Context: an optimization exercise on an open-source flow, tuned for small area and a short achievable clock period. The choices shown serve that exercise and are no tape-out recipe.
The RTL was checked by simulation tests, not by an equivalence proof against the original design.
Not every run is shown, and edits may drop behaviour that the tests do not exercise.

--- flow/config.mk ---
export PLATFORM = sky130hd
export DESIGN_NAME = image_enhance
export DESIGN_NICKNAME = image_enhance
export VERILOG_FILES = /design/flow/design.v
export SDC_FILE = /design/flow/constraint.sdc
export NUM_CORES = 4
export LEC_CHECK = 0
export CAP_MARGIN = 20
export CORE_MARGIN = 2
export CORE_UTILIZATION = 30
export SLEW_MARGIN = 20
--- flow/constraint.sdc ---
create_clock -name core_clock -period 20.0 [get_ports {clk}]
set_input_delay 4.0000 -clock core_clock [delete_from_list [all_inputs] [get_ports {clk}]]
set_output_delay 4.0000 -clock core_clock [all_outputs]
set_load 0.01 [all_outputs]
--- flow/design.v ---
module image_enhance (
    input  logic        clk,
    input  logic        reset,
    input  logic        stall,
    input  logic [80:0] img,
    input  logic [71:0] fil,
    input  logic [8:0]  add_img,
    output logic [29:0] out
);
    logic [80:0] g_r;
    logic [71:0] f_r;
    logic        v1;      
    always_ff @(posedge clk) begin
        if (!stall) begin
            g_r <= img;
            f_r <= fil;
        end
    end
    logic pp1;
    logic pp2;
    logic pp3;
    logic pp4;
    logic pp5;
    logic pp6;
    logic pp7;
    logic pp8;
    logic pp9;
    logic pp10;
    logic pp11;
    logic pp12;
    logic pp13;
    logic pp14;
    logic pp15;
    logic pp16;
    logic pp17;
    logic pp18;
    logic pp19;
    logic pp20;
    logic pp21;
    logic pp22;
    logic pp23;
    logic pp24;
    logic pp25;
    logic pp26;
    logic pp27;
    logic pp28;
    logic pp29;
    logic pp30;
    logic pp31;
    logic pp32;
    logic pp33;
    logic pp34;
    logic pp35;
    logic pp36;
    logic pp37;
    logic pp38;
    logic pp39;
    logic pp40;
    logic pp41;
    logic pp42;
    logic pp43;
    logic pp44;
    logic pp45;
    logic pp46;
    logic pp47;
    logic pp48;
    logic pp49;
    logic pp50;
    logic pp51;
    logic pp52;
    logic pp53;
    logic pp54;
    logic pp55;
    logic pp56;
    logic pp57;
    logic pp58;
    logic pp59;
    logic pp60;
    logic pp61;
    logic pp62;
    logic pp63;
    logic pp64;
    logic pp65;
    logic pp66;
    logic pp67;
    logic pp68;
    logic pp69;
    logic pp70;
    logic pp71;
    logic pp72;
    logic pp73;
    logic pp74;
    logic pp75;
    logic pp76;
    logic pp77;
    logic pp78;
    logic pp79;
    logic pp80;
    logic pp81;
    logic pp82;
    logic pp83;
    logic pp84;
    logic pp85;
    logic pp86;
    logic pp87;
    logic pp88;
    logic pp89;
    logic pp90;
    logic pp91;
    logic pp92;
    logic pp93;
    logic pp94;
    logic pp95;
    logic pp96;
    logic pp97;
    logic pp98;
    logic pp99;
    logic pp100;
    logic pp101;
    logic pp102;
    logic pp103;
    logic pp104;
    logic pp105;
    logic pp106;
    logic pp107;
    logic pp108;
    logic pp109;
    logic pp110;
    logic pp111;
    logic pp112;
    logic pp113;
    logic pp114;
    logic pp115;
    logic pp116;
    logic pp117;
    logic pp118;
    logic pp119;
    logic pp120;
    logic pp121;
    logic pp122;
    logic pp123;
    logic pp124;
    logic pp125;
    logic pp126;
    logic pp127;
    logic pp128;
    logic pp129;
    logic pp130;
    logic pp131;
    logic pp132;
    logic pp133;
    logic pp134;
    logic pp135;
    logic pp136;
    logic pp137;
    logic pp138;
    logic pp139;
    logic pp140;
    logic pp141;
    logic pp142;
    logic pp143;
    logic pp144;
    logic pp145;
    logic pp146;
    logic pp147;
    logic pp148;
    logic pp149;
    logic pp150;
    logic pp151;
    logic pp152;
    logic pp153;
    logic pp154;
    logic pp155;
    logic pp156;
    logic pp157;
    logic pp158;
    logic pp159;
    logic pp160;
    logic pp161;
    logic pp162;
    logic pp163;
    logic pp164;
    logic pp165;
    logic pp166;
    logic pp167;
    logic pp168;
    logic pp169;
    logic pp170;
    logic pp171;
    logic pp172;
    logic pp173;
    logic pp174;
    logic pp175;
    logic pp176;
    logic pp177;
    logic pp178;
    logic pp179;
    logic pp180;
    logic pp181;
    logic pp182;
    logic pp183;
    logic pp184;
    logic pp185;
    logic pp186;
    logic pp187;
    logic pp188;
    logic pp189;
    logic pp190;
    logic pp191;
    logic pp192;
    logic pp193;
    logic pp194;
    logic pp195;
    logic pp196;
    logic pp197;
    logic pp198;
    logic pp199;
    logic pp200;
    logic pp201;
    logic pp202;
    logic pp203;
    logic pp204;
    logic pp205;
    logic pp206;
    logic pp207;
    logic pp208;
    logic pp209;
    logic pp210;
    logic pp211;
    logic pp212;
    logic pp213;
    logic pp214;
    logic pp215;
    logic pp216;
    logic pp217;
    logic pp218;
    logic pp219;
    logic pp220;
    logic pp221;
    logic pp222;
    logic pp223;
    logic pp224;
    logic pp225;
    logic pp226;
    logic pp227;
    logic pp228;
    logic pp229;
    logic pp230;
    logic pp231;
    logic pp232;
    logic pp233;
    logic pp234;
    logic pp235;
    logic pp236;
    logic pp237;
    logic pp238;
    logic pp239;
    logic pp240;
    logic pp241;
    logic pp242;
    logic pp243;
    logic pp244;
    logic pp245;
    logic pp246;
    logic pp247;
    logic pp248;
    logic pp249;
    logic pp250;
    logic pp251;
    logic pp252;
    logic pp253;
    logic pp254;
    logic pp255;
    logic pp256;
    logic pp257;
    logic pp258;
    logic pp259;
    logic pp260;
    logic pp261;
    logic pp262;
    logic pp263;
    logic pp264;
    logic pp265;
    logic pp266;
    logic pp267;
    logic pp268;
    logic pp269;
    logic pp270;
    logic pp271;
    logic pp272;
    logic pp273;
    logic pp274;
    logic pp275;
    logic pp276;
    logic pp277;
    logic pp278;
    logic pp279;
    logic pp280;
    logic pp281;
    logic pp282;
    logic pp283;
    logic pp284;
    logic pp285;
    logic pp286;
    logic pp287;
    logic pp288;
    logic pp289;
    logic pp290;
    logic pp291;
    logic pp292;
    logic pp293;
    logic pp294;
    logic pp295;
    logic pp296;
    logic pp297;
    logic pp298;
    logic pp299;
    logic pp300;
    logic pp301;
    logic pp302;
    logic pp303;
    logic pp304;
    logic pp305;
    logic pp306;
    logic pp307;
    logic pp308;
    logic pp309;
    logic pp310;
    logic pp311;
    logic pp312;
    logic pp313;
    logic pp314;
    logic pp315;
    logic pp316;
    logic pp317;
    logic pp318;
    logic pp319;
    logic pp320;
    logic pp321;
    logic pp322;
    logic pp323;
    logic pp324;
    logic pp325;
    logic pp326;
    logic pp327;
    logic pp328;
    logic pp329;
    logic pp330;
    logic pp331;
    logic pp332;
    logic pp333;
    logic pp334;
    logic pp335;
    logic pp336;
    logic pp337;
    logic pp338;
    logic pp339;
    logic pp340;
    logic pp341;
    logic pp342;
    logic pp343;
    logic pp344;
    logic pp345;
    logic pp346;
    logic pp347;
    logic pp348;
    logic pp349;
    logic pp350;
    logic pp351;
    logic pp352;
    logic pp353;
    logic pp354;
    logic pp355;
    logic pp356;
    logic pp357;
    logic pp358;
    logic pp359;
    logic pp360;
    logic pp361;
    logic pp362;
    logic pp363;
    logic pp364;
    logic pp365;
    logic pp366;
    logic pp367;
    logic pp368;
    logic pp369;
    logic pp370;
    logic pp371;
    logic pp372;
    logic pp373;
    logic pp374;
    logic pp375;
    logic pp376;
    logic pp377;
    logic pp378;
    logic pp379;
    logic pp380;
    logic pp381;
    logic pp382;
    logic pp383;
    logic pp384;
    logic pp385;
    logic pp386;
    logic pp387;
    logic pp388;
    logic pp389;
    logic pp390;
    logic pp391;
    logic pp392;
    logic pp393;
    logic pp394;
    logic pp395;
    logic pp396;
    logic pp397;
    logic pp398;
    logic pp399;
    logic pp400;
    logic pp401;
    logic pp402;
    logic pp403;
    logic pp404;
    logic pp405;
    logic pp406;
    logic pp407;
    logic pp408;
    logic pp409;
    logic pp410;
    logic pp411;
    logic pp412;
    logic pp413;
    logic pp414;
    logic pp415;
    logic pp416;
    logic pp417;
    logic pp418;
    logic pp419;
    logic pp420;
    logic pp421;
    logic pp422;
    logic pp423;
    logic pp424;
    logic pp425;
    logic pp426;
    logic pp427;
    logic pp428;
    logic pp429;
    logic pp430;
    logic pp431;
    logic pp432;
    logic pp433;
    logic pp434;
    logic pp435;
    logic pp436;
    logic pp437;
    logic pp438;
    logic pp439;
    logic pp440;
    logic pp441;
    logic pp442;
    logic pp443;
    logic pp444;
    logic pp445;
    logic pp446;
    logic pp447;
    logic pp448;
    logic pp449;
    logic pp450;
    logic pp451;
    logic pp452;
    logic pp453;
    logic pp454;
    logic pp455;
    logic pp456;
    logic pp457;
    logic pp458;
    logic pp459;
    logic pp460;
    logic pp461;
    logic pp462;
    logic pp463;
    logic pp464;
    logic pp465;
    logic pp466;
    logic pp467;
    logic pp468;
    logic pp469;
    logic pp470;
    logic pp471;
    logic pp472;
    logic pp473;
    logic pp474;
    logic pp475;
    logic pp476;
    logic pp477;
    logic pp478;
    logic pp479;
    logic pp480;
    logic pp481;
    logic pp482;
    logic pp483;
    logic pp484;
    logic pp485;
    logic pp486;
    logic pp487;
    logic pp488;
    logic pp489;
    logic pp490;
    logic pp491;
    logic pp492;
    logic pp493;
    logic pp494;
    logic pp495;
    logic pp496;
    logic pp497;
    logic pp498;
    logic pp499;
    logic pp500;
    logic pp501;
    logic pp502;
    logic pp503;
    logic pp504;
    logic pp505;
    logic pp506;
    logic pp507;
    logic pp508;
    logic pp509;
    logic pp510;
    logic pp511;
    logic pp512;
    logic pp513;
    logic pp514;
    logic pp515;
    logic pp516;
    logic pp517;
    logic pp518;
    logic pp519;
    logic pp520;
    logic pp521;
    logic pp522;
    logic pp523;
    logic pp524;
    logic pp525;
    logic pp526;
    logic pp527;
    logic pp528;
    logic pp529;
    logic pp530;
    logic pp531;
    logic pp532;
    logic pp533;
    logic pp534;
    logic pp535;
    logic pp536;
    logic pp537;
    logic pp538;
    logic pp539;
    logic pp540;
    logic pp541;
    logic pp542;
    logic pp543;
    logic pp544;
    logic pp545;
    logic pp546;
    logic pp547;
    logic pp548;
    logic pp549;
    logic pp550;
    logic pp551;
    logic pp552;
    logic pp553;
    logic pp554;
    logic pp555;
    logic pp556;
    logic pp557;
    logic pp558;
    logic pp559;
    logic pp560;
    logic pp561;
    logic pp562;
    logic pp563;
    logic pp564;
    logic pp565;
    logic pp566;
    logic pp567;
    logic pp568;
    logic pp569;
    logic pp570;
    logic pp571;
    logic pp572;
    logic pp573;
    logic pp574;
    logic pp575;
    logic pp576;
    logic pp577;
    logic pp578;
    logic pp579;
    logic pp580;
    logic pp581;
    logic pp582;
    logic pp583;
    logic pp584;
    logic pp585;
    logic pp586;
    logic pp587;
    logic pp588;
    logic pp589;
    logic pp590;
    logic pp591;
    logic pp592;
    logic pp593;
    logic pp594;
    logic pp595;
    logic pp596;
    logic pp597;
    logic pp598;
    logic pp599;
    logic pp600;
    logic pp601;
    logic pp602;
    logic pp603;
    logic pp604;
    logic pp605;
    logic pp606;
    logic pp607;
    logic pp608;
    logic pp609;
    logic pp610;
    logic pp611;
    logic pp612;
    logic pp613;
    logic pp614;
    logic pp615;
    logic pp616;
    logic pp617;
    logic pp618;
    logic pp619;
    logic pp620;
    logic pp621;
    logic pp622;
    logic pp623;
    logic pp624;
    logic pp625;
    logic pp626;
    logic pp627;
    logic pp628;
    logic pp629;
    logic pp630;
    logic pp631;
    logic pp632;
    logic pp633;
    logic pp634;
    logic pp635;
    logic pp636;
    logic pp637;
    logic pp638;
    logic pp639;
    logic pp640;
    logic pp641;
    logic pp642;
    logic pp643;
    logic pp644;
    logic pp645;
    logic pp646;
    logic pp647;
    logic pp648;
    logic s649;
    logic c650;
    logic s651;
    logic c652;
    logic s653;
    logic c654;
    logic s655;
    logic c656;
    logic s657;
    logic c658;
    logic s659;
    logic c660;
    logic s661;
    logic c662;
    logic s663;
    logic c664;
    logic s665;
    logic c666;
    logic s667;
    logic c668;
    logic s669;
    logic c670;
    logic s671;
    logic c672;
    logic s673;
    logic c674;
    logic s675;
    logic c676;
    logic s677;
    logic c678;
    logic s679;
    logic c680;
    logic s681;
    logic c682;
    logic s683;
    logic c684;
    logic s685;
    logic c686;
    logic s687;
    logic c688;
    logic s689;
    logic c690;
    logic s691;
    logic c692;
    logic s693;
    logic c694;
    logic s695;
    logic c696;
    logic s697;
    logic c698;
    logic s699;
    logic c700;
    logic s701;
    logic c702;
    logic s703;
    logic c704;
    logic s705;
    logic c706;
    logic s707;
    logic c708;
    logic s709;
    logic c710;
    logic s711;
    logic c712;
    logic s713;
    logic c714;
    logic s715;
    logic c716;
    logic s717;
    logic c718;
    logic s719;
    logic c720;
    logic s721;
    logic c722;
    logic s723;
    logic c724;
    logic s725;
    logic c726;
    logic s727;
    logic c728;
    logic s729;
    logic c730;
    logic s731;
    logic c732;
    logic s733;
    logic c734;
    logic s735;
    logic c736;
    logic s737;
    logic c738;
    logic s739;
    logic c740;
    logic s741;
    logic c742;
    logic s743;
    logic c744;
    logic s745;
    logic c746;
    logic s747;
    logic c748;
    logic s749;
    logic c750;
    logic s751;
    logic c752;
    logic s753;
    logic c754;
    logic s755;
    logic c756;
    logic s757;
    logic c758;
    logic s759;
    logic c760;
    logic s761;
    logic c762;
    logic s763;
    logic c764;
    logic s765;
    logic c766;
    logic s767;
    logic c768;
    logic s769;
    logic c770;
    logic s771;
    logic c772;
    logic s773;
    logic c774;
    logic s775;
    logic c776;
    logic s777;
    logic c778;
    logic s779;
    logic c780;
    logic s781;
    logic c782;
    logic s783;
    logic c784;
    logic s785;
    logic c786;
    logic s787;
    logic c788;
    logic s789;
    logic c790;
    logic s791;
    logic c792;
    logic s793;
    logic c794;
    logic s795;
    logic c796;
    logic s797;
    logic c798;
    logic s799;
    logic c800;
    logic s801;
    logic c802;
    logic s803;
    logic c804;
    logic s805;
    logic c806;
    logic s807;
    logic c808;
    logic s809;
    logic c810;
    logic s811;
    logic c812;
    logic s813;
    logic c814;
    logic s815;
    logic c816;
    logic s817;
    logic c818;
    logic s819;
    logic c820;
    logic s821;
    logic c822;
    logic s823;
    logic c824;
    logic s825;
    logic c826;
    logic s827;
    logic c828;
    logic s829;
    logic c830;
    logic s831;
    logic c832;
    logic s833;
    logic c834;
    logic s835;
    logic c836;
    logic s837;
    logic c838;
    logic s839;
    logic c840;
    logic s841;
    logic c842;
    logic s843;
    logic c844;
    logic s845;
    logic c846;
    logic s847;
    logic c848;
    logic s849;
    logic c850;
    logic s851;
    logic c852;
    logic s853;
    logic c854;
    logic s855;
    logic c856;
    logic s857;
    logic c858;
    logic s859;
    logic c860;
    logic s861;
    logic c862;
    logic s863;
    logic c864;
    logic s865;
    logic c866;
    logic s867;
    logic c868;
    logic s869;
    logic c870;
    logic s871;
    logic c872;
    logic s873;
    logic c874;
    logic s875;
    logic c876;
    logic s877;
    logic c878;
    logic s879;
    logic c880;
    logic s881;
    logic c882;
    logic s883;
    logic c884;
    logic s885;
    logic c886;
    logic s887;
    logic c888;
    logic s889;
    logic c890;
    logic s891;
    logic c892;
    logic s893;
    logic c894;
    logic s895;
    logic c896;
    logic s897;
    logic c898;
    logic s899;
    logic c900;
    logic s901;
    logic c902;
    logic s903;
    logic c904;
    logic s905;
    logic c906;
    logic s907;
    logic c908;
    logic s909;
    logic c910;
    logic s911;
    logic c912;
    logic s913;
    logic c914;
    logic s915;
    logic c916;
    logic s917;
    logic c918;
    logic s919;
    logic c920;
    logic s921;
    logic c922;
    logic s923;
    logic c924;
    logic s925;
    logic c926;
    logic s927;
    logic c928;
    logic s929;
    logic c930;
    logic s931;
    logic c932;
    logic s933;
    logic c934;
    logic s935;
    logic c936;
    logic s937;
    logic c938;
    logic s939;
    logic c940;
    logic s941;
    logic c942;
    logic s943;
    logic c944;
    logic s945;
    logic c946;
    logic s947;
    logic c948;
    logic s949;
    logic c950;
    logic s951;
    logic c952;
    logic s953;
    logic c954;
    logic s955;
    logic c956;
    logic s957;
    logic c958;
    logic s959;
    logic c960;
    logic s961;
    logic c962;
    logic s963;
    logic c964;
    logic s965;
    logic c966;
    logic s967;
    logic c968;
    logic s969;
    logic c970;
    logic s971;
    logic c972;
    logic s973;
    logic c974;
    logic s975;
    logic c976;
    logic s977;
    logic c978;
    logic s979;
    logic c980;
    logic s981;
    logic c982;
    logic s983;
    logic c984;
    logic s985;
    logic c986;
    logic s987;
    logic c988;
    logic s989;
    logic c990;
    logic s991;
    logic c992;
    logic s993;
    logic c994;
    logic s995;
    logic c996;
    logic s997;
    logic c998;
    logic s999;
    logic c1000;
    logic s1001;
    logic c1002;
    logic s1003;
    logic c1004;
    logic s1005;
    logic c1006;
    logic s1007;
    logic c1008;
    logic s1009;
    logic c1010;
    logic s1011;
    logic c1012;
    logic s1013;
    logic c1014;
    logic s1015;
    logic c1016;
    logic s1017;
    logic c1018;
    logic s1019;
    logic c1020;
    logic s1021;
    logic c1022;
    logic s1023;
    logic c1024;
    logic s1025;
    logic c1026;
    logic s1027;
    logic c1028;
    logic s1029;
    logic c1030;
    logic s1031;
    logic c1032;
    logic s1033;
    logic c1034;
    logic s1035;
    logic c1036;
    logic s1037;
    logic c1038;
    logic s1039;
    logic c1040;
    logic s1041;
    logic c1042;
    logic s1043;
    logic c1044;
    logic s1045;
    logic c1046;
    logic s1047;
    logic c1048;
    logic s1049;
    logic c1050;
    logic s1051;
    logic c1052;
    logic s1053;
    logic c1054;
    logic s1055;
    logic c1056;
    logic s1057;
    logic c1058;
    logic s1059;
    logic c1060;
    logic s1061;
    logic c1062;
    logic s1063;
    logic c1064;
    logic s1065;
    logic c1066;
    logic s1067;
    logic c1068;
    logic s1069;
    logic c1070;
    logic s1071;
    logic c1072;
    logic s1073;
    logic c1074;
    logic s1075;
    logic c1076;
    logic s1077;
    logic c1078;
    logic s1079;
    logic c1080;
    logic s1081;
    logic c1082;
    logic s1083;
    logic c1084;
    logic s1085;
    logic c1086;
    logic s1087;
    logic c1088;
    logic s1089;
    logic c1090;
    logic s1091;
    logic c1092;
    logic s1093;
    logic c1094;
    logic s1095;
    logic c1096;
    logic s1097;
    logic c1098;
    logic s1099;
    logic c1100;
    logic s1101;
    logic c1102;
    logic s1103;
    logic c1104;
    logic s1105;
    logic c1106;
    logic s1107;
    logic c1108;
    logic s1109;
    logic c1110;
    logic s1111;
    logic c1112;
    logic s1113;
    logic c1114;
    logic s1115;
    logic c1116;
    logic s1117;
    logic c1118;
    logic s1119;
    logic c1120;
    logic s1121;
    logic c1122;
    logic s1123;
    logic c1124;
    logic s1125;
    logic c1126;
    logic s1127;
    logic c1128;
    logic s1129;
    logic c1130;
    logic s1131;
    logic c1132;
    logic s1133;
    logic c1134;
    logic s1135;
    logic c1136;
    logic s1137;
    logic c1138;
    logic s1139;
    logic c1140;
    logic s1141;
    logic c1142;
    logic s1143;
    logic c1144;
    logic s1145;
    logic c1146;
    logic s1147;
    logic c1148;
    logic s1149;
    logic c1150;
    logic s1151;
    logic c1152;
    logic s1153;
    logic c1154;
    logic s1155;
    logic c1156;
    logic s1157;
    logic c1158;
    logic s1159;
    logic c1160;
    logic s1161;
    logic c1162;
    logic s1163;
    logic c1164;
    logic s1165;
    logic c1166;
    logic s1167;
    logic c1168;
    logic s1169;
    logic c1170;
    logic s1171;
    logic c1172;
    logic s1173;
    logic c1174;
    logic s1175;
    logic c1176;
    logic s1177;
    logic c1178;
    logic s1179;
    logic c1180;
    logic s1181;
    logic c1182;
    logic s1183;
    logic c1184;
    logic s1185;
    logic c1186;
    logic s1187;
    logic c1188;
    logic s1189;
    logic c1190;
    logic s1191;
    logic c1192;
    logic s1193;
    logic c1194;
    logic s1195;
    logic c1196;
    logic s1197;
    logic c1198;
    logic s1199;
    logic c1200;
    logic s1201;
    logic c1202;
    logic s1203;
    logic c1204;
    logic s1205;
    logic c1206;
    logic s1207;
    logic c1208;
    logic s1209;
    logic c1210;
    logic s1211;
    logic c1212;
    logic s1213;
    logic c1214;
    logic s1215;
    logic c1216;
    logic s1217;
    logic c1218;
    logic s1219;
    logic c1220;
    logic s1221;
    logic c1222;
    logic s1223;
    logic c1224;
    logic s1225;
    logic c1226;
    logic s1227;
    logic c1228;
    logic s1229;
    logic c1230;
    logic s1231;
    logic c1232;
    logic s1233;
    logic c1234;
    logic s1235;
    logic c1236;
    logic s1237;
    logic c1238;
    logic s1239;
    logic c1240;
    logic s1241;
    logic c1242;
    logic s1243;
    logic c1244;
    logic s1245;
    logic c1246;
    logic s1247;
    logic c1248;
    logic s1249;
    logic c1250;
    logic s1251;
    logic c1252;
    logic s1253;
    logic c1254;
    logic s1255;
    logic c1256;
    logic s1257;
    logic c1258;
    logic s1259;
    logic c1260;
    logic s1261;
    logic c1262;
    logic s1263;
    logic c1264;
    logic s1265;
    logic c1266;
    logic s1267;
    logic c1268;
    logic s1269;
    logic c1270;
    logic s1271;
    logic c1272;
    logic s1273;
    logic c1274;
    logic s1275;
    logic c1276;
    logic s1277;
    logic c1278;
    logic s1279;
    logic c1280;
    logic s1281;
    logic c1282;
    logic s1283;
    logic c1284;
    logic s1285;
    logic c1286;
    logic s1287;
    logic c1288;
    logic s1289;
    logic c1290;
    logic s1291;
    logic c1292;
    logic s1293;
    logic c1294;
    logic s1295;
    logic c1296;
    logic s1297;
    logic c1298;
    logic s1299;
    logic c1300;
    logic s1301;
    logic c1302;
    logic s1303;
    logic c1304;
    logic s1305;
    logic c1306;
    logic s1307;
    logic c1308;
    logic s1309;
    logic c1310;
    logic s1311;
    logic c1312;
    logic s1313;
    logic c1314;
    logic s1315;
    logic c1316;
    logic s1317;
    logic c1318;
    logic s1319;
    logic c1320;
    logic s1321;
    logic c1322;
    logic s1323;
    logic c1324;
    logic s1325;
    logic c1326;
    logic s1327;
    logic c1328;
    logic s1329;
    logic c1330;
    logic s1331;
    logic c1332;
    logic s1333;
    logic c1334;
    logic s1335;
    logic c1336;
    logic s1337;
    logic c1338;
    logic s1339;
    logic c1340;
    logic s1341;
    logic c1342;
    logic s1343;
    logic c1344;
    logic s1345;
    logic c1346;
    logic s1347;
    logic c1348;
    logic s1349;
    logic c1350;
    logic s1351;
    logic c1352;
    logic s1353;
    logic c1354;
    logic s1355;
    logic c1356;
    logic s1357;
    logic c1358;
    logic s1359;
    logic c1360;
    logic s1361;
    logic c1362;
    logic s1363;
    logic c1364;
    logic s1365;
    logic c1366;
    logic s1367;
    logic c1368;
    logic s1369;
    logic c1370;
    logic s1371;
    logic c1372;
    logic s1373;
    logic c1374;
    logic s1375;
    logic c1376;
    logic s1377;
    logic c1378;
    logic s1379;
    logic c1380;
    logic s1381;
    logic c1382;
    logic s1383;
    logic c1384;
    logic s1385;
    logic c1386;
    logic s1387;
    logic c1388;
    logic s1389;
    logic c1390;
    logic s1391;
    logic c1392;
    logic s1393;
    logic c1394;
    logic s1395;
    logic c1396;
    logic s1397;
    logic c1398;
    logic s1399;
    logic c1400;
    logic s1401;
    logic c1402;
    logic s1403;
    logic c1404;
    logic s1405;
    logic c1406;
    logic s1407;
    logic c1408;
    logic s1409;
    logic c1410;
    logic s1411;
    logic c1412;
    logic s1413;
    logic c1414;
    logic s1415;
    logic c1416;
    logic s1417;
    logic c1418;
    logic s1419;
    logic c1420;
    logic s1421;
    logic c1422;
    logic s1423;
    logic c1424;
    logic s1425;
    logic c1426;
    logic s1427;
    logic c1428;
    logic s1429;
    logic c1430;
    logic s1431;
    logic c1432;
    logic s1433;
    logic c1434;
    logic s1435;
    logic c1436;
    logic s1437;
    logic c1438;
    logic s1439;
    logic c1440;
    logic s1441;
    logic c1442;
    logic s1443;
    logic c1444;
    logic s1445;
    logic c1446;
    logic s1447;
    logic c1448;
    logic s1449;
    logic c1450;
    logic s1451;
    logic c1452;
    logic s1453;
    logic c1454;
    logic s1455;
    logic c1456;
    logic s1457;
    logic c1458;
    logic s1459;
    logic c1460;
    logic s1461;
    logic c1462;
    logic s1463;
    logic c1464;
    logic s1465;
    logic c1466;
    logic s1467;
    logic c1468;
    logic s1469;
    logic c1470;
    logic s1471;
    logic c1472;
    logic s1473;
    logic c1474;
    logic s1475;
    logic c1476;
    logic s1477;
    logic c1478;
    logic s1479;
    logic c1480;
    logic s1481;
    logic c1482;
    logic s1483;
    logic c1484;
    logic s1485;
    logic c1486;
    logic s1487;
    logic c1488;
    logic s1489;
    logic c1490;
    logic s1491;
    logic c1492;
    logic s1493;
    logic c1494;
    logic s1495;
    logic c1496;
    logic s1497;
    logic c1498;
    logic s1499;
    logic c1500;
    logic s1501;
    logic c1502;
    logic s1503;
    logic c1504;
    logic s1505;
    logic c1506;
    logic s1507;
    logic c1508;
    logic s1509;
    logic c1510;
    logic s1511;
    logic c1512;
    logic s1513;
    logic c1514;
    logic s1515;
    logic c1516;
    logic s1517;
    logic c1518;
    logic s1519;
    logic c1520;
    logic s1521;
    logic c1522;
    logic s1523;
    logic c1524;
    logic s1525;
    logic c1526;
    logic s1527;
    logic c1528;
    logic s1529;
    logic c1530;
    logic s1531;
    logic c1532;
    logic s1533;
    logic c1534;
    logic s1535;
    logic c1536;
    logic s1537;
    logic c1538;
    logic s1539;
    logic c1540;
    logic s1541;
    logic c1542;
    logic s1543;
    logic c1544;
    logic s1545;
    logic c1546;
    logic s1547;
    logic c1548;
    logic s1549;
    logic c1550;
    logic s1551;
    logic c1552;
    logic s1553;
    logic c1554;
    logic s1555;
    logic c1556;
    logic s1557;
    logic c1558;
    logic s1559;
    logic c1560;
    logic s1561;
    logic c1562;
    logic s1563;
    logic c1564;
    logic s1565;
    logic c1566;
    logic s1567;
    logic c1568;
    logic s1569;
    logic c1570;
    logic s1571;
    logic c1572;
    logic s1573;
    logic c1574;
    logic s1575;
    logic c1576;
    logic s1577;
    logic c1578;
    logic s1579;
    logic c1580;
    logic s1581;
    logic c1582;
    logic s1583;
    logic c1584;
    logic s1585;
    logic c1586;
    logic s1587;
    logic c1588;
    logic s1589;
    logic c1590;
    logic s1591;
    logic c1592;
    logic s1593;
    logic c1594;
    logic s1595;
    logic c1596;
    logic s1597;
    logic c1598;
    logic s1599;
    logic c1600;
    logic s1601;
    logic c1602;
    logic s1603;
    logic c1604;
    logic s1605;
    logic c1606;
    logic s1607;
    logic c1608;
    logic s1609;
    logic c1610;
    logic s1611;
    logic c1612;
    logic s1613;
    logic c1614;
    logic s1615;
    logic c1616;
    logic s1617;
    logic c1618;
    logic s1619;
    logic c1620;
    logic s1621;
    logic c1622;
    logic s1623;
    logic c1624;
    logic s1625;
    logic c1626;
    logic s1627;
    logic c1628;
    logic s1629;
    logic c1630;
    logic s1631;
    logic c1632;
    logic s1633;
    logic c1634;
    logic s1635;
    logic c1636;
    logic s1637;
    logic c1638;
    logic s1639;
    logic c1640;
    logic s1641;
    logic c1642;
    logic s1643;
    logic c1644;
    logic s1645;
    logic c1646;
    logic s1647;
    logic c1648;
    logic s1649;
    logic c1650;
    logic s1651;
    logic c1652;
    logic s1653;
    logic c1654;
    logic s1655;
    logic c1656;
    logic s1657;
    logic c1658;
    logic s1659;
    logic c1660;
    logic s1661;
    logic c1662;
    logic s1663;
    logic c1664;
    logic s1665;
    logic c1666;
    logic s1667;
    logic c1668;
    logic s1669;
    logic c1670;
    logic s1671;
    logic c1672;
    logic s1673;
    logic c1674;
    logic s1675;
    logic c1676;
    logic s1677;
    logic c1678;
    logic s1679;
    logic c1680;
    logic s1681;
    logic c1682;
    logic s1683;
    logic c1684;
    logic s1685;
    logic c1686;
    logic s1687;
    logic c1688;
    logic s1689;
    logic c1690;
    logic s1691;
    logic c1692;
    logic s1693;
    logic c1694;
    logic s1695;
    logic c1696;
    logic s1697;
    logic c1698;
    logic s1699;
    logic c1700;
    logic s1701;
    logic c1702;
    logic s1703;
    logic c1704;
    logic s1705;
    logic c1706;
    logic s1707;
    logic c1708;
    logic s1709;
    logic c1710;
    logic s1711;
    logic c1712;
    logic s1713;
    logic c1714;
    logic s1715;
    logic c1716;
    logic s1717;
    logic c1718;
    logic s1719;
    logic c1720;
    logic s1721;
    logic c1722;
    logic s1723;
    logic c1724;
    logic s1725;
    logic c1726;
    logic s1727;
    logic c1728;
    logic s1729;
    logic c1730;
    logic s1731;
    logic c1732;
    logic s1733;
    logic c1734;
    logic s1735;
    logic c1736;
    logic s1737;
    logic c1738;
    logic s1739;
    logic c1740;
    logic s1741;
    logic c1742;
    logic s1743;
    logic c1744;
    logic s1745;
    logic c1746;
    logic s1747;
    logic c1748;
    logic s1749;
    logic c1750;
    logic s1751;
    logic c1752;
    logic s1753;
    logic c1754;
    logic s1755;
    logic c1756;
    logic s1757;
    logic c1758;
    logic s1759;
    logic c1760;
    logic s1761;
    logic c1762;
    logic s1763;
    logic c1764;
    logic s1765;
    logic c1766;
    logic s1767;
    logic c1768;
    logic s1769;
    logic c1770;
    logic s1771;
    logic c1772;
    logic s1773;
    logic c1774;
    logic s1775;
    logic c1776;
    logic s1777;
    logic c1778;
    logic s1779;
    logic c1780;
    logic s1781;
    logic c1782;
    logic s1783;
    logic c1784;
    logic s1785;
    logic c1786;
    logic s1787;
    logic c1788;
    logic s1789;
    logic c1790;
    logic s1791;
    logic c1792;
    logic s1793;
    logic c1794;
    logic s1795;
    logic c1796;
    logic s1797;
    logic c1798;
    logic s1799;
    logic c1800;
    logic s1801;
    logic c1802;
    logic s1803;
    logic c1804;
    logic s1805;
    logic c1806;
    logic s1807;
    logic c1808;
    logic s1809;
    logic c1810;
    logic s1811;
    logic c1812;
    logic s1813;
    logic c1814;
    logic s1815;
    logic c1816;
    logic s1817;
    logic c1818;
    logic s1819;
    logic c1820;
    logic s1821;
    logic c1822;
    logic s1823;
    logic c1824;
    logic s1825;
    logic c1826;
    logic s1827;
    logic c1828;
    logic s1829;
    logic c1830;
    logic s1831;
    logic c1832;
    logic s1833;
    logic c1834;
    logic s1835;
    logic c1836;
    logic s1837;
    logic c1838;
    logic s1839;
    logic c1840;
    logic s1841;
    logic c1842;
    logic s1843;
    logic c1844;
    logic s1845;
    logic c1846;
    logic s1847;
    logic c1848;
    logic s1849;
    logic c1850;
    logic s1851;
    logic c1852;
    logic s1853;
    logic c1854;
    logic s1855;
    logic c1856;
    logic s1857;
    logic c1858;
    logic s1859;
    logic c1860;
    logic s1861;
    logic c1862;
    logic s1863;
    logic c1864;
    logic s1865;
    logic c1866;
    logic s1867;
    logic c1868;
    logic s1869;
    logic c1870;
    logic s1871;
    logic c1872;
    logic s1873;
    logic c1874;
    logic s1875;
    logic c1876;
    logic s1877;
    logic c1878;
    logic s1879;
    logic c1880;
    logic s1881;
    logic c1882;
    logic s1883;
    logic c1884;
    logic s1885;
    logic c1886;
    logic s1887;
    logic c1888;
    logic s1889;
    logic c1890;
    logic s1891;
    logic c1892;
    logic s1893;
    logic c1894;
    logic s1895;
    logic c1896;
    logic s1897;
    logic c1898;
    logic s1899;
    logic c1900;
    logic s1901;
    logic c1902;
    logic s1903;
    logic c1904;
    logic s1905;
    logic c1906;
    logic s1907;
    logic c1908;
    logic s1909;
    logic c1910;
    logic s1911;
    logic c1912;
    logic s1913;
    logic c1914;
    logic s1915;
    logic c1916;
    logic s1917;
    logic c1918;
    logic s1919;
    logic c1920;
    logic s1921;
    logic c1922;
    logic s1923;
    logic c1924;
    logic s1925;
    logic c1926;
    assign pp1 = f_r[0] & g_r[0];
    assign pp2 = f_r[0] & g_r[1];
    assign pp3 = f_r[0] & g_r[2];
    assign pp4 = f_r[0] & g_r[3];
    assign pp5 = f_r[0] & g_r[4];
    assign pp6 = f_r[0] & g_r[5];
    assign pp7 = f_r[0] & g_r[6];
    assign pp8 = f_r[0] & g_r[7];
    assign pp9 = ~(f_r[0] & g_r[8]);
    assign pp10 = f_r[1] & g_r[0];
    assign pp11 = f_r[1] & g_r[1];
    assign pp12 = f_r[1] & g_r[2];
    assign pp13 = f_r[1] & g_r[3];
    assign pp14 = f_r[1] & g_r[4];
    assign pp15 = f_r[1] & g_r[5];
    assign pp16 = f_r[1] & g_r[6];
    assign pp17 = f_r[1] & g_r[7];
    assign pp18 = ~(f_r[1] & g_r[8]);
    assign pp19 = f_r[2] & g_r[0];
    assign pp20 = f_r[2] & g_r[1];
    assign pp21 = f_r[2] & g_r[2];
    assign pp22 = f_r[2] & g_r[3];
    assign pp23 = f_r[2] & g_r[4];
    assign pp24 = f_r[2] & g_r[5];
    assign pp25 = f_r[2] & g_r[6];
    assign pp26 = f_r[2] & g_r[7];
    assign pp27 = ~(f_r[2] & g_r[8]);
    assign pp28 = f_r[3] & g_r[0];
    assign pp29 = f_r[3] & g_r[1];
    assign pp30 = f_r[3] & g_r[2];
    assign pp31 = f_r[3] & g_r[3];
    assign pp32 = f_r[3] & g_r[4];
    assign pp33 = f_r[3] & g_r[5];
    assign pp34 = f_r[3] & g_r[6];
    assign pp35 = f_r[3] & g_r[7];
    assign pp36 = ~(f_r[3] & g_r[8]);
    assign pp37 = f_r[4] & g_r[0];
    assign pp38 = f_r[4] & g_r[1];
    assign pp39 = f_r[4] & g_r[2];
    assign pp40 = f_r[4] & g_r[3];
    assign pp41 = f_r[4] & g_r[4];
    assign pp42 = f_r[4] & g_r[5];
    assign pp43 = f_r[4] & g_r[6];
    assign pp44 = f_r[4] & g_r[7];
    assign pp45 = ~(f_r[4] & g_r[8]);
    assign pp46 = f_r[5] & g_r[0];
    assign pp47 = f_r[5] & g_r[1];
    assign pp48 = f_r[5] & g_r[2];
    assign pp49 = f_r[5] & g_r[3];
    assign pp50 = f_r[5] & g_r[4];
    assign pp51 = f_r[5] & g_r[5];
    assign pp52 = f_r[5] & g_r[6];
    assign pp53 = f_r[5] & g_r[7];
    assign pp54 = ~(f_r[5] & g_r[8]);
    assign pp55 = f_r[6] & g_r[0];
    assign pp56 = f_r[6] & g_r[1];
    assign pp57 = f_r[6] & g_r[2];
    assign pp58 = f_r[6] & g_r[3];
    assign pp59 = f_r[6] & g_r[4];
    assign pp60 = f_r[6] & g_r[5];
    assign pp61 = f_r[6] & g_r[6];
    assign pp62 = f_r[6] & g_r[7];
    assign pp63 = ~(f_r[6] & g_r[8]);
    assign pp64 = ~(f_r[7] & g_r[0]);
    assign pp65 = ~(f_r[7] & g_r[1]);
    assign pp66 = ~(f_r[7] & g_r[2]);
    assign pp67 = ~(f_r[7] & g_r[3]);
    assign pp68 = ~(f_r[7] & g_r[4]);
    assign pp69 = ~(f_r[7] & g_r[5]);
    assign pp70 = ~(f_r[7] & g_r[6]);
    assign pp71 = ~(f_r[7] & g_r[7]);
    assign pp72 = f_r[7] & g_r[8];
    assign pp73 = f_r[8] & g_r[9];
    assign pp74 = f_r[8] & g_r[10];
    assign pp75 = f_r[8] & g_r[11];
    assign pp76 = f_r[8] & g_r[12];
    assign pp77 = f_r[8] & g_r[13];
    assign pp78 = f_r[8] & g_r[14];
    assign pp79 = f_r[8] & g_r[15];
    assign pp80 = f_r[8] & g_r[16];
    assign pp81 = ~(f_r[8] & g_r[17]);
    assign pp82 = f_r[9] & g_r[9];
    assign pp83 = f_r[9] & g_r[10];
    assign pp84 = f_r[9] & g_r[11];
    assign pp85 = f_r[9] & g_r[12];
    assign pp86 = f_r[9] & g_r[13];
    assign pp87 = f_r[9] & g_r[14];
    assign pp88 = f_r[9] & g_r[15];
    assign pp89 = f_r[9] & g_r[16];
    assign pp90 = ~(f_r[9] & g_r[17]);
    assign pp91 = f_r[10] & g_r[9];
    assign pp92 = f_r[10] & g_r[10];
    assign pp93 = f_r[10] & g_r[11];
    assign pp94 = f_r[10] & g_r[12];
    assign pp95 = f_r[10] & g_r[13];
    assign pp96 = f_r[10] & g_r[14];
    assign pp97 = f_r[10] & g_r[15];
    assign pp98 = f_r[10] & g_r[16];
    assign pp99 = ~(f_r[10] & g_r[17]);
    assign pp100 = f_r[11] & g_r[9];
    assign pp101 = f_r[11] & g_r[10];
    assign pp102 = f_r[11] & g_r[11];
    assign pp103 = f_r[11] & g_r[12];
    assign pp104 = f_r[11] & g_r[13];
    assign pp105 = f_r[11] & g_r[14];
    assign pp106 = f_r[11] & g_r[15];
    assign pp107 = f_r[11] & g_r[16];
    assign pp108 = ~(f_r[11] & g_r[17]);
    assign pp109 = f_r[12] & g_r[9];
    assign pp110 = f_r[12] & g_r[10];
    assign pp111 = f_r[12] & g_r[11];
    assign pp112 = f_r[12] & g_r[12];
    assign pp113 = f_r[12] & g_r[13];
    assign pp114 = f_r[12] & g_r[14];
    assign pp115 = f_r[12] & g_r[15];
    assign pp116 = f_r[12] & g_r[16];
    assign pp117 = ~(f_r[12] & g_r[17]);
    assign pp118 = f_r[13] & g_r[9];
    assign pp119 = f_r[13] & g_r[10];
    assign pp120 = f_r[13] & g_r[11];
    assign pp121 = f_r[13] & g_r[12];
    assign pp122 = f_r[13] & g_r[13];
    assign pp123 = f_r[13] & g_r[14];
    assign pp124 = f_r[13] & g_r[15];
    assign pp125 = f_r[13] & g_r[16];
    assign pp126 = ~(f_r[13] & g_r[17]);
    assign pp127 = f_r[14] & g_r[9];
    assign pp128 = f_r[14] & g_r[10];
    assign pp129 = f_r[14] & g_r[11];
    assign pp130 = f_r[14] & g_r[12];
    assign pp131 = f_r[14] & g_r[13];
    assign pp132 = f_r[14] & g_r[14];
    assign pp133 = f_r[14] & g_r[15];
    assign pp134 = f_r[14] & g_r[16];
    assign pp135 = ~(f_r[14] & g_r[17]);
    assign pp136 = ~(f_r[15] & g_r[9]);
    assign pp137 = ~(f_r[15] & g_r[10]);
    assign pp138 = ~(f_r[15] & g_r[11]);
    assign pp139 = ~(f_r[15] & g_r[12]);
    assign pp140 = ~(f_r[15] & g_r[13]);
    assign pp141 = ~(f_r[15] & g_r[14]);
    assign pp142 = ~(f_r[15] & g_r[15]);
    assign pp143 = ~(f_r[15] & g_r[16]);
    assign pp144 = f_r[15] & g_r[17];
    assign pp145 = f_r[16] & g_r[18];
    assign pp146 = f_r[16] & g_r[19];
    assign pp147 = f_r[16] & g_r[20];
    assign pp148 = f_r[16] & g_r[21];
    assign pp149 = f_r[16] & g_r[22];
    assign pp150 = f_r[16] & g_r[23];
    assign pp151 = f_r[16] & g_r[24];
    assign pp152 = f_r[16] & g_r[25];
    assign pp153 = ~(f_r[16] & g_r[26]);
    assign pp154 = f_r[17] & g_r[18];
    assign pp155 = f_r[17] & g_r[19];
    assign pp156 = f_r[17] & g_r[20];
    assign pp157 = f_r[17] & g_r[21];
    assign pp158 = f_r[17] & g_r[22];
    assign pp159 = f_r[17] & g_r[23];
    assign pp160 = f_r[17] & g_r[24];
    assign pp161 = f_r[17] & g_r[25];
    assign pp162 = ~(f_r[17] & g_r[26]);
    assign pp163 = f_r[18] & g_r[18];
    assign pp164 = f_r[18] & g_r[19];
    assign pp165 = f_r[18] & g_r[20];
    assign pp166 = f_r[18] & g_r[21];
    assign pp167 = f_r[18] & g_r[22];
    assign pp168 = f_r[18] & g_r[23];
    assign pp169 = f_r[18] & g_r[24];
    assign pp170 = f_r[18] & g_r[25];
    assign pp171 = ~(f_r[18] & g_r[26]);
    assign pp172 = f_r[19] & g_r[18];
    assign pp173 = f_r[19] & g_r[19];
    assign pp174 = f_r[19] & g_r[20];
    assign pp175 = f_r[19] & g_r[21];
    assign pp176 = f_r[19] & g_r[22];
    assign pp177 = f_r[19] & g_r[23];
    assign pp178 = f_r[19] & g_r[24];
    assign pp179 = f_r[19] & g_r[25];
    assign pp180 = ~(f_r[19] & g_r[26]);
    assign pp181 = f_r[20] & g_r[18];
    assign pp182 = f_r[20] & g_r[19];
    assign pp183 = f_r[20] & g_r[20];
    assign pp184 = f_r[20] & g_r[21];
    assign pp185 = f_r[20] & g_r[22];
    assign pp186 = f_r[20] & g_r[23];
    assign pp187 = f_r[20] & g_r[24];
    assign pp188 = f_r[20] & g_r[25];
    assign pp189 = ~(f_r[20] & g_r[26]);
    assign pp190 = f_r[21] & g_r[18];
    assign pp191 = f_r[21] & g_r[19];
    assign pp192 = f_r[21] & g_r[20];
    assign pp193 = f_r[21] & g_r[21];
    assign pp194 = f_r[21] & g_r[22];
    assign pp195 = f_r[21] & g_r[23];
    assign pp196 = f_r[21] & g_r[24];
    assign pp197 = f_r[21] & g_r[25];
    assign pp198 = ~(f_r[21] & g_r[26]);
    assign pp199 = f_r[22] & g_r[18];
    assign pp200 = f_r[22] & g_r[19];
    assign pp201 = f_r[22] & g_r[20];
    assign pp202 = f_r[22] & g_r[21];
    assign pp203 = f_r[22] & g_r[22];
    assign pp204 = f_r[22] & g_r[23];
    assign pp205 = f_r[22] & g_r[24];
    assign pp206 = f_r[22] & g_r[25];
    assign pp207 = ~(f_r[22] & g_r[26]);
    assign pp208 = ~(f_r[23] & g_r[18]);
    assign pp209 = ~(f_r[23] & g_r[19]);
    assign pp210 = ~(f_r[23] & g_r[20]);
    assign pp211 = ~(f_r[23] & g_r[21]);
    assign pp212 = ~(f_r[23] & g_r[22]);
    assign pp213 = ~(f_r[23] & g_r[23]);
    assign pp214 = ~(f_r[23] & g_r[24]);
    assign pp215 = ~(f_r[23] & g_r[25]);
    assign pp216 = f_r[23] & g_r[26];
    assign pp217 = f_r[24] & g_r[27];
    assign pp218 = f_r[24] & g_r[28];
    assign pp219 = f_r[24] & g_r[29];
    assign pp220 = f_r[24] & g_r[30];
    assign pp221 = f_r[24] & g_r[31];
    assign pp222 = f_r[24] & g_r[32];
    assign pp223 = f_r[24] & g_r[33];
    assign pp224 = f_r[24] & g_r[34];
    assign pp225 = ~(f_r[24] & g_r[35]);
    assign pp226 = f_r[25] & g_r[27];
    assign pp227 = f_r[25] & g_r[28];
    assign pp228 = f_r[25] & g_r[29];
    assign pp229 = f_r[25] & g_r[30];
    assign pp230 = f_r[25] & g_r[31];
    assign pp231 = f_r[25] & g_r[32];
    assign pp232 = f_r[25] & g_r[33];
    assign pp233 = f_r[25] & g_r[34];
    assign pp234 = ~(f_r[25] & g_r[35]);
    assign pp235 = f_r[26] & g_r[27];
    assign pp236 = f_r[26] & g_r[28];
    assign pp237 = f_r[26] & g_r[29];
    assign pp238 = f_r[26] & g_r[30];
    assign pp239 = f_r[26] & g_r[31];
    assign pp240 = f_r[26] & g_r[32];
    assign pp241 = f_r[26] & g_r[33];
    assign pp242 = f_r[26] & g_r[34];
    assign pp243 = ~(f_r[26] & g_r[35]);
    assign pp244 = f_r[27] & g_r[27];
    assign pp245 = f_r[27] & g_r[28];
    assign pp246 = f_r[27] & g_r[29];
    assign pp247 = f_r[27] & g_r[30];
    assign pp248 = f_r[27] & g_r[31];
    assign pp249 = f_r[27] & g_r[32];
    assign pp250 = f_r[27] & g_r[33];
    assign pp251 = f_r[27] & g_r[34];
    assign pp252 = ~(f_r[27] & g_r[35]);
    assign pp253 = f_r[28] & g_r[27];
    assign pp254 = f_r[28] & g_r[28];
    assign pp255 = f_r[28] & g_r[29];
    assign pp256 = f_r[28] & g_r[30];
    assign pp257 = f_r[28] & g_r[31];
    assign pp258 = f_r[28] & g_r[32];
    assign pp259 = f_r[28] & g_r[33];
    assign pp260 = f_r[28] & g_r[34];
    assign pp261 = ~(f_r[28] & g_r[35]);
    assign pp262 = f_r[29] & g_r[27];
    assign pp263 = f_r[29] & g_r[28];
    assign pp264 = f_r[29] & g_r[29];
    assign pp265 = f_r[29] & g_r[30];
    assign pp266 = f_r[29] & g_r[31];
    assign pp267 = f_r[29] & g_r[32];
    assign pp268 = f_r[29] & g_r[33];
    assign pp269 = f_r[29] & g_r[34];
    assign pp270 = ~(f_r[29] & g_r[35]);
    assign pp271 = f_r[30] & g_r[27];
    assign pp272 = f_r[30] & g_r[28];
    assign pp273 = f_r[30] & g_r[29];
    assign pp274 = f_r[30] & g_r[30];
    assign pp275 = f_r[30] & g_r[31];
    assign pp276 = f_r[30] & g_r[32];
    assign pp277 = f_r[30] & g_r[33];
    assign pp278 = f_r[30] & g_r[34];
    assign pp279 = ~(f_r[30] & g_r[35]);
    assign pp280 = ~(f_r[31] & g_r[27]);
    assign pp281 = ~(f_r[31] & g_r[28]);
    assign pp282 = ~(f_r[31] & g_r[29]);
    assign pp283 = ~(f_r[31] & g_r[30]);
    assign pp284 = ~(f_r[31] & g_r[31]);
    assign pp285 = ~(f_r[31] & g_r[32]);
    assign pp286 = ~(f_r[31] & g_r[33]);
    assign pp287 = ~(f_r[31] & g_r[34]);
    assign pp288 = f_r[31] & g_r[35];
    assign pp289 = f_r[32] & g_r[36];
    assign pp290 = f_r[32] & g_r[37];
    assign pp291 = f_r[32] & g_r[38];
    assign pp292 = f_r[32] & g_r[39];
    assign pp293 = f_r[32] & g_r[40];
    assign pp294 = f_r[32] & g_r[41];
    assign pp295 = f_r[32] & g_r[42];
    assign pp296 = f_r[32] & g_r[43];
    assign pp297 = ~(f_r[32] & g_r[44]);
    assign pp298 = f_r[33] & g_r[36];
    assign pp299 = f_r[33] & g_r[37];
    assign pp300 = f_r[33] & g_r[38];
    assign pp301 = f_r[33] & g_r[39];
    assign pp302 = f_r[33] & g_r[40];
    assign pp303 = f_r[33] & g_r[41];
    assign pp304 = f_r[33] & g_r[42];
    assign pp305 = f_r[33] & g_r[43];
    assign pp306 = ~(f_r[33] & g_r[44]);
    assign pp307 = f_r[34] & g_r[36];
    assign pp308 = f_r[34] & g_r[37];
    assign pp309 = f_r[34] & g_r[38];
    assign pp310 = f_r[34] & g_r[39];
    assign pp311 = f_r[34] & g_r[40];
    assign pp312 = f_r[34] & g_r[41];
    assign pp313 = f_r[34] & g_r[42];
    assign pp314 = f_r[34] & g_r[43];
    assign pp315 = ~(f_r[34] & g_r[44]);
    assign pp316 = f_r[35] & g_r[36];
    assign pp317 = f_r[35] & g_r[37];
    assign pp318 = f_r[35] & g_r[38];
    assign pp319 = f_r[35] & g_r[39];
    assign pp320 = f_r[35] & g_r[40];
    assign pp321 = f_r[35] & g_r[41];
    assign pp322 = f_r[35] & g_r[42];
    assign pp323 = f_r[35] & g_r[43];
    assign pp324 = ~(f_r[35] & g_r[44]);
    assign pp325 = f_r[36] & g_r[36];
    assign pp326 = f_r[36] & g_r[37];
    assign pp327 = f_r[36] & g_r[38];
    assign pp328 = f_r[36] & g_r[39];
    assign pp329 = f_r[36] & g_r[40];
    assign pp330 = f_r[36] & g_r[41];
    assign pp331 = f_r[36] & g_r[42];
    assign pp332 = f_r[36] & g_r[43];
    assign pp333 = ~(f_r[36] & g_r[44]);
    assign pp334 = f_r[37] & g_r[36];
    assign pp335 = f_r[37] & g_r[37];
    assign pp336 = f_r[37] & g_r[38];
    assign pp337 = f_r[37] & g_r[39];
    assign pp338 = f_r[37] & g_r[40];
    assign pp339 = f_r[37] & g_r[41];
    assign pp340 = f_r[37] & g_r[42];
    assign pp341 = f_r[37] & g_r[43];
    assign pp342 = ~(f_r[37] & g_r[44]);
    assign pp343 = f_r[38] & g_r[36];
    assign pp344 = f_r[38] & g_r[37];
    assign pp345 = f_r[38] & g_r[38];
    assign pp346 = f_r[38] & g_r[39];
    assign pp347 = f_r[38] & g_r[40];
    assign pp348 = f_r[38] & g_r[41];
    assign pp349 = f_r[38] & g_r[42];
    assign pp350 = f_r[38] & g_r[43];
    assign pp351 = ~(f_r[38] & g_r[44]);
    assign pp352 = ~(f_r[39] & g_r[36]);
    assign pp353 = ~(f_r[39] & g_r[37]);
    assign pp354 = ~(f_r[39] & g_r[38]);
    assign pp355 = ~(f_r[39] & g_r[39]);
    assign pp356 = ~(f_r[39] & g_r[40]);
    assign pp357 = ~(f_r[39] & g_r[41]);
    assign pp358 = ~(f_r[39] & g_r[42]);
    assign pp359 = ~(f_r[39] & g_r[43]);
    assign pp360 = f_r[39] & g_r[44];
    assign pp361 = f_r[40] & g_r[45];
    assign pp362 = f_r[40] & g_r[46];
    assign pp363 = f_r[40] & g_r[47];
    assign pp364 = f_r[40] & g_r[48];
    assign pp365 = f_r[40] & g_r[49];
    assign pp366 = f_r[40] & g_r[50];
    assign pp367 = f_r[40] & g_r[51];
    assign pp368 = f_r[40] & g_r[52];
    assign pp369 = ~(f_r[40] & g_r[53]);
    assign pp370 = f_r[41] & g_r[45];
    assign pp371 = f_r[41] & g_r[46];
    assign pp372 = f_r[41] & g_r[47];
    assign pp373 = f_r[41] & g_r[48];
    assign pp374 = f_r[41] & g_r[49];
    assign pp375 = f_r[41] & g_r[50];
    assign pp376 = f_r[41] & g_r[51];
    assign pp377 = f_r[41] & g_r[52];
    assign pp378 = ~(f_r[41] & g_r[53]);
    assign pp379 = f_r[42] & g_r[45];
    assign pp380 = f_r[42] & g_r[46];
    assign pp381 = f_r[42] & g_r[47];
    assign pp382 = f_r[42] & g_r[48];
    assign pp383 = f_r[42] & g_r[49];
    assign pp384 = f_r[42] & g_r[50];
    assign pp385 = f_r[42] & g_r[51];
    assign pp386 = f_r[42] & g_r[52];
    assign pp387 = ~(f_r[42] & g_r[53]);
    assign pp388 = f_r[43] & g_r[45];
    assign pp389 = f_r[43] & g_r[46];
    assign pp390 = f_r[43] & g_r[47];
    assign pp391 = f_r[43] & g_r[48];
    assign pp392 = f_r[43] & g_r[49];
    assign pp393 = f_r[43] & g_r[50];
    assign pp394 = f_r[43] & g_r[51];
    assign pp395 = f_r[43] & g_r[52];
    assign pp396 = ~(f_r[43] & g_r[53]);
    assign pp397 = f_r[44] & g_r[45];
    assign pp398 = f_r[44] & g_r[46];
    assign pp399 = f_r[44] & g_r[47];
    assign pp400 = f_r[44] & g_r[48];
    assign pp401 = f_r[44] & g_r[49];
    assign pp402 = f_r[44] & g_r[50];
    assign pp403 = f_r[44] & g_r[51];
    assign pp404 = f_r[44] & g_r[52];
    assign pp405 = ~(f_r[44] & g_r[53]);
    assign pp406 = f_r[45] & g_r[45];
    assign pp407 = f_r[45] & g_r[46];
    assign pp408 = f_r[45] & g_r[47];
    assign pp409 = f_r[45] & g_r[48];
    assign pp410 = f_r[45] & g_r[49];
    assign pp411 = f_r[45] & g_r[50];
    assign pp412 = f_r[45] & g_r[51];
    assign pp413 = f_r[45] & g_r[52];
    assign pp414 = ~(f_r[45] & g_r[53]);
    assign pp415 = f_r[46] & g_r[45];
    assign pp416 = f_r[46] & g_r[46];
    assign pp417 = f_r[46] & g_r[47];
    assign pp418 = f_r[46] & g_r[48];
    assign pp419 = f_r[46] & g_r[49];
    assign pp420 = f_r[46] & g_r[50];
    assign pp421 = f_r[46] & g_r[51];
    assign pp422 = f_r[46] & g_r[52];
    assign pp423 = ~(f_r[46] & g_r[53]);
    assign pp424 = ~(f_r[47] & g_r[45]);
    assign pp425 = ~(f_r[47] & g_r[46]);
    assign pp426 = ~(f_r[47] & g_r[47]);
    assign pp427 = ~(f_r[47] & g_r[48]);
    assign pp428 = ~(f_r[47] & g_r[49]);
    assign pp429 = ~(f_r[47] & g_r[50]);
    assign pp430 = ~(f_r[47] & g_r[51]);
    assign pp431 = ~(f_r[47] & g_r[52]);
    assign pp432 = f_r[47] & g_r[53];
    assign pp433 = f_r[48] & g_r[54];
    assign pp434 = f_r[48] & g_r[55];
    assign pp435 = f_r[48] & g_r[56];
    assign pp436 = f_r[48] & g_r[57];
    assign pp437 = f_r[48] & g_r[58];
    assign pp438 = f_r[48] & g_r[59];
    assign pp439 = f_r[48] & g_r[60];
    assign pp440 = f_r[48] & g_r[61];
    assign pp441 = ~(f_r[48] & g_r[62]);
    assign pp442 = f_r[49] & g_r[54];
    assign pp443 = f_r[49] & g_r[55];
    assign pp444 = f_r[49] & g_r[56];
    assign pp445 = f_r[49] & g_r[57];
    assign pp446 = f_r[49] & g_r[58];
    assign pp447 = f_r[49] & g_r[59];
    assign pp448 = f_r[49] & g_r[60];
    assign pp449 = f_r[49] & g_r[61];
    assign pp450 = ~(f_r[49] & g_r[62]);
    assign pp451 = f_r[50] & g_r[54];
    assign pp452 = f_r[50] & g_r[55];
    assign pp453 = f_r[50] & g_r[56];
    assign pp454 = f_r[50] & g_r[57];
    assign pp455 = f_r[50] & g_r[58];
    assign pp456 = f_r[50] & g_r[59];
    assign pp457 = f_r[50] & g_r[60];
    assign pp458 = f_r[50] & g_r[61];
    assign pp459 = ~(f_r[50] & g_r[62]);
    assign pp460 = f_r[51] & g_r[54];
    assign pp461 = f_r[51] & g_r[55];
    assign pp462 = f_r[51] & g_r[56];
    assign pp463 = f_r[51] & g_r[57];
    assign pp464 = f_r[51] & g_r[58];
    assign pp465 = f_r[51] & g_r[59];
    assign pp466 = f_r[51] & g_r[60];
    assign pp467 = f_r[51] & g_r[61];
    assign pp468 = ~(f_r[51] & g_r[62]);
    assign pp469 = f_r[52] & g_r[54];
    assign pp470 = f_r[52] & g_r[55];
    assign pp471 = f_r[52] & g_r[56];
    assign pp472 = f_r[52] & g_r[57];
    assign pp473 = f_r[52] & g_r[58];
    assign pp474 = f_r[52] & g_r[59];
    assign pp475 = f_r[52] & g_r[60];
    assign pp476 = f_r[52] & g_r[61];
    assign pp477 = ~(f_r[52] & g_r[62]);
    assign pp478 = f_r[53] & g_r[54];
    assign pp479 = f_r[53] & g_r[55];
    assign pp480 = f_r[53] & g_r[56];
    assign pp481 = f_r[53] & g_r[57];
    assign pp482 = f_r[53] & g_r[58];
    assign pp483 = f_r[53] & g_r[59];
    assign pp484 = f_r[53] & g_r[60];
    assign pp485 = f_r[53] & g_r[61];
    assign pp486 = ~(f_r[53] & g_r[62]);
    assign pp487 = f_r[54] & g_r[54];
    assign pp488 = f_r[54] & g_r[55];
    assign pp489 = f_r[54] & g_r[56];
    assign pp490 = f_r[54] & g_r[57];
    assign pp491 = f_r[54] & g_r[58];
    assign pp492 = f_r[54] & g_r[59];
    assign pp493 = f_r[54] & g_r[60];
    assign pp494 = f_r[54] & g_r[61];
    assign pp495 = ~(f_r[54] & g_r[62]);
    assign pp496 = ~(f_r[55] & g_r[54]);
    assign pp497 = ~(f_r[55] & g_r[55]);
    assign pp498 = ~(f_r[55] & g_r[56]);
    assign pp499 = ~(f_r[55] & g_r[57]);
    assign pp500 = ~(f_r[55] & g_r[58]);
    assign pp501 = ~(f_r[55] & g_r[59]);
    assign pp502 = ~(f_r[55] & g_r[60]);
    assign pp503 = ~(f_r[55] & g_r[61]);
    assign pp504 = f_r[55] & g_r[62];
    assign pp505 = f_r[56] & g_r[63];
    assign pp506 = f_r[56] & g_r[64];
    assign pp507 = f_r[56] & g_r[65];
    assign pp508 = f_r[56] & g_r[66];
    assign pp509 = f_r[56] & g_r[67];
    assign pp510 = f_r[56] & g_r[68];
    assign pp511 = f_r[56] & g_r[69];
    assign pp512 = f_r[56] & g_r[70];
    assign pp513 = ~(f_r[56] & g_r[71]);
    assign pp514 = f_r[57] & g_r[63];
    assign pp515 = f_r[57] & g_r[64];
    assign pp516 = f_r[57] & g_r[65];
    assign pp517 = f_r[57] & g_r[66];
    assign pp518 = f_r[57] & g_r[67];
    assign pp519 = f_r[57] & g_r[68];
    assign pp520 = f_r[57] & g_r[69];
    assign pp521 = f_r[57] & g_r[70];
    assign pp522 = ~(f_r[57] & g_r[71]);
    assign pp523 = f_r[58] & g_r[63];
    assign pp524 = f_r[58] & g_r[64];
    assign pp525 = f_r[58] & g_r[65];
    assign pp526 = f_r[58] & g_r[66];
    assign pp527 = f_r[58] & g_r[67];
    assign pp528 = f_r[58] & g_r[68];
    assign pp529 = f_r[58] & g_r[69];
    assign pp530 = f_r[58] & g_r[70];
    assign pp531 = ~(f_r[58] & g_r[71]);
    assign pp532 = f_r[59] & g_r[63];
    assign pp533 = f_r[59] & g_r[64];
    assign pp534 = f_r[59] & g_r[65];
    assign pp535 = f_r[59] & g_r[66];
    assign pp536 = f_r[59] & g_r[67];
    assign pp537 = f_r[59] & g_r[68];
    assign pp538 = f_r[59] & g_r[69];
    assign pp539 = f_r[59] & g_r[70];
    assign pp540 = ~(f_r[59] & g_r[71]);
    assign pp541 = f_r[60] & g_r[63];
    assign pp542 = f_r[60] & g_r[64];
    assign pp543 = f_r[60] & g_r[65];
    assign pp544 = f_r[60] & g_r[66];
    assign pp545 = f_r[60] & g_r[67];
    assign pp546 = f_r[60] & g_r[68];
    assign pp547 = f_r[60] & g_r[69];
    assign pp548 = f_r[60] & g_r[70];
    assign pp549 = ~(f_r[60] & g_r[71]);
    assign pp550 = f_r[61] & g_r[63];
    assign pp551 = f_r[61] & g_r[64];
    assign pp552 = f_r[61] & g_r[65];
    assign pp553 = f_r[61] & g_r[66];
    assign pp554 = f_r[61] & g_r[67];
    assign pp555 = f_r[61] & g_r[68];
    assign pp556 = f_r[61] & g_r[69];
    assign pp557 = f_r[61] & g_r[70];
    assign pp558 = ~(f_r[61] & g_r[71]);
    assign pp559 = f_r[62] & g_r[63];
    assign pp560 = f_r[62] & g_r[64];
    assign pp561 = f_r[62] & g_r[65];
    assign pp562 = f_r[62] & g_r[66];
    assign pp563 = f_r[62] & g_r[67];
    assign pp564 = f_r[62] & g_r[68];
    assign pp565 = f_r[62] & g_r[69];
    assign pp566 = f_r[62] & g_r[70];
    assign pp567 = ~(f_r[62] & g_r[71]);
    assign pp568 = ~(f_r[63] & g_r[63]);
    assign pp569 = ~(f_r[63] & g_r[64]);
    assign pp570 = ~(f_r[63] & g_r[65]);
    assign pp571 = ~(f_r[63] & g_r[66]);
    assign pp572 = ~(f_r[63] & g_r[67]);
    assign pp573 = ~(f_r[63] & g_r[68]);
    assign pp574 = ~(f_r[63] & g_r[69]);
    assign pp575 = ~(f_r[63] & g_r[70]);
    assign pp576 = f_r[63] & g_r[71];
    assign pp577 = f_r[64] & g_r[72];
    assign pp578 = f_r[64] & g_r[73];
    assign pp579 = f_r[64] & g_r[74];
    assign pp580 = f_r[64] & g_r[75];
    assign pp581 = f_r[64] & g_r[76];
    assign pp582 = f_r[64] & g_r[77];
    assign pp583 = f_r[64] & g_r[78];
    assign pp584 = f_r[64] & g_r[79];
    assign pp585 = ~(f_r[64] & g_r[80]);
    assign pp586 = f_r[65] & g_r[72];
    assign pp587 = f_r[65] & g_r[73];
    assign pp588 = f_r[65] & g_r[74];
    assign pp589 = f_r[65] & g_r[75];
    assign pp590 = f_r[65] & g_r[76];
    assign pp591 = f_r[65] & g_r[77];
    assign pp592 = f_r[65] & g_r[78];
    assign pp593 = f_r[65] & g_r[79];
    assign pp594 = ~(f_r[65] & g_r[80]);
    assign pp595 = f_r[66] & g_r[72];
    assign pp596 = f_r[66] & g_r[73];
    assign pp597 = f_r[66] & g_r[74];
    assign pp598 = f_r[66] & g_r[75];
    assign pp599 = f_r[66] & g_r[76];
    assign pp600 = f_r[66] & g_r[77];
    assign pp601 = f_r[66] & g_r[78];
    assign pp602 = f_r[66] & g_r[79];
    assign pp603 = ~(f_r[66] & g_r[80]);
    assign pp604 = f_r[67] & g_r[72];
    assign pp605 = f_r[67] & g_r[73];
    assign pp606 = f_r[67] & g_r[74];
    assign pp607 = f_r[67] & g_r[75];
    assign pp608 = f_r[67] & g_r[76];
    assign pp609 = f_r[67] & g_r[77];
    assign pp610 = f_r[67] & g_r[78];
    assign pp611 = f_r[67] & g_r[79];
    assign pp612 = ~(f_r[67] & g_r[80]);
    assign pp613 = f_r[68] & g_r[72];
    assign pp614 = f_r[68] & g_r[73];
    assign pp615 = f_r[68] & g_r[74];
    assign pp616 = f_r[68] & g_r[75];
    assign pp617 = f_r[68] & g_r[76];
    assign pp618 = f_r[68] & g_r[77];
    assign pp619 = f_r[68] & g_r[78];
    assign pp620 = f_r[68] & g_r[79];
    assign pp621 = ~(f_r[68] & g_r[80]);
    assign pp622 = f_r[69] & g_r[72];
    assign pp623 = f_r[69] & g_r[73];
    assign pp624 = f_r[69] & g_r[74];
    assign pp625 = f_r[69] & g_r[75];
    assign pp626 = f_r[69] & g_r[76];
    assign pp627 = f_r[69] & g_r[77];
    assign pp628 = f_r[69] & g_r[78];
    assign pp629 = f_r[69] & g_r[79];
    assign pp630 = ~(f_r[69] & g_r[80]);
    assign pp631 = f_r[70] & g_r[72];
    assign pp632 = f_r[70] & g_r[73];
    assign pp633 = f_r[70] & g_r[74];
    assign pp634 = f_r[70] & g_r[75];
    assign pp635 = f_r[70] & g_r[76];
    assign pp636 = f_r[70] & g_r[77];
    assign pp637 = f_r[70] & g_r[78];
    assign pp638 = f_r[70] & g_r[79];
    assign pp639 = ~(f_r[70] & g_r[80]);
    assign pp640 = ~(f_r[71] & g_r[72]);
    assign pp641 = ~(f_r[71] & g_r[73]);
    assign pp642 = ~(f_r[71] & g_r[74]);
    assign pp643 = ~(f_r[71] & g_r[75]);
    assign pp644 = ~(f_r[71] & g_r[76]);
    assign pp645 = ~(f_r[71] & g_r[77]);
    assign pp646 = ~(f_r[71] & g_r[78]);
    assign pp647 = ~(f_r[71] & g_r[79]);
    assign pp648 = f_r[71] & g_r[80];
    assign s649 = pp1 ^ pp73 ^ pp145;
    assign c650 = (pp1 & pp73) | (pp145 & (pp1 ^ pp73));
    assign s651 = pp217 ^ pp289 ^ pp361;
    assign c652 = (pp217 & pp289) | (pp361 & (pp217 ^ pp289));
    assign s653 = pp433 ^ pp505 ^ pp577;
    assign c654 = (pp433 & pp505) | (pp577 & (pp433 ^ pp505));
    assign s655 = s649 ^ s651 ^ s653;
    assign c656 = (s649 & s651) | (s653 & (s649 ^ s651));
    assign s657 = pp2 ^ pp10 ^ pp74;
    assign c658 = (pp2 & pp10) | (pp74 & (pp2 ^ pp10));
    assign s659 = pp82 ^ pp146 ^ pp154;
    assign c660 = (pp82 & pp146) | (pp154 & (pp82 ^ pp146));
    assign s661 = pp218 ^ pp226 ^ pp290;
    assign c662 = (pp218 & pp226) | (pp290 & (pp218 ^ pp226));
    assign s663 = pp298 ^ pp362 ^ pp370;
    assign c664 = (pp298 & pp362) | (pp370 & (pp298 ^ pp362));
    assign s665 = pp434 ^ pp442 ^ pp506;
    assign c666 = (pp434 & pp442) | (pp506 & (pp434 ^ pp442));
    assign s667 = pp514 ^ pp578 ^ pp586;
    assign c668 = (pp514 & pp578) | (pp586 & (pp514 ^ pp578));
    assign s669 = 1'b1 ^ c650 ^ c652;
    assign c670 = (1'b1 & c650) | (c652 & (1'b1 ^ c650));
    assign s671 = c654 ^ s657 ^ s659;
    assign c672 = (c654 & s657) | (s659 & (c654 ^ s657));
    assign s673 = s661 ^ s663 ^ s665;
    assign c674 = (s661 & s663) | (s665 & (s661 ^ s663));
    assign s675 = s667 ^ c656 ^ s669;
    assign c676 = (s667 & c656) | (s669 & (s667 ^ c656));
    assign s677 = s671 ^ s673 ^ s675;
    assign c678 = (s671 & s673) | (s675 & (s671 ^ s673));
    assign s679 = pp3 ^ pp11 ^ pp19;
    assign c680 = (pp3 & pp11) | (pp19 & (pp3 ^ pp11));
    assign s681 = pp75 ^ pp83 ^ pp91;
    assign c682 = (pp75 & pp83) | (pp91 & (pp75 ^ pp83));
    assign s683 = pp147 ^ pp155 ^ pp163;
    assign c684 = (pp147 & pp155) | (pp163 & (pp147 ^ pp155));
    assign s685 = pp219 ^ pp227 ^ pp235;
    assign c686 = (pp219 & pp227) | (pp235 & (pp219 ^ pp227));
    assign s687 = pp291 ^ pp299 ^ pp307;
    assign c688 = (pp291 & pp299) | (pp307 & (pp291 ^ pp299));
    assign s689 = pp363 ^ pp371 ^ pp379;
    assign c690 = (pp363 & pp371) | (pp379 & (pp363 ^ pp371));
    assign s691 = pp435 ^ pp443 ^ pp451;
    assign c692 = (pp435 & pp443) | (pp451 & (pp435 ^ pp443));
    assign s693 = pp507 ^ pp515 ^ pp523;
    assign c694 = (pp507 & pp515) | (pp523 & (pp507 ^ pp515));
    assign s695 = pp579 ^ pp587 ^ pp595;
    assign c696 = (pp579 & pp587) | (pp595 & (pp579 ^ pp587));
    assign s697 = 1'b1 ^ c658 ^ c660;
    assign c698 = (1'b1 & c658) | (c660 & (1'b1 ^ c658));
    assign s699 = c662 ^ c664 ^ c666;
    assign c700 = (c662 & c664) | (c666 & (c662 ^ c664));
    assign s701 = c668 ^ s679 ^ s681;
    assign c702 = (c668 & s679) | (s681 & (c668 ^ s679));
    assign s703 = s683 ^ s685 ^ s687;
    assign c704 = (s683 & s685) | (s687 & (s683 ^ s685));
    assign s705 = s689 ^ s691 ^ s693;
    assign c706 = (s689 & s691) | (s693 & (s689 ^ s691));
    assign s707 = s695 ^ c670 ^ c672;
    assign c708 = (s695 & c670) | (c672 & (s695 ^ c670));
    assign s709 = c674 ^ s697 ^ s699;
    assign c710 = (c674 & s697) | (s699 & (c674 ^ s697));
    assign s711 = s701 ^ s703 ^ s705;
    assign c712 = (s701 & s703) | (s705 & (s701 ^ s703));
    assign s713 = c676 ^ s707 ^ s709;
    assign c714 = (c676 & s707) | (s709 & (c676 ^ s707));
    assign s715 = s711 ^ c678 ^ s713;
    assign c716 = (s711 & c678) | (s713 & (s711 ^ c678));
    assign s717 = pp4 ^ pp12 ^ pp20;
    assign c718 = (pp4 & pp12) | (pp20 & (pp4 ^ pp12));
    assign s719 = pp28 ^ pp76 ^ pp84;
    assign c720 = (pp28 & pp76) | (pp84 & (pp28 ^ pp76));
    assign s721 = pp92 ^ pp100 ^ pp148;
    assign c722 = (pp92 & pp100) | (pp148 & (pp92 ^ pp100));
    assign s723 = pp156 ^ pp164 ^ pp172;
    assign c724 = (pp156 & pp164) | (pp172 & (pp156 ^ pp164));
    assign s725 = pp220 ^ pp228 ^ pp236;
    assign c726 = (pp220 & pp228) | (pp236 & (pp220 ^ pp228));
    assign s727 = pp244 ^ pp292 ^ pp300;
    assign c728 = (pp244 & pp292) | (pp300 & (pp244 ^ pp292));
    assign s729 = pp308 ^ pp316 ^ pp364;
    assign c730 = (pp308 & pp316) | (pp364 & (pp308 ^ pp316));
    assign s731 = pp372 ^ pp380 ^ pp388;
    assign c732 = (pp372 & pp380) | (pp388 & (pp372 ^ pp380));
    assign s733 = pp436 ^ pp444 ^ pp452;
    assign c734 = (pp436 & pp444) | (pp452 & (pp436 ^ pp444));
    assign s735 = pp460 ^ pp508 ^ pp516;
    assign c736 = (pp460 & pp508) | (pp516 & (pp460 ^ pp508));
    assign s737 = pp524 ^ pp532 ^ pp580;
    assign c738 = (pp524 & pp532) | (pp580 & (pp524 ^ pp532));
    assign s739 = pp588 ^ pp596 ^ pp604;
    assign c740 = (pp588 & pp596) | (pp604 & (pp588 ^ pp596));
    assign s741 = 1'b1 ^ c680 ^ c682;
    assign c742 = (1'b1 & c680) | (c682 & (1'b1 ^ c680));
    assign s743 = c684 ^ c686 ^ c688;
    assign c744 = (c684 & c686) | (c688 & (c684 ^ c686));
    assign s745 = c690 ^ c692 ^ c694;
    assign c746 = (c690 & c692) | (c694 & (c690 ^ c692));
    assign s747 = c696 ^ s717 ^ s719;
    assign c748 = (c696 & s717) | (s719 & (c696 ^ s717));
    assign s749 = s721 ^ s723 ^ s725;
    assign c750 = (s721 & s723) | (s725 & (s721 ^ s723));
    assign s751 = s727 ^ s729 ^ s731;
    assign c752 = (s727 & s729) | (s731 & (s727 ^ s729));
    assign s753 = s733 ^ s735 ^ s737;
    assign c754 = (s733 & s735) | (s737 & (s733 ^ s735));
    assign s755 = s739 ^ c698 ^ c700;
    assign c756 = (s739 & c698) | (c700 & (s739 ^ c698));
    assign s757 = c702 ^ c704 ^ c706;
    assign c758 = (c702 & c704) | (c706 & (c702 ^ c704));
    assign s759 = s741 ^ s743 ^ s745;
    assign c760 = (s741 & s743) | (s745 & (s741 ^ s743));
    assign s761 = s747 ^ s749 ^ s751;
    assign c762 = (s747 & s749) | (s751 & (s747 ^ s749));
    assign s763 = s753 ^ c708 ^ c710;
    assign c764 = (s753 & c708) | (c710 & (s753 ^ c708));
    assign s765 = s755 ^ c712 ^ s757;
    assign c766 = (s755 & c712) | (s757 & (s755 ^ c712));
    assign s767 = s759 ^ s761 ^ c714;
    assign c768 = (s759 & s761) | (c714 & (s759 ^ s761));
    assign s769 = s763 ^ s765 ^ c716;
    assign c770 = (s763 & s765) | (c716 & (s763 ^ s765));
    assign s771 = pp5 ^ pp13 ^ pp21;
    assign c772 = (pp5 & pp13) | (pp21 & (pp5 ^ pp13));
    assign s773 = pp29 ^ pp37 ^ pp77;
    assign c774 = (pp29 & pp37) | (pp77 & (pp29 ^ pp37));
    assign s775 = pp85 ^ pp93 ^ pp101;
    assign c776 = (pp85 & pp93) | (pp101 & (pp85 ^ pp93));
    assign s777 = pp109 ^ pp149 ^ pp157;
    assign c778 = (pp109 & pp149) | (pp157 & (pp109 ^ pp149));
    assign s779 = pp165 ^ pp173 ^ pp181;
    assign c780 = (pp165 & pp173) | (pp181 & (pp165 ^ pp173));
    assign s781 = pp221 ^ pp229 ^ pp237;
    assign c782 = (pp221 & pp229) | (pp237 & (pp221 ^ pp229));
    assign s783 = pp245 ^ pp253 ^ pp293;
    assign c784 = (pp245 & pp253) | (pp293 & (pp245 ^ pp253));
    assign s785 = pp301 ^ pp309 ^ pp317;
    assign c786 = (pp301 & pp309) | (pp317 & (pp301 ^ pp309));
    assign s787 = pp325 ^ pp365 ^ pp373;
    assign c788 = (pp325 & pp365) | (pp373 & (pp325 ^ pp365));
    assign s789 = pp381 ^ pp389 ^ pp397;
    assign c790 = (pp381 & pp389) | (pp397 & (pp381 ^ pp389));
    assign s791 = pp437 ^ pp445 ^ pp453;
    assign c792 = (pp437 & pp445) | (pp453 & (pp437 ^ pp445));
    assign s793 = pp461 ^ pp469 ^ pp509;
    assign c794 = (pp461 & pp469) | (pp509 & (pp461 ^ pp469));
    assign s795 = pp517 ^ pp525 ^ pp533;
    assign c796 = (pp517 & pp525) | (pp533 & (pp517 ^ pp525));
    assign s797 = pp541 ^ pp581 ^ pp589;
    assign c798 = (pp541 & pp581) | (pp589 & (pp541 ^ pp581));
    assign s799 = pp597 ^ pp605 ^ pp613;
    assign c800 = (pp597 & pp605) | (pp613 & (pp597 ^ pp605));
    assign s801 = 1'b1 ^ c718 ^ c720;
    assign c802 = (1'b1 & c718) | (c720 & (1'b1 ^ c718));
    assign s803 = c722 ^ c724 ^ c726;
    assign c804 = (c722 & c724) | (c726 & (c722 ^ c724));
    assign s805 = c728 ^ c730 ^ c732;
    assign c806 = (c728 & c730) | (c732 & (c728 ^ c730));
    assign s807 = c734 ^ c736 ^ c738;
    assign c808 = (c734 & c736) | (c738 & (c734 ^ c736));
    assign s809 = c740 ^ s771 ^ s773;
    assign c810 = (c740 & s771) | (s773 & (c740 ^ s771));
    assign s811 = s775 ^ s777 ^ s779;
    assign c812 = (s775 & s777) | (s779 & (s775 ^ s777));
    assign s813 = s781 ^ s783 ^ s785;
    assign c814 = (s781 & s783) | (s785 & (s781 ^ s783));
    assign s815 = s787 ^ s789 ^ s791;
    assign c816 = (s787 & s789) | (s791 & (s787 ^ s789));
    assign s817 = s793 ^ s795 ^ s797;
    assign c818 = (s793 & s795) | (s797 & (s793 ^ s795));
    assign s819 = s799 ^ c742 ^ c744;
    assign c820 = (s799 & c742) | (c744 & (s799 ^ c742));
    assign s821 = c746 ^ c748 ^ c750;
    assign c822 = (c746 & c748) | (c750 & (c746 ^ c748));
    assign s823 = c752 ^ c754 ^ s801;
    assign c824 = (c752 & c754) | (s801 & (c752 ^ c754));
    assign s825 = s803 ^ s805 ^ s807;
    assign c826 = (s803 & s805) | (s807 & (s803 ^ s805));
    assign s827 = s809 ^ s811 ^ s813;
    assign c828 = (s809 & s811) | (s813 & (s809 ^ s811));
    assign s829 = s815 ^ s817 ^ c756;
    assign c830 = (s815 & s817) | (c756 & (s815 ^ s817));
    assign s831 = c758 ^ c760 ^ s819;
    assign c832 = (c758 & c760) | (s819 & (c758 ^ c760));
    assign s833 = c762 ^ s821 ^ s823;
    assign c834 = (c762 & s821) | (s823 & (c762 ^ s821));
    assign s835 = s825 ^ s827 ^ c764;
    assign c836 = (s825 & s827) | (c764 & (s825 ^ s827));
    assign s837 = s829 ^ c766 ^ s831;
    assign c838 = (s829 & c766) | (s831 & (s829 ^ c766));
    assign s839 = s833 ^ c768 ^ s835;
    assign c840 = (s833 & c768) | (s835 & (s833 ^ c768));
    assign s841 = s837 ^ c770 ^ s839;
    assign c842 = (s837 & c770) | (s839 & (s837 ^ c770));
    assign s843 = pp6 ^ pp14 ^ pp22;
    assign c844 = (pp6 & pp14) | (pp22 & (pp6 ^ pp14));
    assign s845 = pp30 ^ pp38 ^ pp46;
    assign c846 = (pp30 & pp38) | (pp46 & (pp30 ^ pp38));
    assign s847 = pp78 ^ pp86 ^ pp94;
    assign c848 = (pp78 & pp86) | (pp94 & (pp78 ^ pp86));
    assign s849 = pp102 ^ pp110 ^ pp118;
    assign c850 = (pp102 & pp110) | (pp118 & (pp102 ^ pp110));
    assign s851 = pp150 ^ pp158 ^ pp166;
    assign c852 = (pp150 & pp158) | (pp166 & (pp150 ^ pp158));
    assign s853 = pp174 ^ pp182 ^ pp190;
    assign c854 = (pp174 & pp182) | (pp190 & (pp174 ^ pp182));
    assign s855 = pp222 ^ pp230 ^ pp238;
    assign c856 = (pp222 & pp230) | (pp238 & (pp222 ^ pp230));
    assign s857 = pp246 ^ pp254 ^ pp262;
    assign c858 = (pp246 & pp254) | (pp262 & (pp246 ^ pp254));
    assign s859 = pp294 ^ pp302 ^ pp310;
    assign c860 = (pp294 & pp302) | (pp310 & (pp294 ^ pp302));
    assign s861 = pp318 ^ pp326 ^ pp334;
    assign c862 = (pp318 & pp326) | (pp334 & (pp318 ^ pp326));
    assign s863 = pp366 ^ pp374 ^ pp382;
    assign c864 = (pp366 & pp374) | (pp382 & (pp366 ^ pp374));
    assign s865 = pp390 ^ pp398 ^ pp406;
    assign c866 = (pp390 & pp398) | (pp406 & (pp390 ^ pp398));
    assign s867 = pp438 ^ pp446 ^ pp454;
    assign c868 = (pp438 & pp446) | (pp454 & (pp438 ^ pp446));
    assign s869 = pp462 ^ pp470 ^ pp478;
    assign c870 = (pp462 & pp470) | (pp478 & (pp462 ^ pp470));
    assign s871 = pp510 ^ pp518 ^ pp526;
    assign c872 = (pp510 & pp518) | (pp526 & (pp510 ^ pp518));
    assign s873 = pp534 ^ pp542 ^ pp550;
    assign c874 = (pp534 & pp542) | (pp550 & (pp534 ^ pp542));
    assign s875 = pp582 ^ pp590 ^ pp598;
    assign c876 = (pp582 & pp590) | (pp598 & (pp582 ^ pp590));
    assign s877 = pp606 ^ pp614 ^ pp622;
    assign c878 = (pp606 & pp614) | (pp622 & (pp606 ^ pp614));
    assign s879 = 1'b1 ^ c772 ^ c774;
    assign c880 = (1'b1 & c772) | (c774 & (1'b1 ^ c772));
    assign s881 = c776 ^ c778 ^ c780;
    assign c882 = (c776 & c778) | (c780 & (c776 ^ c778));
    assign s883 = c782 ^ c784 ^ c786;
    assign c884 = (c782 & c784) | (c786 & (c782 ^ c784));
    assign s885 = c788 ^ c790 ^ c792;
    assign c886 = (c788 & c790) | (c792 & (c788 ^ c790));
    assign s887 = c794 ^ c796 ^ c798;
    assign c888 = (c794 & c796) | (c798 & (c794 ^ c796));
    assign s889 = c800 ^ s843 ^ s845;
    assign c890 = (c800 & s843) | (s845 & (c800 ^ s843));
    assign s891 = s847 ^ s849 ^ s851;
    assign c892 = (s847 & s849) | (s851 & (s847 ^ s849));
    assign s893 = s853 ^ s855 ^ s857;
    assign c894 = (s853 & s855) | (s857 & (s853 ^ s855));
    assign s895 = s859 ^ s861 ^ s863;
    assign c896 = (s859 & s861) | (s863 & (s859 ^ s861));
    assign s897 = s865 ^ s867 ^ s869;
    assign c898 = (s865 & s867) | (s869 & (s865 ^ s867));
    assign s899 = s871 ^ s873 ^ s875;
    assign c900 = (s871 & s873) | (s875 & (s871 ^ s873));
    assign s901 = s877 ^ c802 ^ c804;
    assign c902 = (s877 & c802) | (c804 & (s877 ^ c802));
    assign s903 = c806 ^ c808 ^ c810;
    assign c904 = (c806 & c808) | (c810 & (c806 ^ c808));
    assign s905 = c812 ^ c814 ^ c816;
    assign c906 = (c812 & c814) | (c816 & (c812 ^ c814));
    assign s907 = c818 ^ s879 ^ s881;
    assign c908 = (c818 & s879) | (s881 & (c818 ^ s879));
    assign s909 = s883 ^ s885 ^ s887;
    assign c910 = (s883 & s885) | (s887 & (s883 ^ s885));
    assign s911 = s889 ^ s891 ^ s893;
    assign c912 = (s889 & s891) | (s893 & (s889 ^ s891));
    assign s913 = s895 ^ s897 ^ s899;
    assign c914 = (s895 & s897) | (s899 & (s895 ^ s897));
    assign s915 = c820 ^ c822 ^ c824;
    assign c916 = (c820 & c822) | (c824 & (c820 ^ c822));
    assign s917 = c826 ^ s901 ^ c828;
    assign c918 = (c826 & s901) | (c828 & (c826 ^ s901));
    assign s919 = s903 ^ s905 ^ s907;
    assign c920 = (s903 & s905) | (s907 & (s903 ^ s905));
    assign s921 = s909 ^ s911 ^ s913;
    assign c922 = (s909 & s911) | (s913 & (s909 ^ s911));
    assign s923 = c830 ^ c832 ^ c834;
    assign c924 = (c830 & c832) | (c834 & (c830 ^ c832));
    assign s925 = s915 ^ s917 ^ s919;
    assign c926 = (s915 & s917) | (s919 & (s915 ^ s917));
    assign s927 = s921 ^ c836 ^ c838;
    assign c928 = (s921 & c836) | (c838 & (s921 ^ c836));
    assign s929 = s923 ^ s925 ^ c840;
    assign c930 = (s923 & s925) | (c840 & (s923 ^ s925));
    assign s931 = pp7 ^ pp15 ^ pp23;
    assign c932 = (pp7 & pp15) | (pp23 & (pp7 ^ pp15));
    assign s933 = pp31 ^ pp39 ^ pp47;
    assign c934 = (pp31 & pp39) | (pp47 & (pp31 ^ pp39));
    assign s935 = pp55 ^ pp79 ^ pp87;
    assign c936 = (pp55 & pp79) | (pp87 & (pp55 ^ pp79));
    assign s937 = pp95 ^ pp103 ^ pp111;
    assign c938 = (pp95 & pp103) | (pp111 & (pp95 ^ pp103));
    assign s939 = pp119 ^ pp127 ^ pp151;
    assign c940 = (pp119 & pp127) | (pp151 & (pp119 ^ pp127));
    assign s941 = pp159 ^ pp167 ^ pp175;
    assign c942 = (pp159 & pp167) | (pp175 & (pp159 ^ pp167));
    assign s943 = pp183 ^ pp191 ^ pp199;
    assign c944 = (pp183 & pp191) | (pp199 & (pp183 ^ pp191));
    assign s945 = pp223 ^ pp231 ^ pp239;
    assign c946 = (pp223 & pp231) | (pp239 & (pp223 ^ pp231));
    assign s947 = pp247 ^ pp255 ^ pp263;
    assign c948 = (pp247 & pp255) | (pp263 & (pp247 ^ pp255));
    assign s949 = pp271 ^ pp295 ^ pp303;
    assign c950 = (pp271 & pp295) | (pp303 & (pp271 ^ pp295));
    assign s951 = pp311 ^ pp319 ^ pp327;
    assign c952 = (pp311 & pp319) | (pp327 & (pp311 ^ pp319));
    assign s953 = pp335 ^ pp343 ^ pp367;
    assign c954 = (pp335 & pp343) | (pp367 & (pp335 ^ pp343));
    assign s955 = pp375 ^ pp383 ^ pp391;
    assign c956 = (pp375 & pp383) | (pp391 & (pp375 ^ pp383));
    assign s957 = pp399 ^ pp407 ^ pp415;
    assign c958 = (pp399 & pp407) | (pp415 & (pp399 ^ pp407));
    assign s959 = pp439 ^ pp447 ^ pp455;
    assign c960 = (pp439 & pp447) | (pp455 & (pp439 ^ pp447));
    assign s961 = pp463 ^ pp471 ^ pp479;
    assign c962 = (pp463 & pp471) | (pp479 & (pp463 ^ pp471));
    assign s963 = pp487 ^ pp511 ^ pp519;
    assign c964 = (pp487 & pp511) | (pp519 & (pp487 ^ pp511));
    assign s965 = pp527 ^ pp535 ^ pp543;
    assign c966 = (pp527 & pp535) | (pp543 & (pp527 ^ pp535));
    assign s967 = pp551 ^ pp559 ^ pp583;
    assign c968 = (pp551 & pp559) | (pp583 & (pp551 ^ pp559));
    assign s969 = pp591 ^ pp599 ^ pp607;
    assign c970 = (pp591 & pp599) | (pp607 & (pp591 ^ pp599));
    assign s971 = pp615 ^ pp623 ^ pp631;
    assign c972 = (pp615 & pp623) | (pp631 & (pp615 ^ pp623));
    assign s973 = 1'b1 ^ c844 ^ c846;
    assign c974 = (1'b1 & c844) | (c846 & (1'b1 ^ c844));
    assign s975 = c848 ^ c850 ^ c852;
    assign c976 = (c848 & c850) | (c852 & (c848 ^ c850));
    assign s977 = c854 ^ c856 ^ c858;
    assign c978 = (c854 & c856) | (c858 & (c854 ^ c856));
    assign s979 = c860 ^ c862 ^ c864;
    assign c980 = (c860 & c862) | (c864 & (c860 ^ c862));
    assign s981 = c866 ^ c868 ^ c870;
    assign c982 = (c866 & c868) | (c870 & (c866 ^ c868));
    assign s983 = c872 ^ c874 ^ c876;
    assign c984 = (c872 & c874) | (c876 & (c872 ^ c874));
    assign s985 = c878 ^ s931 ^ s933;
    assign c986 = (c878 & s931) | (s933 & (c878 ^ s931));
    assign s987 = s935 ^ s937 ^ s939;
    assign c988 = (s935 & s937) | (s939 & (s935 ^ s937));
    assign s989 = s941 ^ s943 ^ s945;
    assign c990 = (s941 & s943) | (s945 & (s941 ^ s943));
    assign s991 = s947 ^ s949 ^ s951;
    assign c992 = (s947 & s949) | (s951 & (s947 ^ s949));
    assign s993 = s953 ^ s955 ^ s957;
    assign c994 = (s953 & s955) | (s957 & (s953 ^ s955));
    assign s995 = s959 ^ s961 ^ s963;
    assign c996 = (s959 & s961) | (s963 & (s959 ^ s961));
    assign s997 = s965 ^ s967 ^ s969;
    assign c998 = (s965 & s967) | (s969 & (s965 ^ s967));
    assign s999 = s971 ^ c880 ^ c882;
    assign c1000 = (s971 & c880) | (c882 & (s971 ^ c880));
    assign s1001 = c884 ^ c886 ^ c888;
    assign c1002 = (c884 & c886) | (c888 & (c884 ^ c886));
    assign s1003 = c890 ^ c892 ^ c894;
    assign c1004 = (c890 & c892) | (c894 & (c890 ^ c892));
    assign s1005 = c896 ^ c898 ^ c900;
    assign c1006 = (c896 & c898) | (c900 & (c896 ^ c898));
    assign s1007 = s973 ^ s975 ^ s977;
    assign c1008 = (s973 & s975) | (s977 & (s973 ^ s975));
    assign s1009 = s979 ^ s981 ^ s983;
    assign c1010 = (s979 & s981) | (s983 & (s979 ^ s981));
    assign s1011 = s985 ^ s987 ^ s989;
    assign c1012 = (s985 & s987) | (s989 & (s985 ^ s987));
    assign s1013 = s991 ^ s993 ^ s995;
    assign c1014 = (s991 & s993) | (s995 & (s991 ^ s993));
    assign s1015 = s997 ^ c902 ^ c904;
    assign c1016 = (s997 & c902) | (c904 & (s997 ^ c902));
    assign s1017 = c906 ^ c908 ^ c910;
    assign c1018 = (c906 & c908) | (c910 & (c906 ^ c908));
    assign s1019 = s999 ^ s1001 ^ c912;
    assign c1020 = (s999 & s1001) | (c912 & (s999 ^ s1001));
    assign s1021 = c914 ^ s1003 ^ s1005;
    assign c1022 = (c914 & s1003) | (s1005 & (c914 ^ s1003));
    assign s1023 = s1007 ^ s1009 ^ s1011;
    assign c1024 = (s1007 & s1009) | (s1011 & (s1007 ^ s1009));
    assign s1025 = s1013 ^ c916 ^ c918;
    assign c1026 = (s1013 & c916) | (c918 & (s1013 ^ c916));
    assign s1027 = c920 ^ s1015 ^ s1017;
    assign c1028 = (c920 & s1015) | (s1017 & (c920 ^ s1015));
    assign s1029 = c922 ^ s1019 ^ s1021;
    assign c1030 = (c922 & s1019) | (s1021 & (c922 ^ s1019));
    assign s1031 = s1023 ^ c924 ^ c926;
    assign c1032 = (s1023 & c924) | (c926 & (s1023 ^ c924));
    assign s1033 = s1025 ^ s1027 ^ s1029;
    assign c1034 = (s1025 & s1027) | (s1029 & (s1025 ^ s1027));
    assign s1035 = c928 ^ s1031 ^ s1033;
    assign c1036 = (c928 & s1031) | (s1033 & (c928 ^ s1031));
    assign s1037 = pp8 ^ pp16 ^ pp24;
    assign c1038 = (pp8 & pp16) | (pp24 & (pp8 ^ pp16));
    assign s1039 = pp32 ^ pp40 ^ pp48;
    assign c1040 = (pp32 & pp40) | (pp48 & (pp32 ^ pp40));
    assign s1041 = pp56 ^ pp64 ^ pp80;
    assign c1042 = (pp56 & pp64) | (pp80 & (pp56 ^ pp64));
    assign s1043 = pp88 ^ pp96 ^ pp104;
    assign c1044 = (pp88 & pp96) | (pp104 & (pp88 ^ pp96));
    assign s1045 = pp112 ^ pp120 ^ pp128;
    assign c1046 = (pp112 & pp120) | (pp128 & (pp112 ^ pp120));
    assign s1047 = pp136 ^ pp152 ^ pp160;
    assign c1048 = (pp136 & pp152) | (pp160 & (pp136 ^ pp152));
    assign s1049 = pp168 ^ pp176 ^ pp184;
    assign c1050 = (pp168 & pp176) | (pp184 & (pp168 ^ pp176));
    assign s1051 = pp192 ^ pp200 ^ pp208;
    assign c1052 = (pp192 & pp200) | (pp208 & (pp192 ^ pp200));
    assign s1053 = pp224 ^ pp232 ^ pp240;
    assign c1054 = (pp224 & pp232) | (pp240 & (pp224 ^ pp232));
    assign s1055 = pp248 ^ pp256 ^ pp264;
    assign c1056 = (pp248 & pp256) | (pp264 & (pp248 ^ pp256));
    assign s1057 = pp272 ^ pp280 ^ pp296;
    assign c1058 = (pp272 & pp280) | (pp296 & (pp272 ^ pp280));
    assign s1059 = pp304 ^ pp312 ^ pp320;
    assign c1060 = (pp304 & pp312) | (pp320 & (pp304 ^ pp312));
    assign s1061 = pp328 ^ pp336 ^ pp344;
    assign c1062 = (pp328 & pp336) | (pp344 & (pp328 ^ pp336));
    assign s1063 = pp352 ^ pp368 ^ pp376;
    assign c1064 = (pp352 & pp368) | (pp376 & (pp352 ^ pp368));
    assign s1065 = pp384 ^ pp392 ^ pp400;
    assign c1066 = (pp384 & pp392) | (pp400 & (pp384 ^ pp392));
    assign s1067 = pp408 ^ pp416 ^ pp424;
    assign c1068 = (pp408 & pp416) | (pp424 & (pp408 ^ pp416));
    assign s1069 = pp440 ^ pp448 ^ pp456;
    assign c1070 = (pp440 & pp448) | (pp456 & (pp440 ^ pp448));
    assign s1071 = pp464 ^ pp472 ^ pp480;
    assign c1072 = (pp464 & pp472) | (pp480 & (pp464 ^ pp472));
    assign s1073 = pp488 ^ pp496 ^ pp512;
    assign c1074 = (pp488 & pp496) | (pp512 & (pp488 ^ pp496));
    assign s1075 = pp520 ^ pp528 ^ pp536;
    assign c1076 = (pp520 & pp528) | (pp536 & (pp520 ^ pp528));
    assign s1077 = pp544 ^ pp552 ^ pp560;
    assign c1078 = (pp544 & pp552) | (pp560 & (pp544 ^ pp552));
    assign s1079 = pp568 ^ pp584 ^ pp592;
    assign c1080 = (pp568 & pp584) | (pp592 & (pp568 ^ pp584));
    assign s1081 = pp600 ^ pp608 ^ pp616;
    assign c1082 = (pp600 & pp608) | (pp616 & (pp600 ^ pp608));
    assign s1083 = pp624 ^ pp632 ^ pp640;
    assign c1084 = (pp624 & pp632) | (pp640 & (pp624 ^ pp632));
    assign s1085 = c932 ^ c934 ^ c936;
    assign c1086 = (c932 & c934) | (c936 & (c932 ^ c934));
    assign s1087 = c938 ^ c940 ^ c942;
    assign c1088 = (c938 & c940) | (c942 & (c938 ^ c940));
    assign s1089 = c944 ^ c946 ^ c948;
    assign c1090 = (c944 & c946) | (c948 & (c944 ^ c946));
    assign s1091 = c950 ^ c952 ^ c954;
    assign c1092 = (c950 & c952) | (c954 & (c950 ^ c952));
    assign s1093 = c956 ^ c958 ^ c960;
    assign c1094 = (c956 & c958) | (c960 & (c956 ^ c958));
    assign s1095 = c962 ^ c964 ^ c966;
    assign c1096 = (c962 & c964) | (c966 & (c962 ^ c964));
    assign s1097 = c968 ^ c970 ^ c972;
    assign c1098 = (c968 & c970) | (c972 & (c968 ^ c970));
    assign s1099 = s1037 ^ s1039 ^ s1041;
    assign c1100 = (s1037 & s1039) | (s1041 & (s1037 ^ s1039));
    assign s1101 = s1043 ^ s1045 ^ s1047;
    assign c1102 = (s1043 & s1045) | (s1047 & (s1043 ^ s1045));
    assign s1103 = s1049 ^ s1051 ^ s1053;
    assign c1104 = (s1049 & s1051) | (s1053 & (s1049 ^ s1051));
    assign s1105 = s1055 ^ s1057 ^ s1059;
    assign c1106 = (s1055 & s1057) | (s1059 & (s1055 ^ s1057));
    assign s1107 = s1061 ^ s1063 ^ s1065;
    assign c1108 = (s1061 & s1063) | (s1065 & (s1061 ^ s1063));
    assign s1109 = s1067 ^ s1069 ^ s1071;
    assign c1110 = (s1067 & s1069) | (s1071 & (s1067 ^ s1069));
    assign s1111 = s1073 ^ s1075 ^ s1077;
    assign c1112 = (s1073 & s1075) | (s1077 & (s1073 ^ s1075));
    assign s1113 = s1079 ^ s1081 ^ s1083;
    assign c1114 = (s1079 & s1081) | (s1083 & (s1079 ^ s1081));
    assign s1115 = c974 ^ c976 ^ c978;
    assign c1116 = (c974 & c976) | (c978 & (c974 ^ c976));
    assign s1117 = c980 ^ c982 ^ c984;
    assign c1118 = (c980 & c982) | (c984 & (c980 ^ c982));
    assign s1119 = c986 ^ c988 ^ c990;
    assign c1120 = (c986 & c988) | (c990 & (c986 ^ c988));
    assign s1121 = c992 ^ c994 ^ c996;
    assign c1122 = (c992 & c994) | (c996 & (c992 ^ c994));
    assign s1123 = c998 ^ s1085 ^ s1087;
    assign c1124 = (c998 & s1085) | (s1087 & (c998 ^ s1085));
    assign s1125 = s1089 ^ s1091 ^ s1093;
    assign c1126 = (s1089 & s1091) | (s1093 & (s1089 ^ s1091));
    assign s1127 = s1095 ^ s1097 ^ s1099;
    assign c1128 = (s1095 & s1097) | (s1099 & (s1095 ^ s1097));
    assign s1129 = s1101 ^ s1103 ^ s1105;
    assign c1130 = (s1101 & s1103) | (s1105 & (s1101 ^ s1103));
    assign s1131 = s1107 ^ s1109 ^ s1111;
    assign c1132 = (s1107 & s1109) | (s1111 & (s1107 ^ s1109));
    assign s1133 = s1113 ^ c1000 ^ c1002;
    assign c1134 = (s1113 & c1000) | (c1002 & (s1113 ^ c1000));
    assign s1135 = c1004 ^ c1006 ^ c1008;
    assign c1136 = (c1004 & c1006) | (c1008 & (c1004 ^ c1006));
    assign s1137 = c1010 ^ s1115 ^ s1117;
    assign c1138 = (c1010 & s1115) | (s1117 & (c1010 ^ s1115));
    assign s1139 = c1012 ^ c1014 ^ s1119;
    assign c1140 = (c1012 & c1014) | (s1119 & (c1012 ^ c1014));
    assign s1141 = s1121 ^ s1123 ^ s1125;
    assign c1142 = (s1121 & s1123) | (s1125 & (s1121 ^ s1123));
    assign s1143 = s1127 ^ s1129 ^ s1131;
    assign c1144 = (s1127 & s1129) | (s1131 & (s1127 ^ s1129));
    assign s1145 = c1016 ^ c1018 ^ s1133;
    assign c1146 = (c1016 & c1018) | (s1133 & (c1016 ^ c1018));
    assign s1147 = c1020 ^ c1022 ^ s1135;
    assign c1148 = (c1020 & c1022) | (s1135 & (c1020 ^ c1022));
    assign s1149 = s1137 ^ c1024 ^ s1139;
    assign c1150 = (s1137 & c1024) | (s1139 & (s1137 ^ c1024));
    assign s1151 = s1141 ^ s1143 ^ c1026;
    assign c1152 = (s1141 & s1143) | (c1026 & (s1141 ^ s1143));
    assign s1153 = c1028 ^ s1145 ^ c1030;
    assign c1154 = (c1028 & s1145) | (c1030 & (c1028 ^ s1145));
    assign s1155 = s1147 ^ s1149 ^ c1032;
    assign c1156 = (s1147 & s1149) | (c1032 & (s1147 ^ s1149));
    assign s1157 = s1151 ^ c1034 ^ s1153;
    assign c1158 = (s1151 & c1034) | (s1153 & (s1151 ^ c1034));
    assign s1159 = pp9 ^ pp17 ^ pp25;
    assign c1160 = (pp9 & pp17) | (pp25 & (pp9 ^ pp17));
    assign s1161 = pp33 ^ pp41 ^ pp49;
    assign c1162 = (pp33 & pp41) | (pp49 & (pp33 ^ pp41));
    assign s1163 = pp57 ^ pp65 ^ pp81;
    assign c1164 = (pp57 & pp65) | (pp81 & (pp57 ^ pp65));
    assign s1165 = pp89 ^ pp97 ^ pp105;
    assign c1166 = (pp89 & pp97) | (pp105 & (pp89 ^ pp97));
    assign s1167 = pp113 ^ pp121 ^ pp129;
    assign c1168 = (pp113 & pp121) | (pp129 & (pp113 ^ pp121));
    assign s1169 = pp137 ^ pp153 ^ pp161;
    assign c1170 = (pp137 & pp153) | (pp161 & (pp137 ^ pp153));
    assign s1171 = pp169 ^ pp177 ^ pp185;
    assign c1172 = (pp169 & pp177) | (pp185 & (pp169 ^ pp177));
    assign s1173 = pp193 ^ pp201 ^ pp209;
    assign c1174 = (pp193 & pp201) | (pp209 & (pp193 ^ pp201));
    assign s1175 = pp225 ^ pp233 ^ pp241;
    assign c1176 = (pp225 & pp233) | (pp241 & (pp225 ^ pp233));
    assign s1177 = pp249 ^ pp257 ^ pp265;
    assign c1178 = (pp249 & pp257) | (pp265 & (pp249 ^ pp257));
    assign s1179 = pp273 ^ pp281 ^ pp297;
    assign c1180 = (pp273 & pp281) | (pp297 & (pp273 ^ pp281));
    assign s1181 = pp305 ^ pp313 ^ pp321;
    assign c1182 = (pp305 & pp313) | (pp321 & (pp305 ^ pp313));
    assign s1183 = pp329 ^ pp337 ^ pp345;
    assign c1184 = (pp329 & pp337) | (pp345 & (pp329 ^ pp337));
    assign s1185 = pp353 ^ pp369 ^ pp377;
    assign c1186 = (pp353 & pp369) | (pp377 & (pp353 ^ pp369));
    assign s1187 = pp385 ^ pp393 ^ pp401;
    assign c1188 = (pp385 & pp393) | (pp401 & (pp385 ^ pp393));
    assign s1189 = pp409 ^ pp417 ^ pp425;
    assign c1190 = (pp409 & pp417) | (pp425 & (pp409 ^ pp417));
    assign s1191 = pp441 ^ pp449 ^ pp457;
    assign c1192 = (pp441 & pp449) | (pp457 & (pp441 ^ pp449));
    assign s1193 = pp465 ^ pp473 ^ pp481;
    assign c1194 = (pp465 & pp473) | (pp481 & (pp465 ^ pp473));
    assign s1195 = pp489 ^ pp497 ^ pp513;
    assign c1196 = (pp489 & pp497) | (pp513 & (pp489 ^ pp497));
    assign s1197 = pp521 ^ pp529 ^ pp537;
    assign c1198 = (pp521 & pp529) | (pp537 & (pp521 ^ pp529));
    assign s1199 = pp545 ^ pp553 ^ pp561;
    assign c1200 = (pp545 & pp553) | (pp561 & (pp545 ^ pp553));
    assign s1201 = pp569 ^ pp585 ^ pp593;
    assign c1202 = (pp569 & pp585) | (pp593 & (pp569 ^ pp585));
    assign s1203 = pp601 ^ pp609 ^ pp617;
    assign c1204 = (pp601 & pp609) | (pp617 & (pp601 ^ pp609));
    assign s1205 = pp625 ^ pp633 ^ pp641;
    assign c1206 = (pp625 & pp633) | (pp641 & (pp625 ^ pp633));
    assign s1207 = 1'b1 ^ c1038 ^ c1040;
    assign c1208 = (1'b1 & c1038) | (c1040 & (1'b1 ^ c1038));
    assign s1209 = c1042 ^ c1044 ^ c1046;
    assign c1210 = (c1042 & c1044) | (c1046 & (c1042 ^ c1044));
    assign s1211 = c1048 ^ c1050 ^ c1052;
    assign c1212 = (c1048 & c1050) | (c1052 & (c1048 ^ c1050));
    assign s1213 = c1054 ^ c1056 ^ c1058;
    assign c1214 = (c1054 & c1056) | (c1058 & (c1054 ^ c1056));
    assign s1215 = c1060 ^ c1062 ^ c1064;
    assign c1216 = (c1060 & c1062) | (c1064 & (c1060 ^ c1062));
    assign s1217 = c1066 ^ c1068 ^ c1070;
    assign c1218 = (c1066 & c1068) | (c1070 & (c1066 ^ c1068));
    assign s1219 = c1072 ^ c1074 ^ c1076;
    assign c1220 = (c1072 & c1074) | (c1076 & (c1072 ^ c1074));
    assign s1221 = c1078 ^ c1080 ^ c1082;
    assign c1222 = (c1078 & c1080) | (c1082 & (c1078 ^ c1080));
    assign s1223 = c1084 ^ s1159 ^ s1161;
    assign c1224 = (c1084 & s1159) | (s1161 & (c1084 ^ s1159));
    assign s1225 = s1163 ^ s1165 ^ s1167;
    assign c1226 = (s1163 & s1165) | (s1167 & (s1163 ^ s1165));
    assign s1227 = s1169 ^ s1171 ^ s1173;
    assign c1228 = (s1169 & s1171) | (s1173 & (s1169 ^ s1171));
    assign s1229 = s1175 ^ s1177 ^ s1179;
    assign c1230 = (s1175 & s1177) | (s1179 & (s1175 ^ s1177));
    assign s1231 = s1181 ^ s1183 ^ s1185;
    assign c1232 = (s1181 & s1183) | (s1185 & (s1181 ^ s1183));
    assign s1233 = s1187 ^ s1189 ^ s1191;
    assign c1234 = (s1187 & s1189) | (s1191 & (s1187 ^ s1189));
    assign s1235 = s1193 ^ s1195 ^ s1197;
    assign c1236 = (s1193 & s1195) | (s1197 & (s1193 ^ s1195));
    assign s1237 = s1199 ^ s1201 ^ s1203;
    assign c1238 = (s1199 & s1201) | (s1203 & (s1199 ^ s1201));
    assign s1239 = s1205 ^ c1086 ^ c1088;
    assign c1240 = (s1205 & c1086) | (c1088 & (s1205 ^ c1086));
    assign s1241 = c1090 ^ c1092 ^ c1094;
    assign c1242 = (c1090 & c1092) | (c1094 & (c1090 ^ c1092));
    assign s1243 = c1096 ^ c1098 ^ c1100;
    assign c1244 = (c1096 & c1098) | (c1100 & (c1096 ^ c1098));
    assign s1245 = c1102 ^ c1104 ^ c1106;
    assign c1246 = (c1102 & c1104) | (c1106 & (c1102 ^ c1104));
    assign s1247 = c1108 ^ c1110 ^ c1112;
    assign c1248 = (c1108 & c1110) | (c1112 & (c1108 ^ c1110));
    assign s1249 = c1114 ^ s1207 ^ s1209;
    assign c1250 = (c1114 & s1207) | (s1209 & (c1114 ^ s1207));
    assign s1251 = s1211 ^ s1213 ^ s1215;
    assign c1252 = (s1211 & s1213) | (s1215 & (s1211 ^ s1213));
    assign s1253 = s1217 ^ s1219 ^ s1221;
    assign c1254 = (s1217 & s1219) | (s1221 & (s1217 ^ s1219));
    assign s1255 = s1223 ^ s1225 ^ s1227;
    assign c1256 = (s1223 & s1225) | (s1227 & (s1223 ^ s1225));
    assign s1257 = s1229 ^ s1231 ^ s1233;
    assign c1258 = (s1229 & s1231) | (s1233 & (s1229 ^ s1231));
    assign s1259 = s1235 ^ s1237 ^ c1116;
    assign c1260 = (s1235 & s1237) | (c1116 & (s1235 ^ s1237));
    assign s1261 = c1118 ^ c1120 ^ c1122;
    assign c1262 = (c1118 & c1120) | (c1122 & (c1118 ^ c1120));
    assign s1263 = c1124 ^ c1126 ^ s1239;
    assign c1264 = (c1124 & c1126) | (s1239 & (c1124 ^ c1126));
    assign s1265 = s1241 ^ c1128 ^ c1130;
    assign c1266 = (s1241 & c1128) | (c1130 & (s1241 ^ c1128));
    assign s1267 = c1132 ^ s1243 ^ s1245;
    assign c1268 = (c1132 & s1243) | (s1245 & (c1132 ^ s1243));
    assign s1269 = s1247 ^ s1249 ^ s1251;
    assign c1270 = (s1247 & s1249) | (s1251 & (s1247 ^ s1249));
    assign s1271 = s1253 ^ s1255 ^ s1257;
    assign c1272 = (s1253 & s1255) | (s1257 & (s1253 ^ s1255));
    assign s1273 = c1134 ^ c1136 ^ c1138;
    assign c1274 = (c1134 & c1136) | (c1138 & (c1134 ^ c1136));
    assign s1275 = s1259 ^ c1140 ^ c1142;
    assign c1276 = (s1259 & c1140) | (c1142 & (s1259 ^ c1140));
    assign s1277 = s1261 ^ s1263 ^ c1144;
    assign c1278 = (s1261 & s1263) | (c1144 & (s1261 ^ s1263));
    assign s1279 = s1265 ^ s1267 ^ s1269;
    assign c1280 = (s1265 & s1267) | (s1269 & (s1265 ^ s1267));
    assign s1281 = s1271 ^ c1146 ^ c1148;
    assign c1282 = (s1271 & c1146) | (c1148 & (s1271 ^ c1146));
    assign s1283 = s1273 ^ c1150 ^ s1275;
    assign c1284 = (s1273 & c1150) | (s1275 & (s1273 ^ c1150));
    assign s1285 = s1277 ^ s1279 ^ c1152;
    assign c1286 = (s1277 & s1279) | (c1152 & (s1277 ^ s1279));
    assign s1287 = c1154 ^ s1281 ^ s1283;
    assign c1288 = (c1154 & s1281) | (s1283 & (c1154 ^ s1281));
    assign s1289 = pp18 ^ pp26 ^ pp34;
    assign c1290 = (pp18 & pp26) | (pp34 & (pp18 ^ pp26));
    assign s1291 = pp42 ^ pp50 ^ pp58;
    assign c1292 = (pp42 & pp50) | (pp58 & (pp42 ^ pp50));
    assign s1293 = pp66 ^ pp90 ^ pp98;
    assign c1294 = (pp66 & pp90) | (pp98 & (pp66 ^ pp90));
    assign s1295 = pp106 ^ pp114 ^ pp122;
    assign c1296 = (pp106 & pp114) | (pp122 & (pp106 ^ pp114));
    assign s1297 = pp130 ^ pp138 ^ pp162;
    assign c1298 = (pp130 & pp138) | (pp162 & (pp130 ^ pp138));
    assign s1299 = pp170 ^ pp178 ^ pp186;
    assign c1300 = (pp170 & pp178) | (pp186 & (pp170 ^ pp178));
    assign s1301 = pp194 ^ pp202 ^ pp210;
    assign c1302 = (pp194 & pp202) | (pp210 & (pp194 ^ pp202));
    assign s1303 = pp234 ^ pp242 ^ pp250;
    assign c1304 = (pp234 & pp242) | (pp250 & (pp234 ^ pp242));
    assign s1305 = pp258 ^ pp266 ^ pp274;
    assign c1306 = (pp258 & pp266) | (pp274 & (pp258 ^ pp266));
    assign s1307 = pp282 ^ pp306 ^ pp314;
    assign c1308 = (pp282 & pp306) | (pp314 & (pp282 ^ pp306));
    assign s1309 = pp322 ^ pp330 ^ pp338;
    assign c1310 = (pp322 & pp330) | (pp338 & (pp322 ^ pp330));
    assign s1311 = pp346 ^ pp354 ^ pp378;
    assign c1312 = (pp346 & pp354) | (pp378 & (pp346 ^ pp354));
    assign s1313 = pp386 ^ pp394 ^ pp402;
    assign c1314 = (pp386 & pp394) | (pp402 & (pp386 ^ pp394));
    assign s1315 = pp410 ^ pp418 ^ pp426;
    assign c1316 = (pp410 & pp418) | (pp426 & (pp410 ^ pp418));
    assign s1317 = pp450 ^ pp458 ^ pp466;
    assign c1318 = (pp450 & pp458) | (pp466 & (pp450 ^ pp458));
    assign s1319 = pp474 ^ pp482 ^ pp490;
    assign c1320 = (pp474 & pp482) | (pp490 & (pp474 ^ pp482));
    assign s1321 = pp498 ^ pp522 ^ pp530;
    assign c1322 = (pp498 & pp522) | (pp530 & (pp498 ^ pp522));
    assign s1323 = pp538 ^ pp546 ^ pp554;
    assign c1324 = (pp538 & pp546) | (pp554 & (pp538 ^ pp546));
    assign s1325 = pp562 ^ pp570 ^ pp594;
    assign c1326 = (pp562 & pp570) | (pp594 & (pp562 ^ pp570));
    assign s1327 = pp602 ^ pp610 ^ pp618;
    assign c1328 = (pp602 & pp610) | (pp618 & (pp602 ^ pp610));
    assign s1329 = pp626 ^ pp634 ^ pp642;
    assign c1330 = (pp626 & pp634) | (pp642 & (pp626 ^ pp634));
    assign s1331 = 1'b1 ^ c1160 ^ c1162;
    assign c1332 = (1'b1 & c1160) | (c1162 & (1'b1 ^ c1160));
    assign s1333 = c1164 ^ c1166 ^ c1168;
    assign c1334 = (c1164 & c1166) | (c1168 & (c1164 ^ c1166));
    assign s1335 = c1170 ^ c1172 ^ c1174;
    assign c1336 = (c1170 & c1172) | (c1174 & (c1170 ^ c1172));
    assign s1337 = c1176 ^ c1178 ^ c1180;
    assign c1338 = (c1176 & c1178) | (c1180 & (c1176 ^ c1178));
    assign s1339 = c1182 ^ c1184 ^ c1186;
    assign c1340 = (c1182 & c1184) | (c1186 & (c1182 ^ c1184));
    assign s1341 = c1188 ^ c1190 ^ c1192;
    assign c1342 = (c1188 & c1190) | (c1192 & (c1188 ^ c1190));
    assign s1343 = c1194 ^ c1196 ^ c1198;
    assign c1344 = (c1194 & c1196) | (c1198 & (c1194 ^ c1196));
    assign s1345 = c1200 ^ c1202 ^ c1204;
    assign c1346 = (c1200 & c1202) | (c1204 & (c1200 ^ c1202));
    assign s1347 = c1206 ^ s1289 ^ s1291;
    assign c1348 = (c1206 & s1289) | (s1291 & (c1206 ^ s1289));
    assign s1349 = s1293 ^ s1295 ^ s1297;
    assign c1350 = (s1293 & s1295) | (s1297 & (s1293 ^ s1295));
    assign s1351 = s1299 ^ s1301 ^ s1303;
    assign c1352 = (s1299 & s1301) | (s1303 & (s1299 ^ s1301));
    assign s1353 = s1305 ^ s1307 ^ s1309;
    assign c1354 = (s1305 & s1307) | (s1309 & (s1305 ^ s1307));
    assign s1355 = s1311 ^ s1313 ^ s1315;
    assign c1356 = (s1311 & s1313) | (s1315 & (s1311 ^ s1313));
    assign s1357 = s1317 ^ s1319 ^ s1321;
    assign c1358 = (s1317 & s1319) | (s1321 & (s1317 ^ s1319));
    assign s1359 = s1323 ^ s1325 ^ s1327;
    assign c1360 = (s1323 & s1325) | (s1327 & (s1323 ^ s1325));
    assign s1361 = s1329 ^ c1208 ^ c1210;
    assign c1362 = (s1329 & c1208) | (c1210 & (s1329 ^ c1208));
    assign s1363 = c1212 ^ c1214 ^ c1216;
    assign c1364 = (c1212 & c1214) | (c1216 & (c1212 ^ c1214));
    assign s1365 = c1218 ^ c1220 ^ c1222;
    assign c1366 = (c1218 & c1220) | (c1222 & (c1218 ^ c1220));
    assign s1367 = c1224 ^ c1226 ^ c1228;
    assign c1368 = (c1224 & c1226) | (c1228 & (c1224 ^ c1226));
    assign s1369 = c1230 ^ c1232 ^ c1234;
    assign c1370 = (c1230 & c1232) | (c1234 & (c1230 ^ c1232));
    assign s1371 = c1236 ^ c1238 ^ s1331;
    assign c1372 = (c1236 & c1238) | (s1331 & (c1236 ^ c1238));
    assign s1373 = s1333 ^ s1335 ^ s1337;
    assign c1374 = (s1333 & s1335) | (s1337 & (s1333 ^ s1335));
    assign s1375 = s1339 ^ s1341 ^ s1343;
    assign c1376 = (s1339 & s1341) | (s1343 & (s1339 ^ s1341));
    assign s1377 = s1345 ^ s1347 ^ s1349;
    assign c1378 = (s1345 & s1347) | (s1349 & (s1345 ^ s1347));
    assign s1379 = s1351 ^ s1353 ^ s1355;
    assign c1380 = (s1351 & s1353) | (s1355 & (s1351 ^ s1353));
    assign s1381 = s1357 ^ s1359 ^ c1240;
    assign c1382 = (s1357 & s1359) | (c1240 & (s1357 ^ s1359));
    assign s1383 = c1242 ^ c1244 ^ c1246;
    assign c1384 = (c1242 & c1244) | (c1246 & (c1242 ^ c1244));
    assign s1385 = c1248 ^ c1250 ^ c1252;
    assign c1386 = (c1248 & c1250) | (c1252 & (c1248 ^ c1250));
    assign s1387 = c1254 ^ s1361 ^ s1363;
    assign c1388 = (c1254 & s1361) | (s1363 & (c1254 ^ s1361));
    assign s1389 = s1365 ^ c1256 ^ c1258;
    assign c1390 = (s1365 & c1256) | (c1258 & (s1365 ^ c1256));
    assign s1391 = s1367 ^ s1369 ^ s1371;
    assign c1392 = (s1367 & s1369) | (s1371 & (s1367 ^ s1369));
    assign s1393 = s1373 ^ s1375 ^ s1377;
    assign c1394 = (s1373 & s1375) | (s1377 & (s1373 ^ s1375));
    assign s1395 = s1379 ^ c1260 ^ c1262;
    assign c1396 = (s1379 & c1260) | (c1262 & (s1379 ^ c1260));
    assign s1397 = c1264 ^ s1381 ^ c1266;
    assign c1398 = (c1264 & s1381) | (c1266 & (c1264 ^ s1381));
    assign s1399 = c1268 ^ c1270 ^ s1383;
    assign c1400 = (c1268 & c1270) | (s1383 & (c1268 ^ c1270));
    assign s1401 = s1385 ^ s1387 ^ c1272;
    assign c1402 = (s1385 & s1387) | (c1272 & (s1385 ^ s1387));
    assign s1403 = s1389 ^ s1391 ^ s1393;
    assign c1404 = (s1389 & s1391) | (s1393 & (s1389 ^ s1391));
    assign s1405 = c1274 ^ c1276 ^ s1395;
    assign c1406 = (c1274 & c1276) | (s1395 & (c1274 ^ c1276));
    assign s1407 = c1278 ^ c1280 ^ s1397;
    assign c1408 = (c1278 & c1280) | (s1397 & (c1278 ^ c1280));
    assign s1409 = s1399 ^ s1401 ^ s1403;
    assign c1410 = (s1399 & s1401) | (s1403 & (s1399 ^ s1401));
    assign s1411 = c1282 ^ c1284 ^ s1405;
    assign c1412 = (c1282 & c1284) | (s1405 & (c1282 ^ c1284));
    assign s1413 = s1407 ^ c1286 ^ s1409;
    assign c1414 = (s1407 & c1286) | (s1409 & (s1407 ^ c1286));
    assign s1415 = pp27 ^ pp35 ^ pp43;
    assign c1416 = (pp27 & pp35) | (pp43 & (pp27 ^ pp35));
    assign s1417 = pp51 ^ pp59 ^ pp67;
    assign c1418 = (pp51 & pp59) | (pp67 & (pp51 ^ pp59));
    assign s1419 = pp99 ^ pp107 ^ pp115;
    assign c1420 = (pp99 & pp107) | (pp115 & (pp99 ^ pp107));
    assign s1421 = pp123 ^ pp131 ^ pp139;
    assign c1422 = (pp123 & pp131) | (pp139 & (pp123 ^ pp131));
    assign s1423 = pp171 ^ pp179 ^ pp187;
    assign c1424 = (pp171 & pp179) | (pp187 & (pp171 ^ pp179));
    assign s1425 = pp195 ^ pp203 ^ pp211;
    assign c1426 = (pp195 & pp203) | (pp211 & (pp195 ^ pp203));
    assign s1427 = pp243 ^ pp251 ^ pp259;
    assign c1428 = (pp243 & pp251) | (pp259 & (pp243 ^ pp251));
    assign s1429 = pp267 ^ pp275 ^ pp283;
    assign c1430 = (pp267 & pp275) | (pp283 & (pp267 ^ pp275));
    assign s1431 = pp315 ^ pp323 ^ pp331;
    assign c1432 = (pp315 & pp323) | (pp331 & (pp315 ^ pp323));
    assign s1433 = pp339 ^ pp347 ^ pp355;
    assign c1434 = (pp339 & pp347) | (pp355 & (pp339 ^ pp347));
    assign s1435 = pp387 ^ pp395 ^ pp403;
    assign c1436 = (pp387 & pp395) | (pp403 & (pp387 ^ pp395));
    assign s1437 = pp411 ^ pp419 ^ pp427;
    assign c1438 = (pp411 & pp419) | (pp427 & (pp411 ^ pp419));
    assign s1439 = pp459 ^ pp467 ^ pp475;
    assign c1440 = (pp459 & pp467) | (pp475 & (pp459 ^ pp467));
    assign s1441 = pp483 ^ pp491 ^ pp499;
    assign c1442 = (pp483 & pp491) | (pp499 & (pp483 ^ pp491));
    assign s1443 = pp531 ^ pp539 ^ pp547;
    assign c1444 = (pp531 & pp539) | (pp547 & (pp531 ^ pp539));
    assign s1445 = pp555 ^ pp563 ^ pp571;
    assign c1446 = (pp555 & pp563) | (pp571 & (pp555 ^ pp563));
    assign s1447 = pp603 ^ pp611 ^ pp619;
    assign c1448 = (pp603 & pp611) | (pp619 & (pp603 ^ pp611));
    assign s1449 = pp627 ^ pp635 ^ pp643;
    assign c1450 = (pp627 & pp635) | (pp643 & (pp627 ^ pp635));
    assign s1451 = 1'b1 ^ c1290 ^ c1292;
    assign c1452 = (1'b1 & c1290) | (c1292 & (1'b1 ^ c1290));
    assign s1453 = c1294 ^ c1296 ^ c1298;
    assign c1454 = (c1294 & c1296) | (c1298 & (c1294 ^ c1296));
    assign s1455 = c1300 ^ c1302 ^ c1304;
    assign c1456 = (c1300 & c1302) | (c1304 & (c1300 ^ c1302));
    assign s1457 = c1306 ^ c1308 ^ c1310;
    assign c1458 = (c1306 & c1308) | (c1310 & (c1306 ^ c1308));
    assign s1459 = c1312 ^ c1314 ^ c1316;
    assign c1460 = (c1312 & c1314) | (c1316 & (c1312 ^ c1314));
    assign s1461 = c1318 ^ c1320 ^ c1322;
    assign c1462 = (c1318 & c1320) | (c1322 & (c1318 ^ c1320));
    assign s1463 = c1324 ^ c1326 ^ c1328;
    assign c1464 = (c1324 & c1326) | (c1328 & (c1324 ^ c1326));
    assign s1465 = c1330 ^ s1415 ^ s1417;
    assign c1466 = (c1330 & s1415) | (s1417 & (c1330 ^ s1415));
    assign s1467 = s1419 ^ s1421 ^ s1423;
    assign c1468 = (s1419 & s1421) | (s1423 & (s1419 ^ s1421));
    assign s1469 = s1425 ^ s1427 ^ s1429;
    assign c1470 = (s1425 & s1427) | (s1429 & (s1425 ^ s1427));
    assign s1471 = s1431 ^ s1433 ^ s1435;
    assign c1472 = (s1431 & s1433) | (s1435 & (s1431 ^ s1433));
    assign s1473 = s1437 ^ s1439 ^ s1441;
    assign c1474 = (s1437 & s1439) | (s1441 & (s1437 ^ s1439));
    assign s1475 = s1443 ^ s1445 ^ s1447;
    assign c1476 = (s1443 & s1445) | (s1447 & (s1443 ^ s1445));
    assign s1477 = s1449 ^ c1332 ^ c1334;
    assign c1478 = (s1449 & c1332) | (c1334 & (s1449 ^ c1332));
    assign s1479 = c1336 ^ c1338 ^ c1340;
    assign c1480 = (c1336 & c1338) | (c1340 & (c1336 ^ c1338));
    assign s1481 = c1342 ^ c1344 ^ c1346;
    assign c1482 = (c1342 & c1344) | (c1346 & (c1342 ^ c1344));
    assign s1483 = c1348 ^ c1350 ^ c1352;
    assign c1484 = (c1348 & c1350) | (c1352 & (c1348 ^ c1350));
    assign s1485 = c1354 ^ c1356 ^ c1358;
    assign c1486 = (c1354 & c1356) | (c1358 & (c1354 ^ c1356));
    assign s1487 = c1360 ^ s1451 ^ s1453;
    assign c1488 = (c1360 & s1451) | (s1453 & (c1360 ^ s1451));
    assign s1489 = s1455 ^ s1457 ^ s1459;
    assign c1490 = (s1455 & s1457) | (s1459 & (s1455 ^ s1457));
    assign s1491 = s1461 ^ s1463 ^ s1465;
    assign c1492 = (s1461 & s1463) | (s1465 & (s1461 ^ s1463));
    assign s1493 = s1467 ^ s1469 ^ s1471;
    assign c1494 = (s1467 & s1469) | (s1471 & (s1467 ^ s1469));
    assign s1495 = s1473 ^ s1475 ^ c1362;
    assign c1496 = (s1473 & s1475) | (c1362 & (s1473 ^ s1475));
    assign s1497 = c1364 ^ c1366 ^ c1368;
    assign c1498 = (c1364 & c1366) | (c1368 & (c1364 ^ c1366));
    assign s1499 = c1370 ^ c1372 ^ c1374;
    assign c1500 = (c1370 & c1372) | (c1374 & (c1370 ^ c1372));
    assign s1501 = c1376 ^ s1477 ^ s1479;
    assign c1502 = (c1376 & s1477) | (s1479 & (c1376 ^ s1477));
    assign s1503 = s1481 ^ c1378 ^ c1380;
    assign c1504 = (s1481 & c1378) | (c1380 & (s1481 ^ c1378));
    assign s1505 = s1483 ^ s1485 ^ s1487;
    assign c1506 = (s1483 & s1485) | (s1487 & (s1483 ^ s1485));
    assign s1507 = s1489 ^ s1491 ^ s1493;
    assign c1508 = (s1489 & s1491) | (s1493 & (s1489 ^ s1491));
    assign s1509 = c1382 ^ c1384 ^ c1386;
    assign c1510 = (c1382 & c1384) | (c1386 & (c1382 ^ c1384));
    assign s1511 = c1388 ^ s1495 ^ c1390;
    assign c1512 = (c1388 & s1495) | (c1390 & (c1388 ^ s1495));
    assign s1513 = c1392 ^ s1497 ^ s1499;
    assign c1514 = (c1392 & s1497) | (s1499 & (c1392 ^ s1497));
    assign s1515 = s1501 ^ c1394 ^ s1503;
    assign c1516 = (s1501 & c1394) | (s1503 & (s1501 ^ c1394));
    assign s1517 = s1505 ^ s1507 ^ c1396;
    assign c1518 = (s1505 & s1507) | (c1396 & (s1505 ^ s1507));
    assign s1519 = c1398 ^ c1400 ^ s1509;
    assign c1520 = (c1398 & c1400) | (s1509 & (c1398 ^ c1400));
    assign s1521 = c1402 ^ s1511 ^ s1513;
    assign c1522 = (c1402 & s1511) | (s1513 & (c1402 ^ s1511));
    assign s1523 = c1404 ^ s1515 ^ c1406;
    assign c1524 = (c1404 & s1515) | (c1406 & (c1404 ^ s1515));
    assign s1525 = s1517 ^ c1408 ^ s1519;
    assign c1526 = (s1517 & c1408) | (s1519 & (s1517 ^ c1408));
    assign s1527 = pp36 ^ pp44 ^ pp52;
    assign c1528 = (pp36 & pp44) | (pp52 & (pp36 ^ pp44));
    assign s1529 = pp60 ^ pp68 ^ pp108;
    assign c1530 = (pp60 & pp68) | (pp108 & (pp60 ^ pp68));
    assign s1531 = pp116 ^ pp124 ^ pp132;
    assign c1532 = (pp116 & pp124) | (pp132 & (pp116 ^ pp124));
    assign s1533 = pp140 ^ pp180 ^ pp188;
    assign c1534 = (pp140 & pp180) | (pp188 & (pp140 ^ pp180));
    assign s1535 = pp196 ^ pp204 ^ pp212;
    assign c1536 = (pp196 & pp204) | (pp212 & (pp196 ^ pp204));
    assign s1537 = pp252 ^ pp260 ^ pp268;
    assign c1538 = (pp252 & pp260) | (pp268 & (pp252 ^ pp260));
    assign s1539 = pp276 ^ pp284 ^ pp324;
    assign c1540 = (pp276 & pp284) | (pp324 & (pp276 ^ pp284));
    assign s1541 = pp332 ^ pp340 ^ pp348;
    assign c1542 = (pp332 & pp340) | (pp348 & (pp332 ^ pp340));
    assign s1543 = pp356 ^ pp396 ^ pp404;
    assign c1544 = (pp356 & pp396) | (pp404 & (pp356 ^ pp396));
    assign s1545 = pp412 ^ pp420 ^ pp428;
    assign c1546 = (pp412 & pp420) | (pp428 & (pp412 ^ pp420));
    assign s1547 = pp468 ^ pp476 ^ pp484;
    assign c1548 = (pp468 & pp476) | (pp484 & (pp468 ^ pp476));
    assign s1549 = pp492 ^ pp500 ^ pp540;
    assign c1550 = (pp492 & pp500) | (pp540 & (pp492 ^ pp500));
    assign s1551 = pp548 ^ pp556 ^ pp564;
    assign c1552 = (pp548 & pp556) | (pp564 & (pp548 ^ pp556));
    assign s1553 = pp572 ^ pp612 ^ pp620;
    assign c1554 = (pp572 & pp612) | (pp620 & (pp572 ^ pp612));
    assign s1555 = pp628 ^ pp636 ^ pp644;
    assign c1556 = (pp628 & pp636) | (pp644 & (pp628 ^ pp636));
    assign s1557 = 1'b1 ^ c1416 ^ c1418;
    assign c1558 = (1'b1 & c1416) | (c1418 & (1'b1 ^ c1416));
    assign s1559 = c1420 ^ c1422 ^ c1424;
    assign c1560 = (c1420 & c1422) | (c1424 & (c1420 ^ c1422));
    assign s1561 = c1426 ^ c1428 ^ c1430;
    assign c1562 = (c1426 & c1428) | (c1430 & (c1426 ^ c1428));
    assign s1563 = c1432 ^ c1434 ^ c1436;
    assign c1564 = (c1432 & c1434) | (c1436 & (c1432 ^ c1434));
    assign s1565 = c1438 ^ c1440 ^ c1442;
    assign c1566 = (c1438 & c1440) | (c1442 & (c1438 ^ c1440));
    assign s1567 = c1444 ^ c1446 ^ c1448;
    assign c1568 = (c1444 & c1446) | (c1448 & (c1444 ^ c1446));
    assign s1569 = c1450 ^ s1527 ^ s1529;
    assign c1570 = (c1450 & s1527) | (s1529 & (c1450 ^ s1527));
    assign s1571 = s1531 ^ s1533 ^ s1535;
    assign c1572 = (s1531 & s1533) | (s1535 & (s1531 ^ s1533));
    assign s1573 = s1537 ^ s1539 ^ s1541;
    assign c1574 = (s1537 & s1539) | (s1541 & (s1537 ^ s1539));
    assign s1575 = s1543 ^ s1545 ^ s1547;
    assign c1576 = (s1543 & s1545) | (s1547 & (s1543 ^ s1545));
    assign s1577 = s1549 ^ s1551 ^ s1553;
    assign c1578 = (s1549 & s1551) | (s1553 & (s1549 ^ s1551));
    assign s1579 = s1555 ^ c1452 ^ c1454;
    assign c1580 = (s1555 & c1452) | (c1454 & (s1555 ^ c1452));
    assign s1581 = c1456 ^ c1458 ^ c1460;
    assign c1582 = (c1456 & c1458) | (c1460 & (c1456 ^ c1458));
    assign s1583 = c1462 ^ c1464 ^ c1466;
    assign c1584 = (c1462 & c1464) | (c1466 & (c1462 ^ c1464));
    assign s1585 = c1468 ^ c1470 ^ c1472;
    assign c1586 = (c1468 & c1470) | (c1472 & (c1468 ^ c1470));
    assign s1587 = c1474 ^ c1476 ^ s1557;
    assign c1588 = (c1474 & c1476) | (s1557 & (c1474 ^ c1476));
    assign s1589 = s1559 ^ s1561 ^ s1563;
    assign c1590 = (s1559 & s1561) | (s1563 & (s1559 ^ s1561));
    assign s1591 = s1565 ^ s1567 ^ s1569;
    assign c1592 = (s1565 & s1567) | (s1569 & (s1565 ^ s1567));
    assign s1593 = s1571 ^ s1573 ^ s1575;
    assign c1594 = (s1571 & s1573) | (s1575 & (s1571 ^ s1573));
    assign s1595 = s1577 ^ c1478 ^ c1480;
    assign c1596 = (s1577 & c1478) | (c1480 & (s1577 ^ c1478));
    assign s1597 = c1482 ^ c1484 ^ c1486;
    assign c1598 = (c1482 & c1484) | (c1486 & (c1482 ^ c1484));
    assign s1599 = c1488 ^ c1490 ^ s1579;
    assign c1600 = (c1488 & c1490) | (s1579 & (c1488 ^ c1490));
    assign s1601 = s1581 ^ c1492 ^ c1494;
    assign c1602 = (s1581 & c1492) | (c1494 & (s1581 ^ c1492));
    assign s1603 = s1583 ^ s1585 ^ s1587;
    assign c1604 = (s1583 & s1585) | (s1587 & (s1583 ^ s1585));
    assign s1605 = s1589 ^ s1591 ^ s1593;
    assign c1606 = (s1589 & s1591) | (s1593 & (s1589 ^ s1591));
    assign s1607 = c1496 ^ c1498 ^ c1500;
    assign c1608 = (c1496 & c1498) | (c1500 & (c1496 ^ c1498));
    assign s1609 = c1502 ^ s1595 ^ c1504;
    assign c1610 = (c1502 & s1595) | (c1504 & (c1502 ^ s1595));
    assign s1611 = c1506 ^ s1597 ^ s1599;
    assign c1612 = (c1506 & s1597) | (s1599 & (c1506 ^ s1597));
    assign s1613 = c1508 ^ s1601 ^ s1603;
    assign c1614 = (c1508 & s1601) | (s1603 & (c1508 ^ s1601));
    assign s1615 = s1605 ^ c1510 ^ c1512;
    assign c1616 = (s1605 & c1510) | (c1512 & (s1605 ^ c1510));
    assign s1617 = c1514 ^ s1607 ^ c1516;
    assign c1618 = (c1514 & s1607) | (c1516 & (c1514 ^ s1607));
    assign s1619 = s1609 ^ s1611 ^ s1613;
    assign c1620 = (s1609 & s1611) | (s1613 & (s1609 ^ s1611));
    assign s1621 = c1518 ^ c1520 ^ c1522;
    assign c1622 = (c1518 & c1520) | (c1522 & (c1518 ^ c1520));
    assign s1623 = s1615 ^ s1617 ^ s1619;
    assign c1624 = (s1615 & s1617) | (s1619 & (s1615 ^ s1617));
    assign s1625 = pp45 ^ pp53 ^ pp61;
    assign c1626 = (pp45 & pp53) | (pp61 & (pp45 ^ pp53));
    assign s1627 = pp69 ^ pp117 ^ pp125;
    assign c1628 = (pp69 & pp117) | (pp125 & (pp69 ^ pp117));
    assign s1629 = pp133 ^ pp141 ^ pp189;
    assign c1630 = (pp133 & pp141) | (pp189 & (pp133 ^ pp141));
    assign s1631 = pp197 ^ pp205 ^ pp213;
    assign c1632 = (pp197 & pp205) | (pp213 & (pp197 ^ pp205));
    assign s1633 = pp261 ^ pp269 ^ pp277;
    assign c1634 = (pp261 & pp269) | (pp277 & (pp261 ^ pp269));
    assign s1635 = pp285 ^ pp333 ^ pp341;
    assign c1636 = (pp285 & pp333) | (pp341 & (pp285 ^ pp333));
    assign s1637 = pp349 ^ pp357 ^ pp405;
    assign c1638 = (pp349 & pp357) | (pp405 & (pp349 ^ pp357));
    assign s1639 = pp413 ^ pp421 ^ pp429;
    assign c1640 = (pp413 & pp421) | (pp429 & (pp413 ^ pp421));
    assign s1641 = pp477 ^ pp485 ^ pp493;
    assign c1642 = (pp477 & pp485) | (pp493 & (pp477 ^ pp485));
    assign s1643 = pp501 ^ pp549 ^ pp557;
    assign c1644 = (pp501 & pp549) | (pp557 & (pp501 ^ pp549));
    assign s1645 = pp565 ^ pp573 ^ pp621;
    assign c1646 = (pp565 & pp573) | (pp621 & (pp565 ^ pp573));
    assign s1647 = pp629 ^ pp637 ^ pp645;
    assign c1648 = (pp629 & pp637) | (pp645 & (pp629 ^ pp637));
    assign s1649 = c1528 ^ c1530 ^ c1532;
    assign c1650 = (c1528 & c1530) | (c1532 & (c1528 ^ c1530));
    assign s1651 = c1534 ^ c1536 ^ c1538;
    assign c1652 = (c1534 & c1536) | (c1538 & (c1534 ^ c1536));
    assign s1653 = c1540 ^ c1542 ^ c1544;
    assign c1654 = (c1540 & c1542) | (c1544 & (c1540 ^ c1542));
    assign s1655 = c1546 ^ c1548 ^ c1550;
    assign c1656 = (c1546 & c1548) | (c1550 & (c1546 ^ c1548));
    assign s1657 = c1552 ^ c1554 ^ c1556;
    assign c1658 = (c1552 & c1554) | (c1556 & (c1552 ^ c1554));
    assign s1659 = s1625 ^ s1627 ^ s1629;
    assign c1660 = (s1625 & s1627) | (s1629 & (s1625 ^ s1627));
    assign s1661 = s1631 ^ s1633 ^ s1635;
    assign c1662 = (s1631 & s1633) | (s1635 & (s1631 ^ s1633));
    assign s1663 = s1637 ^ s1639 ^ s1641;
    assign c1664 = (s1637 & s1639) | (s1641 & (s1637 ^ s1639));
    assign s1665 = s1643 ^ s1645 ^ s1647;
    assign c1666 = (s1643 & s1645) | (s1647 & (s1643 ^ s1645));
    assign s1667 = c1558 ^ c1560 ^ c1562;
    assign c1668 = (c1558 & c1560) | (c1562 & (c1558 ^ c1560));
    assign s1669 = c1564 ^ c1566 ^ c1568;
    assign c1670 = (c1564 & c1566) | (c1568 & (c1564 ^ c1566));
    assign s1671 = c1570 ^ c1572 ^ c1574;
    assign c1672 = (c1570 & c1572) | (c1574 & (c1570 ^ c1572));
    assign s1673 = c1576 ^ c1578 ^ s1649;
    assign c1674 = (c1576 & c1578) | (s1649 & (c1576 ^ c1578));
    assign s1675 = s1651 ^ s1653 ^ s1655;
    assign c1676 = (s1651 & s1653) | (s1655 & (s1651 ^ s1653));
    assign s1677 = s1657 ^ s1659 ^ s1661;
    assign c1678 = (s1657 & s1659) | (s1661 & (s1657 ^ s1659));
    assign s1679 = s1663 ^ s1665 ^ c1580;
    assign c1680 = (s1663 & s1665) | (c1580 & (s1663 ^ s1665));
    assign s1681 = c1582 ^ c1584 ^ c1586;
    assign c1682 = (c1582 & c1584) | (c1586 & (c1582 ^ c1584));
    assign s1683 = c1588 ^ c1590 ^ s1667;
    assign c1684 = (c1588 & c1590) | (s1667 & (c1588 ^ c1590));
    assign s1685 = s1669 ^ c1592 ^ c1594;
    assign c1686 = (s1669 & c1592) | (c1594 & (s1669 ^ c1592));
    assign s1687 = s1671 ^ s1673 ^ s1675;
    assign c1688 = (s1671 & s1673) | (s1675 & (s1671 ^ s1673));
    assign s1689 = s1677 ^ c1596 ^ c1598;
    assign c1690 = (s1677 & c1596) | (c1598 & (s1677 ^ c1596));
    assign s1691 = c1600 ^ s1679 ^ c1602;
    assign c1692 = (c1600 & s1679) | (c1602 & (c1600 ^ s1679));
    assign s1693 = c1604 ^ s1681 ^ s1683;
    assign c1694 = (c1604 & s1681) | (s1683 & (c1604 ^ s1681));
    assign s1695 = c1606 ^ s1685 ^ s1687;
    assign c1696 = (c1606 & s1685) | (s1687 & (c1606 ^ s1685));
    assign s1697 = c1608 ^ c1610 ^ c1612;
    assign c1698 = (c1608 & c1610) | (c1612 & (c1608 ^ c1610));
    assign s1699 = s1689 ^ c1614 ^ s1691;
    assign c1700 = (s1689 & c1614) | (s1691 & (s1689 ^ c1614));
    assign s1701 = s1693 ^ s1695 ^ c1616;
    assign c1702 = (s1693 & s1695) | (c1616 & (s1693 ^ s1695));
    assign s1703 = c1618 ^ s1697 ^ c1620;
    assign c1704 = (c1618 & s1697) | (c1620 & (c1618 ^ s1697));
    assign s1705 = pp54 ^ pp62 ^ pp70;
    assign c1706 = (pp54 & pp62) | (pp70 & (pp54 ^ pp62));
    assign s1707 = pp126 ^ pp134 ^ pp142;
    assign c1708 = (pp126 & pp134) | (pp142 & (pp126 ^ pp134));
    assign s1709 = pp198 ^ pp206 ^ pp214;
    assign c1710 = (pp198 & pp206) | (pp214 & (pp198 ^ pp206));
    assign s1711 = pp270 ^ pp278 ^ pp286;
    assign c1712 = (pp270 & pp278) | (pp286 & (pp270 ^ pp278));
    assign s1713 = pp342 ^ pp350 ^ pp358;
    assign c1714 = (pp342 & pp350) | (pp358 & (pp342 ^ pp350));
    assign s1715 = pp414 ^ pp422 ^ pp430;
    assign c1716 = (pp414 & pp422) | (pp430 & (pp414 ^ pp422));
    assign s1717 = pp486 ^ pp494 ^ pp502;
    assign c1718 = (pp486 & pp494) | (pp502 & (pp486 ^ pp494));
    assign s1719 = pp558 ^ pp566 ^ pp574;
    assign c1720 = (pp558 & pp566) | (pp574 & (pp558 ^ pp566));
    assign s1721 = pp630 ^ pp638 ^ pp646;
    assign c1722 = (pp630 & pp638) | (pp646 & (pp630 ^ pp638));
    assign s1723 = c1626 ^ c1628 ^ c1630;
    assign c1724 = (c1626 & c1628) | (c1630 & (c1626 ^ c1628));
    assign s1725 = c1632 ^ c1634 ^ c1636;
    assign c1726 = (c1632 & c1634) | (c1636 & (c1632 ^ c1634));
    assign s1727 = c1638 ^ c1640 ^ c1642;
    assign c1728 = (c1638 & c1640) | (c1642 & (c1638 ^ c1640));
    assign s1729 = c1644 ^ c1646 ^ c1648;
    assign c1730 = (c1644 & c1646) | (c1648 & (c1644 ^ c1646));
    assign s1731 = s1705 ^ s1707 ^ s1709;
    assign c1732 = (s1705 & s1707) | (s1709 & (s1705 ^ s1707));
    assign s1733 = s1711 ^ s1713 ^ s1715;
    assign c1734 = (s1711 & s1713) | (s1715 & (s1711 ^ s1713));
    assign s1735 = s1717 ^ s1719 ^ s1721;
    assign c1736 = (s1717 & s1719) | (s1721 & (s1717 ^ s1719));
    assign s1737 = c1650 ^ c1652 ^ c1654;
    assign c1738 = (c1650 & c1652) | (c1654 & (c1650 ^ c1652));
    assign s1739 = c1656 ^ c1658 ^ c1660;
    assign c1740 = (c1656 & c1658) | (c1660 & (c1656 ^ c1658));
    assign s1741 = c1662 ^ c1664 ^ c1666;
    assign c1742 = (c1662 & c1664) | (c1666 & (c1662 ^ c1664));
    assign s1743 = s1723 ^ s1725 ^ s1727;
    assign c1744 = (s1723 & s1725) | (s1727 & (s1723 ^ s1725));
    assign s1745 = s1729 ^ s1731 ^ s1733;
    assign c1746 = (s1729 & s1731) | (s1733 & (s1729 ^ s1731));
    assign s1747 = s1735 ^ c1668 ^ c1670;
    assign c1748 = (s1735 & c1668) | (c1670 & (s1735 ^ c1668));
    assign s1749 = c1672 ^ c1674 ^ c1676;
    assign c1750 = (c1672 & c1674) | (c1676 & (c1672 ^ c1674));
    assign s1751 = s1737 ^ c1678 ^ s1739;
    assign c1752 = (s1737 & c1678) | (s1739 & (s1737 ^ c1678));
    assign s1753 = s1741 ^ s1743 ^ s1745;
    assign c1754 = (s1741 & s1743) | (s1745 & (s1741 ^ s1743));
    assign s1755 = c1680 ^ c1682 ^ c1684;
    assign c1756 = (c1680 & c1682) | (c1684 & (c1680 ^ c1682));
    assign s1757 = s1747 ^ c1686 ^ c1688;
    assign c1758 = (s1747 & c1686) | (c1688 & (s1747 ^ c1686));
    assign s1759 = s1749 ^ s1751 ^ s1753;
    assign c1760 = (s1749 & s1751) | (s1753 & (s1749 ^ s1751));
    assign s1761 = c1690 ^ c1692 ^ c1694;
    assign c1762 = (c1690 & c1692) | (c1694 & (c1690 ^ c1692));
    assign s1763 = s1755 ^ c1696 ^ s1757;
    assign c1764 = (s1755 & c1696) | (s1757 & (s1755 ^ c1696));
    assign s1765 = s1759 ^ c1698 ^ c1700;
    assign c1766 = (s1759 & c1698) | (c1700 & (s1759 ^ c1698));
    assign s1767 = s1761 ^ s1763 ^ c1702;
    assign c1768 = (s1761 & s1763) | (c1702 & (s1761 ^ s1763));
    assign s1769 = pp63 ^ pp71 ^ pp135;
    assign c1770 = (pp63 & pp71) | (pp135 & (pp63 ^ pp71));
    assign s1771 = pp143 ^ pp207 ^ pp215;
    assign c1772 = (pp143 & pp207) | (pp215 & (pp143 ^ pp207));
    assign s1773 = pp279 ^ pp287 ^ pp351;
    assign c1774 = (pp279 & pp287) | (pp351 & (pp279 ^ pp287));
    assign s1775 = pp359 ^ pp423 ^ pp431;
    assign c1776 = (pp359 & pp423) | (pp431 & (pp359 ^ pp423));
    assign s1777 = pp495 ^ pp503 ^ pp567;
    assign c1778 = (pp495 & pp503) | (pp567 & (pp495 ^ pp503));
    assign s1779 = pp575 ^ pp639 ^ pp647;
    assign c1780 = (pp575 & pp639) | (pp647 & (pp575 ^ pp639));
    assign s1781 = c1706 ^ c1708 ^ c1710;
    assign c1782 = (c1706 & c1708) | (c1710 & (c1706 ^ c1708));
    assign s1783 = c1712 ^ c1714 ^ c1716;
    assign c1784 = (c1712 & c1714) | (c1716 & (c1712 ^ c1714));
    assign s1785 = c1718 ^ c1720 ^ c1722;
    assign c1786 = (c1718 & c1720) | (c1722 & (c1718 ^ c1720));
    assign s1787 = s1769 ^ s1771 ^ s1773;
    assign c1788 = (s1769 & s1771) | (s1773 & (s1769 ^ s1771));
    assign s1789 = s1775 ^ s1777 ^ s1779;
    assign c1790 = (s1775 & s1777) | (s1779 & (s1775 ^ s1777));
    assign s1791 = c1724 ^ c1726 ^ c1728;
    assign c1792 = (c1724 & c1726) | (c1728 & (c1724 ^ c1726));
    assign s1793 = c1730 ^ c1732 ^ c1734;
    assign c1794 = (c1730 & c1732) | (c1734 & (c1730 ^ c1732));
    assign s1795 = c1736 ^ s1781 ^ s1783;
    assign c1796 = (c1736 & s1781) | (s1783 & (c1736 ^ s1781));
    assign s1797 = s1785 ^ s1787 ^ s1789;
    assign c1798 = (s1785 & s1787) | (s1789 & (s1785 ^ s1787));
    assign s1799 = c1738 ^ c1740 ^ c1742;
    assign c1800 = (c1738 & c1740) | (c1742 & (c1738 ^ c1740));
    assign s1801 = c1744 ^ s1791 ^ c1746;
    assign c1802 = (c1744 & s1791) | (c1746 & (c1744 ^ s1791));
    assign s1803 = s1793 ^ s1795 ^ s1797;
    assign c1804 = (s1793 & s1795) | (s1797 & (s1793 ^ s1795));
    assign s1805 = c1748 ^ c1750 ^ c1752;
    assign c1806 = (c1748 & c1750) | (c1752 & (c1748 ^ c1750));
    assign s1807 = s1799 ^ c1754 ^ s1801;
    assign c1808 = (s1799 & c1754) | (s1801 & (s1799 ^ c1754));
    assign s1809 = s1803 ^ c1756 ^ c1758;
    assign c1810 = (s1803 & c1756) | (c1758 & (s1803 ^ c1756));
    assign s1811 = s1805 ^ c1760 ^ s1807;
    assign c1812 = (s1805 & c1760) | (s1807 & (s1805 ^ c1760));
    assign s1813 = c1762 ^ c1764 ^ s1809;
    assign c1814 = (c1762 & c1764) | (s1809 & (c1762 ^ c1764));
    assign s1815 = pp72 ^ pp144 ^ pp216;
    assign c1816 = (pp72 & pp144) | (pp216 & (pp72 ^ pp144));
    assign s1817 = pp288 ^ pp360 ^ pp432;
    assign c1818 = (pp288 & pp360) | (pp432 & (pp288 ^ pp360));
    assign s1819 = pp504 ^ pp576 ^ pp648;
    assign c1820 = (pp504 & pp576) | (pp648 & (pp504 ^ pp576));
    assign s1821 = c1770 ^ c1772 ^ c1774;
    assign c1822 = (c1770 & c1772) | (c1774 & (c1770 ^ c1772));
    assign s1823 = c1776 ^ c1778 ^ c1780;
    assign c1824 = (c1776 & c1778) | (c1780 & (c1776 ^ c1778));
    assign s1825 = s1815 ^ s1817 ^ s1819;
    assign c1826 = (s1815 & s1817) | (s1819 & (s1815 ^ s1817));
    assign s1827 = c1782 ^ c1784 ^ c1786;
    assign c1828 = (c1782 & c1784) | (c1786 & (c1782 ^ c1784));
    assign s1829 = c1788 ^ c1790 ^ s1821;
    assign c1830 = (c1788 & c1790) | (s1821 & (c1788 ^ c1790));
    assign s1831 = s1823 ^ s1825 ^ c1792;
    assign c1832 = (s1823 & s1825) | (c1792 & (s1823 ^ s1825));
    assign s1833 = c1794 ^ c1796 ^ s1827;
    assign c1834 = (c1794 & c1796) | (s1827 & (c1794 ^ c1796));
    assign s1835 = c1798 ^ s1829 ^ c1800;
    assign c1836 = (c1798 & s1829) | (c1800 & (c1798 ^ s1829));
    assign s1837 = s1831 ^ c1802 ^ s1833;
    assign c1838 = (s1831 & c1802) | (s1833 & (s1831 ^ c1802));
    assign s1839 = c1804 ^ c1806 ^ s1835;
    assign c1840 = (c1804 & c1806) | (s1835 & (c1804 ^ c1806));
    assign s1841 = c1808 ^ s1837 ^ c1810;
    assign c1842 = (c1808 & s1837) | (c1810 & (c1808 ^ s1837));
    assign s1843 = 1'b1 ^ c1816 ^ c1818;
    assign c1844 = (1'b1 & c1816) | (c1818 & (1'b1 ^ c1816));
    assign s1845 = c1820 ^ c1822 ^ c1824;
    assign c1846 = (c1820 & c1822) | (c1824 & (c1820 ^ c1822));
    assign s1847 = c1826 ^ s1843 ^ c1828;
    assign c1848 = (c1826 & s1843) | (c1828 & (c1826 ^ s1843));
    assign s1849 = c1830 ^ s1845 ^ c1832;
    assign c1850 = (c1830 & s1845) | (c1832 & (c1830 ^ s1845));
    assign s1851 = c1834 ^ s1847 ^ c1836;
    assign c1852 = (c1834 & s1847) | (c1836 & (c1834 ^ s1847));
    assign s1853 = s1849 ^ c1838 ^ c1840;
    assign c1854 = (s1849 & c1838) | (c1840 & (s1849 ^ c1838));
    assign s1855 = 1'b1 ^ c1844 ^ c1846;
    assign c1856 = (1'b1 & c1844) | (c1846 & (1'b1 ^ c1844));
    assign s1857 = c1848 ^ s1855 ^ c1850;
    assign c1858 = (c1848 & s1855) | (c1850 & (c1848 ^ s1855));
    assign s1859 = c1852 ^ s1857 ^ c1854;
    assign c1860 = (c1852 & s1857) | (c1854 & (c1852 ^ s1857));
    assign s1861 = 1'b1 ^ c1856 ^ c1858;
    assign c1862 = (1'b1 & c1856) | (c1858 & (1'b1 ^ c1856));
    logic [53:0] cs_r;
    logic [8:0] a_r;
    logic       s2;       
    logic       d2;       
    always_ff @(posedge clk) begin
        if (!stall) begin
            cs_r <= {c1862, c1860, s1861, s1859, s1853, c1842, s1851, s1841, c1814, c1812, s1839, c1768, s1813, c1766, s1811, s1767, s1765, c1704, s1703, c1624, s1701, c1622, s1699, s1623, s1621, c1526, c1524, c1414, s1525, s1523, c1412, c1410, s1521, s1413, s1411, c1288, s1287, c1158, s1285, c1156, s1157, c1036, s1155, s1035, c930, s929, c842, s927, s841, s769, s767, s715, s677, s655};
            a_r <= add_img;
        end
    end
    assign s1863 = cs_r[3] ^ cs_r[4] ^ a_r[3];
    assign c1864 = (cs_r[3] & cs_r[4]) | (a_r[3] & (cs_r[3] ^ cs_r[4]));
    assign s1865 = cs_r[5] ^ a_r[4] ^ c1864;
    assign c1866 = (cs_r[5] & a_r[4]) | (c1864 & (cs_r[5] ^ a_r[4]));
    assign s1867 = cs_r[6] ^ cs_r[7] ^ cs_r[8];
    assign c1868 = (cs_r[6] & cs_r[7]) | (cs_r[8] & (cs_r[6] ^ cs_r[7]));
    assign s1869 = a_r[5] ^ s1867 ^ c1866;
    assign c1870 = (a_r[5] & s1867) | (c1866 & (a_r[5] ^ s1867));
    assign s1871 = cs_r[9] ^ cs_r[10] ^ a_r[6];
    assign c1872 = (cs_r[9] & cs_r[10]) | (a_r[6] & (cs_r[9] ^ cs_r[10]));
    assign s1873 = c1868 ^ s1871 ^ c1870;
    assign c1874 = (c1868 & s1871) | (c1870 & (c1868 ^ s1871));
    assign s1875 = cs_r[11] ^ cs_r[12] ^ cs_r[13];
    assign c1876 = (cs_r[11] & cs_r[12]) | (cs_r[13] & (cs_r[11] ^ cs_r[12]));
    assign s1877 = a_r[7] ^ c1872 ^ s1875;
    assign c1878 = (a_r[7] & c1872) | (s1875 & (a_r[7] ^ c1872));
    assign s1879 = cs_r[14] ^ cs_r[15] ^ cs_r[16];
    assign c1880 = (cs_r[14] & cs_r[15]) | (cs_r[16] & (cs_r[14] ^ cs_r[15]));
    assign s1881 = cs_r[17] ^ a_r[8] ^ c1876;
    assign c1882 = (cs_r[17] & a_r[8]) | (c1876 & (cs_r[17] ^ a_r[8]));
    assign s1883 = s1879 ^ c1878 ^ s1881;
    assign c1884 = (s1879 & c1878) | (s1881 & (s1879 ^ c1878));
    assign s1885 = cs_r[18] ^ cs_r[19] ^ cs_r[20];
    assign c1886 = (cs_r[18] & cs_r[19]) | (cs_r[20] & (cs_r[18] ^ cs_r[19]));
    assign s1887 = c1880 ^ s1885 ^ c1882;
    assign c1888 = (c1880 & s1885) | (c1882 & (c1880 ^ s1885));
    assign s1889 = cs_r[21] ^ cs_r[22] ^ cs_r[23];
    assign c1890 = (cs_r[21] & cs_r[22]) | (cs_r[23] & (cs_r[21] ^ cs_r[22]));
    assign s1891 = cs_r[24] ^ cs_r[25] ^ cs_r[26];
    assign c1892 = (cs_r[24] & cs_r[25]) | (cs_r[26] & (cs_r[24] ^ cs_r[25]));
    assign s1893 = c1886 ^ s1889 ^ s1891;
    assign c1894 = (c1886 & s1889) | (s1891 & (c1886 ^ s1889));
    assign s1895 = cs_r[27] ^ cs_r[28] ^ cs_r[29];
    assign c1896 = (cs_r[27] & cs_r[28]) | (cs_r[29] & (cs_r[27] ^ cs_r[28]));
    assign s1897 = cs_r[30] ^ c1890 ^ c1892;
    assign c1898 = (cs_r[30] & c1890) | (c1892 & (cs_r[30] ^ c1890));
    assign s1899 = s1895 ^ c1894 ^ s1897;
    assign c1900 = (s1895 & c1894) | (s1897 & (s1895 ^ c1894));
    assign s1901 = cs_r[31] ^ cs_r[32] ^ cs_r[33];
    assign c1902 = (cs_r[31] & cs_r[32]) | (cs_r[33] & (cs_r[31] ^ cs_r[32]));
    assign s1903 = cs_r[34] ^ cs_r[35] ^ c1896;
    assign c1904 = (cs_r[34] & cs_r[35]) | (c1896 & (cs_r[34] ^ cs_r[35]));
    assign s1905 = s1901 ^ c1898 ^ s1903;
    assign c1906 = (s1901 & c1898) | (s1903 & (s1901 ^ c1898));
    assign s1907 = cs_r[36] ^ cs_r[37] ^ cs_r[38];
    assign c1908 = (cs_r[36] & cs_r[37]) | (cs_r[38] & (cs_r[36] ^ cs_r[37]));
    assign s1909 = c1902 ^ s1907 ^ c1904;
    assign c1910 = (c1902 & s1907) | (c1904 & (c1902 ^ s1907));
    assign s1911 = cs_r[39] ^ cs_r[40] ^ cs_r[41];
    assign c1912 = (cs_r[39] & cs_r[40]) | (cs_r[41] & (cs_r[39] ^ cs_r[40]));
    assign s1913 = cs_r[42] ^ c1908 ^ s1911;
    assign c1914 = (cs_r[42] & c1908) | (s1911 & (cs_r[42] ^ c1908));
    assign s1915 = cs_r[43] ^ cs_r[44] ^ cs_r[45];
    assign c1916 = (cs_r[43] & cs_r[44]) | (cs_r[45] & (cs_r[43] ^ cs_r[44]));
    assign s1917 = cs_r[46] ^ c1912 ^ s1915;
    assign c1918 = (cs_r[46] & c1912) | (s1915 & (cs_r[46] ^ c1912));
    assign s1919 = cs_r[47] ^ cs_r[48] ^ cs_r[49];
    assign c1920 = (cs_r[47] & cs_r[48]) | (cs_r[49] & (cs_r[47] ^ cs_r[48]));
    assign s1921 = c1916 ^ s1919 ^ c1918;
    assign c1922 = (c1916 & s1919) | (c1918 & (c1916 ^ s1919));
    assign s1923 = cs_r[50] ^ c1920 ^ c1922;
    assign c1924 = (cs_r[50] & c1920) | (c1922 & (cs_r[50] ^ c1920));
    assign s1925 = cs_r[51] ^ cs_r[52] ^ c1924;
    assign c1926 = (cs_r[51] & cs_r[52]) | (c1924 & (cs_r[51] ^ cs_r[52]));
    logic [19:0] x1, x0, x;
    assign x1 = {cs_r[53], s1925, s1923, s1921, c1914, s1913, c1906, c1900, s1899, s1893, c1884, s1883, s1877, s1873, s1869, s1865, s1863, cs_r[2], cs_r[1], cs_r[0]} + {c1926, 1'b0, 1'b0, 1'b0, s1917, c1910, s1909, s1905, 1'b0, c1888, s1887, 1'b0, c1874, 1'b0, 1'b0, 1'b0, 1'b0, a_r[2], a_r[1], a_r[0]};
    assign x0 = 20'd510 + 20'(d2 ? a_r : 9'd0);
    assign x = (s2 & d2) ? x1 : x0;
    logic [16:0] xh_r;
    logic        xn_r;
    logic        on_r;    
    logic        d3;      
    always_ff @(posedge clk) begin
        if (!stall) begin
            xh_r <= x[19:3];
            xn_r <= x[19] & (|x[2:0]);
            on_r <= x[19] & ~((&x[18:3]) & (|x[2:0]));
        end
    end
    logic signed [16:0] o_r;
    logic               o_s, o_t;
    always_ff @(posedge clk) begin
        if (reset) begin
            o_r <= 17'd0;
            o_s <= 1'b0;
            o_t <= 1'b0;
        end else if (!stall) begin
            o_r <= d3 ? xh_r + {16'd0, xn_r} : 17'd0;
            o_s <= d3 & xh_r[16] & ~(xn_r & (&xh_r[15:0]));
            o_t <= d3 & on_r;
        end
    end
    assign out = {{4{o_t}}, {5{o_s}}, {5{o_r[16]}}, o_r[15:0]};
    always_ff @(posedge clk) begin
        if (reset) begin
            v1 <= 1'b0;
            s2 <= 1'b0;
            d2 <= 1'b0;
            d3 <= 1'b0;
        end else if (!stall) begin
            v1 <= 1'b1;
            s2 <= v1;
            d2 <= 1'b1;
            d3 <= 1'b1;
        end
    end
endmodule
--- flow/flow/run.sh ---
#!/bin/bash
# Layout flow: the standard synthesis, then a netlist pass that removes
# inverters around the full-adder cells (flow/invopt.py: cell polarities chosen so fewer inverters are needed), then the standard
# ORFS flow from floorplan to finish with the settings in flow/settings.txt.
set -euo pipefail
R=orfs/results/sky130hd/image_enhance/base
bash standard.sh synth > synth.log 2>&1
python3 flow/invopt.py $R/1_2_yosys.v $R/1_2_yosys_invopt.v > invopt.log 2>&1
cp $R/1_2_yosys.v $R/1_2_yosys_orig.v
cp $R/1_2_yosys_invopt.v $R/1_2_yosys.v
rm -f $R/1_synth.odb $R/1_synth.sdc
mapfile -t EXTRA < flow/settings.txt
bash standard.sh "${EXTRA[@]}" finish > finish.log 2>&1
--- flow/flow/invopt.py ---
#!/usr/bin/env python3
"""Remove inverters around adder cells in a mapped sky130hd netlist.

The netlist's logic is kept; only the polarity in which signals are carried
changes:
  * fa cells are self-dual, FA(~a,~b,~c) = (~sum, ~cout), so each may work
    on complemented inputs and give complemented outputs;
  * 2-input AND/OR-type gates (and2, nand2, or2, nor2 and their b-variants)
    and xor2/xnor2 take their inputs in either polarity and give their output
    in either polarity, by choice of cell;
  * ha cells are split into an xor gate and an AND-type gate when that helps.
Every other cell, and every port, keeps the polarity it has.  The choice is
made by simulated annealing on total cell area, then every inverter is
rebuilt: at most one per driven signal.

Usage: invopt2.py IN.v OUT.v
"""
import re, sys, random, math, os
from collections import defaultdict

src = open(sys.argv[1]).read()
OUTP = {"X", "Y", "Q", "Q_N", "SUM", "COUT", "HI", "LO", "GCLK"}
PFX = "sky130_fd_sc_hd__"
inst_re = re.compile(r'^(\s*)(sky130_fd_sc_hd__\w+)\s+(\S+)\s*\((.*?)\);\n', re.S | re.M)
pin_re = re.compile(r'\.(\w+)\(\s*((?:\\\S+\s)|[^()\s]+)\s*\)')

cells, pieces, last = [], [], 0
for m in inst_re.finditer(src):
    pieces.append(src[last:m.start()])
    pins = [(p, n.strip()) for p, n in pin_re.findall(m.group(4))]
    cells.append({"type": m.group(2), "name": m.group(3), "pins": pins, "ind": m.group(1)})
    pieces.append(len(cells) - 1)
    last = m.end()
pieces.append(src[last:])

header_text = "".join(p for p in pieces if isinstance(p, str))
special = set()
for m in re.finditer(r'^\s*(input|output|inout)\s+(\[[^\]]*\]\s*)?(\S+?)\s*;', header_text, re.M):
    special.add(m.group(3))
for m in re.finditer(r'^\s*assign\s+(.*?);', header_text, re.M | re.S):
    for t in re.findall(r'\\\S+|[A-Za-z_][\w$]*', m.group(1)):
        special.add(t)

def base(n):
    return n if n.startswith("\\") else re.sub(r'\[\d+\]$', '', n)

def is_special(n):
    return n in special or base(n) in special or "'" in n

driver, loads = {}, defaultdict(list)
for i, c in enumerate(cells):
    for p, n in c["pins"]:
        if p in OUTP:
            driver[n] = (i, p)
        else:
            loads[n].append((i, p))

def kind_of(t):
    if not t.startswith(PFX):
        return None
    return t[len(PFX):]

INVRE = re.compile(r'(clk)?inv_\d+$')
inv_cells = {i for i, c in enumerate(cells) if INVRE.match(kind_of(c["type"]))}

# AND-type cells: name -> (pinA, pinB, out, ia, ib, io): out = AND(A^ia, B^ib) ^ io
ANDT = {
    "and2_1": ("A", "B", "X", 0, 0, 0), "and2_0": ("A", "B", "X", 0, 0, 0),
    "nand2_1": ("A", "B", "Y", 0, 0, 1),
    "or2_1": ("A", "B", "X", 1, 1, 1), "or2_0": ("A", "B", "X", 1, 1, 1),
    "nor2_1": ("A", "B", "Y", 1, 1, 0),
    "and2b_1": ("A_N", "B", "X", 1, 0, 0),
    "nand2b_1": ("A_N", "B", "Y", 1, 0, 1),
    "or2b_1": ("A", "B_N", "X", 1, 0, 1),
    "nor2b_1": ("A", "B_N", "Y", 1, 0, 0),
}
XORT = {"xor2_1": ("A", "B", "X", 0), "xnor2_1": ("A", "B", "Y", 1)}
A = {"and2": 6.256, "nand2": 3.7536, "nor2": 3.7536, "or2": 6.256,
     "nor2b": 6.256, "nand2b": 6.256, "xor2": 8.7584, "ha": 12.512}
INV = 3.7536

def root_of(n):
    par, k = 0, 0
    while n in driver and driver[n][0] in inv_cells and k < 100:
        n = dict(cells[driver[n][0]]["pins"])["A"]
        par ^= 1
        k += 1
    return n, par

netroot = {n: root_of(n) for n in set(driver) | set(loads)}
trees = {}
for n, (r, par) in netroot.items():
    t = trees.setdefault(r, {"nets": [], "loads": [], "frozen": False})
    t["nets"].append((n, par))
    if is_special(n) and n != r:
        t["frozen"] = True
    for (ci, p) in loads[n]:
        if ci not in inv_cells:
            t["loads"].append((ci, p, par))

# node kinds
kind = {}
for i, c in enumerate(cells):
    k = kind_of(c["type"])
    if i in inv_cells:
        kind[i] = "inv"
    elif re.match(r'fa_1$', k):
        kind[i] = "fa"
    elif k == "ha_1":
        kind[i] = "ha"
    elif k in ANDT:
        kind[i] = "and"
    elif k in XORT:
        kind[i] = "xor"
    else:
        kind[i] = "fixed"

# cells touching frozen trees or driving special roots are fixed
for r, t in trees.items():
    if t["frozen"] or is_special(r):
        if r in driver:
            kind[driver[r][0]] = "fixed" if kind[driver[r][0]] != "inv" else "inv"
        if t["frozen"]:
            for (ci, p, par) in t["loads"]:
                kind[ci] = "fixed"

# per node: input literals (root, lp) and output roots
pinmap = {i: dict(c["pins"]) for i, c in enumerate(cells)}
node_in = {}
for i, c in enumerate(cells):
    k = kind[i]
    if k in ("and", "xor", "ha"):
        pm = pinmap[i]
        if k == "and":
            pa, pb, po, ia, ib, io = ANDT[kind_of(c["type"])]
        elif k == "xor":
            pa, pb, po, io = XORT[kind_of(c["type"])]
            ia = ib = 0
        else:
            pa, pb, ia, ib, io = "A", "B", 0, 0, 0
        ra, par_a = netroot[pm[pa]]
        rb, par_b = netroot[pm[pb]]
        node_in[i] = (ra, par_a ^ ia, rb, par_b ^ ib, io)

# variables: fa -> [f]; and/xor -> [o]; ha -> [o_s, o_c]
pol = defaultdict(int)       # (cell, outpin) -> output polarity
def outpol(r):
    if r not in driver:
        return 0
    ci, p = driver[r]
    return pol[(ci, p)]

def and_cell(pa, pb, oo):
    if pa == pb:
        return {(0, 0): "and2", (0, 1): "nand2", (1, 0): "nor2", (1, 1): "or2"}[(pa, oo)]
    return "nand2b" if oo else "nor2b"

def node_cost(i):
    k = kind[i]
    if k not in ("and", "xor", "ha"):
        return 0.0
    ra, la, rb, lb, io = node_in[i]
    pa, pb = la ^ outpol(ra), lb ^ outpol(rb)
    if k == "and":
        oo = io ^ pol[(i, ANDT[kind_of(cells[i]["type"])][2])]
        return A[and_cell(pa, pb, oo)]
    if k == "xor":
        return A["xor2"]
    os_, oc = pol[(i, "SUM")], pol[(i, "COUT")]
    if pa == 0 and pb == 0 and os_ == 0 and oc == 0:
        return A["ha"]
    return A["xor2"] + A[and_cell(pa, pb, oc)]

def load_need(ci, p, par, pd):
    """1 if this load pin needs the complement of the root net."""
    k = kind[ci]
    if k in ("and", "xor", "ha"):
        return 0
    if k == "fa":
        return par ^ pd ^ pol[(ci, "SUM")]
    return par ^ pd

def root_cost(r):
    t = trees[r]
    if t["frozen"]:
        return 0.0
    pd = outpol(r)
    for (ci, p, par) in t["loads"]:
        if load_need(ci, p, par, pd):
            return INV
    return 0.0

# variables
var_cells = [i for i in range(len(cells)) if kind[i] in ("fa", "and", "xor", "ha")]
out_roots = defaultdict(set)
in_roots = defaultdict(set)
for r, t in trees.items():
    if r in driver:
        out_roots[driver[r][0]].add(r)
    for (ci, p, par) in t["loads"]:
        in_roots[ci].add(r)
abs_loads = defaultdict(set)     # root -> absorbing nodes loading it
for r, t in trees.items():
    for (ci, p, par) in t["loads"]:
        if kind[ci] in ("and", "xor", "ha"):
            abs_loads[r].add(ci)

def flip_var(i, which):
    k = kind[i]
    if k == "fa":
        pol[(i, "SUM")] ^= 1
        pol[(i, "COUT")] ^= 1
    elif k in ("and", "xor"):
        o = ANDT[kind_of(cells[i]["type"])][2] if k == "and" else XORT[kind_of(cells[i]["type"])][2]
        pol[(i, o)] ^= 1
    else:
        pol[(i, "SUM" if which == 0 else "COUT")] ^= 1

def affected(i):
    rs = set(out_roots[i]) | set(in_roots[i])
    ns = {i}
    for r in out_roots[i]:
        ns |= abs_loads[r]
    return rs, ns

aff_cache = {i: affected(i) for i in var_cells}

def local(i):
    rs, ns = aff_cache[i]
    return sum(root_cost(r) for r in rs) + sum(node_cost(n) for n in ns)

def total():
    return sum(root_cost(r) for r in trees) + sum(node_cost(n) for n in range(len(cells)))

moves = [(i, 0) for i in var_cells] + [(i, 1) for i in var_cells if kind[i] == "ha"]
random.seed(1)
before = total() + INV * 0
inv_before = len(inv_cells) * INV
T0 = float(os.environ.get("T0", "4.0"))
steps = int(os.environ.get("SA", "300")) * len(moves)
for s_ in range(steps):
    i, w = moves[random.randrange(len(moves))]
    c0 = local(i)
    flip_var(i, w)
    dl = local(i) - c0
    T = T0 * (1 - s_ / steps)
    if not (dl < 0 or (T > 0.01 and random.random() < math.exp(-dl / T))):
        flip_var(i, w)
changed, passes = True, 0
while changed and passes < 50:
    changed, passes = False, passes + 1
    for (i, w) in moves:
        c0 = local(i)
        flip_var(i, w)
        if local(i) - c0 < -1e-9:
            changed = True
        else:
            flip_var(i, w)
after = total()
print(f"cost (gate area of the flexible cells + inverters): {before:.1f} -> {after:.1f}", file=sys.stderr)

# ---- rebuild ----
remove = set()
for r, t in trees.items():
    if not t["frozen"]:
        for (n, par) in t["nets"]:
            if n in driver and driver[n][0] in inv_cells:
                remove.add(driver[n][0])
new_cells, new_wires = [], []
cnt = [0]
invnet = {}
def get_inv(r):
    if r not in invnet:
        cnt[0] += 1
        n = f"_invopt_n{cnt[0]}_"
        new_wires.append(n)
        new_cells.append({"type": PFX + "inv_1", "name": f"_invopt_{cnt[0]}_",
                          "pins": [("A", r), ("Y", n)], "ind": "  "})
        invnet[r] = n
    return invnet[r]

# reconnect fixed and fa loads
for r, t in trees.items():
    if t["frozen"]:
        continue
    pd = outpol(r)
    for (ci, p, par) in t["loads"]:
        if kind[ci] in ("and", "xor", "ha"):
            continue
        tgt = get_inv(r) if load_need(ci, p, par, pd) else r
        cells[ci]["pins"] = [(pp, tgt if pp == p else nn) for (pp, nn) in cells[ci]["pins"]]

AND_PINS = {"and2": ("A", "B", "X"), "nand2": ("A", "B", "Y"), "nor2": ("A", "B", "Y"),
            "or2": ("A", "B", "X")}
def make_and(pa, pb, oo, ra, rb, outnet):
    t = and_cell(pa, pb, oo)
    if t in AND_PINS:
        a, b, o = AND_PINS[t]
        return PFX + t + "_1", [(a, ra), (b, rb), (o, outnet)]
    # mixed: inverted-literal input goes to A_N (nand2b) / A (nor2b)
    inv_in, true_in = (ra, rb) if pa else (rb, ra)
    if t == "nand2b":
        return PFX + "nand2b_1", [("A_N", inv_in), ("B", true_in), ("Y", outnet)]
    return PFX + "nor2b_1", [("A", inv_in), ("B_N", true_in), ("Y", outnet)]

def make_xor(pa, pb, want_func_inv, ra, rb, outnet):
    # pins see a^pa, b^pb; output must be a^b^want_func_inv
    if pa ^ pb ^ want_func_inv:
        return PFX + "xnor2_1", [("A", ra), ("B", rb), ("Y", outnet)]
    return PFX + "xor2_1", [("A", ra), ("B", rb), ("X", outnet)]

hx = [0]
for i in var_cells:
    k = kind[i]
    if k not in ("and", "xor", "ha"):
        continue
    c = cells[i]
    ra, la, rb, lb, io = node_in[i]
    pa, pb = la ^ outpol(ra), lb ^ outpol(rb)
    pm = pinmap[i]
    if k == "and":
        o = ANDT[kind_of(c["type"])][2]
        c["type"], c["pins"] = make_and(pa, pb, io ^ pol[(i, o)], ra, rb, pm[o])
    elif k == "xor":
        o = XORT[kind_of(c["type"])][2]
        c["type"], c["pins"] = make_xor(pa, pb, io ^ pol[(i, o)], ra, rb, pm[o])
    else:
        os_, oc = pol[(i, "SUM")], pol[(i, "COUT")]
        if pa == 0 and pb == 0 and os_ == 0 and oc == 0:
            c["pins"] = [("A", ra), ("B", rb), ("COUT", pm["COUT"]), ("SUM", pm["SUM"])]
        else:
            hx[0] += 1
            t1, p1 = make_xor(pa, pb, os_, ra, rb, pm["SUM"])
            new_cells.append({"type": t1, "name": f"_haxor_{hx[0]}_", "pins": p1, "ind": "  "})
            c["type"], c["pins"] = make_and(pa, pb, oc, ra, rb, pm["COUT"])

# ---- full-adder input order: latest-arriving input on CIN ----
# (fa_1 is fastest from CIN, then B, then A; the inputs are interchangeable)
allc = [c for i, c in enumerate(cells) if i not in remove] + new_cells
drv2 = {}
for c in allc:
    for p, n in c["pins"]:
        if p in OUTP:
            drv2[n] = c
SEQ = re.compile(r'(e?dfx|dfr|dfs|sdf|dlx|dlr)')
arr = {}
def arrival(n, depth=0):
    if n in arr:
        return arr[n]
    c = drv2.get(n)
    if c is None or SEQ.match(kind_of(c["type"]) or "") or depth > 400:
        arr[n] = 0.0
        return 0.0
    ins = [(p, nn) for p, nn in c["pins"] if p not in OUTP]
    k = kind_of(c["type"])
    if k.startswith("fa_"):
        tin = {p: arrival(nn, depth + 1) for p, nn in ins}
        outp = [p for p, nn in c["pins"] if nn == n][0]
        if outp == "SUM":
            t = max(tin["A"] + 0.55, tin["B"] + 0.53, tin["CIN"] + 0.49)
        else:
            t = max(tin["A"] + 0.45, tin["B"] + 0.43, tin["CIN"] + 0.39)
    else:
        d = 0.06 if "inv" in k else 0.2
        t = max([arrival(nn, depth + 1) for p, nn in ins] or [0.0]) + d
    arr[n] = t
    return t
sys.setrecursionlimit(100000)
# topological order over fa cells: process by increasing input arrival
fas = [c for c in allc if kind_of(c["type"]).startswith("fa_")]
def fa_in_arr(c):
    return max(arrival(nn) for p, nn in c["pins"] if p not in OUTP)
nperm = 0
for c in sorted(fas, key=fa_in_arr):
    pm = dict(c["pins"])
    ins = sorted([pm["A"], pm["B"], pm["CIN"]], key=arrival)
    if [pm["A"], pm["B"], pm["CIN"]] != ins:
        nperm += 1
        c["pins"] = [("A", ins[0]), ("B", ins[1]), ("CIN", ins[2]),
                     ("COUT", pm["COUT"]), ("SUM", pm["SUM"])]
        # outputs of this cell change: forget arrivals downstream
        arr.clear()
print(f"reordered the inputs of {nperm} of {len(fas)} full adders", file=sys.stderr)

def fmt_net(n):
    return n + " " if n.startswith("\\") else n

def fmt(c):
    pins = ",\n".join(f"    .{p}({fmt_net(n)})" for p, n in c["pins"])
    return f"{c['ind']}{c['type']} {c['name']} (\n{pins}\n  );\n"

used = set()
for i, c in enumerate(cells):
    if i not in remove:
        used.update(n for p, n in c["pins"])
for c in new_cells:
    used.update(n for p, n in c["pins"])

out = []
for p in pieces:
    if isinstance(p, str):
        def keep(m):
            n = m.group(1)
            return m.group(0) if (n in used or is_special(n)) else ""
        out.append(re.sub(r'^\s*wire\s+(\\\S+|[\w$]+)\s*;\n', keep, p, flags=re.M))
    elif p not in remove:
        out.append(fmt(cells[p]))
text = "".join(out)
i = text.rfind("endmodule")
text = text[:i] + "".join(fmt(c) for c in new_cells) + text[i:]
m = re.search(r'^\s*wire\s', text, re.M)
text = text[:m.start()] + "\n" + "".join(f"  wire {w};\n" for w in new_wires) + text[m.start():]
open(sys.argv[2], "w").write(text)
from collections import Counter
print(f"removed {len(remove)} inverters, added {sum(1 for c in new_cells if 'inv_1' in c['type'])}, "
      f"split {hx[0]} half adders", file=sys.stderr)
--- flow/flow/settings.txt ---
SETUP_SLACK_MARGIN=15.0
BUFFER_PORTS_ARGS=-buffer_cell sky130_fd_sc_hd__buf_1
--- flow/standard.sh ---
#!/bin/bash
# synth_recipe.tcl (not shown) runs the flow's synth.tcl, then flattens the netlist and writes it again
# the make line also repeats each setting of config.mk as NAME=value (left out here)
make -C /OpenROAD-flow-scripts/flow DESIGN_CONFIG=/design/flow/config.mk WORK_HOME=/design/flow/orfs CLKGATE_MAP_FILE= SYNTH_SCRIPT=/design/flow/synth_recipe.tcl "${@:-finish}"
==> impl_metrics.csv, run 1 <==
group,metric,value,unit
grt,busiest_layer,"met2",
routing,drcViolationCount,0,
synth,netlist_instances,1888,
routing,wl_per_cell,25.4,microns
cells_and_area,area_delta_synth_final,13.4,%
floorplan,coreArea,82100,sq um
clock_network,cts_tree,"yes",
placement,dpl_cell_area,26800,sq um
cells_and_area,seq-cell-share,26.6,%
sta,worstMarginPinSlew,904,ps
cells_and_area,antenna_cells,0,
sta,clock-skew-final,26.0,ps
worst_hold_path,holdPathStages,2,
cells_and_area,postLayoutCoreUtil,34.4,%
placement,dpl.hpwl,68400,microns
sta,timing.final.max_slew_violations,0,
floorplan,die_h,292,microns
cells_and_area,seq_cells,256,
clock_network,cts_root_buf,"clkbuf_16",
worst_hold_path,min_path_type,"reg2reg",
synth,syn_avg_cell_area,13.2,sq um
worst_setup_path,end_kind,"output port",
clock_network,postCtsSetupRepairBufs,10,
cells_and_area,multi_input_cells,1525,
cells_and_area,largest_register_ffs,81,
sta,min_period,5090,ps
grt,grtUsageTotal,19.3,%
worst_setup_path,crit_path_max_fanout,5,
outcome,status,"timing/DRC/antenna clean",
synth,ys_warn_count,1,
sta,rsz0062_at_grt,"true",
grt,grt_antenna_before_repair,0,
clock_network,h-tree-depth,1,
cells_and_area,top_register,"g_r",
placement,port_buffers,194,
routing,drtAntennaViolNets,0,
cells_and_area,multi_input_area_share,60.1,%
cells_and_area,non_clock_inverter_count,68,
worst_setup_path,crit_buf_inv,1,
grt,first_global_vias,17900,
routing,wl_met1,30000,microns
cells_and_area,buffer_area_share,4.09,%
clock_network,cts_resized,89,
clock_network,clockBufferDepth,3,
worst_setup_path,reg2reg_from,"f_r[7]",
worst_setup_path,critical-path-top-delay-family,"flip-flops",
floorplan,well_tap_count,1070,
worst_setup_path,path_cells,"buf_6",
cells_and_area,n_all_buffers,214,
sta,hold_violations,0,
grt,grt_max_degree,77,
routing,via_per_inst,5.01,
placement,dp_slack,13260,ps
sta,slew_headroom,39.8,%
cells_and_area,multiInputGateArea,17000,sq um
cells_and_area,largestClassByArea,"multi-input gates",
sta,fin_setup_tns,0,ps
sta,fmax,0.196,GHz
run_1/met1.png
Bar = 100 microns. Supply wires on this layer in grey.
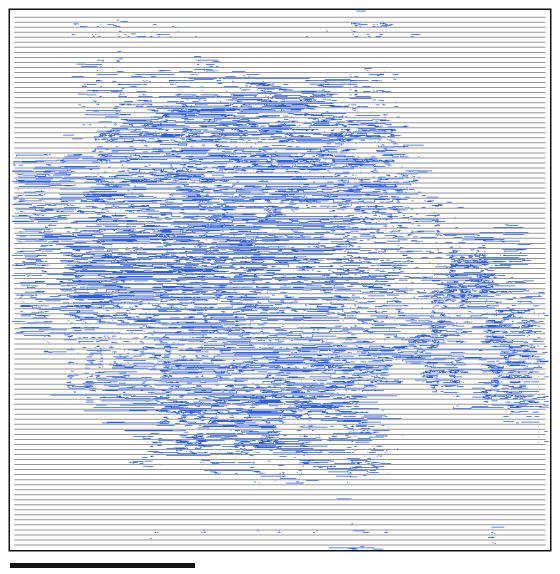
The layer holds 37% of the routed length. The layer carries 30.0 mm of wire. 2503 nets have wire on it. The wires run mostly horizontal.
WL final: 81100 microns
vias post-DR: 16000
M1 GR Usage: 24.1%

run_1/met2.png
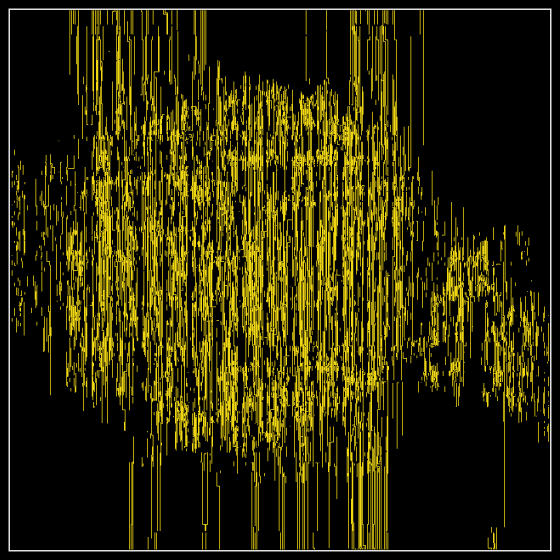
The wires run mostly vertical. The longest straight run is 96.9 microns. The layer holds 50% of the routed length. 2621 nets have wire on it.

run_1/met3.png
Bar = 100 microns.
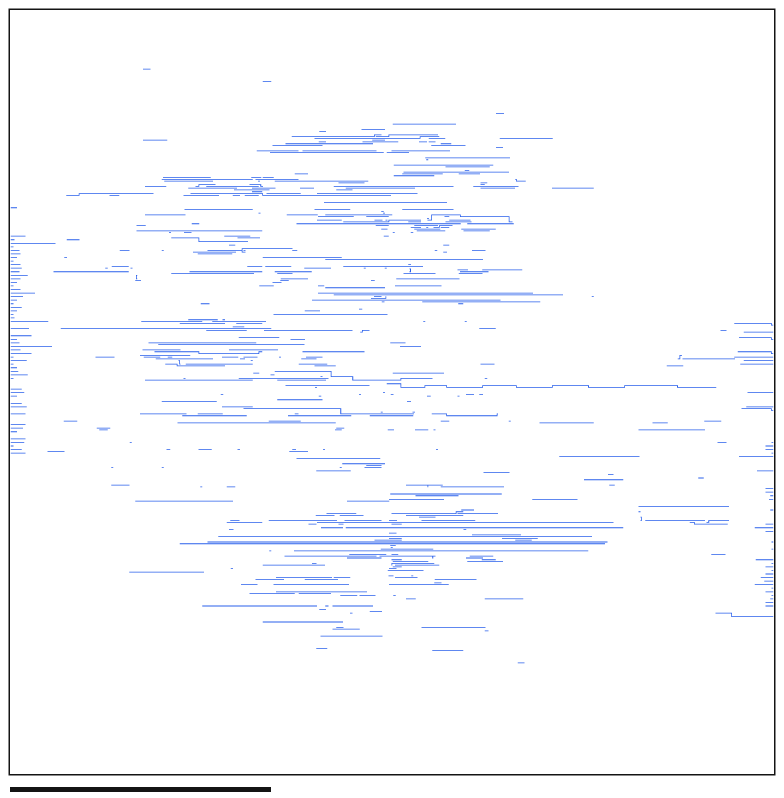
339 nets have wire on it. The wires run mostly horizontal. The layer holds 8.0% of the routed length. The layer carries 6490 microns of wire. The longest straight run is 162 microns.

run_1/final_all.png
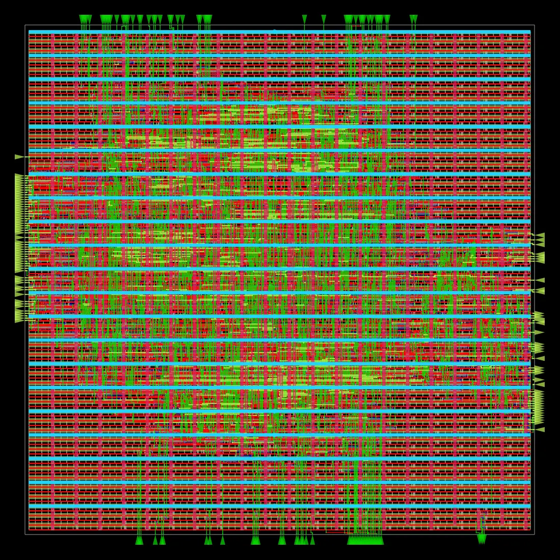

==> run 1 -> run 2 <==
--- a/flow/config.mk
+++ b/flow/config.mk
@@ -8,4 +8,4 @@
 export CAP_MARGIN = 20
 export CORE_MARGIN = 2
-export CORE_UTILIZATION = 30
+export CORE_UTILIZATION = 55
 export SLEW_MARGIN = 20
run_2/final_all.png
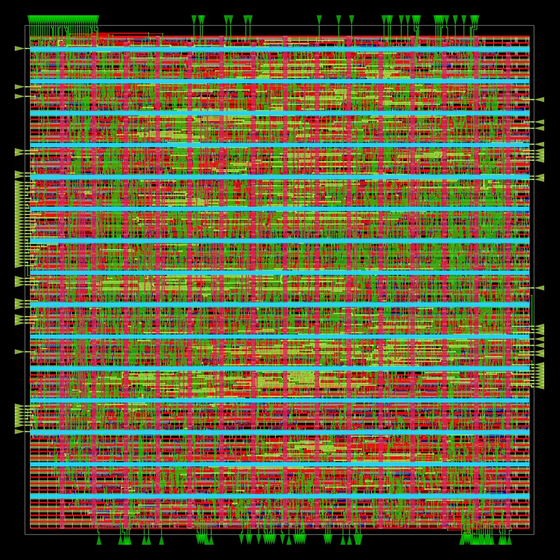
Die Ht: 217 microns
WL final: 71400 microns
# IOs: 195

run_2/met4.png
Bar = 50 microns. Supply wires on this layer in grey.
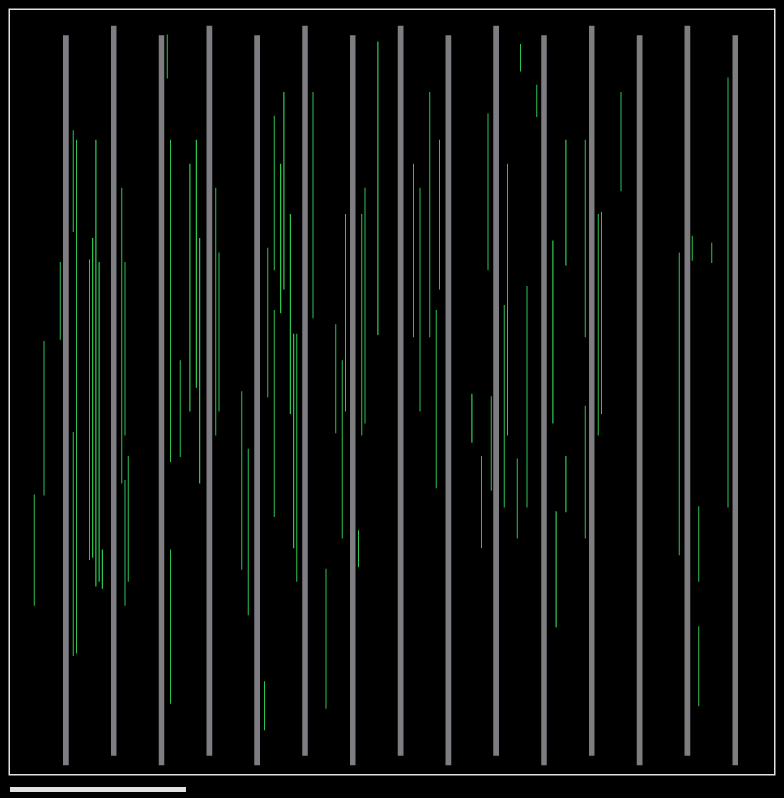
The longest straight run is 146 microns. 61 nets have wire on it. The layer carries 3700 microns of wire.

run_2/met2.png
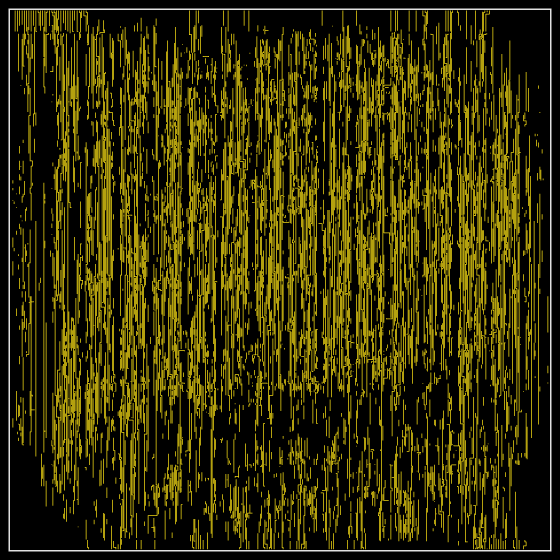
2620 nets have wire on it. The longest straight run is 108 microns.
vias post-DR: 15900
met2 usage: 50.0%

run_2/met1.png
Bar = 50 microns. Supply wires on this layer in grey.
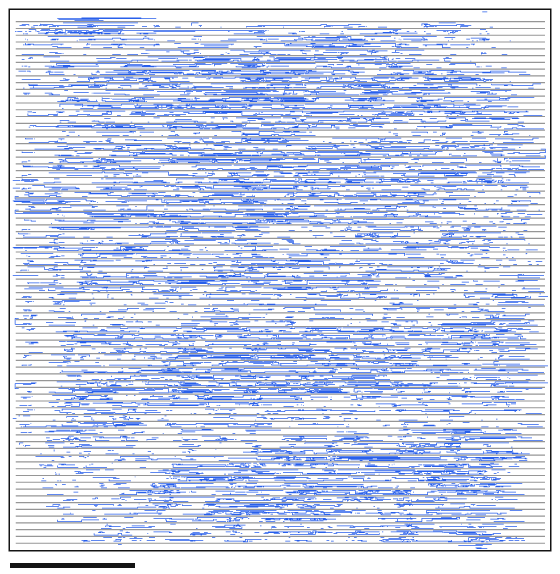
The longest straight run is 64.4 microns. The layer carries 27.0 mm of wire. The wires run mostly horizontal. 2442 nets have wire on it. The layer holds 38% of the routed length.

==> run 2 against run 1 <==
Synthesized cell count is the same. Global-route usage grew 13 points. Clock-buffer cell count is the same. Sequential share of layout area grew 0.58 points. Register-to-register slack gained 30 ps. Maximum frequency grew 0.20%. Worst hold slack lost 27 ps. Die area shrank 45%. Clock skew shrank 4.6 ps. Utilization grew 28 points. Via count shrank 0.22%. Largest cell class unchanged.
==> impl_metrics.csv, run 2 <==
group,metric,value,unit
clock_network,clockBufferDepth,3,
cells_and_area,multi_input_cells,1525,
floorplan,coreArea,44500,sq um
worst_hold_path,holdPathStages,2,
synth,ys_warn_count,1,
clock_network,cts_root_buf,"clkbuf_16",
sta,fmax,0.197,GHz
worst_hold_path,worstHoldStart,"o_r[1]",
worst_setup_path,crit_path_max_fanout,6,
synth,netlist_instances,1888,
worst_setup_path,reg2reg_depth,10,
cells_and_area,seq_cells,256,
sta,rsz0062_at_grt,"true",
routing,via_per_inst,5.89,
worst_hold_path,whs_endpoint,"o_r[1]",
routing,drtAntennaViolNets,0,
grt,grtUsageTotal,32.0,%
outcome,status,"timing/DRC/antenna clean",
worst_setup_path,crit_buf_inv,1,
grt,busiest_layer,"met2",
cells_and_area,top_register,"g_r",
routing,met3_length,6710,microns
synth,syn_avg_cell_area,13.2,sq um
placement,port_buffers,194,
sta,clock-skew-final,21.5,ps
cells_and_area,postLayoutCoreUtil,62.1,%
grt,first_global_vias,17500,
placement,dp_slack,13170,ps
grt,grt_max_degree,43,
cells_and_area,buffer_area_share,4.64,%
worst_setup_path,end_kind,"output port",
routing,wl_per_cell,26.3,microns
cells_and_area,seq-cell-share,27.2,%
cells_and_area,largestClassByArea,"multi-input gates",
worst_setup_path,worstSetupPathType,"reg2out",
grt,grt_use_met1,44.7,%
cells_and_area,multiInputGateArea,17000,sq um
cells_and_area,antenna_cells,0,
grt,grt_antenna_before_repair,0,
cells_and_area,area_delta_synth_final,11.0,%
worst_setup_path,reg2reg_from,"f_r[71]",
clock_network,cts_resized,95,
cells_and_area,n_all_buffers,217,
sta,timing.final.max_slew_violations,0,
sta,worstMarginPinSlew,899,ps
routing,drcViolationCount,0,
worst_setup_path,r2r-end,"cs_r[38]",
clock_network,h-tree-depth,1,
clock_network,postCtsSetupRepairBufs,2,
sta,hold_violations,0,
worst_setup_path,path_cells,"buf_6",
cells_and_area,largest_register_ffs,81,
placement,dpl.hpwl,60200,microns
floorplan,well_tap_count,592,
cells_and_area,non_clock_inverter_count,68,
floorplan,initial_core_util,56.0,%
cells_and_area,multi_input_area_share,61.5,%
routing,wl_met1,27000,microns
placement,dpl_cell_area,26200,sq um
sta,fin_setup_tns,0,ps
worst_hold_path,min_path_type,"reg2reg",
sta,slew_headroom,40.1,%
sta,min_period,5080,ps
clock_network,cts_tree,"yes",
run_2/met3.png
Bar = 50 microns.
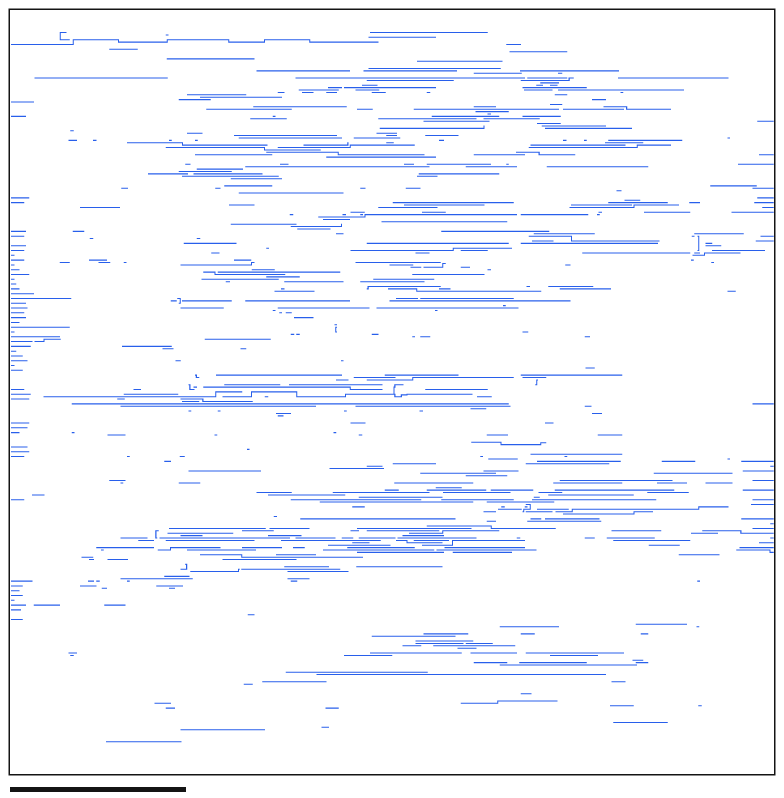

==> run 2 -> run 3 <==
--- a/flow/config.mk
+++ b/flow/config.mk
@@ -9,3 +9,5 @@
 export CORE_MARGIN = 2
 export CORE_UTILIZATION = 55
+export CTS_CLUSTER_DIAMETER = 80
+export CTS_CLUSTER_SIZE = 30
 export SLEW_MARGIN = 20
run_3/met3.png
Bar = 50 microns.
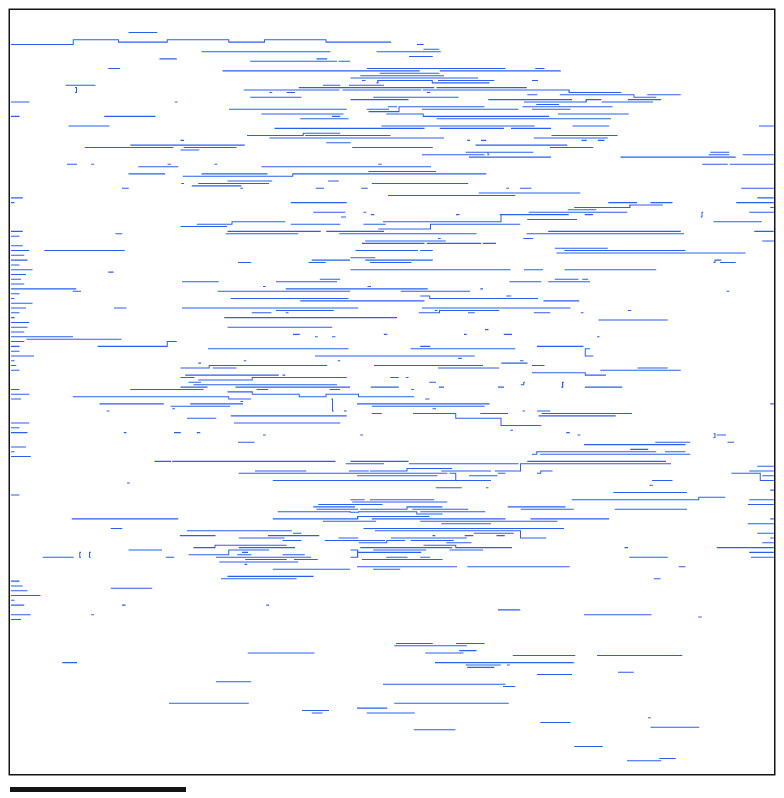
The layer holds 9.6% of the routed length. The longest straight run is 61.6 microns. The wires run mostly horizontal. The layer carries 6890 microns of wire. 316 nets have wire on it.

run_3/met4.png
Bar = 50 microns. Supply wires on this layer in grey.
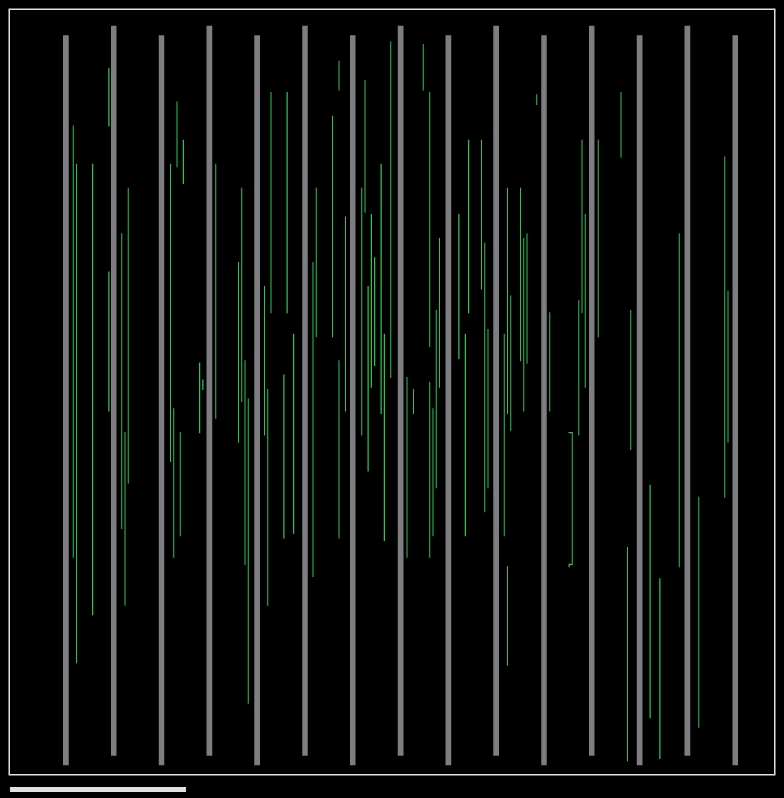
The layer carries 4050 microns of wire. The longest straight run is 141 microns. 69 nets have wire on it.

run_3/met1.png
Bar = 50 microns. Supply wires on this layer in grey.
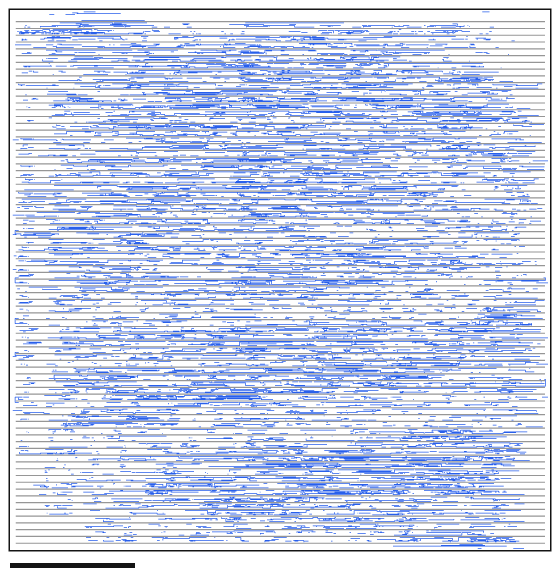
The wires run mostly horizontal. The layer carries 26.6 mm of wire. The longest straight run is 58.4 microns. 2448 nets have wire on it.

run_3/met2.png
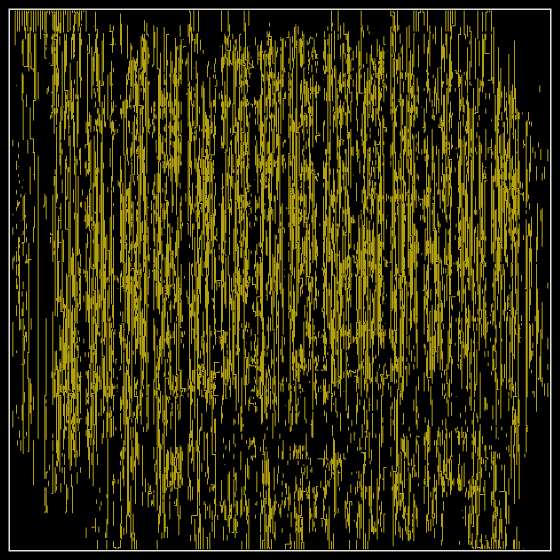
2622 nets have wire on it. The longest straight run is 114 microns. The layer carries 34.1 mm of wire. The wires run mostly vertical. The layer holds 48% of the routed length.

==> run 3 against run 2 <==
Wire length up 0.45%. Clock-buffer cell count down 17. Die area unchanged. Register-to-register slack about the same.
==> impl_metrics.csv, run 3 <==
group,metric,value,unit
sta,fin_setup_tns,0,ps
routing,drcViolationCount,0,
floorplan,io_pins,195,
clock_network,cts_tree,"yes",
synth,netlist_instances,1888,
floorplan,initial_core_util,56.0,%
cells_and_area,antenna_cells,0,
routing,wl_per_cell,26.7,microns
sta,clock-skew-final,24.2,ps
clock_network,clockBufferDepth,3,
synth,ys_warn_count,1,
cells_and_area,seq_cells,256,
placement,dpl.hpwl,60800,microns
placement,port_buffers,194,
worst_hold_path,holdPathStages,2,
worst_hold_path,min_path_type,"reg2reg",
routing,vias,15900,
clock_network,h-tree-depth,1,
grt,grt_max_degree,74,
worst_setup_path,crit_path_max_fanout,6,
worst_setup_path,worstSetupPathType,"reg2out",
cells_and_area,multi_input_cells,1525,
cells_and_area,area_delta_synth_final,9.86,%
sta,worstMarginPinSlew,888,ps
cells_and_area,largest_register_ffs,81,
grt,first_global_vias,17400,
worst_setup_path,critical-path-top-delay-family,"flip-flops",
sta,hold_violations,0,
clock_network,postCtsSetupRepairBufs,3,
worst_hold_path,whs_endpoint,"o_r[1]",
cells_and_area,largestClassByArea,"multi-input gates",
sta,timing.final.max_slew_violations,0,
floorplan,coreArea,44500,sq um
grt,grtUsageTotal,32.3,%
outcome,status,"timing/DRC/antenna clean",
placement,dpl_cell_area,26200,sq um
sta,rsz0062_at_grt,"true",
worst_setup_path,end_kind,"output port",
routing,routed_wl,71700,microns
worst_setup_path,reg2reg_depth,10,
routing,drtAntennaViolNets,0,
grt,grt_antenna_before_repair,0,
sta,min_period,5090,ps
cells_and_area,postLayoutCoreUtil,61.5,%
worst_setup_path,reg2reg_from,"f_r[7]",
worst_setup_path,r2r-end,"cs_r[38]",
floorplan,well_tap_count,592,
worst_setup_path,path_cells,"buf_6",
synth,syn_avg_cell_area,13.2,sq um
cells_and_area,seq-cell-share,27.4,%
grt,globalRouteMet2Util,50.0,%
floorplan,die_h,217,microns
worst_hold_path,worstHoldStart,"o_r[1]",
cells_and_area,multi_input_area_share,62.1,%
worst_setup_path,crit_buf_inv,1,
cells_and_area,top_register,"g_r",
sta,slew_headroom,40.8,%
cells_and_area,n_all_buffers,209,
clock_network,cts_root_buf,"clkbuf_16",
routing,via_per_inst,5.92,
run_3/final_all.png
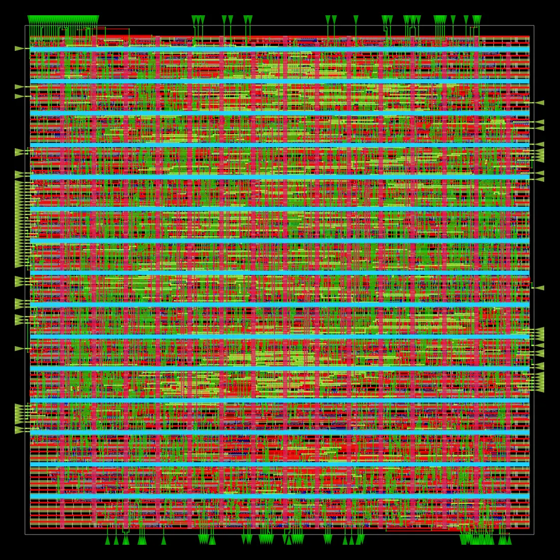

==> run 3 -> run 4 <==
==> flow/flow/settings.txt (replaced) <==
SETUP_SLACK_MARGIN=14.7
BUFFER_PORTS_ARGS=-buffer_cell sky130_fd_sc_hd__buf_1
run_4/final_all.png
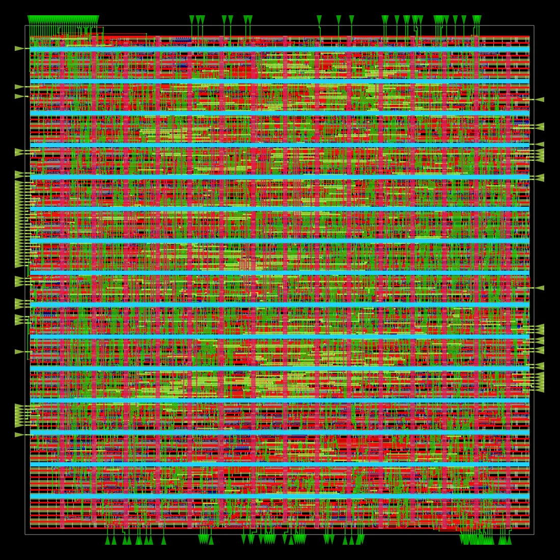
Die W: 217 microns
non-filler cells, final: 2674
final core utilization: 60.7%

run_4/met2.png
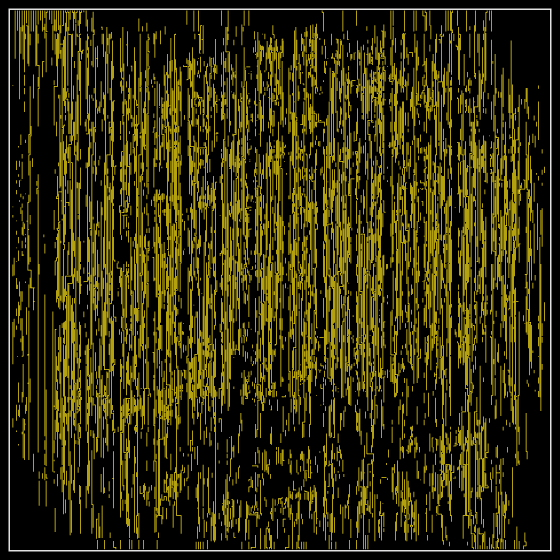
The layer holds 48% of the routed length. The wires run mostly vertical. 2591 nets have wire on it.

==> run 4 against run 3 <==
First-iteration DRC count is 0.48% lower. Clock-buffer cell count is 2 higher. Final cell count is 0.30% lower. Still clean. Clock skew is 24 ps higher. Register-to-register slack worse by 90 ps. Largest cell class unchanged. Non-clock buffer count is 10 lower. Sequential share of layout area is 0.23 points higher. Critical endpoint is now g_r[5]. Via count is 0.94% lower. Die area stayed put. Worst hold slack worse by 6.2 ps.
==> impl_metrics.csv, run 4 <==
group,metric,value,unit
sta,hold_violations,0,
sta,worstMarginPinSlew,879,ps
cells_and_area,largest_register_ffs,81,
worst_setup_path,path_cells,"clkdlybuf4s15_2, clkinvlp_4, buf_16, buf_16",
synth,netlist_instances,1888,
grt,grt_antenna_before_repair,0,
routing,vias,15700,
worst_hold_path,holdPathStages,2,
clock_network,cts_root_buf,"clkbuf_16",
worst_setup_path,worstSetupPathType,"in2reg",
worst_hold_path,min_path_type,"reg2reg",
clock_network,postCtsSetupRepairBufs,0,
synth,syn_avg_cell_area,13.2,sq um
cells_and_area,seq-cell-share,27.7,%
cells_and_area,area_delta_synth_final,8.48,%
worst_setup_path,reg2reg_from,"f_r[67]",
worst_setup_path,critical-path-top-delay-family,"buffers and inverters",
worst_setup_path,end_kind,"flop",
clock_network,cts_resized,11,
routing,met3_length,6050,microns
routing,via_per_inst,5.88,
worst_hold_path,worstHoldStart,"o_r[1]",
placement,port_buffers,194,
floorplan,well_tap_count,592,
grt,globalRouteMet2Util,49.4,%
cells_and_area,seq_cells,256,
worst_setup_path,crit_path_max_fanout,72,
routing,top_layer_used,"met4",
cells_and_area,multi_input_area_share,62.9,%
routing,wl_per_cell,26.4,microns
placement,placed_cells,2639,
worst_setup_path,crit_path_frequent_cell,"buf_16",
floorplan,io_pins,195,
routing,wl_met1,27000,microns
grt,grt_max_degree,86,
clock_network,clk_latency,580,ps
sta,clock-skew-final,48.5,ps
cells_and_area,largestClassByArea,"multi-input gates",
floorplan,num_rows,77,
routing,drt_iter0_drc,1446,
sta,min_period,5220,ps
placement,dp_slack,13150,ps
routing,routed_wl,70600,microns
sta,fmax,0.192,GHz
routing,drtAntennaViolNets,0,
grt,first_global_vias,17200,
sta,slew_headroom,41.4,%
floorplan,coreArea,44500,sq um
cells_and_area,antenna_cells,0,
cells_and_area,top_register,"g_r",
sta,timing.final.max_slew_violations,0,
clock_network,numCtsBuffers,19,
placement,dpl_cell_area,26200,sq um
worst_hold_path,whs_endpoint,"o_r[1]",
clock_network,h-tree-depth,1,
worst_setup_path,reg2reg_depth,10,
grt,busiest_layer,"met2",
sta,rsz0062_at_grt,"false",
clock_network,cts_tree,"yes",
routing,drcViolationCount,0,
cells_and_area,n_all_buffers,199,
outcome,status,"timing/DRC/antenna clean",
worst_setup_path,crit_buf_inv,4,
synth,ys_warn_count,1,
sta,fin_setup_tns,0,ps
grt,grt_use_met1,44.6,%
grt,use_met3,4.53,%
cells_and_area,buffer_area_share,3.15,%
grt,grtUsageTotal,31.5,%
cells_and_area,non_clock_inverter_count,68,
synth,netlist_area,24900,sq um
cells_and_area,multi_input_cells,1525,
placement,dpl.hpwl,60200,microns
cells_and_area,clock_buffers,20,
clock_network,clockBufferDepth,3,
cells_and_area,multiInputGateArea,17000,sq um
worst_setup_path,r2r-end,"cs_r[20]",
floorplan,initial_core_util,56.0,%
run_4/met4.png
Bar = 50 microns. Supply wires on this layer in grey.
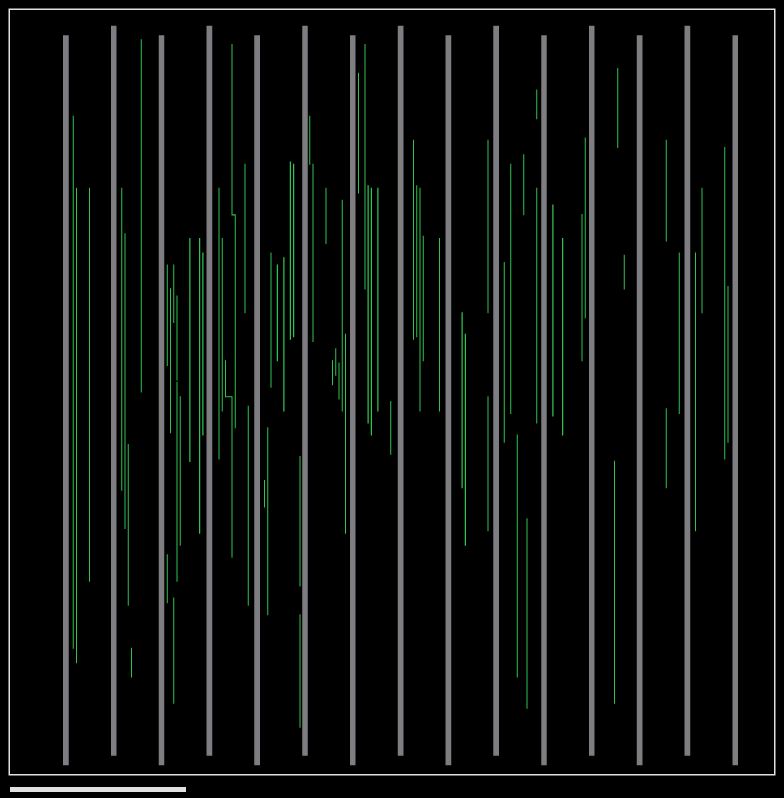
69 nets have wire on it. The longest straight run is 151 microns.

run_4/met3.png
Bar = 50 microns.
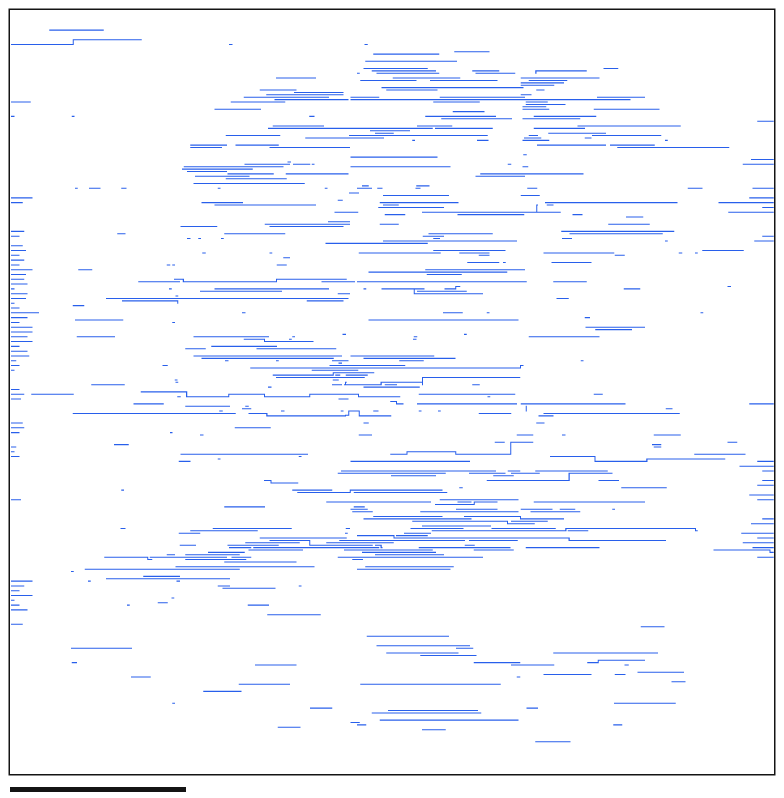
The longest straight run is 79.1 microns. The layer holds 8.6% of the routed length. The layer carries 6050 microns of wire. The wires run mostly horizontal.

run_4/met1.png
Bar = 50 microns. Supply wires on this layer in grey.
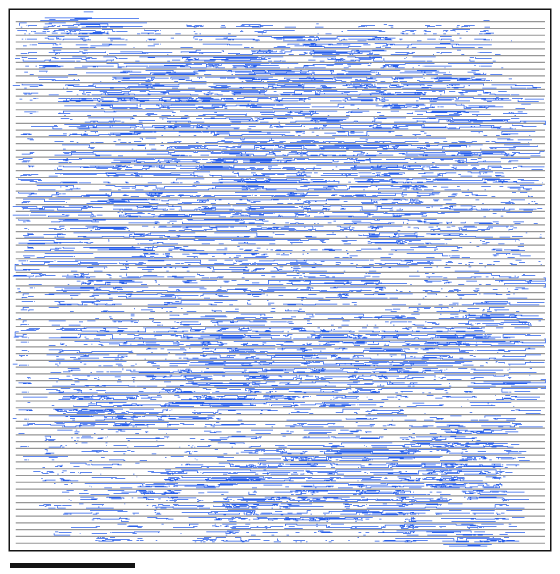

==> run 4 -> run 5 <==
==> flow/flow/settings.txt (replaced) <==
SETUP_SLACK_MARGIN=14.9
BUFFER_PORTS_ARGS=-buffer_cell sky130_fd_sc_hd__buf_1
run_5/met1.png
Bar = 50 microns. Supply wires on this layer in grey.
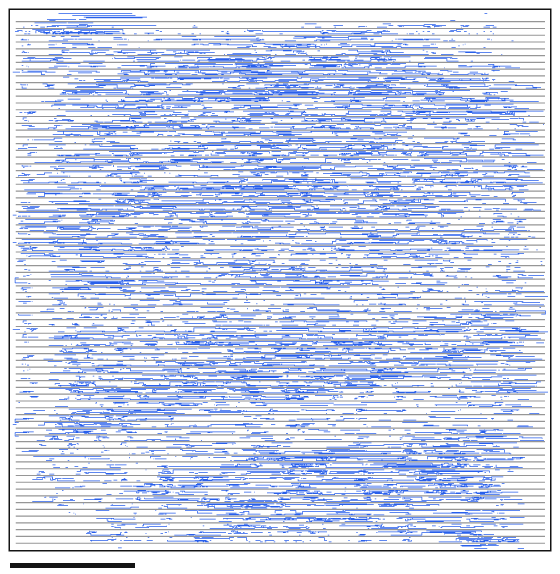
The layer carries 26.7 mm of wire. 2469 nets have wire on it.
M1 GR Usage: 45.1%
vias post-DR: 15900
WL final: 70600 microns

run_5/met4.png
Bar = 50 microns. Supply wires on this layer in grey.
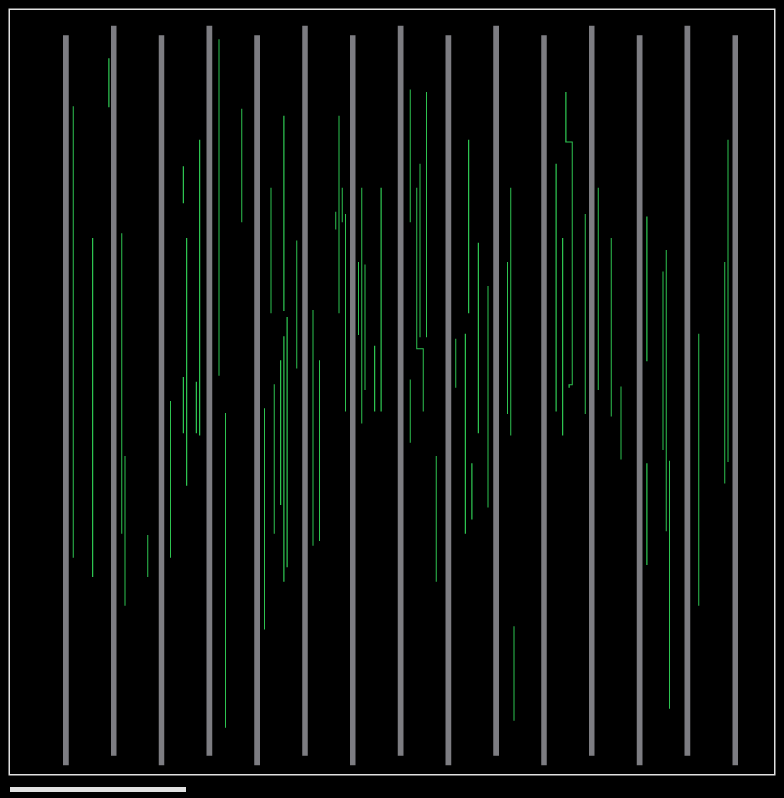
57 nets have wire on it. The layer carries 3250 microns of wire. The layer holds 4.6% of the routed length. The wires run mostly vertical.

==> run 5 against run 4 <==
Global-route usage up 0.23 points. Wire length about the same. Critical path depth down 3. Die area unchanged. Worst hold slack better by 7.2 ps. Synthesized cell count unchanged. Still clean. Maximum frequency up 2.9%. Final cell count about the same. Flip-flop and latch count unchanged.
==> impl_metrics.csv, run 5 <==
group,metric,value,unit
routing,drtAntennaViolNets,0,
clock_network,numCtsBuffers,18,
worst_setup_path,reg2reg_depth,10,
worst_hold_path,whs_endpoint,"o_r[1]",
worst_setup_path,crit_buf_inv,1,
sta,hold_violations,0,
cells_and_area,clock_buffers,20,
worst_setup_path,crit_start,"o_r[2]",
cells_and_area,top_register,"g_r",
floorplan,die_h,217,microns
worst_setup_path,crit_path_max_fanout,2,
clock_network,cts_root_buf,"clkbuf_16",
cells_and_area,area_delta_synth_final,8.47,%
grt,use_met3,4.72,%
placement,placed_cells,2639,
cells_and_area,seq-cell-share,27.7,%
cells_and_area,multi_input_cells,1525,
routing,met3_length,6620,microns
routing,wl_per_cell,26.4,microns
grt,grt_first_pass_wirelength,108000,microns
placement,port_buffers,194,
cells_and_area,seq_area,7490,sq um
cells_and_area,largestClassByArea,"multi-input gates",
grt,grt_antenna_before_repair,0,
sta,rsz0062_at_grt,"false",
floorplan,initial_core_util,56.0,%
worst_setup_path,cp_slowest_cell,"dfxtp_1",
worst_setup_path,r2r-end,"cs_r[38]",
cells_and_area,postLayoutCoreUtil,60.7,%
routing,drcViolationCount,0,
job,maxCapViolCount,0,
sta,fin_setup_tns,0,ps
routing,top_layer_used,"met4",
worst_hold_path,min_path_type,"reg2reg",
sta,timing.final.max_slew_violations,0,
clock_network,h-tree-depth,1,
routing,wl_met1,26700,microns
clock_network,cts_resized,34,
cells_and_area,seq_cells,256,
synth,netlist_instances,1888,
cells_and_area,multiInputGateArea,17000,sq um
outcome,status,"timing/DRC/antenna clean",
placement,dpl_cell_area,26200,sq um
floorplan,io_pins,195,
worst_setup_path,end_kind,"output port",
synth,syn_avg_cell_area,13.2,sq um
worst_setup_path,worstSetupPathType,"reg2out",
placement,dp_slack,13140,ps
grt,grt_max_degree,74,
clock_network,clockBufferDepth,3,
worst_setup_path,critical-path-top-delay-family,"flip-flops",
floorplan,fp.dieArea,47000,sq um
sta,worstMarginPinSlew,880,ps
sta,clock-skew-final,36.9,ps
floorplan,well_tap_count,592,
cells_and_area,n_all_buffers,200,
placement,dpl.hpwl,60300,microns
cells_and_area,final_cells,2673,
floorplan,num_rows,77,
synth,netlist_area,24900,sq um
sta,min_period,5070,ps
cells_and_area,multi_input_area_share,62.9,%
cells_and_area,antenna_cells,0,
worst_hold_path,worstHoldStart,"o_r[1]",
routing,drt_iter0_drc,1589,
grt,first_global_vias,17300,
sta,fmax,0.197,GHz
synth,ys_warn_count,1,
floorplan,coreArea,44500,sq um
clock_network,postCtsSetupRepairBufs,0,
clock_network,cts_tree,"yes",
synth,syn-num-nets,2702,
cells_and_area,non_clock_inverter_count,68,
worst_setup_path,start_kind,"flop",
sta,slew_headroom,41.3,%
floorplan,die_w,217,microns
grt,busiest_layer,"met2",
cells_and_area,buffer_area_share,3.37,%
cells_and_area,largest_register_ffs,81,
grt,grtUsageTotal,31.7,%
worst_setup_path,path_cells,"buf_2",
routing,via_per_inst,5.93,
worst_setup_path,reg2reg_from,"f_r[66]",
run_5/met3.png
Bar = 50 microns.
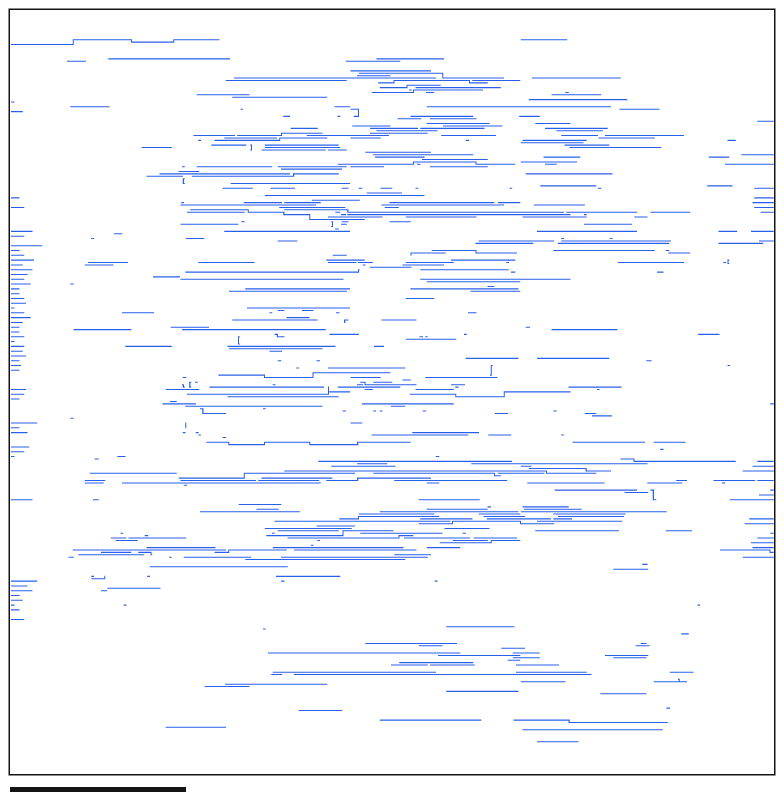
The longest straight run is 84.2 microns. The wires run mostly horizontal. The layer carries 6620 microns of wire. 307 nets have wire on it.

run_5/met2.png
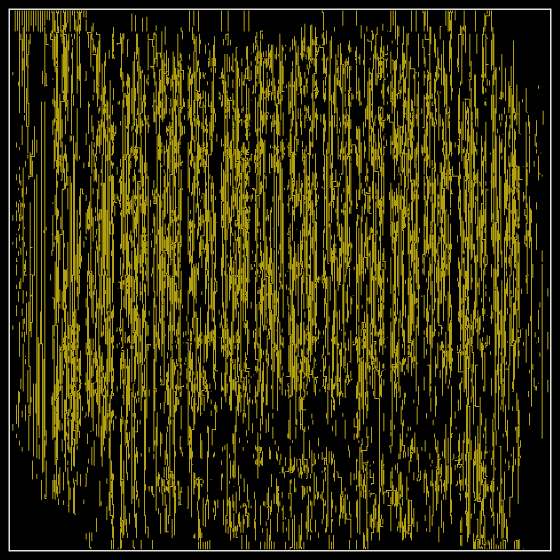
The layer carries 34.0 mm of wire. The wires run mostly vertical. 2617 nets have wire on it. The longest straight run is 134 microns.
met2 usage: 50.5%

run_5/final_all.png
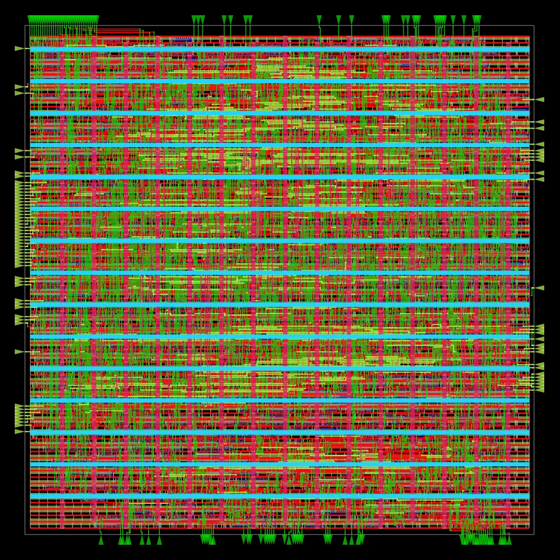

==> run 5 -> run 6 <==
--- a/flow/config.mk
+++ b/flow/config.mk
@@ -8,5 +8,5 @@
 export CAP_MARGIN = 20
 export CORE_MARGIN = 2
-export CORE_UTILIZATION = 55
+export CORE_UTILIZATION = 70
 export CTS_CLUSTER_DIAMETER = 80
 export CTS_CLUSTER_SIZE = 30
run_6/final_all.png
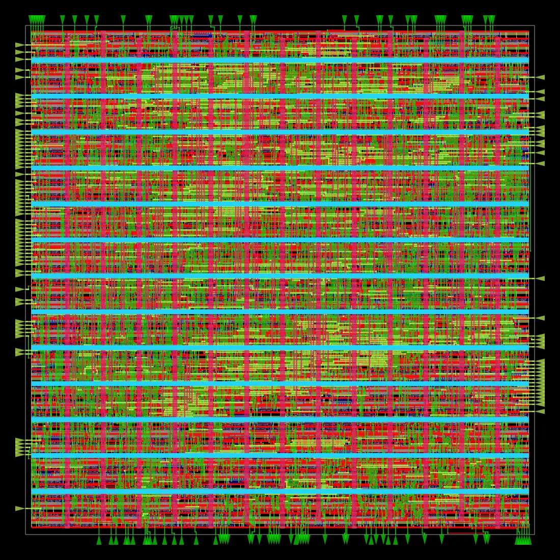
WL final: 67900 microns
final instance area: 26800 sq um
die area: 37100 sq um

run_6/met2.png
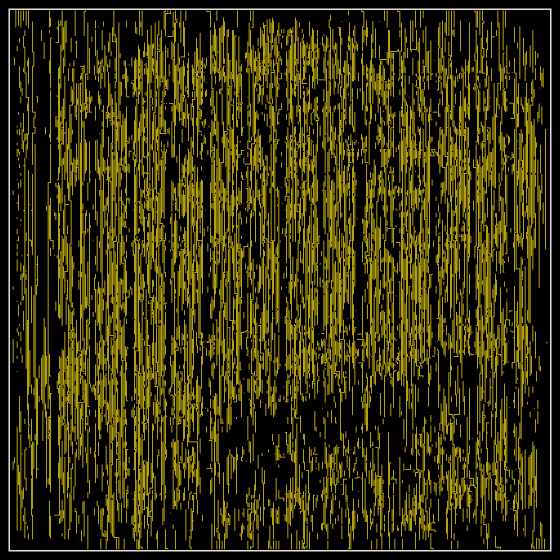
The layer holds 47% of the routed length. The longest straight run is 94.2 microns. 2605 nets have wire on it. The wires run mostly vertical. The layer carries 31.7 mm of wire.
vias post-DR: 16200
met2 usage: 59.5%

==> run 6 against run 5 <==
Sequential share of layout area rose by 0.26 points. Register-to-register slack barely moved. Die area fell by 21%. Clock skew fell by 5.5 ps. Wire length fell by 3.8%. Critical path type unchanged. Flip-flop and latch count did not move. Maximum frequency barely moved. Still clean. Worst setup slack barely moved. Design area fell by 1.0%. Via count rose by 1.9%.
==> impl_metrics.csv, run 6 <==
group,metric,value,unit
cells_and_area,seq-cell-share,28.0,%
sta,fin_setup_tns,0,ps
outcome,status,"timing/DRC/antenna clean",
worst_setup_path,reg2reg_depth,10,
synth,syn-num-nets,2702,
clock_network,postCtsSetupRepairBufs,3,
grt,first_global_vias,17800,
sta,slew_headroom,43.2,%
floorplan,well_tap_count,461,
routing,drt_iter0_drc,1713,
floorplan,num_rows,69,
sta,rsz0062_at_grt,"false",
clock_network,cts_tree,"yes",
worst_setup_path,crit_path_max_fanout,5,
cells_and_area,non_clock_inverter_count,69,
sta,clock-skew-final,31.4,ps
worst_hold_path,worstHoldStart,"o_r[1]",
worst_setup_path,r2r-end,"cs_r[38]",
clock_network,clk_latency,540,ps
cells_and_area,largest_register_ffs,81,
worst_setup_path,worstSetupPathType,"reg2out",
placement,port_buffers,194,
worst_setup_path,crit_start,"o_t",
clock_network,numCtsBuffers,17,
clock_network,cts_resized,11,
worst_setup_path,cp_slowest_cell,"dfxtp_2",
job,maxCapViolCount,0,
routing,met3_length,7870,microns
cells_and_area,postLayoutCoreUtil,75.8,%
cells_and_area,final_cells,2540,
cells_and_area,n_all_buffers,201,
worst_setup_path,start_kind,"flop",
cells_and_area,multi_input_area_share,63.6,%
grt,busiest_layer,"met2",
sta,hold_violations,0,
clock_network,cts_root_buf,"clkbuf_16",
cells_and_area,antenna_cells,0,
cells_and_area,multi_input_cells,1525,
grt,grt_antenna_before_repair,0,
worst_hold_path,holdPathStages,2,
synth,netlist_instances,1888,
placement,dpl.hpwl,57400,microns
placement,dpl_cell_area,26100,sq um
placement,dp_slack,13140,ps
routing,wl_per_cell,26.7,microns
cells_and_area,clock_buffers,18,
floorplan,die_w,193,microns
worst_setup_path,end_kind,"output port",
cells_and_area,buffer_area_share,3.06,%
grt,grt_use_met1,53.4,%
sta,fmax,0.197,GHz
sta,worstMarginPinSlew,851,ps
routing,via_per_inst,6.36,
floorplan,io_pins,195,
placement,placed_cells,2508,
synth,netlist_area,24900,sq um
floorplan,initial_core_util,70.6,%
routing,top_layer_used,"met4",
run_6/met3.png
Bar = 50 microns.
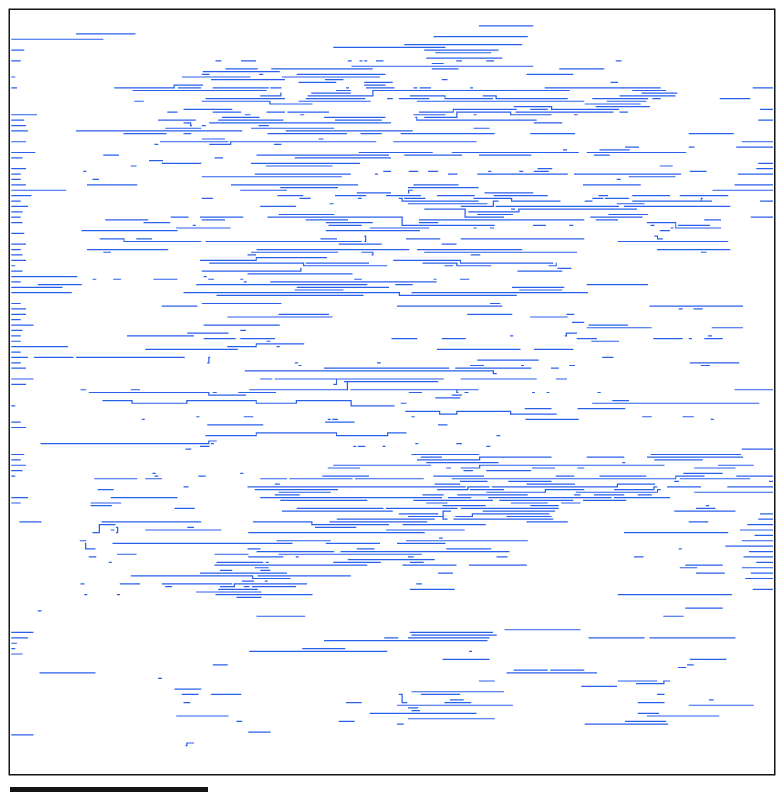
The layer carries 7870 microns of wire. The wires run mostly horizontal.
met3 Resource Use GR: 8.42%

run_6/met1.png
Bar = 50 microns. Supply wires on this layer in grey.
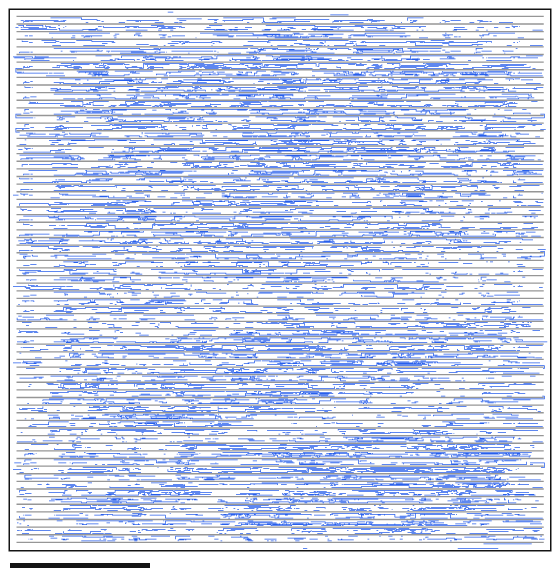
The longest straight run is 48.8 microns. The layer holds 34% of the routed length. The layer carries 23.1 mm of wire.

run_6/met4.png
Bar = 50 microns. Supply wires on this layer in grey.
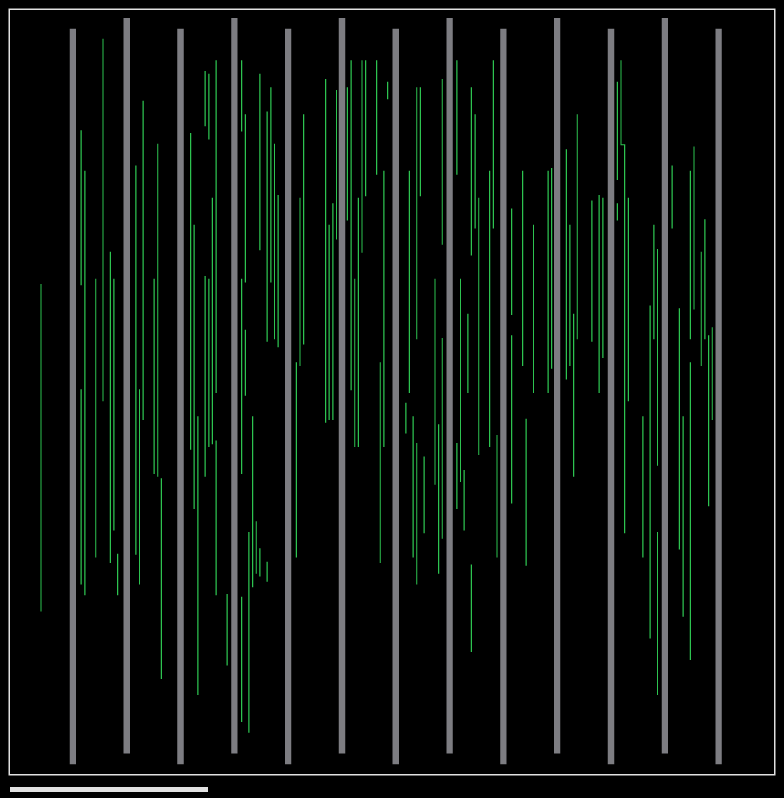

==> run 6 -> run 7 <==
==> flow/flow/run.sh (replaced) <==
#!/bin/bash
# Layout flow:
#  1. the standard synthesis (standard.sh synth), unchanged;
#  2. flow/invopt.py on its netlist: picks the polarity in which each
#     full adder and 2-input AND/OR/XOR gate works, so that fewer inverters
#     are needed, and puts each full adder's latest input on its fastest pin
#     (the logic and the registers are left as they are);
#  3. the standard ORFS flow from floorplan to finish, with the make settings
#     in flow/settings.txt, one per line: ports buffered with buf_1, and
#     timing repair asked for 14.9 ns of setup slack (a 5.1 ns period), at
#     the design's clock period and constraints.
# Each step's output goes to its own log file in the work folder.
set -euo pipefail
R=orfs/results/sky130hd/image_enhance/base
bash standard.sh synth > synth.log 2>&1
python3 flow/invopt.py $R/1_2_yosys.v $R/1_2_yosys_invopt.v > invopt.log 2>&1
cp $R/1_2_yosys.v $R/1_2_yosys_orig.v
cp $R/1_2_yosys_invopt.v $R/1_2_yosys.v
rm -f $R/1_synth.odb $R/1_synth.sdc
mapfile -t EXTRA < flow/settings.txt
bash standard.sh "${EXTRA[@]}" finish > finish.log 2>&1
==> flow/flow/settings.txt (replaced) <==
SETUP_SLACK_MARGIN=14.95
BUFFER_PORTS_ARGS=-buffer_cell sky130_fd_sc_hd__buf_1
run_7/met4.png
Bar = 50 microns. Supply wires on this layer in grey.
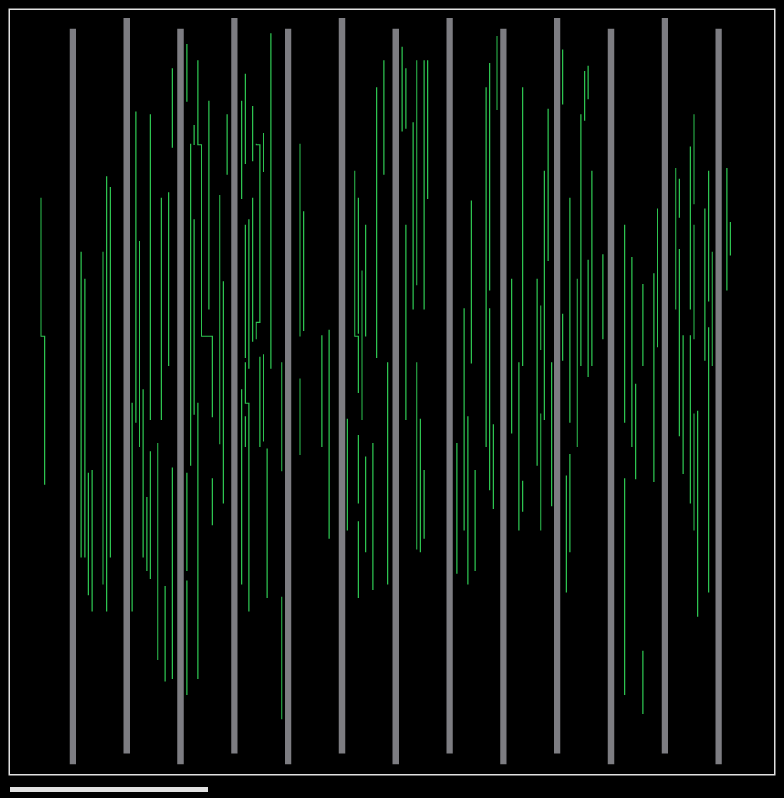
The layer carries 5320 microns of wire. The longest straight run is 110 microns.

run_7/final_all.png
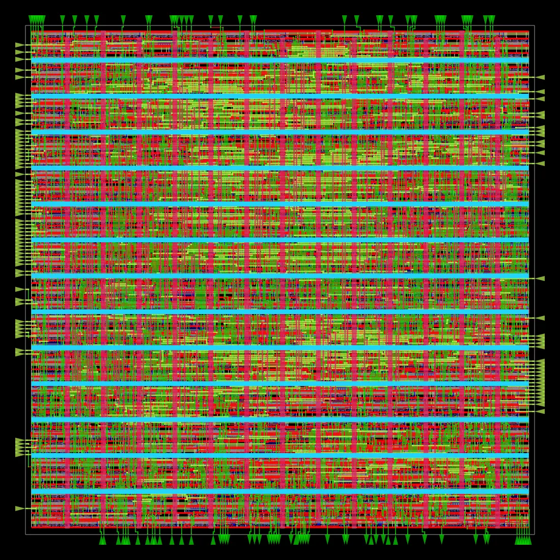
final instance area: 27000 sq um
Die Ht: 193 microns
WL final: 68300 microns
row cnt: 69
Die W: 193 microns

run_7/met1.png
Bar = 50 microns. Supply wires on this layer in grey.
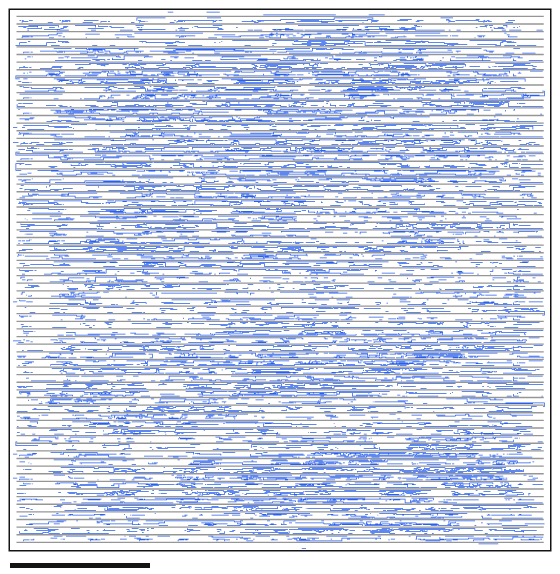
The layer carries 23.1 mm of wire. The longest straight run is 45.1 microns.
M1 GR Usage: 53.8%
vias post-DR: 16200

run_7/met2.png
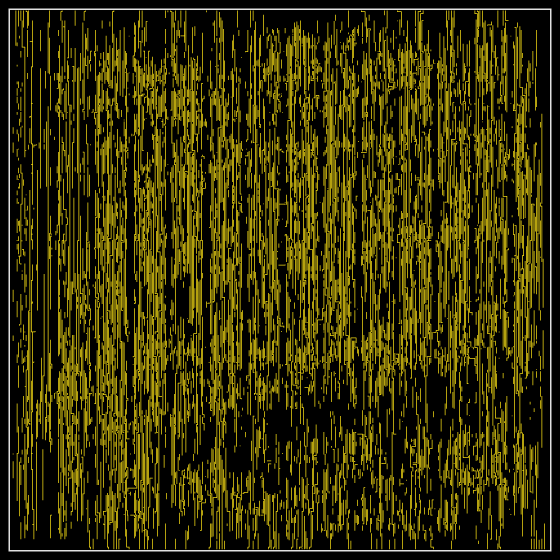
The layer carries 31.6 mm of wire. 2602 nets have wire on it.

==> run 7 against run 6 <==
Synthesized cell count did not move. Largest cell class unchanged. Utilization is 0.78 points higher. Die area is the same. Critical path type unchanged. Via count is 0.58% higher.
==> impl_metrics.csv, run 7 <==
group,metric,value,unit
sta,rsz0062_at_grt,"true",
worst_hold_path,whs_endpoint,"o_r[1]",
worst_setup_path,critical-path-top-delay-family,"flip-flops",
cells_and_area,largest_register_ffs,81,
cells_and_area,n_all_buffers,201,
floorplan,initial_core_util,70.6,%
grt,globalRouteMet2Util,59.5,%
routing,drtAntennaViolNets,0,
sta,hold_violations,0,
grt,grt_max_degree,80,
clock_network,cts_resized,61,
cells_and_area,buffer_area_share,3.69,%
sta,timing.final.max_slew_violations,0,
cells_and_area,clock_buffers,19,
job,maxCapViolCount,0,
floorplan,well_tap_count,461,
floorplan,io_pins,195,
worst_setup_path,crit_buf_inv,1,
worst_setup_path,crit_path_max_fanout,5,
clock_network,clockBufferDepth,3,
clock_network,clk_latency,550,ps
clock_network,cts_root_buf,"clkbuf_16",
clock_network,cts_tree,"yes",
routing,wl_met1,23100,microns
worst_setup_path,reg2reg_depth,10,
placement,dpl.hpwl,57200,microns
worst_setup_path,crit_start,"o_t",
sta,worstMarginPinSlew,900,ps
floorplan,coreArea,35300,sq um
clock_network,postCtsSetupRepairBufs,2,
worst_setup_path,r2r-end,"cs_r[38]",
cells_and_area,antenna_cells,0,
worst_hold_path,holdPathStages,2,
cells_and_area,top_register,"g_r",
routing,wl_per_cell,26.9,microns
grt,use_met3,8.17,%
synth,netlist_instances,1888,
placement,dpl_cell_area,26100,sq um
cells_and_area,seq-cell-share,27.7,%
placement,placed_cells,2508,
routing,drt_iter0_drc,1636,
sta,fin_setup_tns,0,ps
sta,clock-skew-final,32.0,ps
grt,grt_antenna_before_repair,0,
worst_setup_path,reg2reg_from,"f_r[65]",
worst_hold_path,min_path_type,"reg2reg",
routing,top_layer_used,"met4",
cells_and_area,largestClassByArea,"multi-input gates",
worst_setup_path,start_kind,"flop",
worst_setup_path,path_cells,"buf_6",
worst_setup_path,end_kind,"output port",
clock_network,numCtsBuffers,18,
cells_and_area,final_cells,2541,
sta,slew_headroom,40.0,%
floorplan,fp.dieArea,37100,sq um
outcome,status,"timing/DRC/antenna clean",
sta,min_period,5070,ps
clock_network,h-tree-depth,1,
worst_setup_path,cp_slowest_cell,"dfxtp_4",
worst_setup_path,worstSetupPathType,"reg2out",
synth,ys_warn_count,1,
grt,grt_first_pass_wirelength,104000,microns
grt,grtUsageTotal,39.5,%
cells_and_area,postLayoutCoreUtil,76.5,%
cells_and_area,seq_area,7500,sq um
placement,dp_slack,13340,ps
cells_and_area,seq_cells,256,
cells_and_area,multi_input_cells,1525,
run_7/met3.png
Bar = 50 microns.
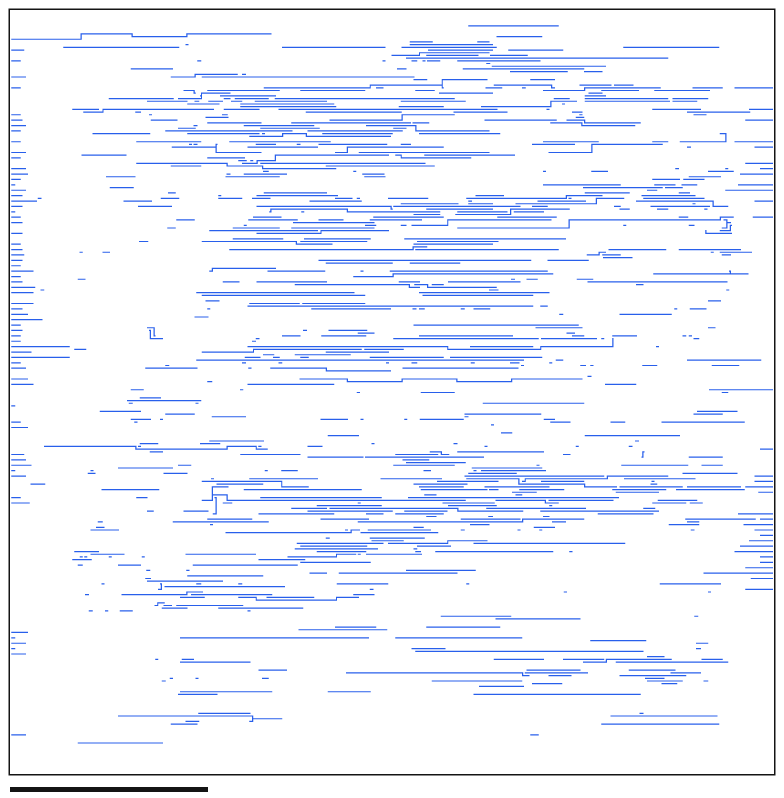

==> run 7 -> run 8 <==
==> flow/flow/settings.txt (replaced) <==
SETUP_SLACK_MARGIN=14.9
BUFFER_PORTS_ARGS=-buffer_cell sky130_fd_sc_hd__buf_1
run_8/met3.png
Bar = 50 microns.
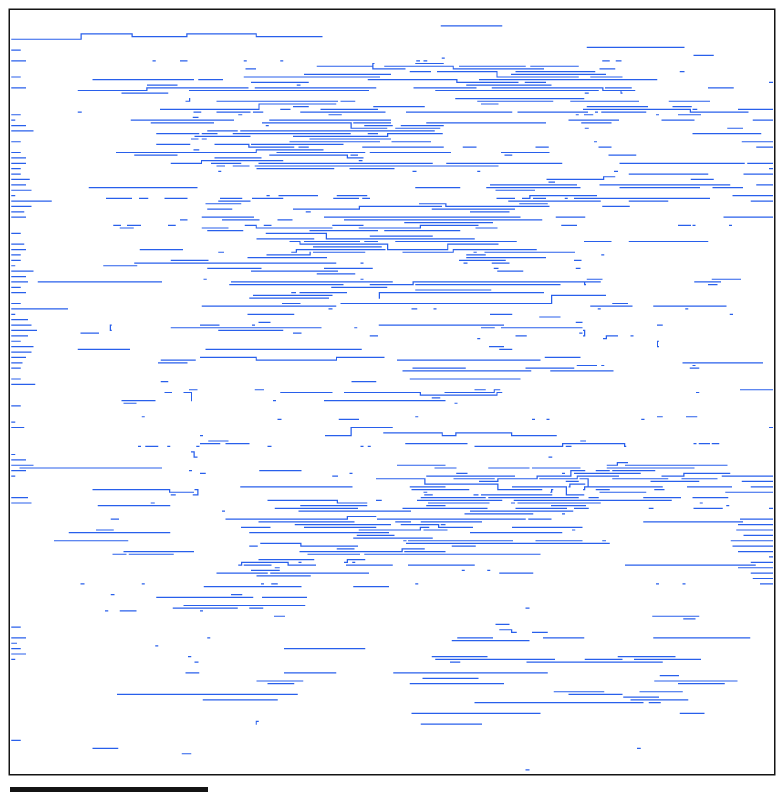
The layer holds 11% of the routed length. The layer carries 7510 microns of wire. 394 nets have wire on it. The longest straight run is 61.2 microns. The wires run mostly horizontal.
vias post-DR: 16100
WL final: 67700 microns

run_8/met4.png
Bar = 50 microns. Supply wires on this layer in grey.
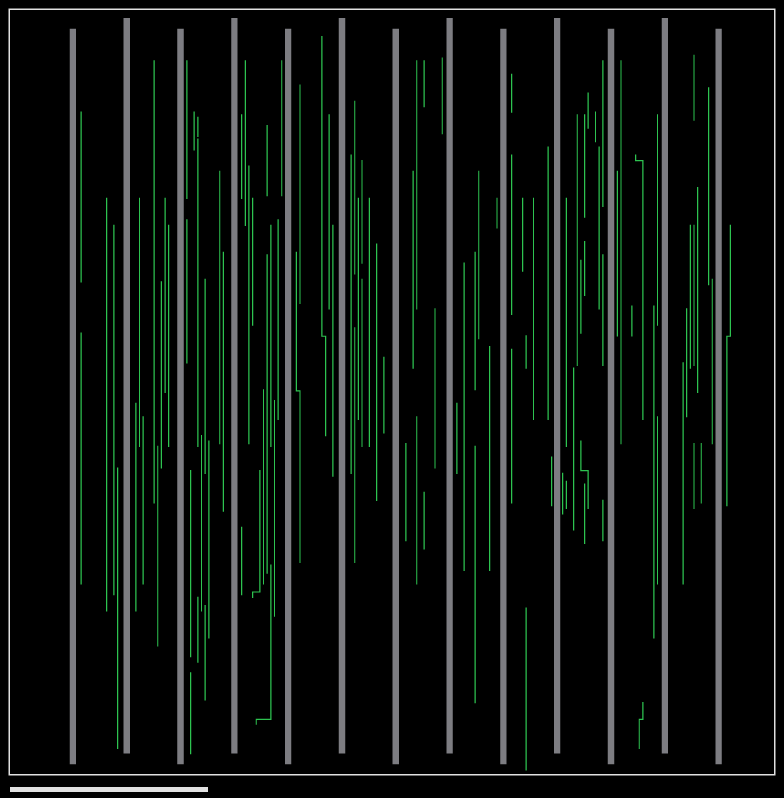
The longest straight run is 112 microns. The layer holds 7.2% of the routed length. 102 nets have wire on it.

run_8/met2.png
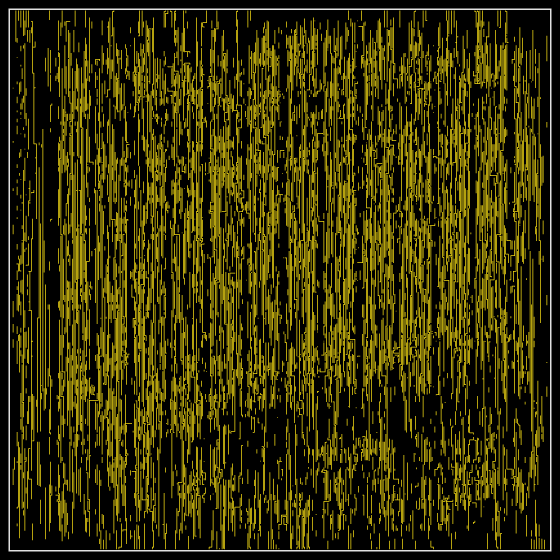
The layer carries 31.8 mm of wire. The layer holds 47% of the routed length. 2611 nets have wire on it.
met2 usage: 59.6%

run_8/met1.png
Bar = 50 microns. Supply wires on this layer in grey.
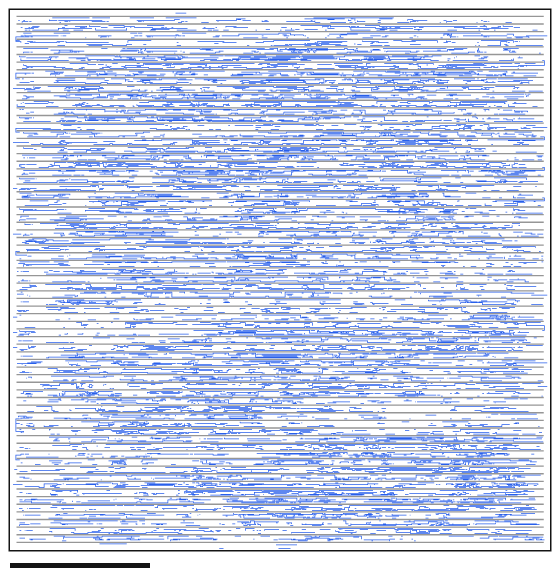
The wires run mostly horizontal. The layer carries 23.6 mm of wire. The layer holds 35% of the routed length. 2408 nets have wire on it. The longest straight run is 51.1 microns.
M1 GR Usage: 54.4%

==> run 8 against run 7 <==
Die area unchanged. Clock-buffer cell count fell by 2. Global-route usage decreased by 0.11 points. Worst setup slack lost 15 ps. Area after synthesis is the same. Flip-flop and latch count stayed put. Sequential share of layout area is 0.20 points higher. Non-clock buffer count shrank 3. Via count shrank 0.92%. Critical path depth is the same. Highest routed layer unchanged.
==> impl_metrics.csv, run 8 <==
group,metric,value,unit
cells_and_area,antenna_cells,0,
placement,dp_slack,13510,ps
clock_network,cts_tree,"yes",
cells_and_area,area_delta_synth_final,7.54,%
worst_setup_path,crit_start,"o_r[15]",
sta,hold_violations,0,
clock_network,numCtsBuffers,17,
cells_and_area,n_all_buffers,198,
sta,clock-skew-final,23.8,ps
placement,dpl.hpwl,57200,microns
cells_and_area,non_clock_inverter_count,68,
worst_hold_path,worstHoldStart,"o_r[0]",
cells_and_area,seq_area,7490,sq um
worst_setup_path,critical-path-top-delay-family,"flip-flops",
grt,first_global_vias,17600,
clock_network,clockBufferDepth,3,
cells_and_area,largest_register_ffs,81,
synth,netlist_area,24900,sq um
cells_and_area,seq_cells,256,
worst_setup_path,reg2reg_depth,10,
clock_network,clk_latency,550,ps
outcome,status,"timing/DRC/antenna clean",
worst_hold_path,holdPathStages,2,
cells_and_area,final_cells,2538,
sta,slew_headroom,26.4,%
cells_and_area,buffer_area_share,3.25,%
worst_setup_path,crit_buf_inv,1,
synth,syn-num-nets,2702,
routing,wl_per_cell,26.7,microns
floorplan,fp.dieArea,37100,sq um
floorplan,initial_core_util,70.6,%
synth,syn_avg_cell_area,13.2,sq um
cells_and_area,multi_input_cells,1525,
cells_and_area,multiInputGateArea,17000,sq um
routing,drcViolationCount,0,
floorplan,io_pins,195,
run_8/final_all.png
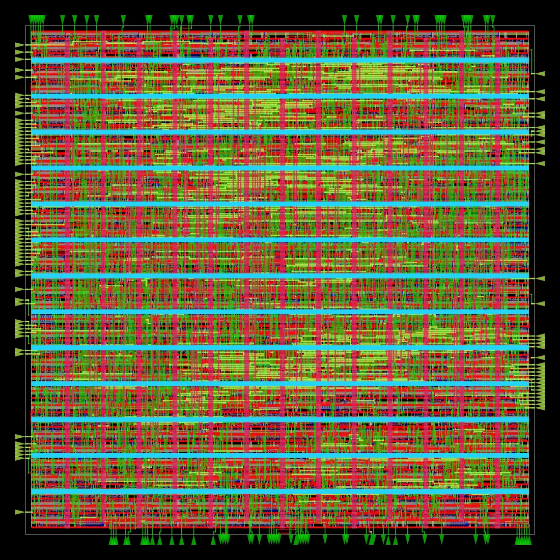

==> run 8 -> run 9 <==
--- a/flow/config.mk
+++ b/flow/config.mk
@@ -8,5 +8,5 @@
 export CAP_MARGIN = 20
 export CORE_MARGIN = 2
-export CORE_UTILIZATION = 70
+export CORE_UTILIZATION = 80
 export CTS_CLUSTER_DIAMETER = 80
 export CTS_CLUSTER_SIZE = 30
run_9/final_all.png
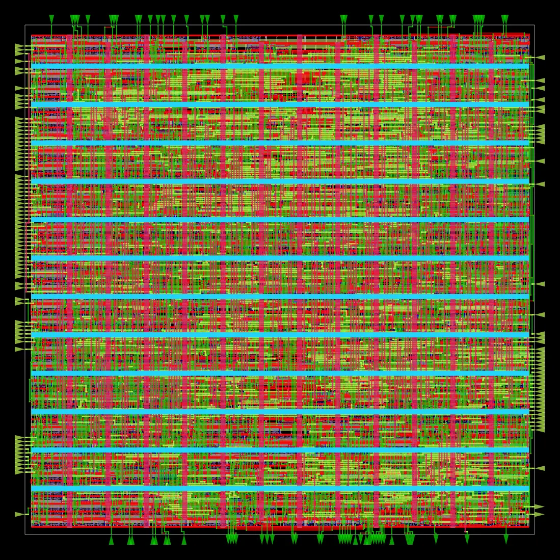
WL final: 75400 microns
Die W: 180 microns
final instance area: 26600 sq um

run_9/met2.png
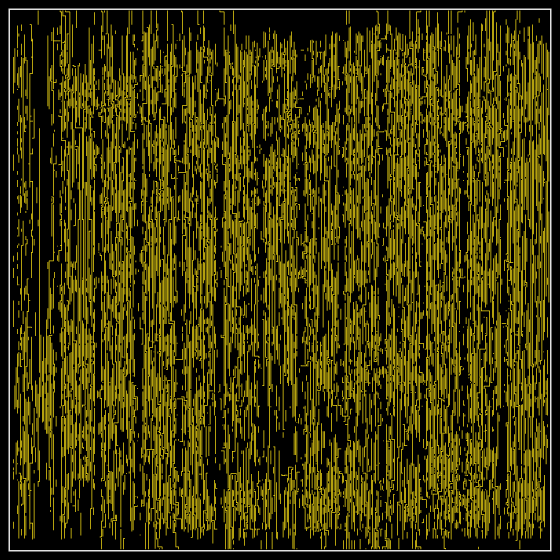
The layer holds 46% of the routed length. The wires run mostly vertical.

==> run 9 against run 8 <==
Highest routed layer unchanged. Still clean on timing, DRC and antenna. Worst hold slack gained 14 ps. Design area shrank 0.70%. Clock skew grew 7.5 ps. Flip-flop and latch count is the same. Critical path depth is the same. Critical path type unchanged.
==> impl_metrics.csv, run 9 <==
group,metric,value,unit
outcome,status,"timing/DRC/antenna clean",
grt,grt_use_met1,62.4,%
worst_setup_path,crit_path_max_fanout,5,
placement,port_buffers,194,
floorplan,coreArea,30700,sq um
cells_and_area,area_delta_synth_final,6.78,%
routing,drcViolationCount,0,
clock_network,h-tree-depth,1,
cells_and_area,multiInputGateArea,17000,sq um
placement,dpl_cell_area,26000,sq um
cells_and_area,antenna_cells,1,
routing,drt_iter0_drc,2454,
placement,placed_cells,2442,
grt,globalRouteMet2Util,72.3,%
job,maxCapViolCount,0,
synth,syn-num-nets,2702,
worst_setup_path,reg2reg_depth,13,
sta,clock-skew-final,31.3,ps
floorplan,io_pins,195,
placement,dpl.hpwl,60900,microns
cells_and_area,top_register,"g_r",
clock_network,clk_latency,540,ps
worst_setup_path,cp_slowest_cell,"dfxtp_2",
synth,netlist_instances,1888,
sta,rsz0062_at_grt,"true",
synth,ys_warn_count,1,
cells_and_area,n_all_buffers,201,
routing,top_layer_used,"met4",
worst_setup_path,start_kind,"flop",
routing,wl_met1,21900,microns
grt,grt_max_degree,87,
clock_network,numCtsBuffers,14,
sta,slew_headroom,34.2,%
grt,grt_first_pass_wirelength,115000,microns
worst_setup_path,path_cells,"buf_1",
clock_network,cts_tree,"yes",
floorplan,initial_core_util,81.3,%
synth,syn_avg_cell_area,13.2,sq um
routing,drtAntennaViolNets,0,
cells_and_area,multi_input_area_share,63.9,%
worst_hold_path,min_path_type,"reg2reg",
floorplan,well_tap_count,396,
routing,met3_length,10900,microns
cells_and_area,seq-cell-share,28.1,%
worst_setup_path,r2r-end,"on_r",
grt,grtUsageTotal,49.2,%
cells_and_area,seq_area,7480,sq um
floorplan,num_rows,64,
grt,first_global_vias,19900,
cells_and_area,final_cells,2471,
sta,timing.final.max_slew_violations,0,
clock_network,clockBufferDepth,3,
sta,fmax,0.196,GHz
clock_network,cts_resized,21,
worst_setup_path,path_depth,1,
sta,min_period,5090,ps
worst_hold_path,holdPathStages,2,
cells_and_area,layout_common_cells,"627 x fa_1, 557 x nand2_1, 235 x edfxtp_1",
worst_setup_path,critical-path-top-delay-family,"flip-flops",
cells_and_area,largest_register_ffs,81,
cells_and_area,largestClassByArea,"multi-input gates",
clock_network,postCtsSetupRepairBufs,0,
placement,dp_slack,13140,ps
worst_setup_path,worstSetupPathType,"reg2out",
cells_and_area,postLayoutCoreUtil,86.8,%
routing,wl_per_cell,30.5,microns
grt,grt_antenna_before_repair,0,
cells_and_area,clock_buffers,18,
cells_and_area,non_clock_inverter_count,68,
cells_and_area,seq_cells,256,
sta,worstMarginPinSlew,987,ps
grt,busiest_layer,"met2",
worst_setup_path,reg2reg_from,"a_r[3]",
sta,hold_violations,0,
clock_network,cts_root_buf,"clkbuf_16",
cells_and_area,multi_input_cells,1525,
worst_setup_path,end_kind,"output port",
worst_hold_path,whs_endpoint,"o_r[1]",
synth,netlist_area,24900,sq um
run_9/met3.png
Bar = 50 microns.
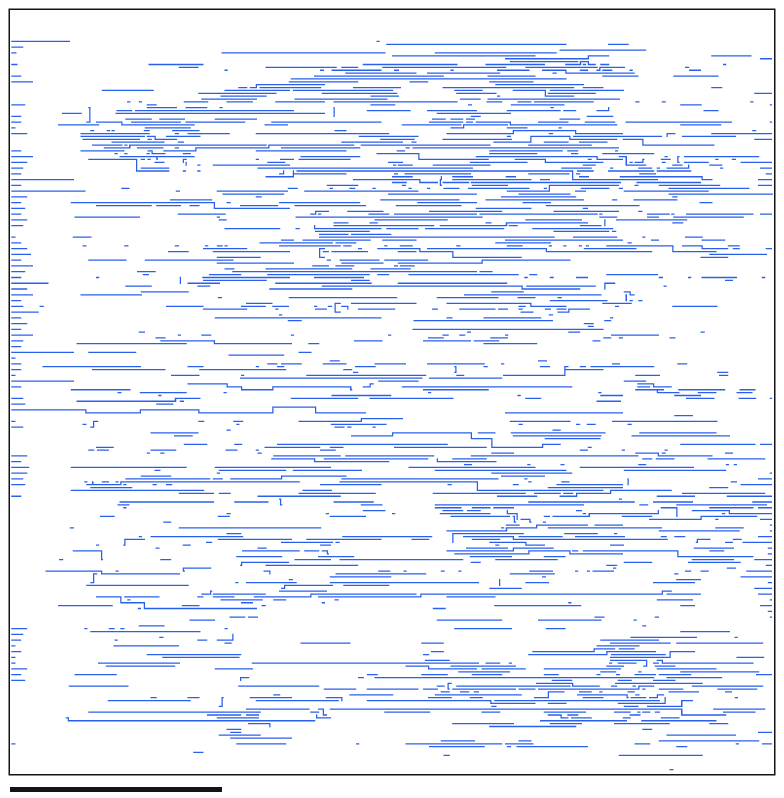
The wires run mostly horizontal. The longest straight run is 83.0 microns. 647 nets have wire on it. The layer holds 14% of the routed length. The layer carries 10900 microns of wire.
vias post-DR: 17600
met3 Resource Use GR: 13.3%

run_9/met4.png
Bar = 50 microns. Supply wires on this layer in grey.
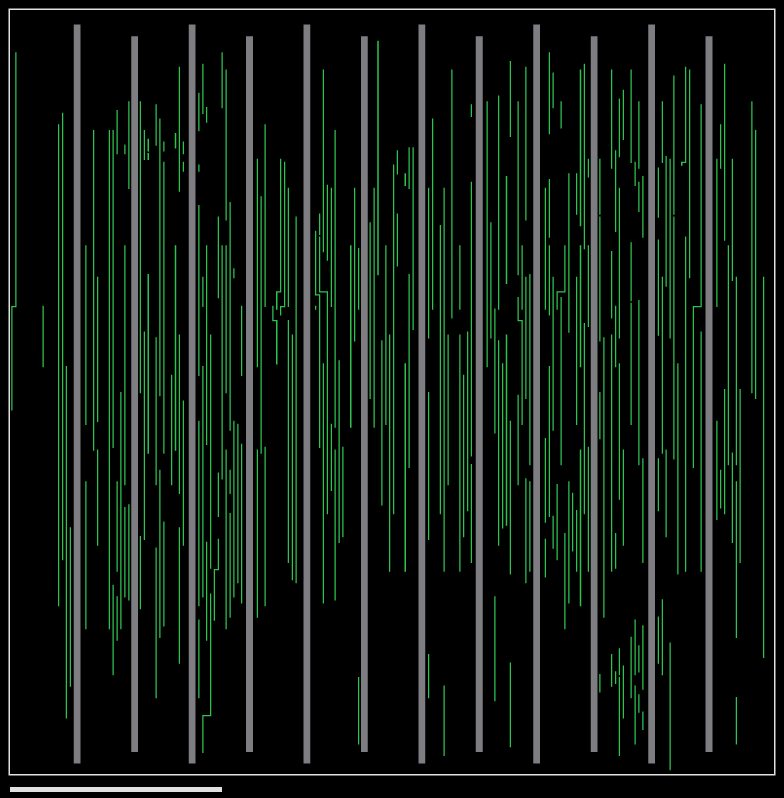
The longest straight run is 118 microns. 228 nets have wire on it. The layer carries 8160 microns of wire. The layer holds 11% of the routed length. The wires run mostly vertical.

## port drivers added, routing unchanged
How much do the figures lean on ideal ports? The routed layouts below were timed once more, with nothing changed but the port constraints. Step 1 (the two cells are an assumption about what drives the block):
set clk [get_ports {clk}]
set_driving_cell -lib_cell sky130_fd_sc_hd__clkbuf_16 $clk
set_driving_cell -lib_cell sky130_fd_sc_hd__buf_2 [delete_from_list [all_inputs] $clk]
Step 2 adds t to the input delays and takes it off the output delays; t is the mean of the earliest and latest rising clock arrival at the registers after step 1. Input paths then give back, and output paths get back, about the clock's delay inside the block. Slacks: no drivers / after step 1 / after step 2; pairs: no drivers / after step 1.
run | t (ns) | slack for setup (ns) | hold WS [ns] | slew at the worst register clock pin (ns)
run 1 | 0.646 | 14.907 / 14.842 / 14.448 | 0.521 / 0.521 / 0.521 | 0.07 / 0.07
run 2 | 0.633 | 14.917 / 14.857 / 14.541 | 0.494 / 0.494 / 0.494 | 0.06 / 0.06
run 3 | 0.609 | 14.905 / 14.846 / 14.512 | 0.504 / 0.504 / 0.504 | 0.10 / 0.10
run 4 | 0.617 | 14.782 / 14.781 / 14.199 | 0.497 / 0.497 / 0.497 | 0.11 / 0.11
run 5 | 0.609 | 14.930 / 14.867 / 14.472 | 0.505 / 0.505 / 0.505 | 0.11 / 0.11
run 6 | 0.585 | 14.930 / 14.872 / 14.461 | 0.496 / 0.496 / 0.496 | 0.11 / 0.11
run 7 | 0.590 | 14.927 / 14.872 / 14.536 | 0.504 / 0.504 / 0.504 | 0.10 / 0.10
run 8 | 0.599 | 14.913 / 14.853 / 14.388 | 0.499 / 0.499 / 0.499 | 0.11 / 0.11
run 9 | 0.577 | 14.910 / 14.855 / 14.430 | 0.513 / 0.513 / 0.513 | 0.12 / 0.12
After both steps every run listed still meets setup and hold. For run 4, which loses most, drivers alone change the setup slack by -0.001 ns; drivers and shift together by -0.583 ns.
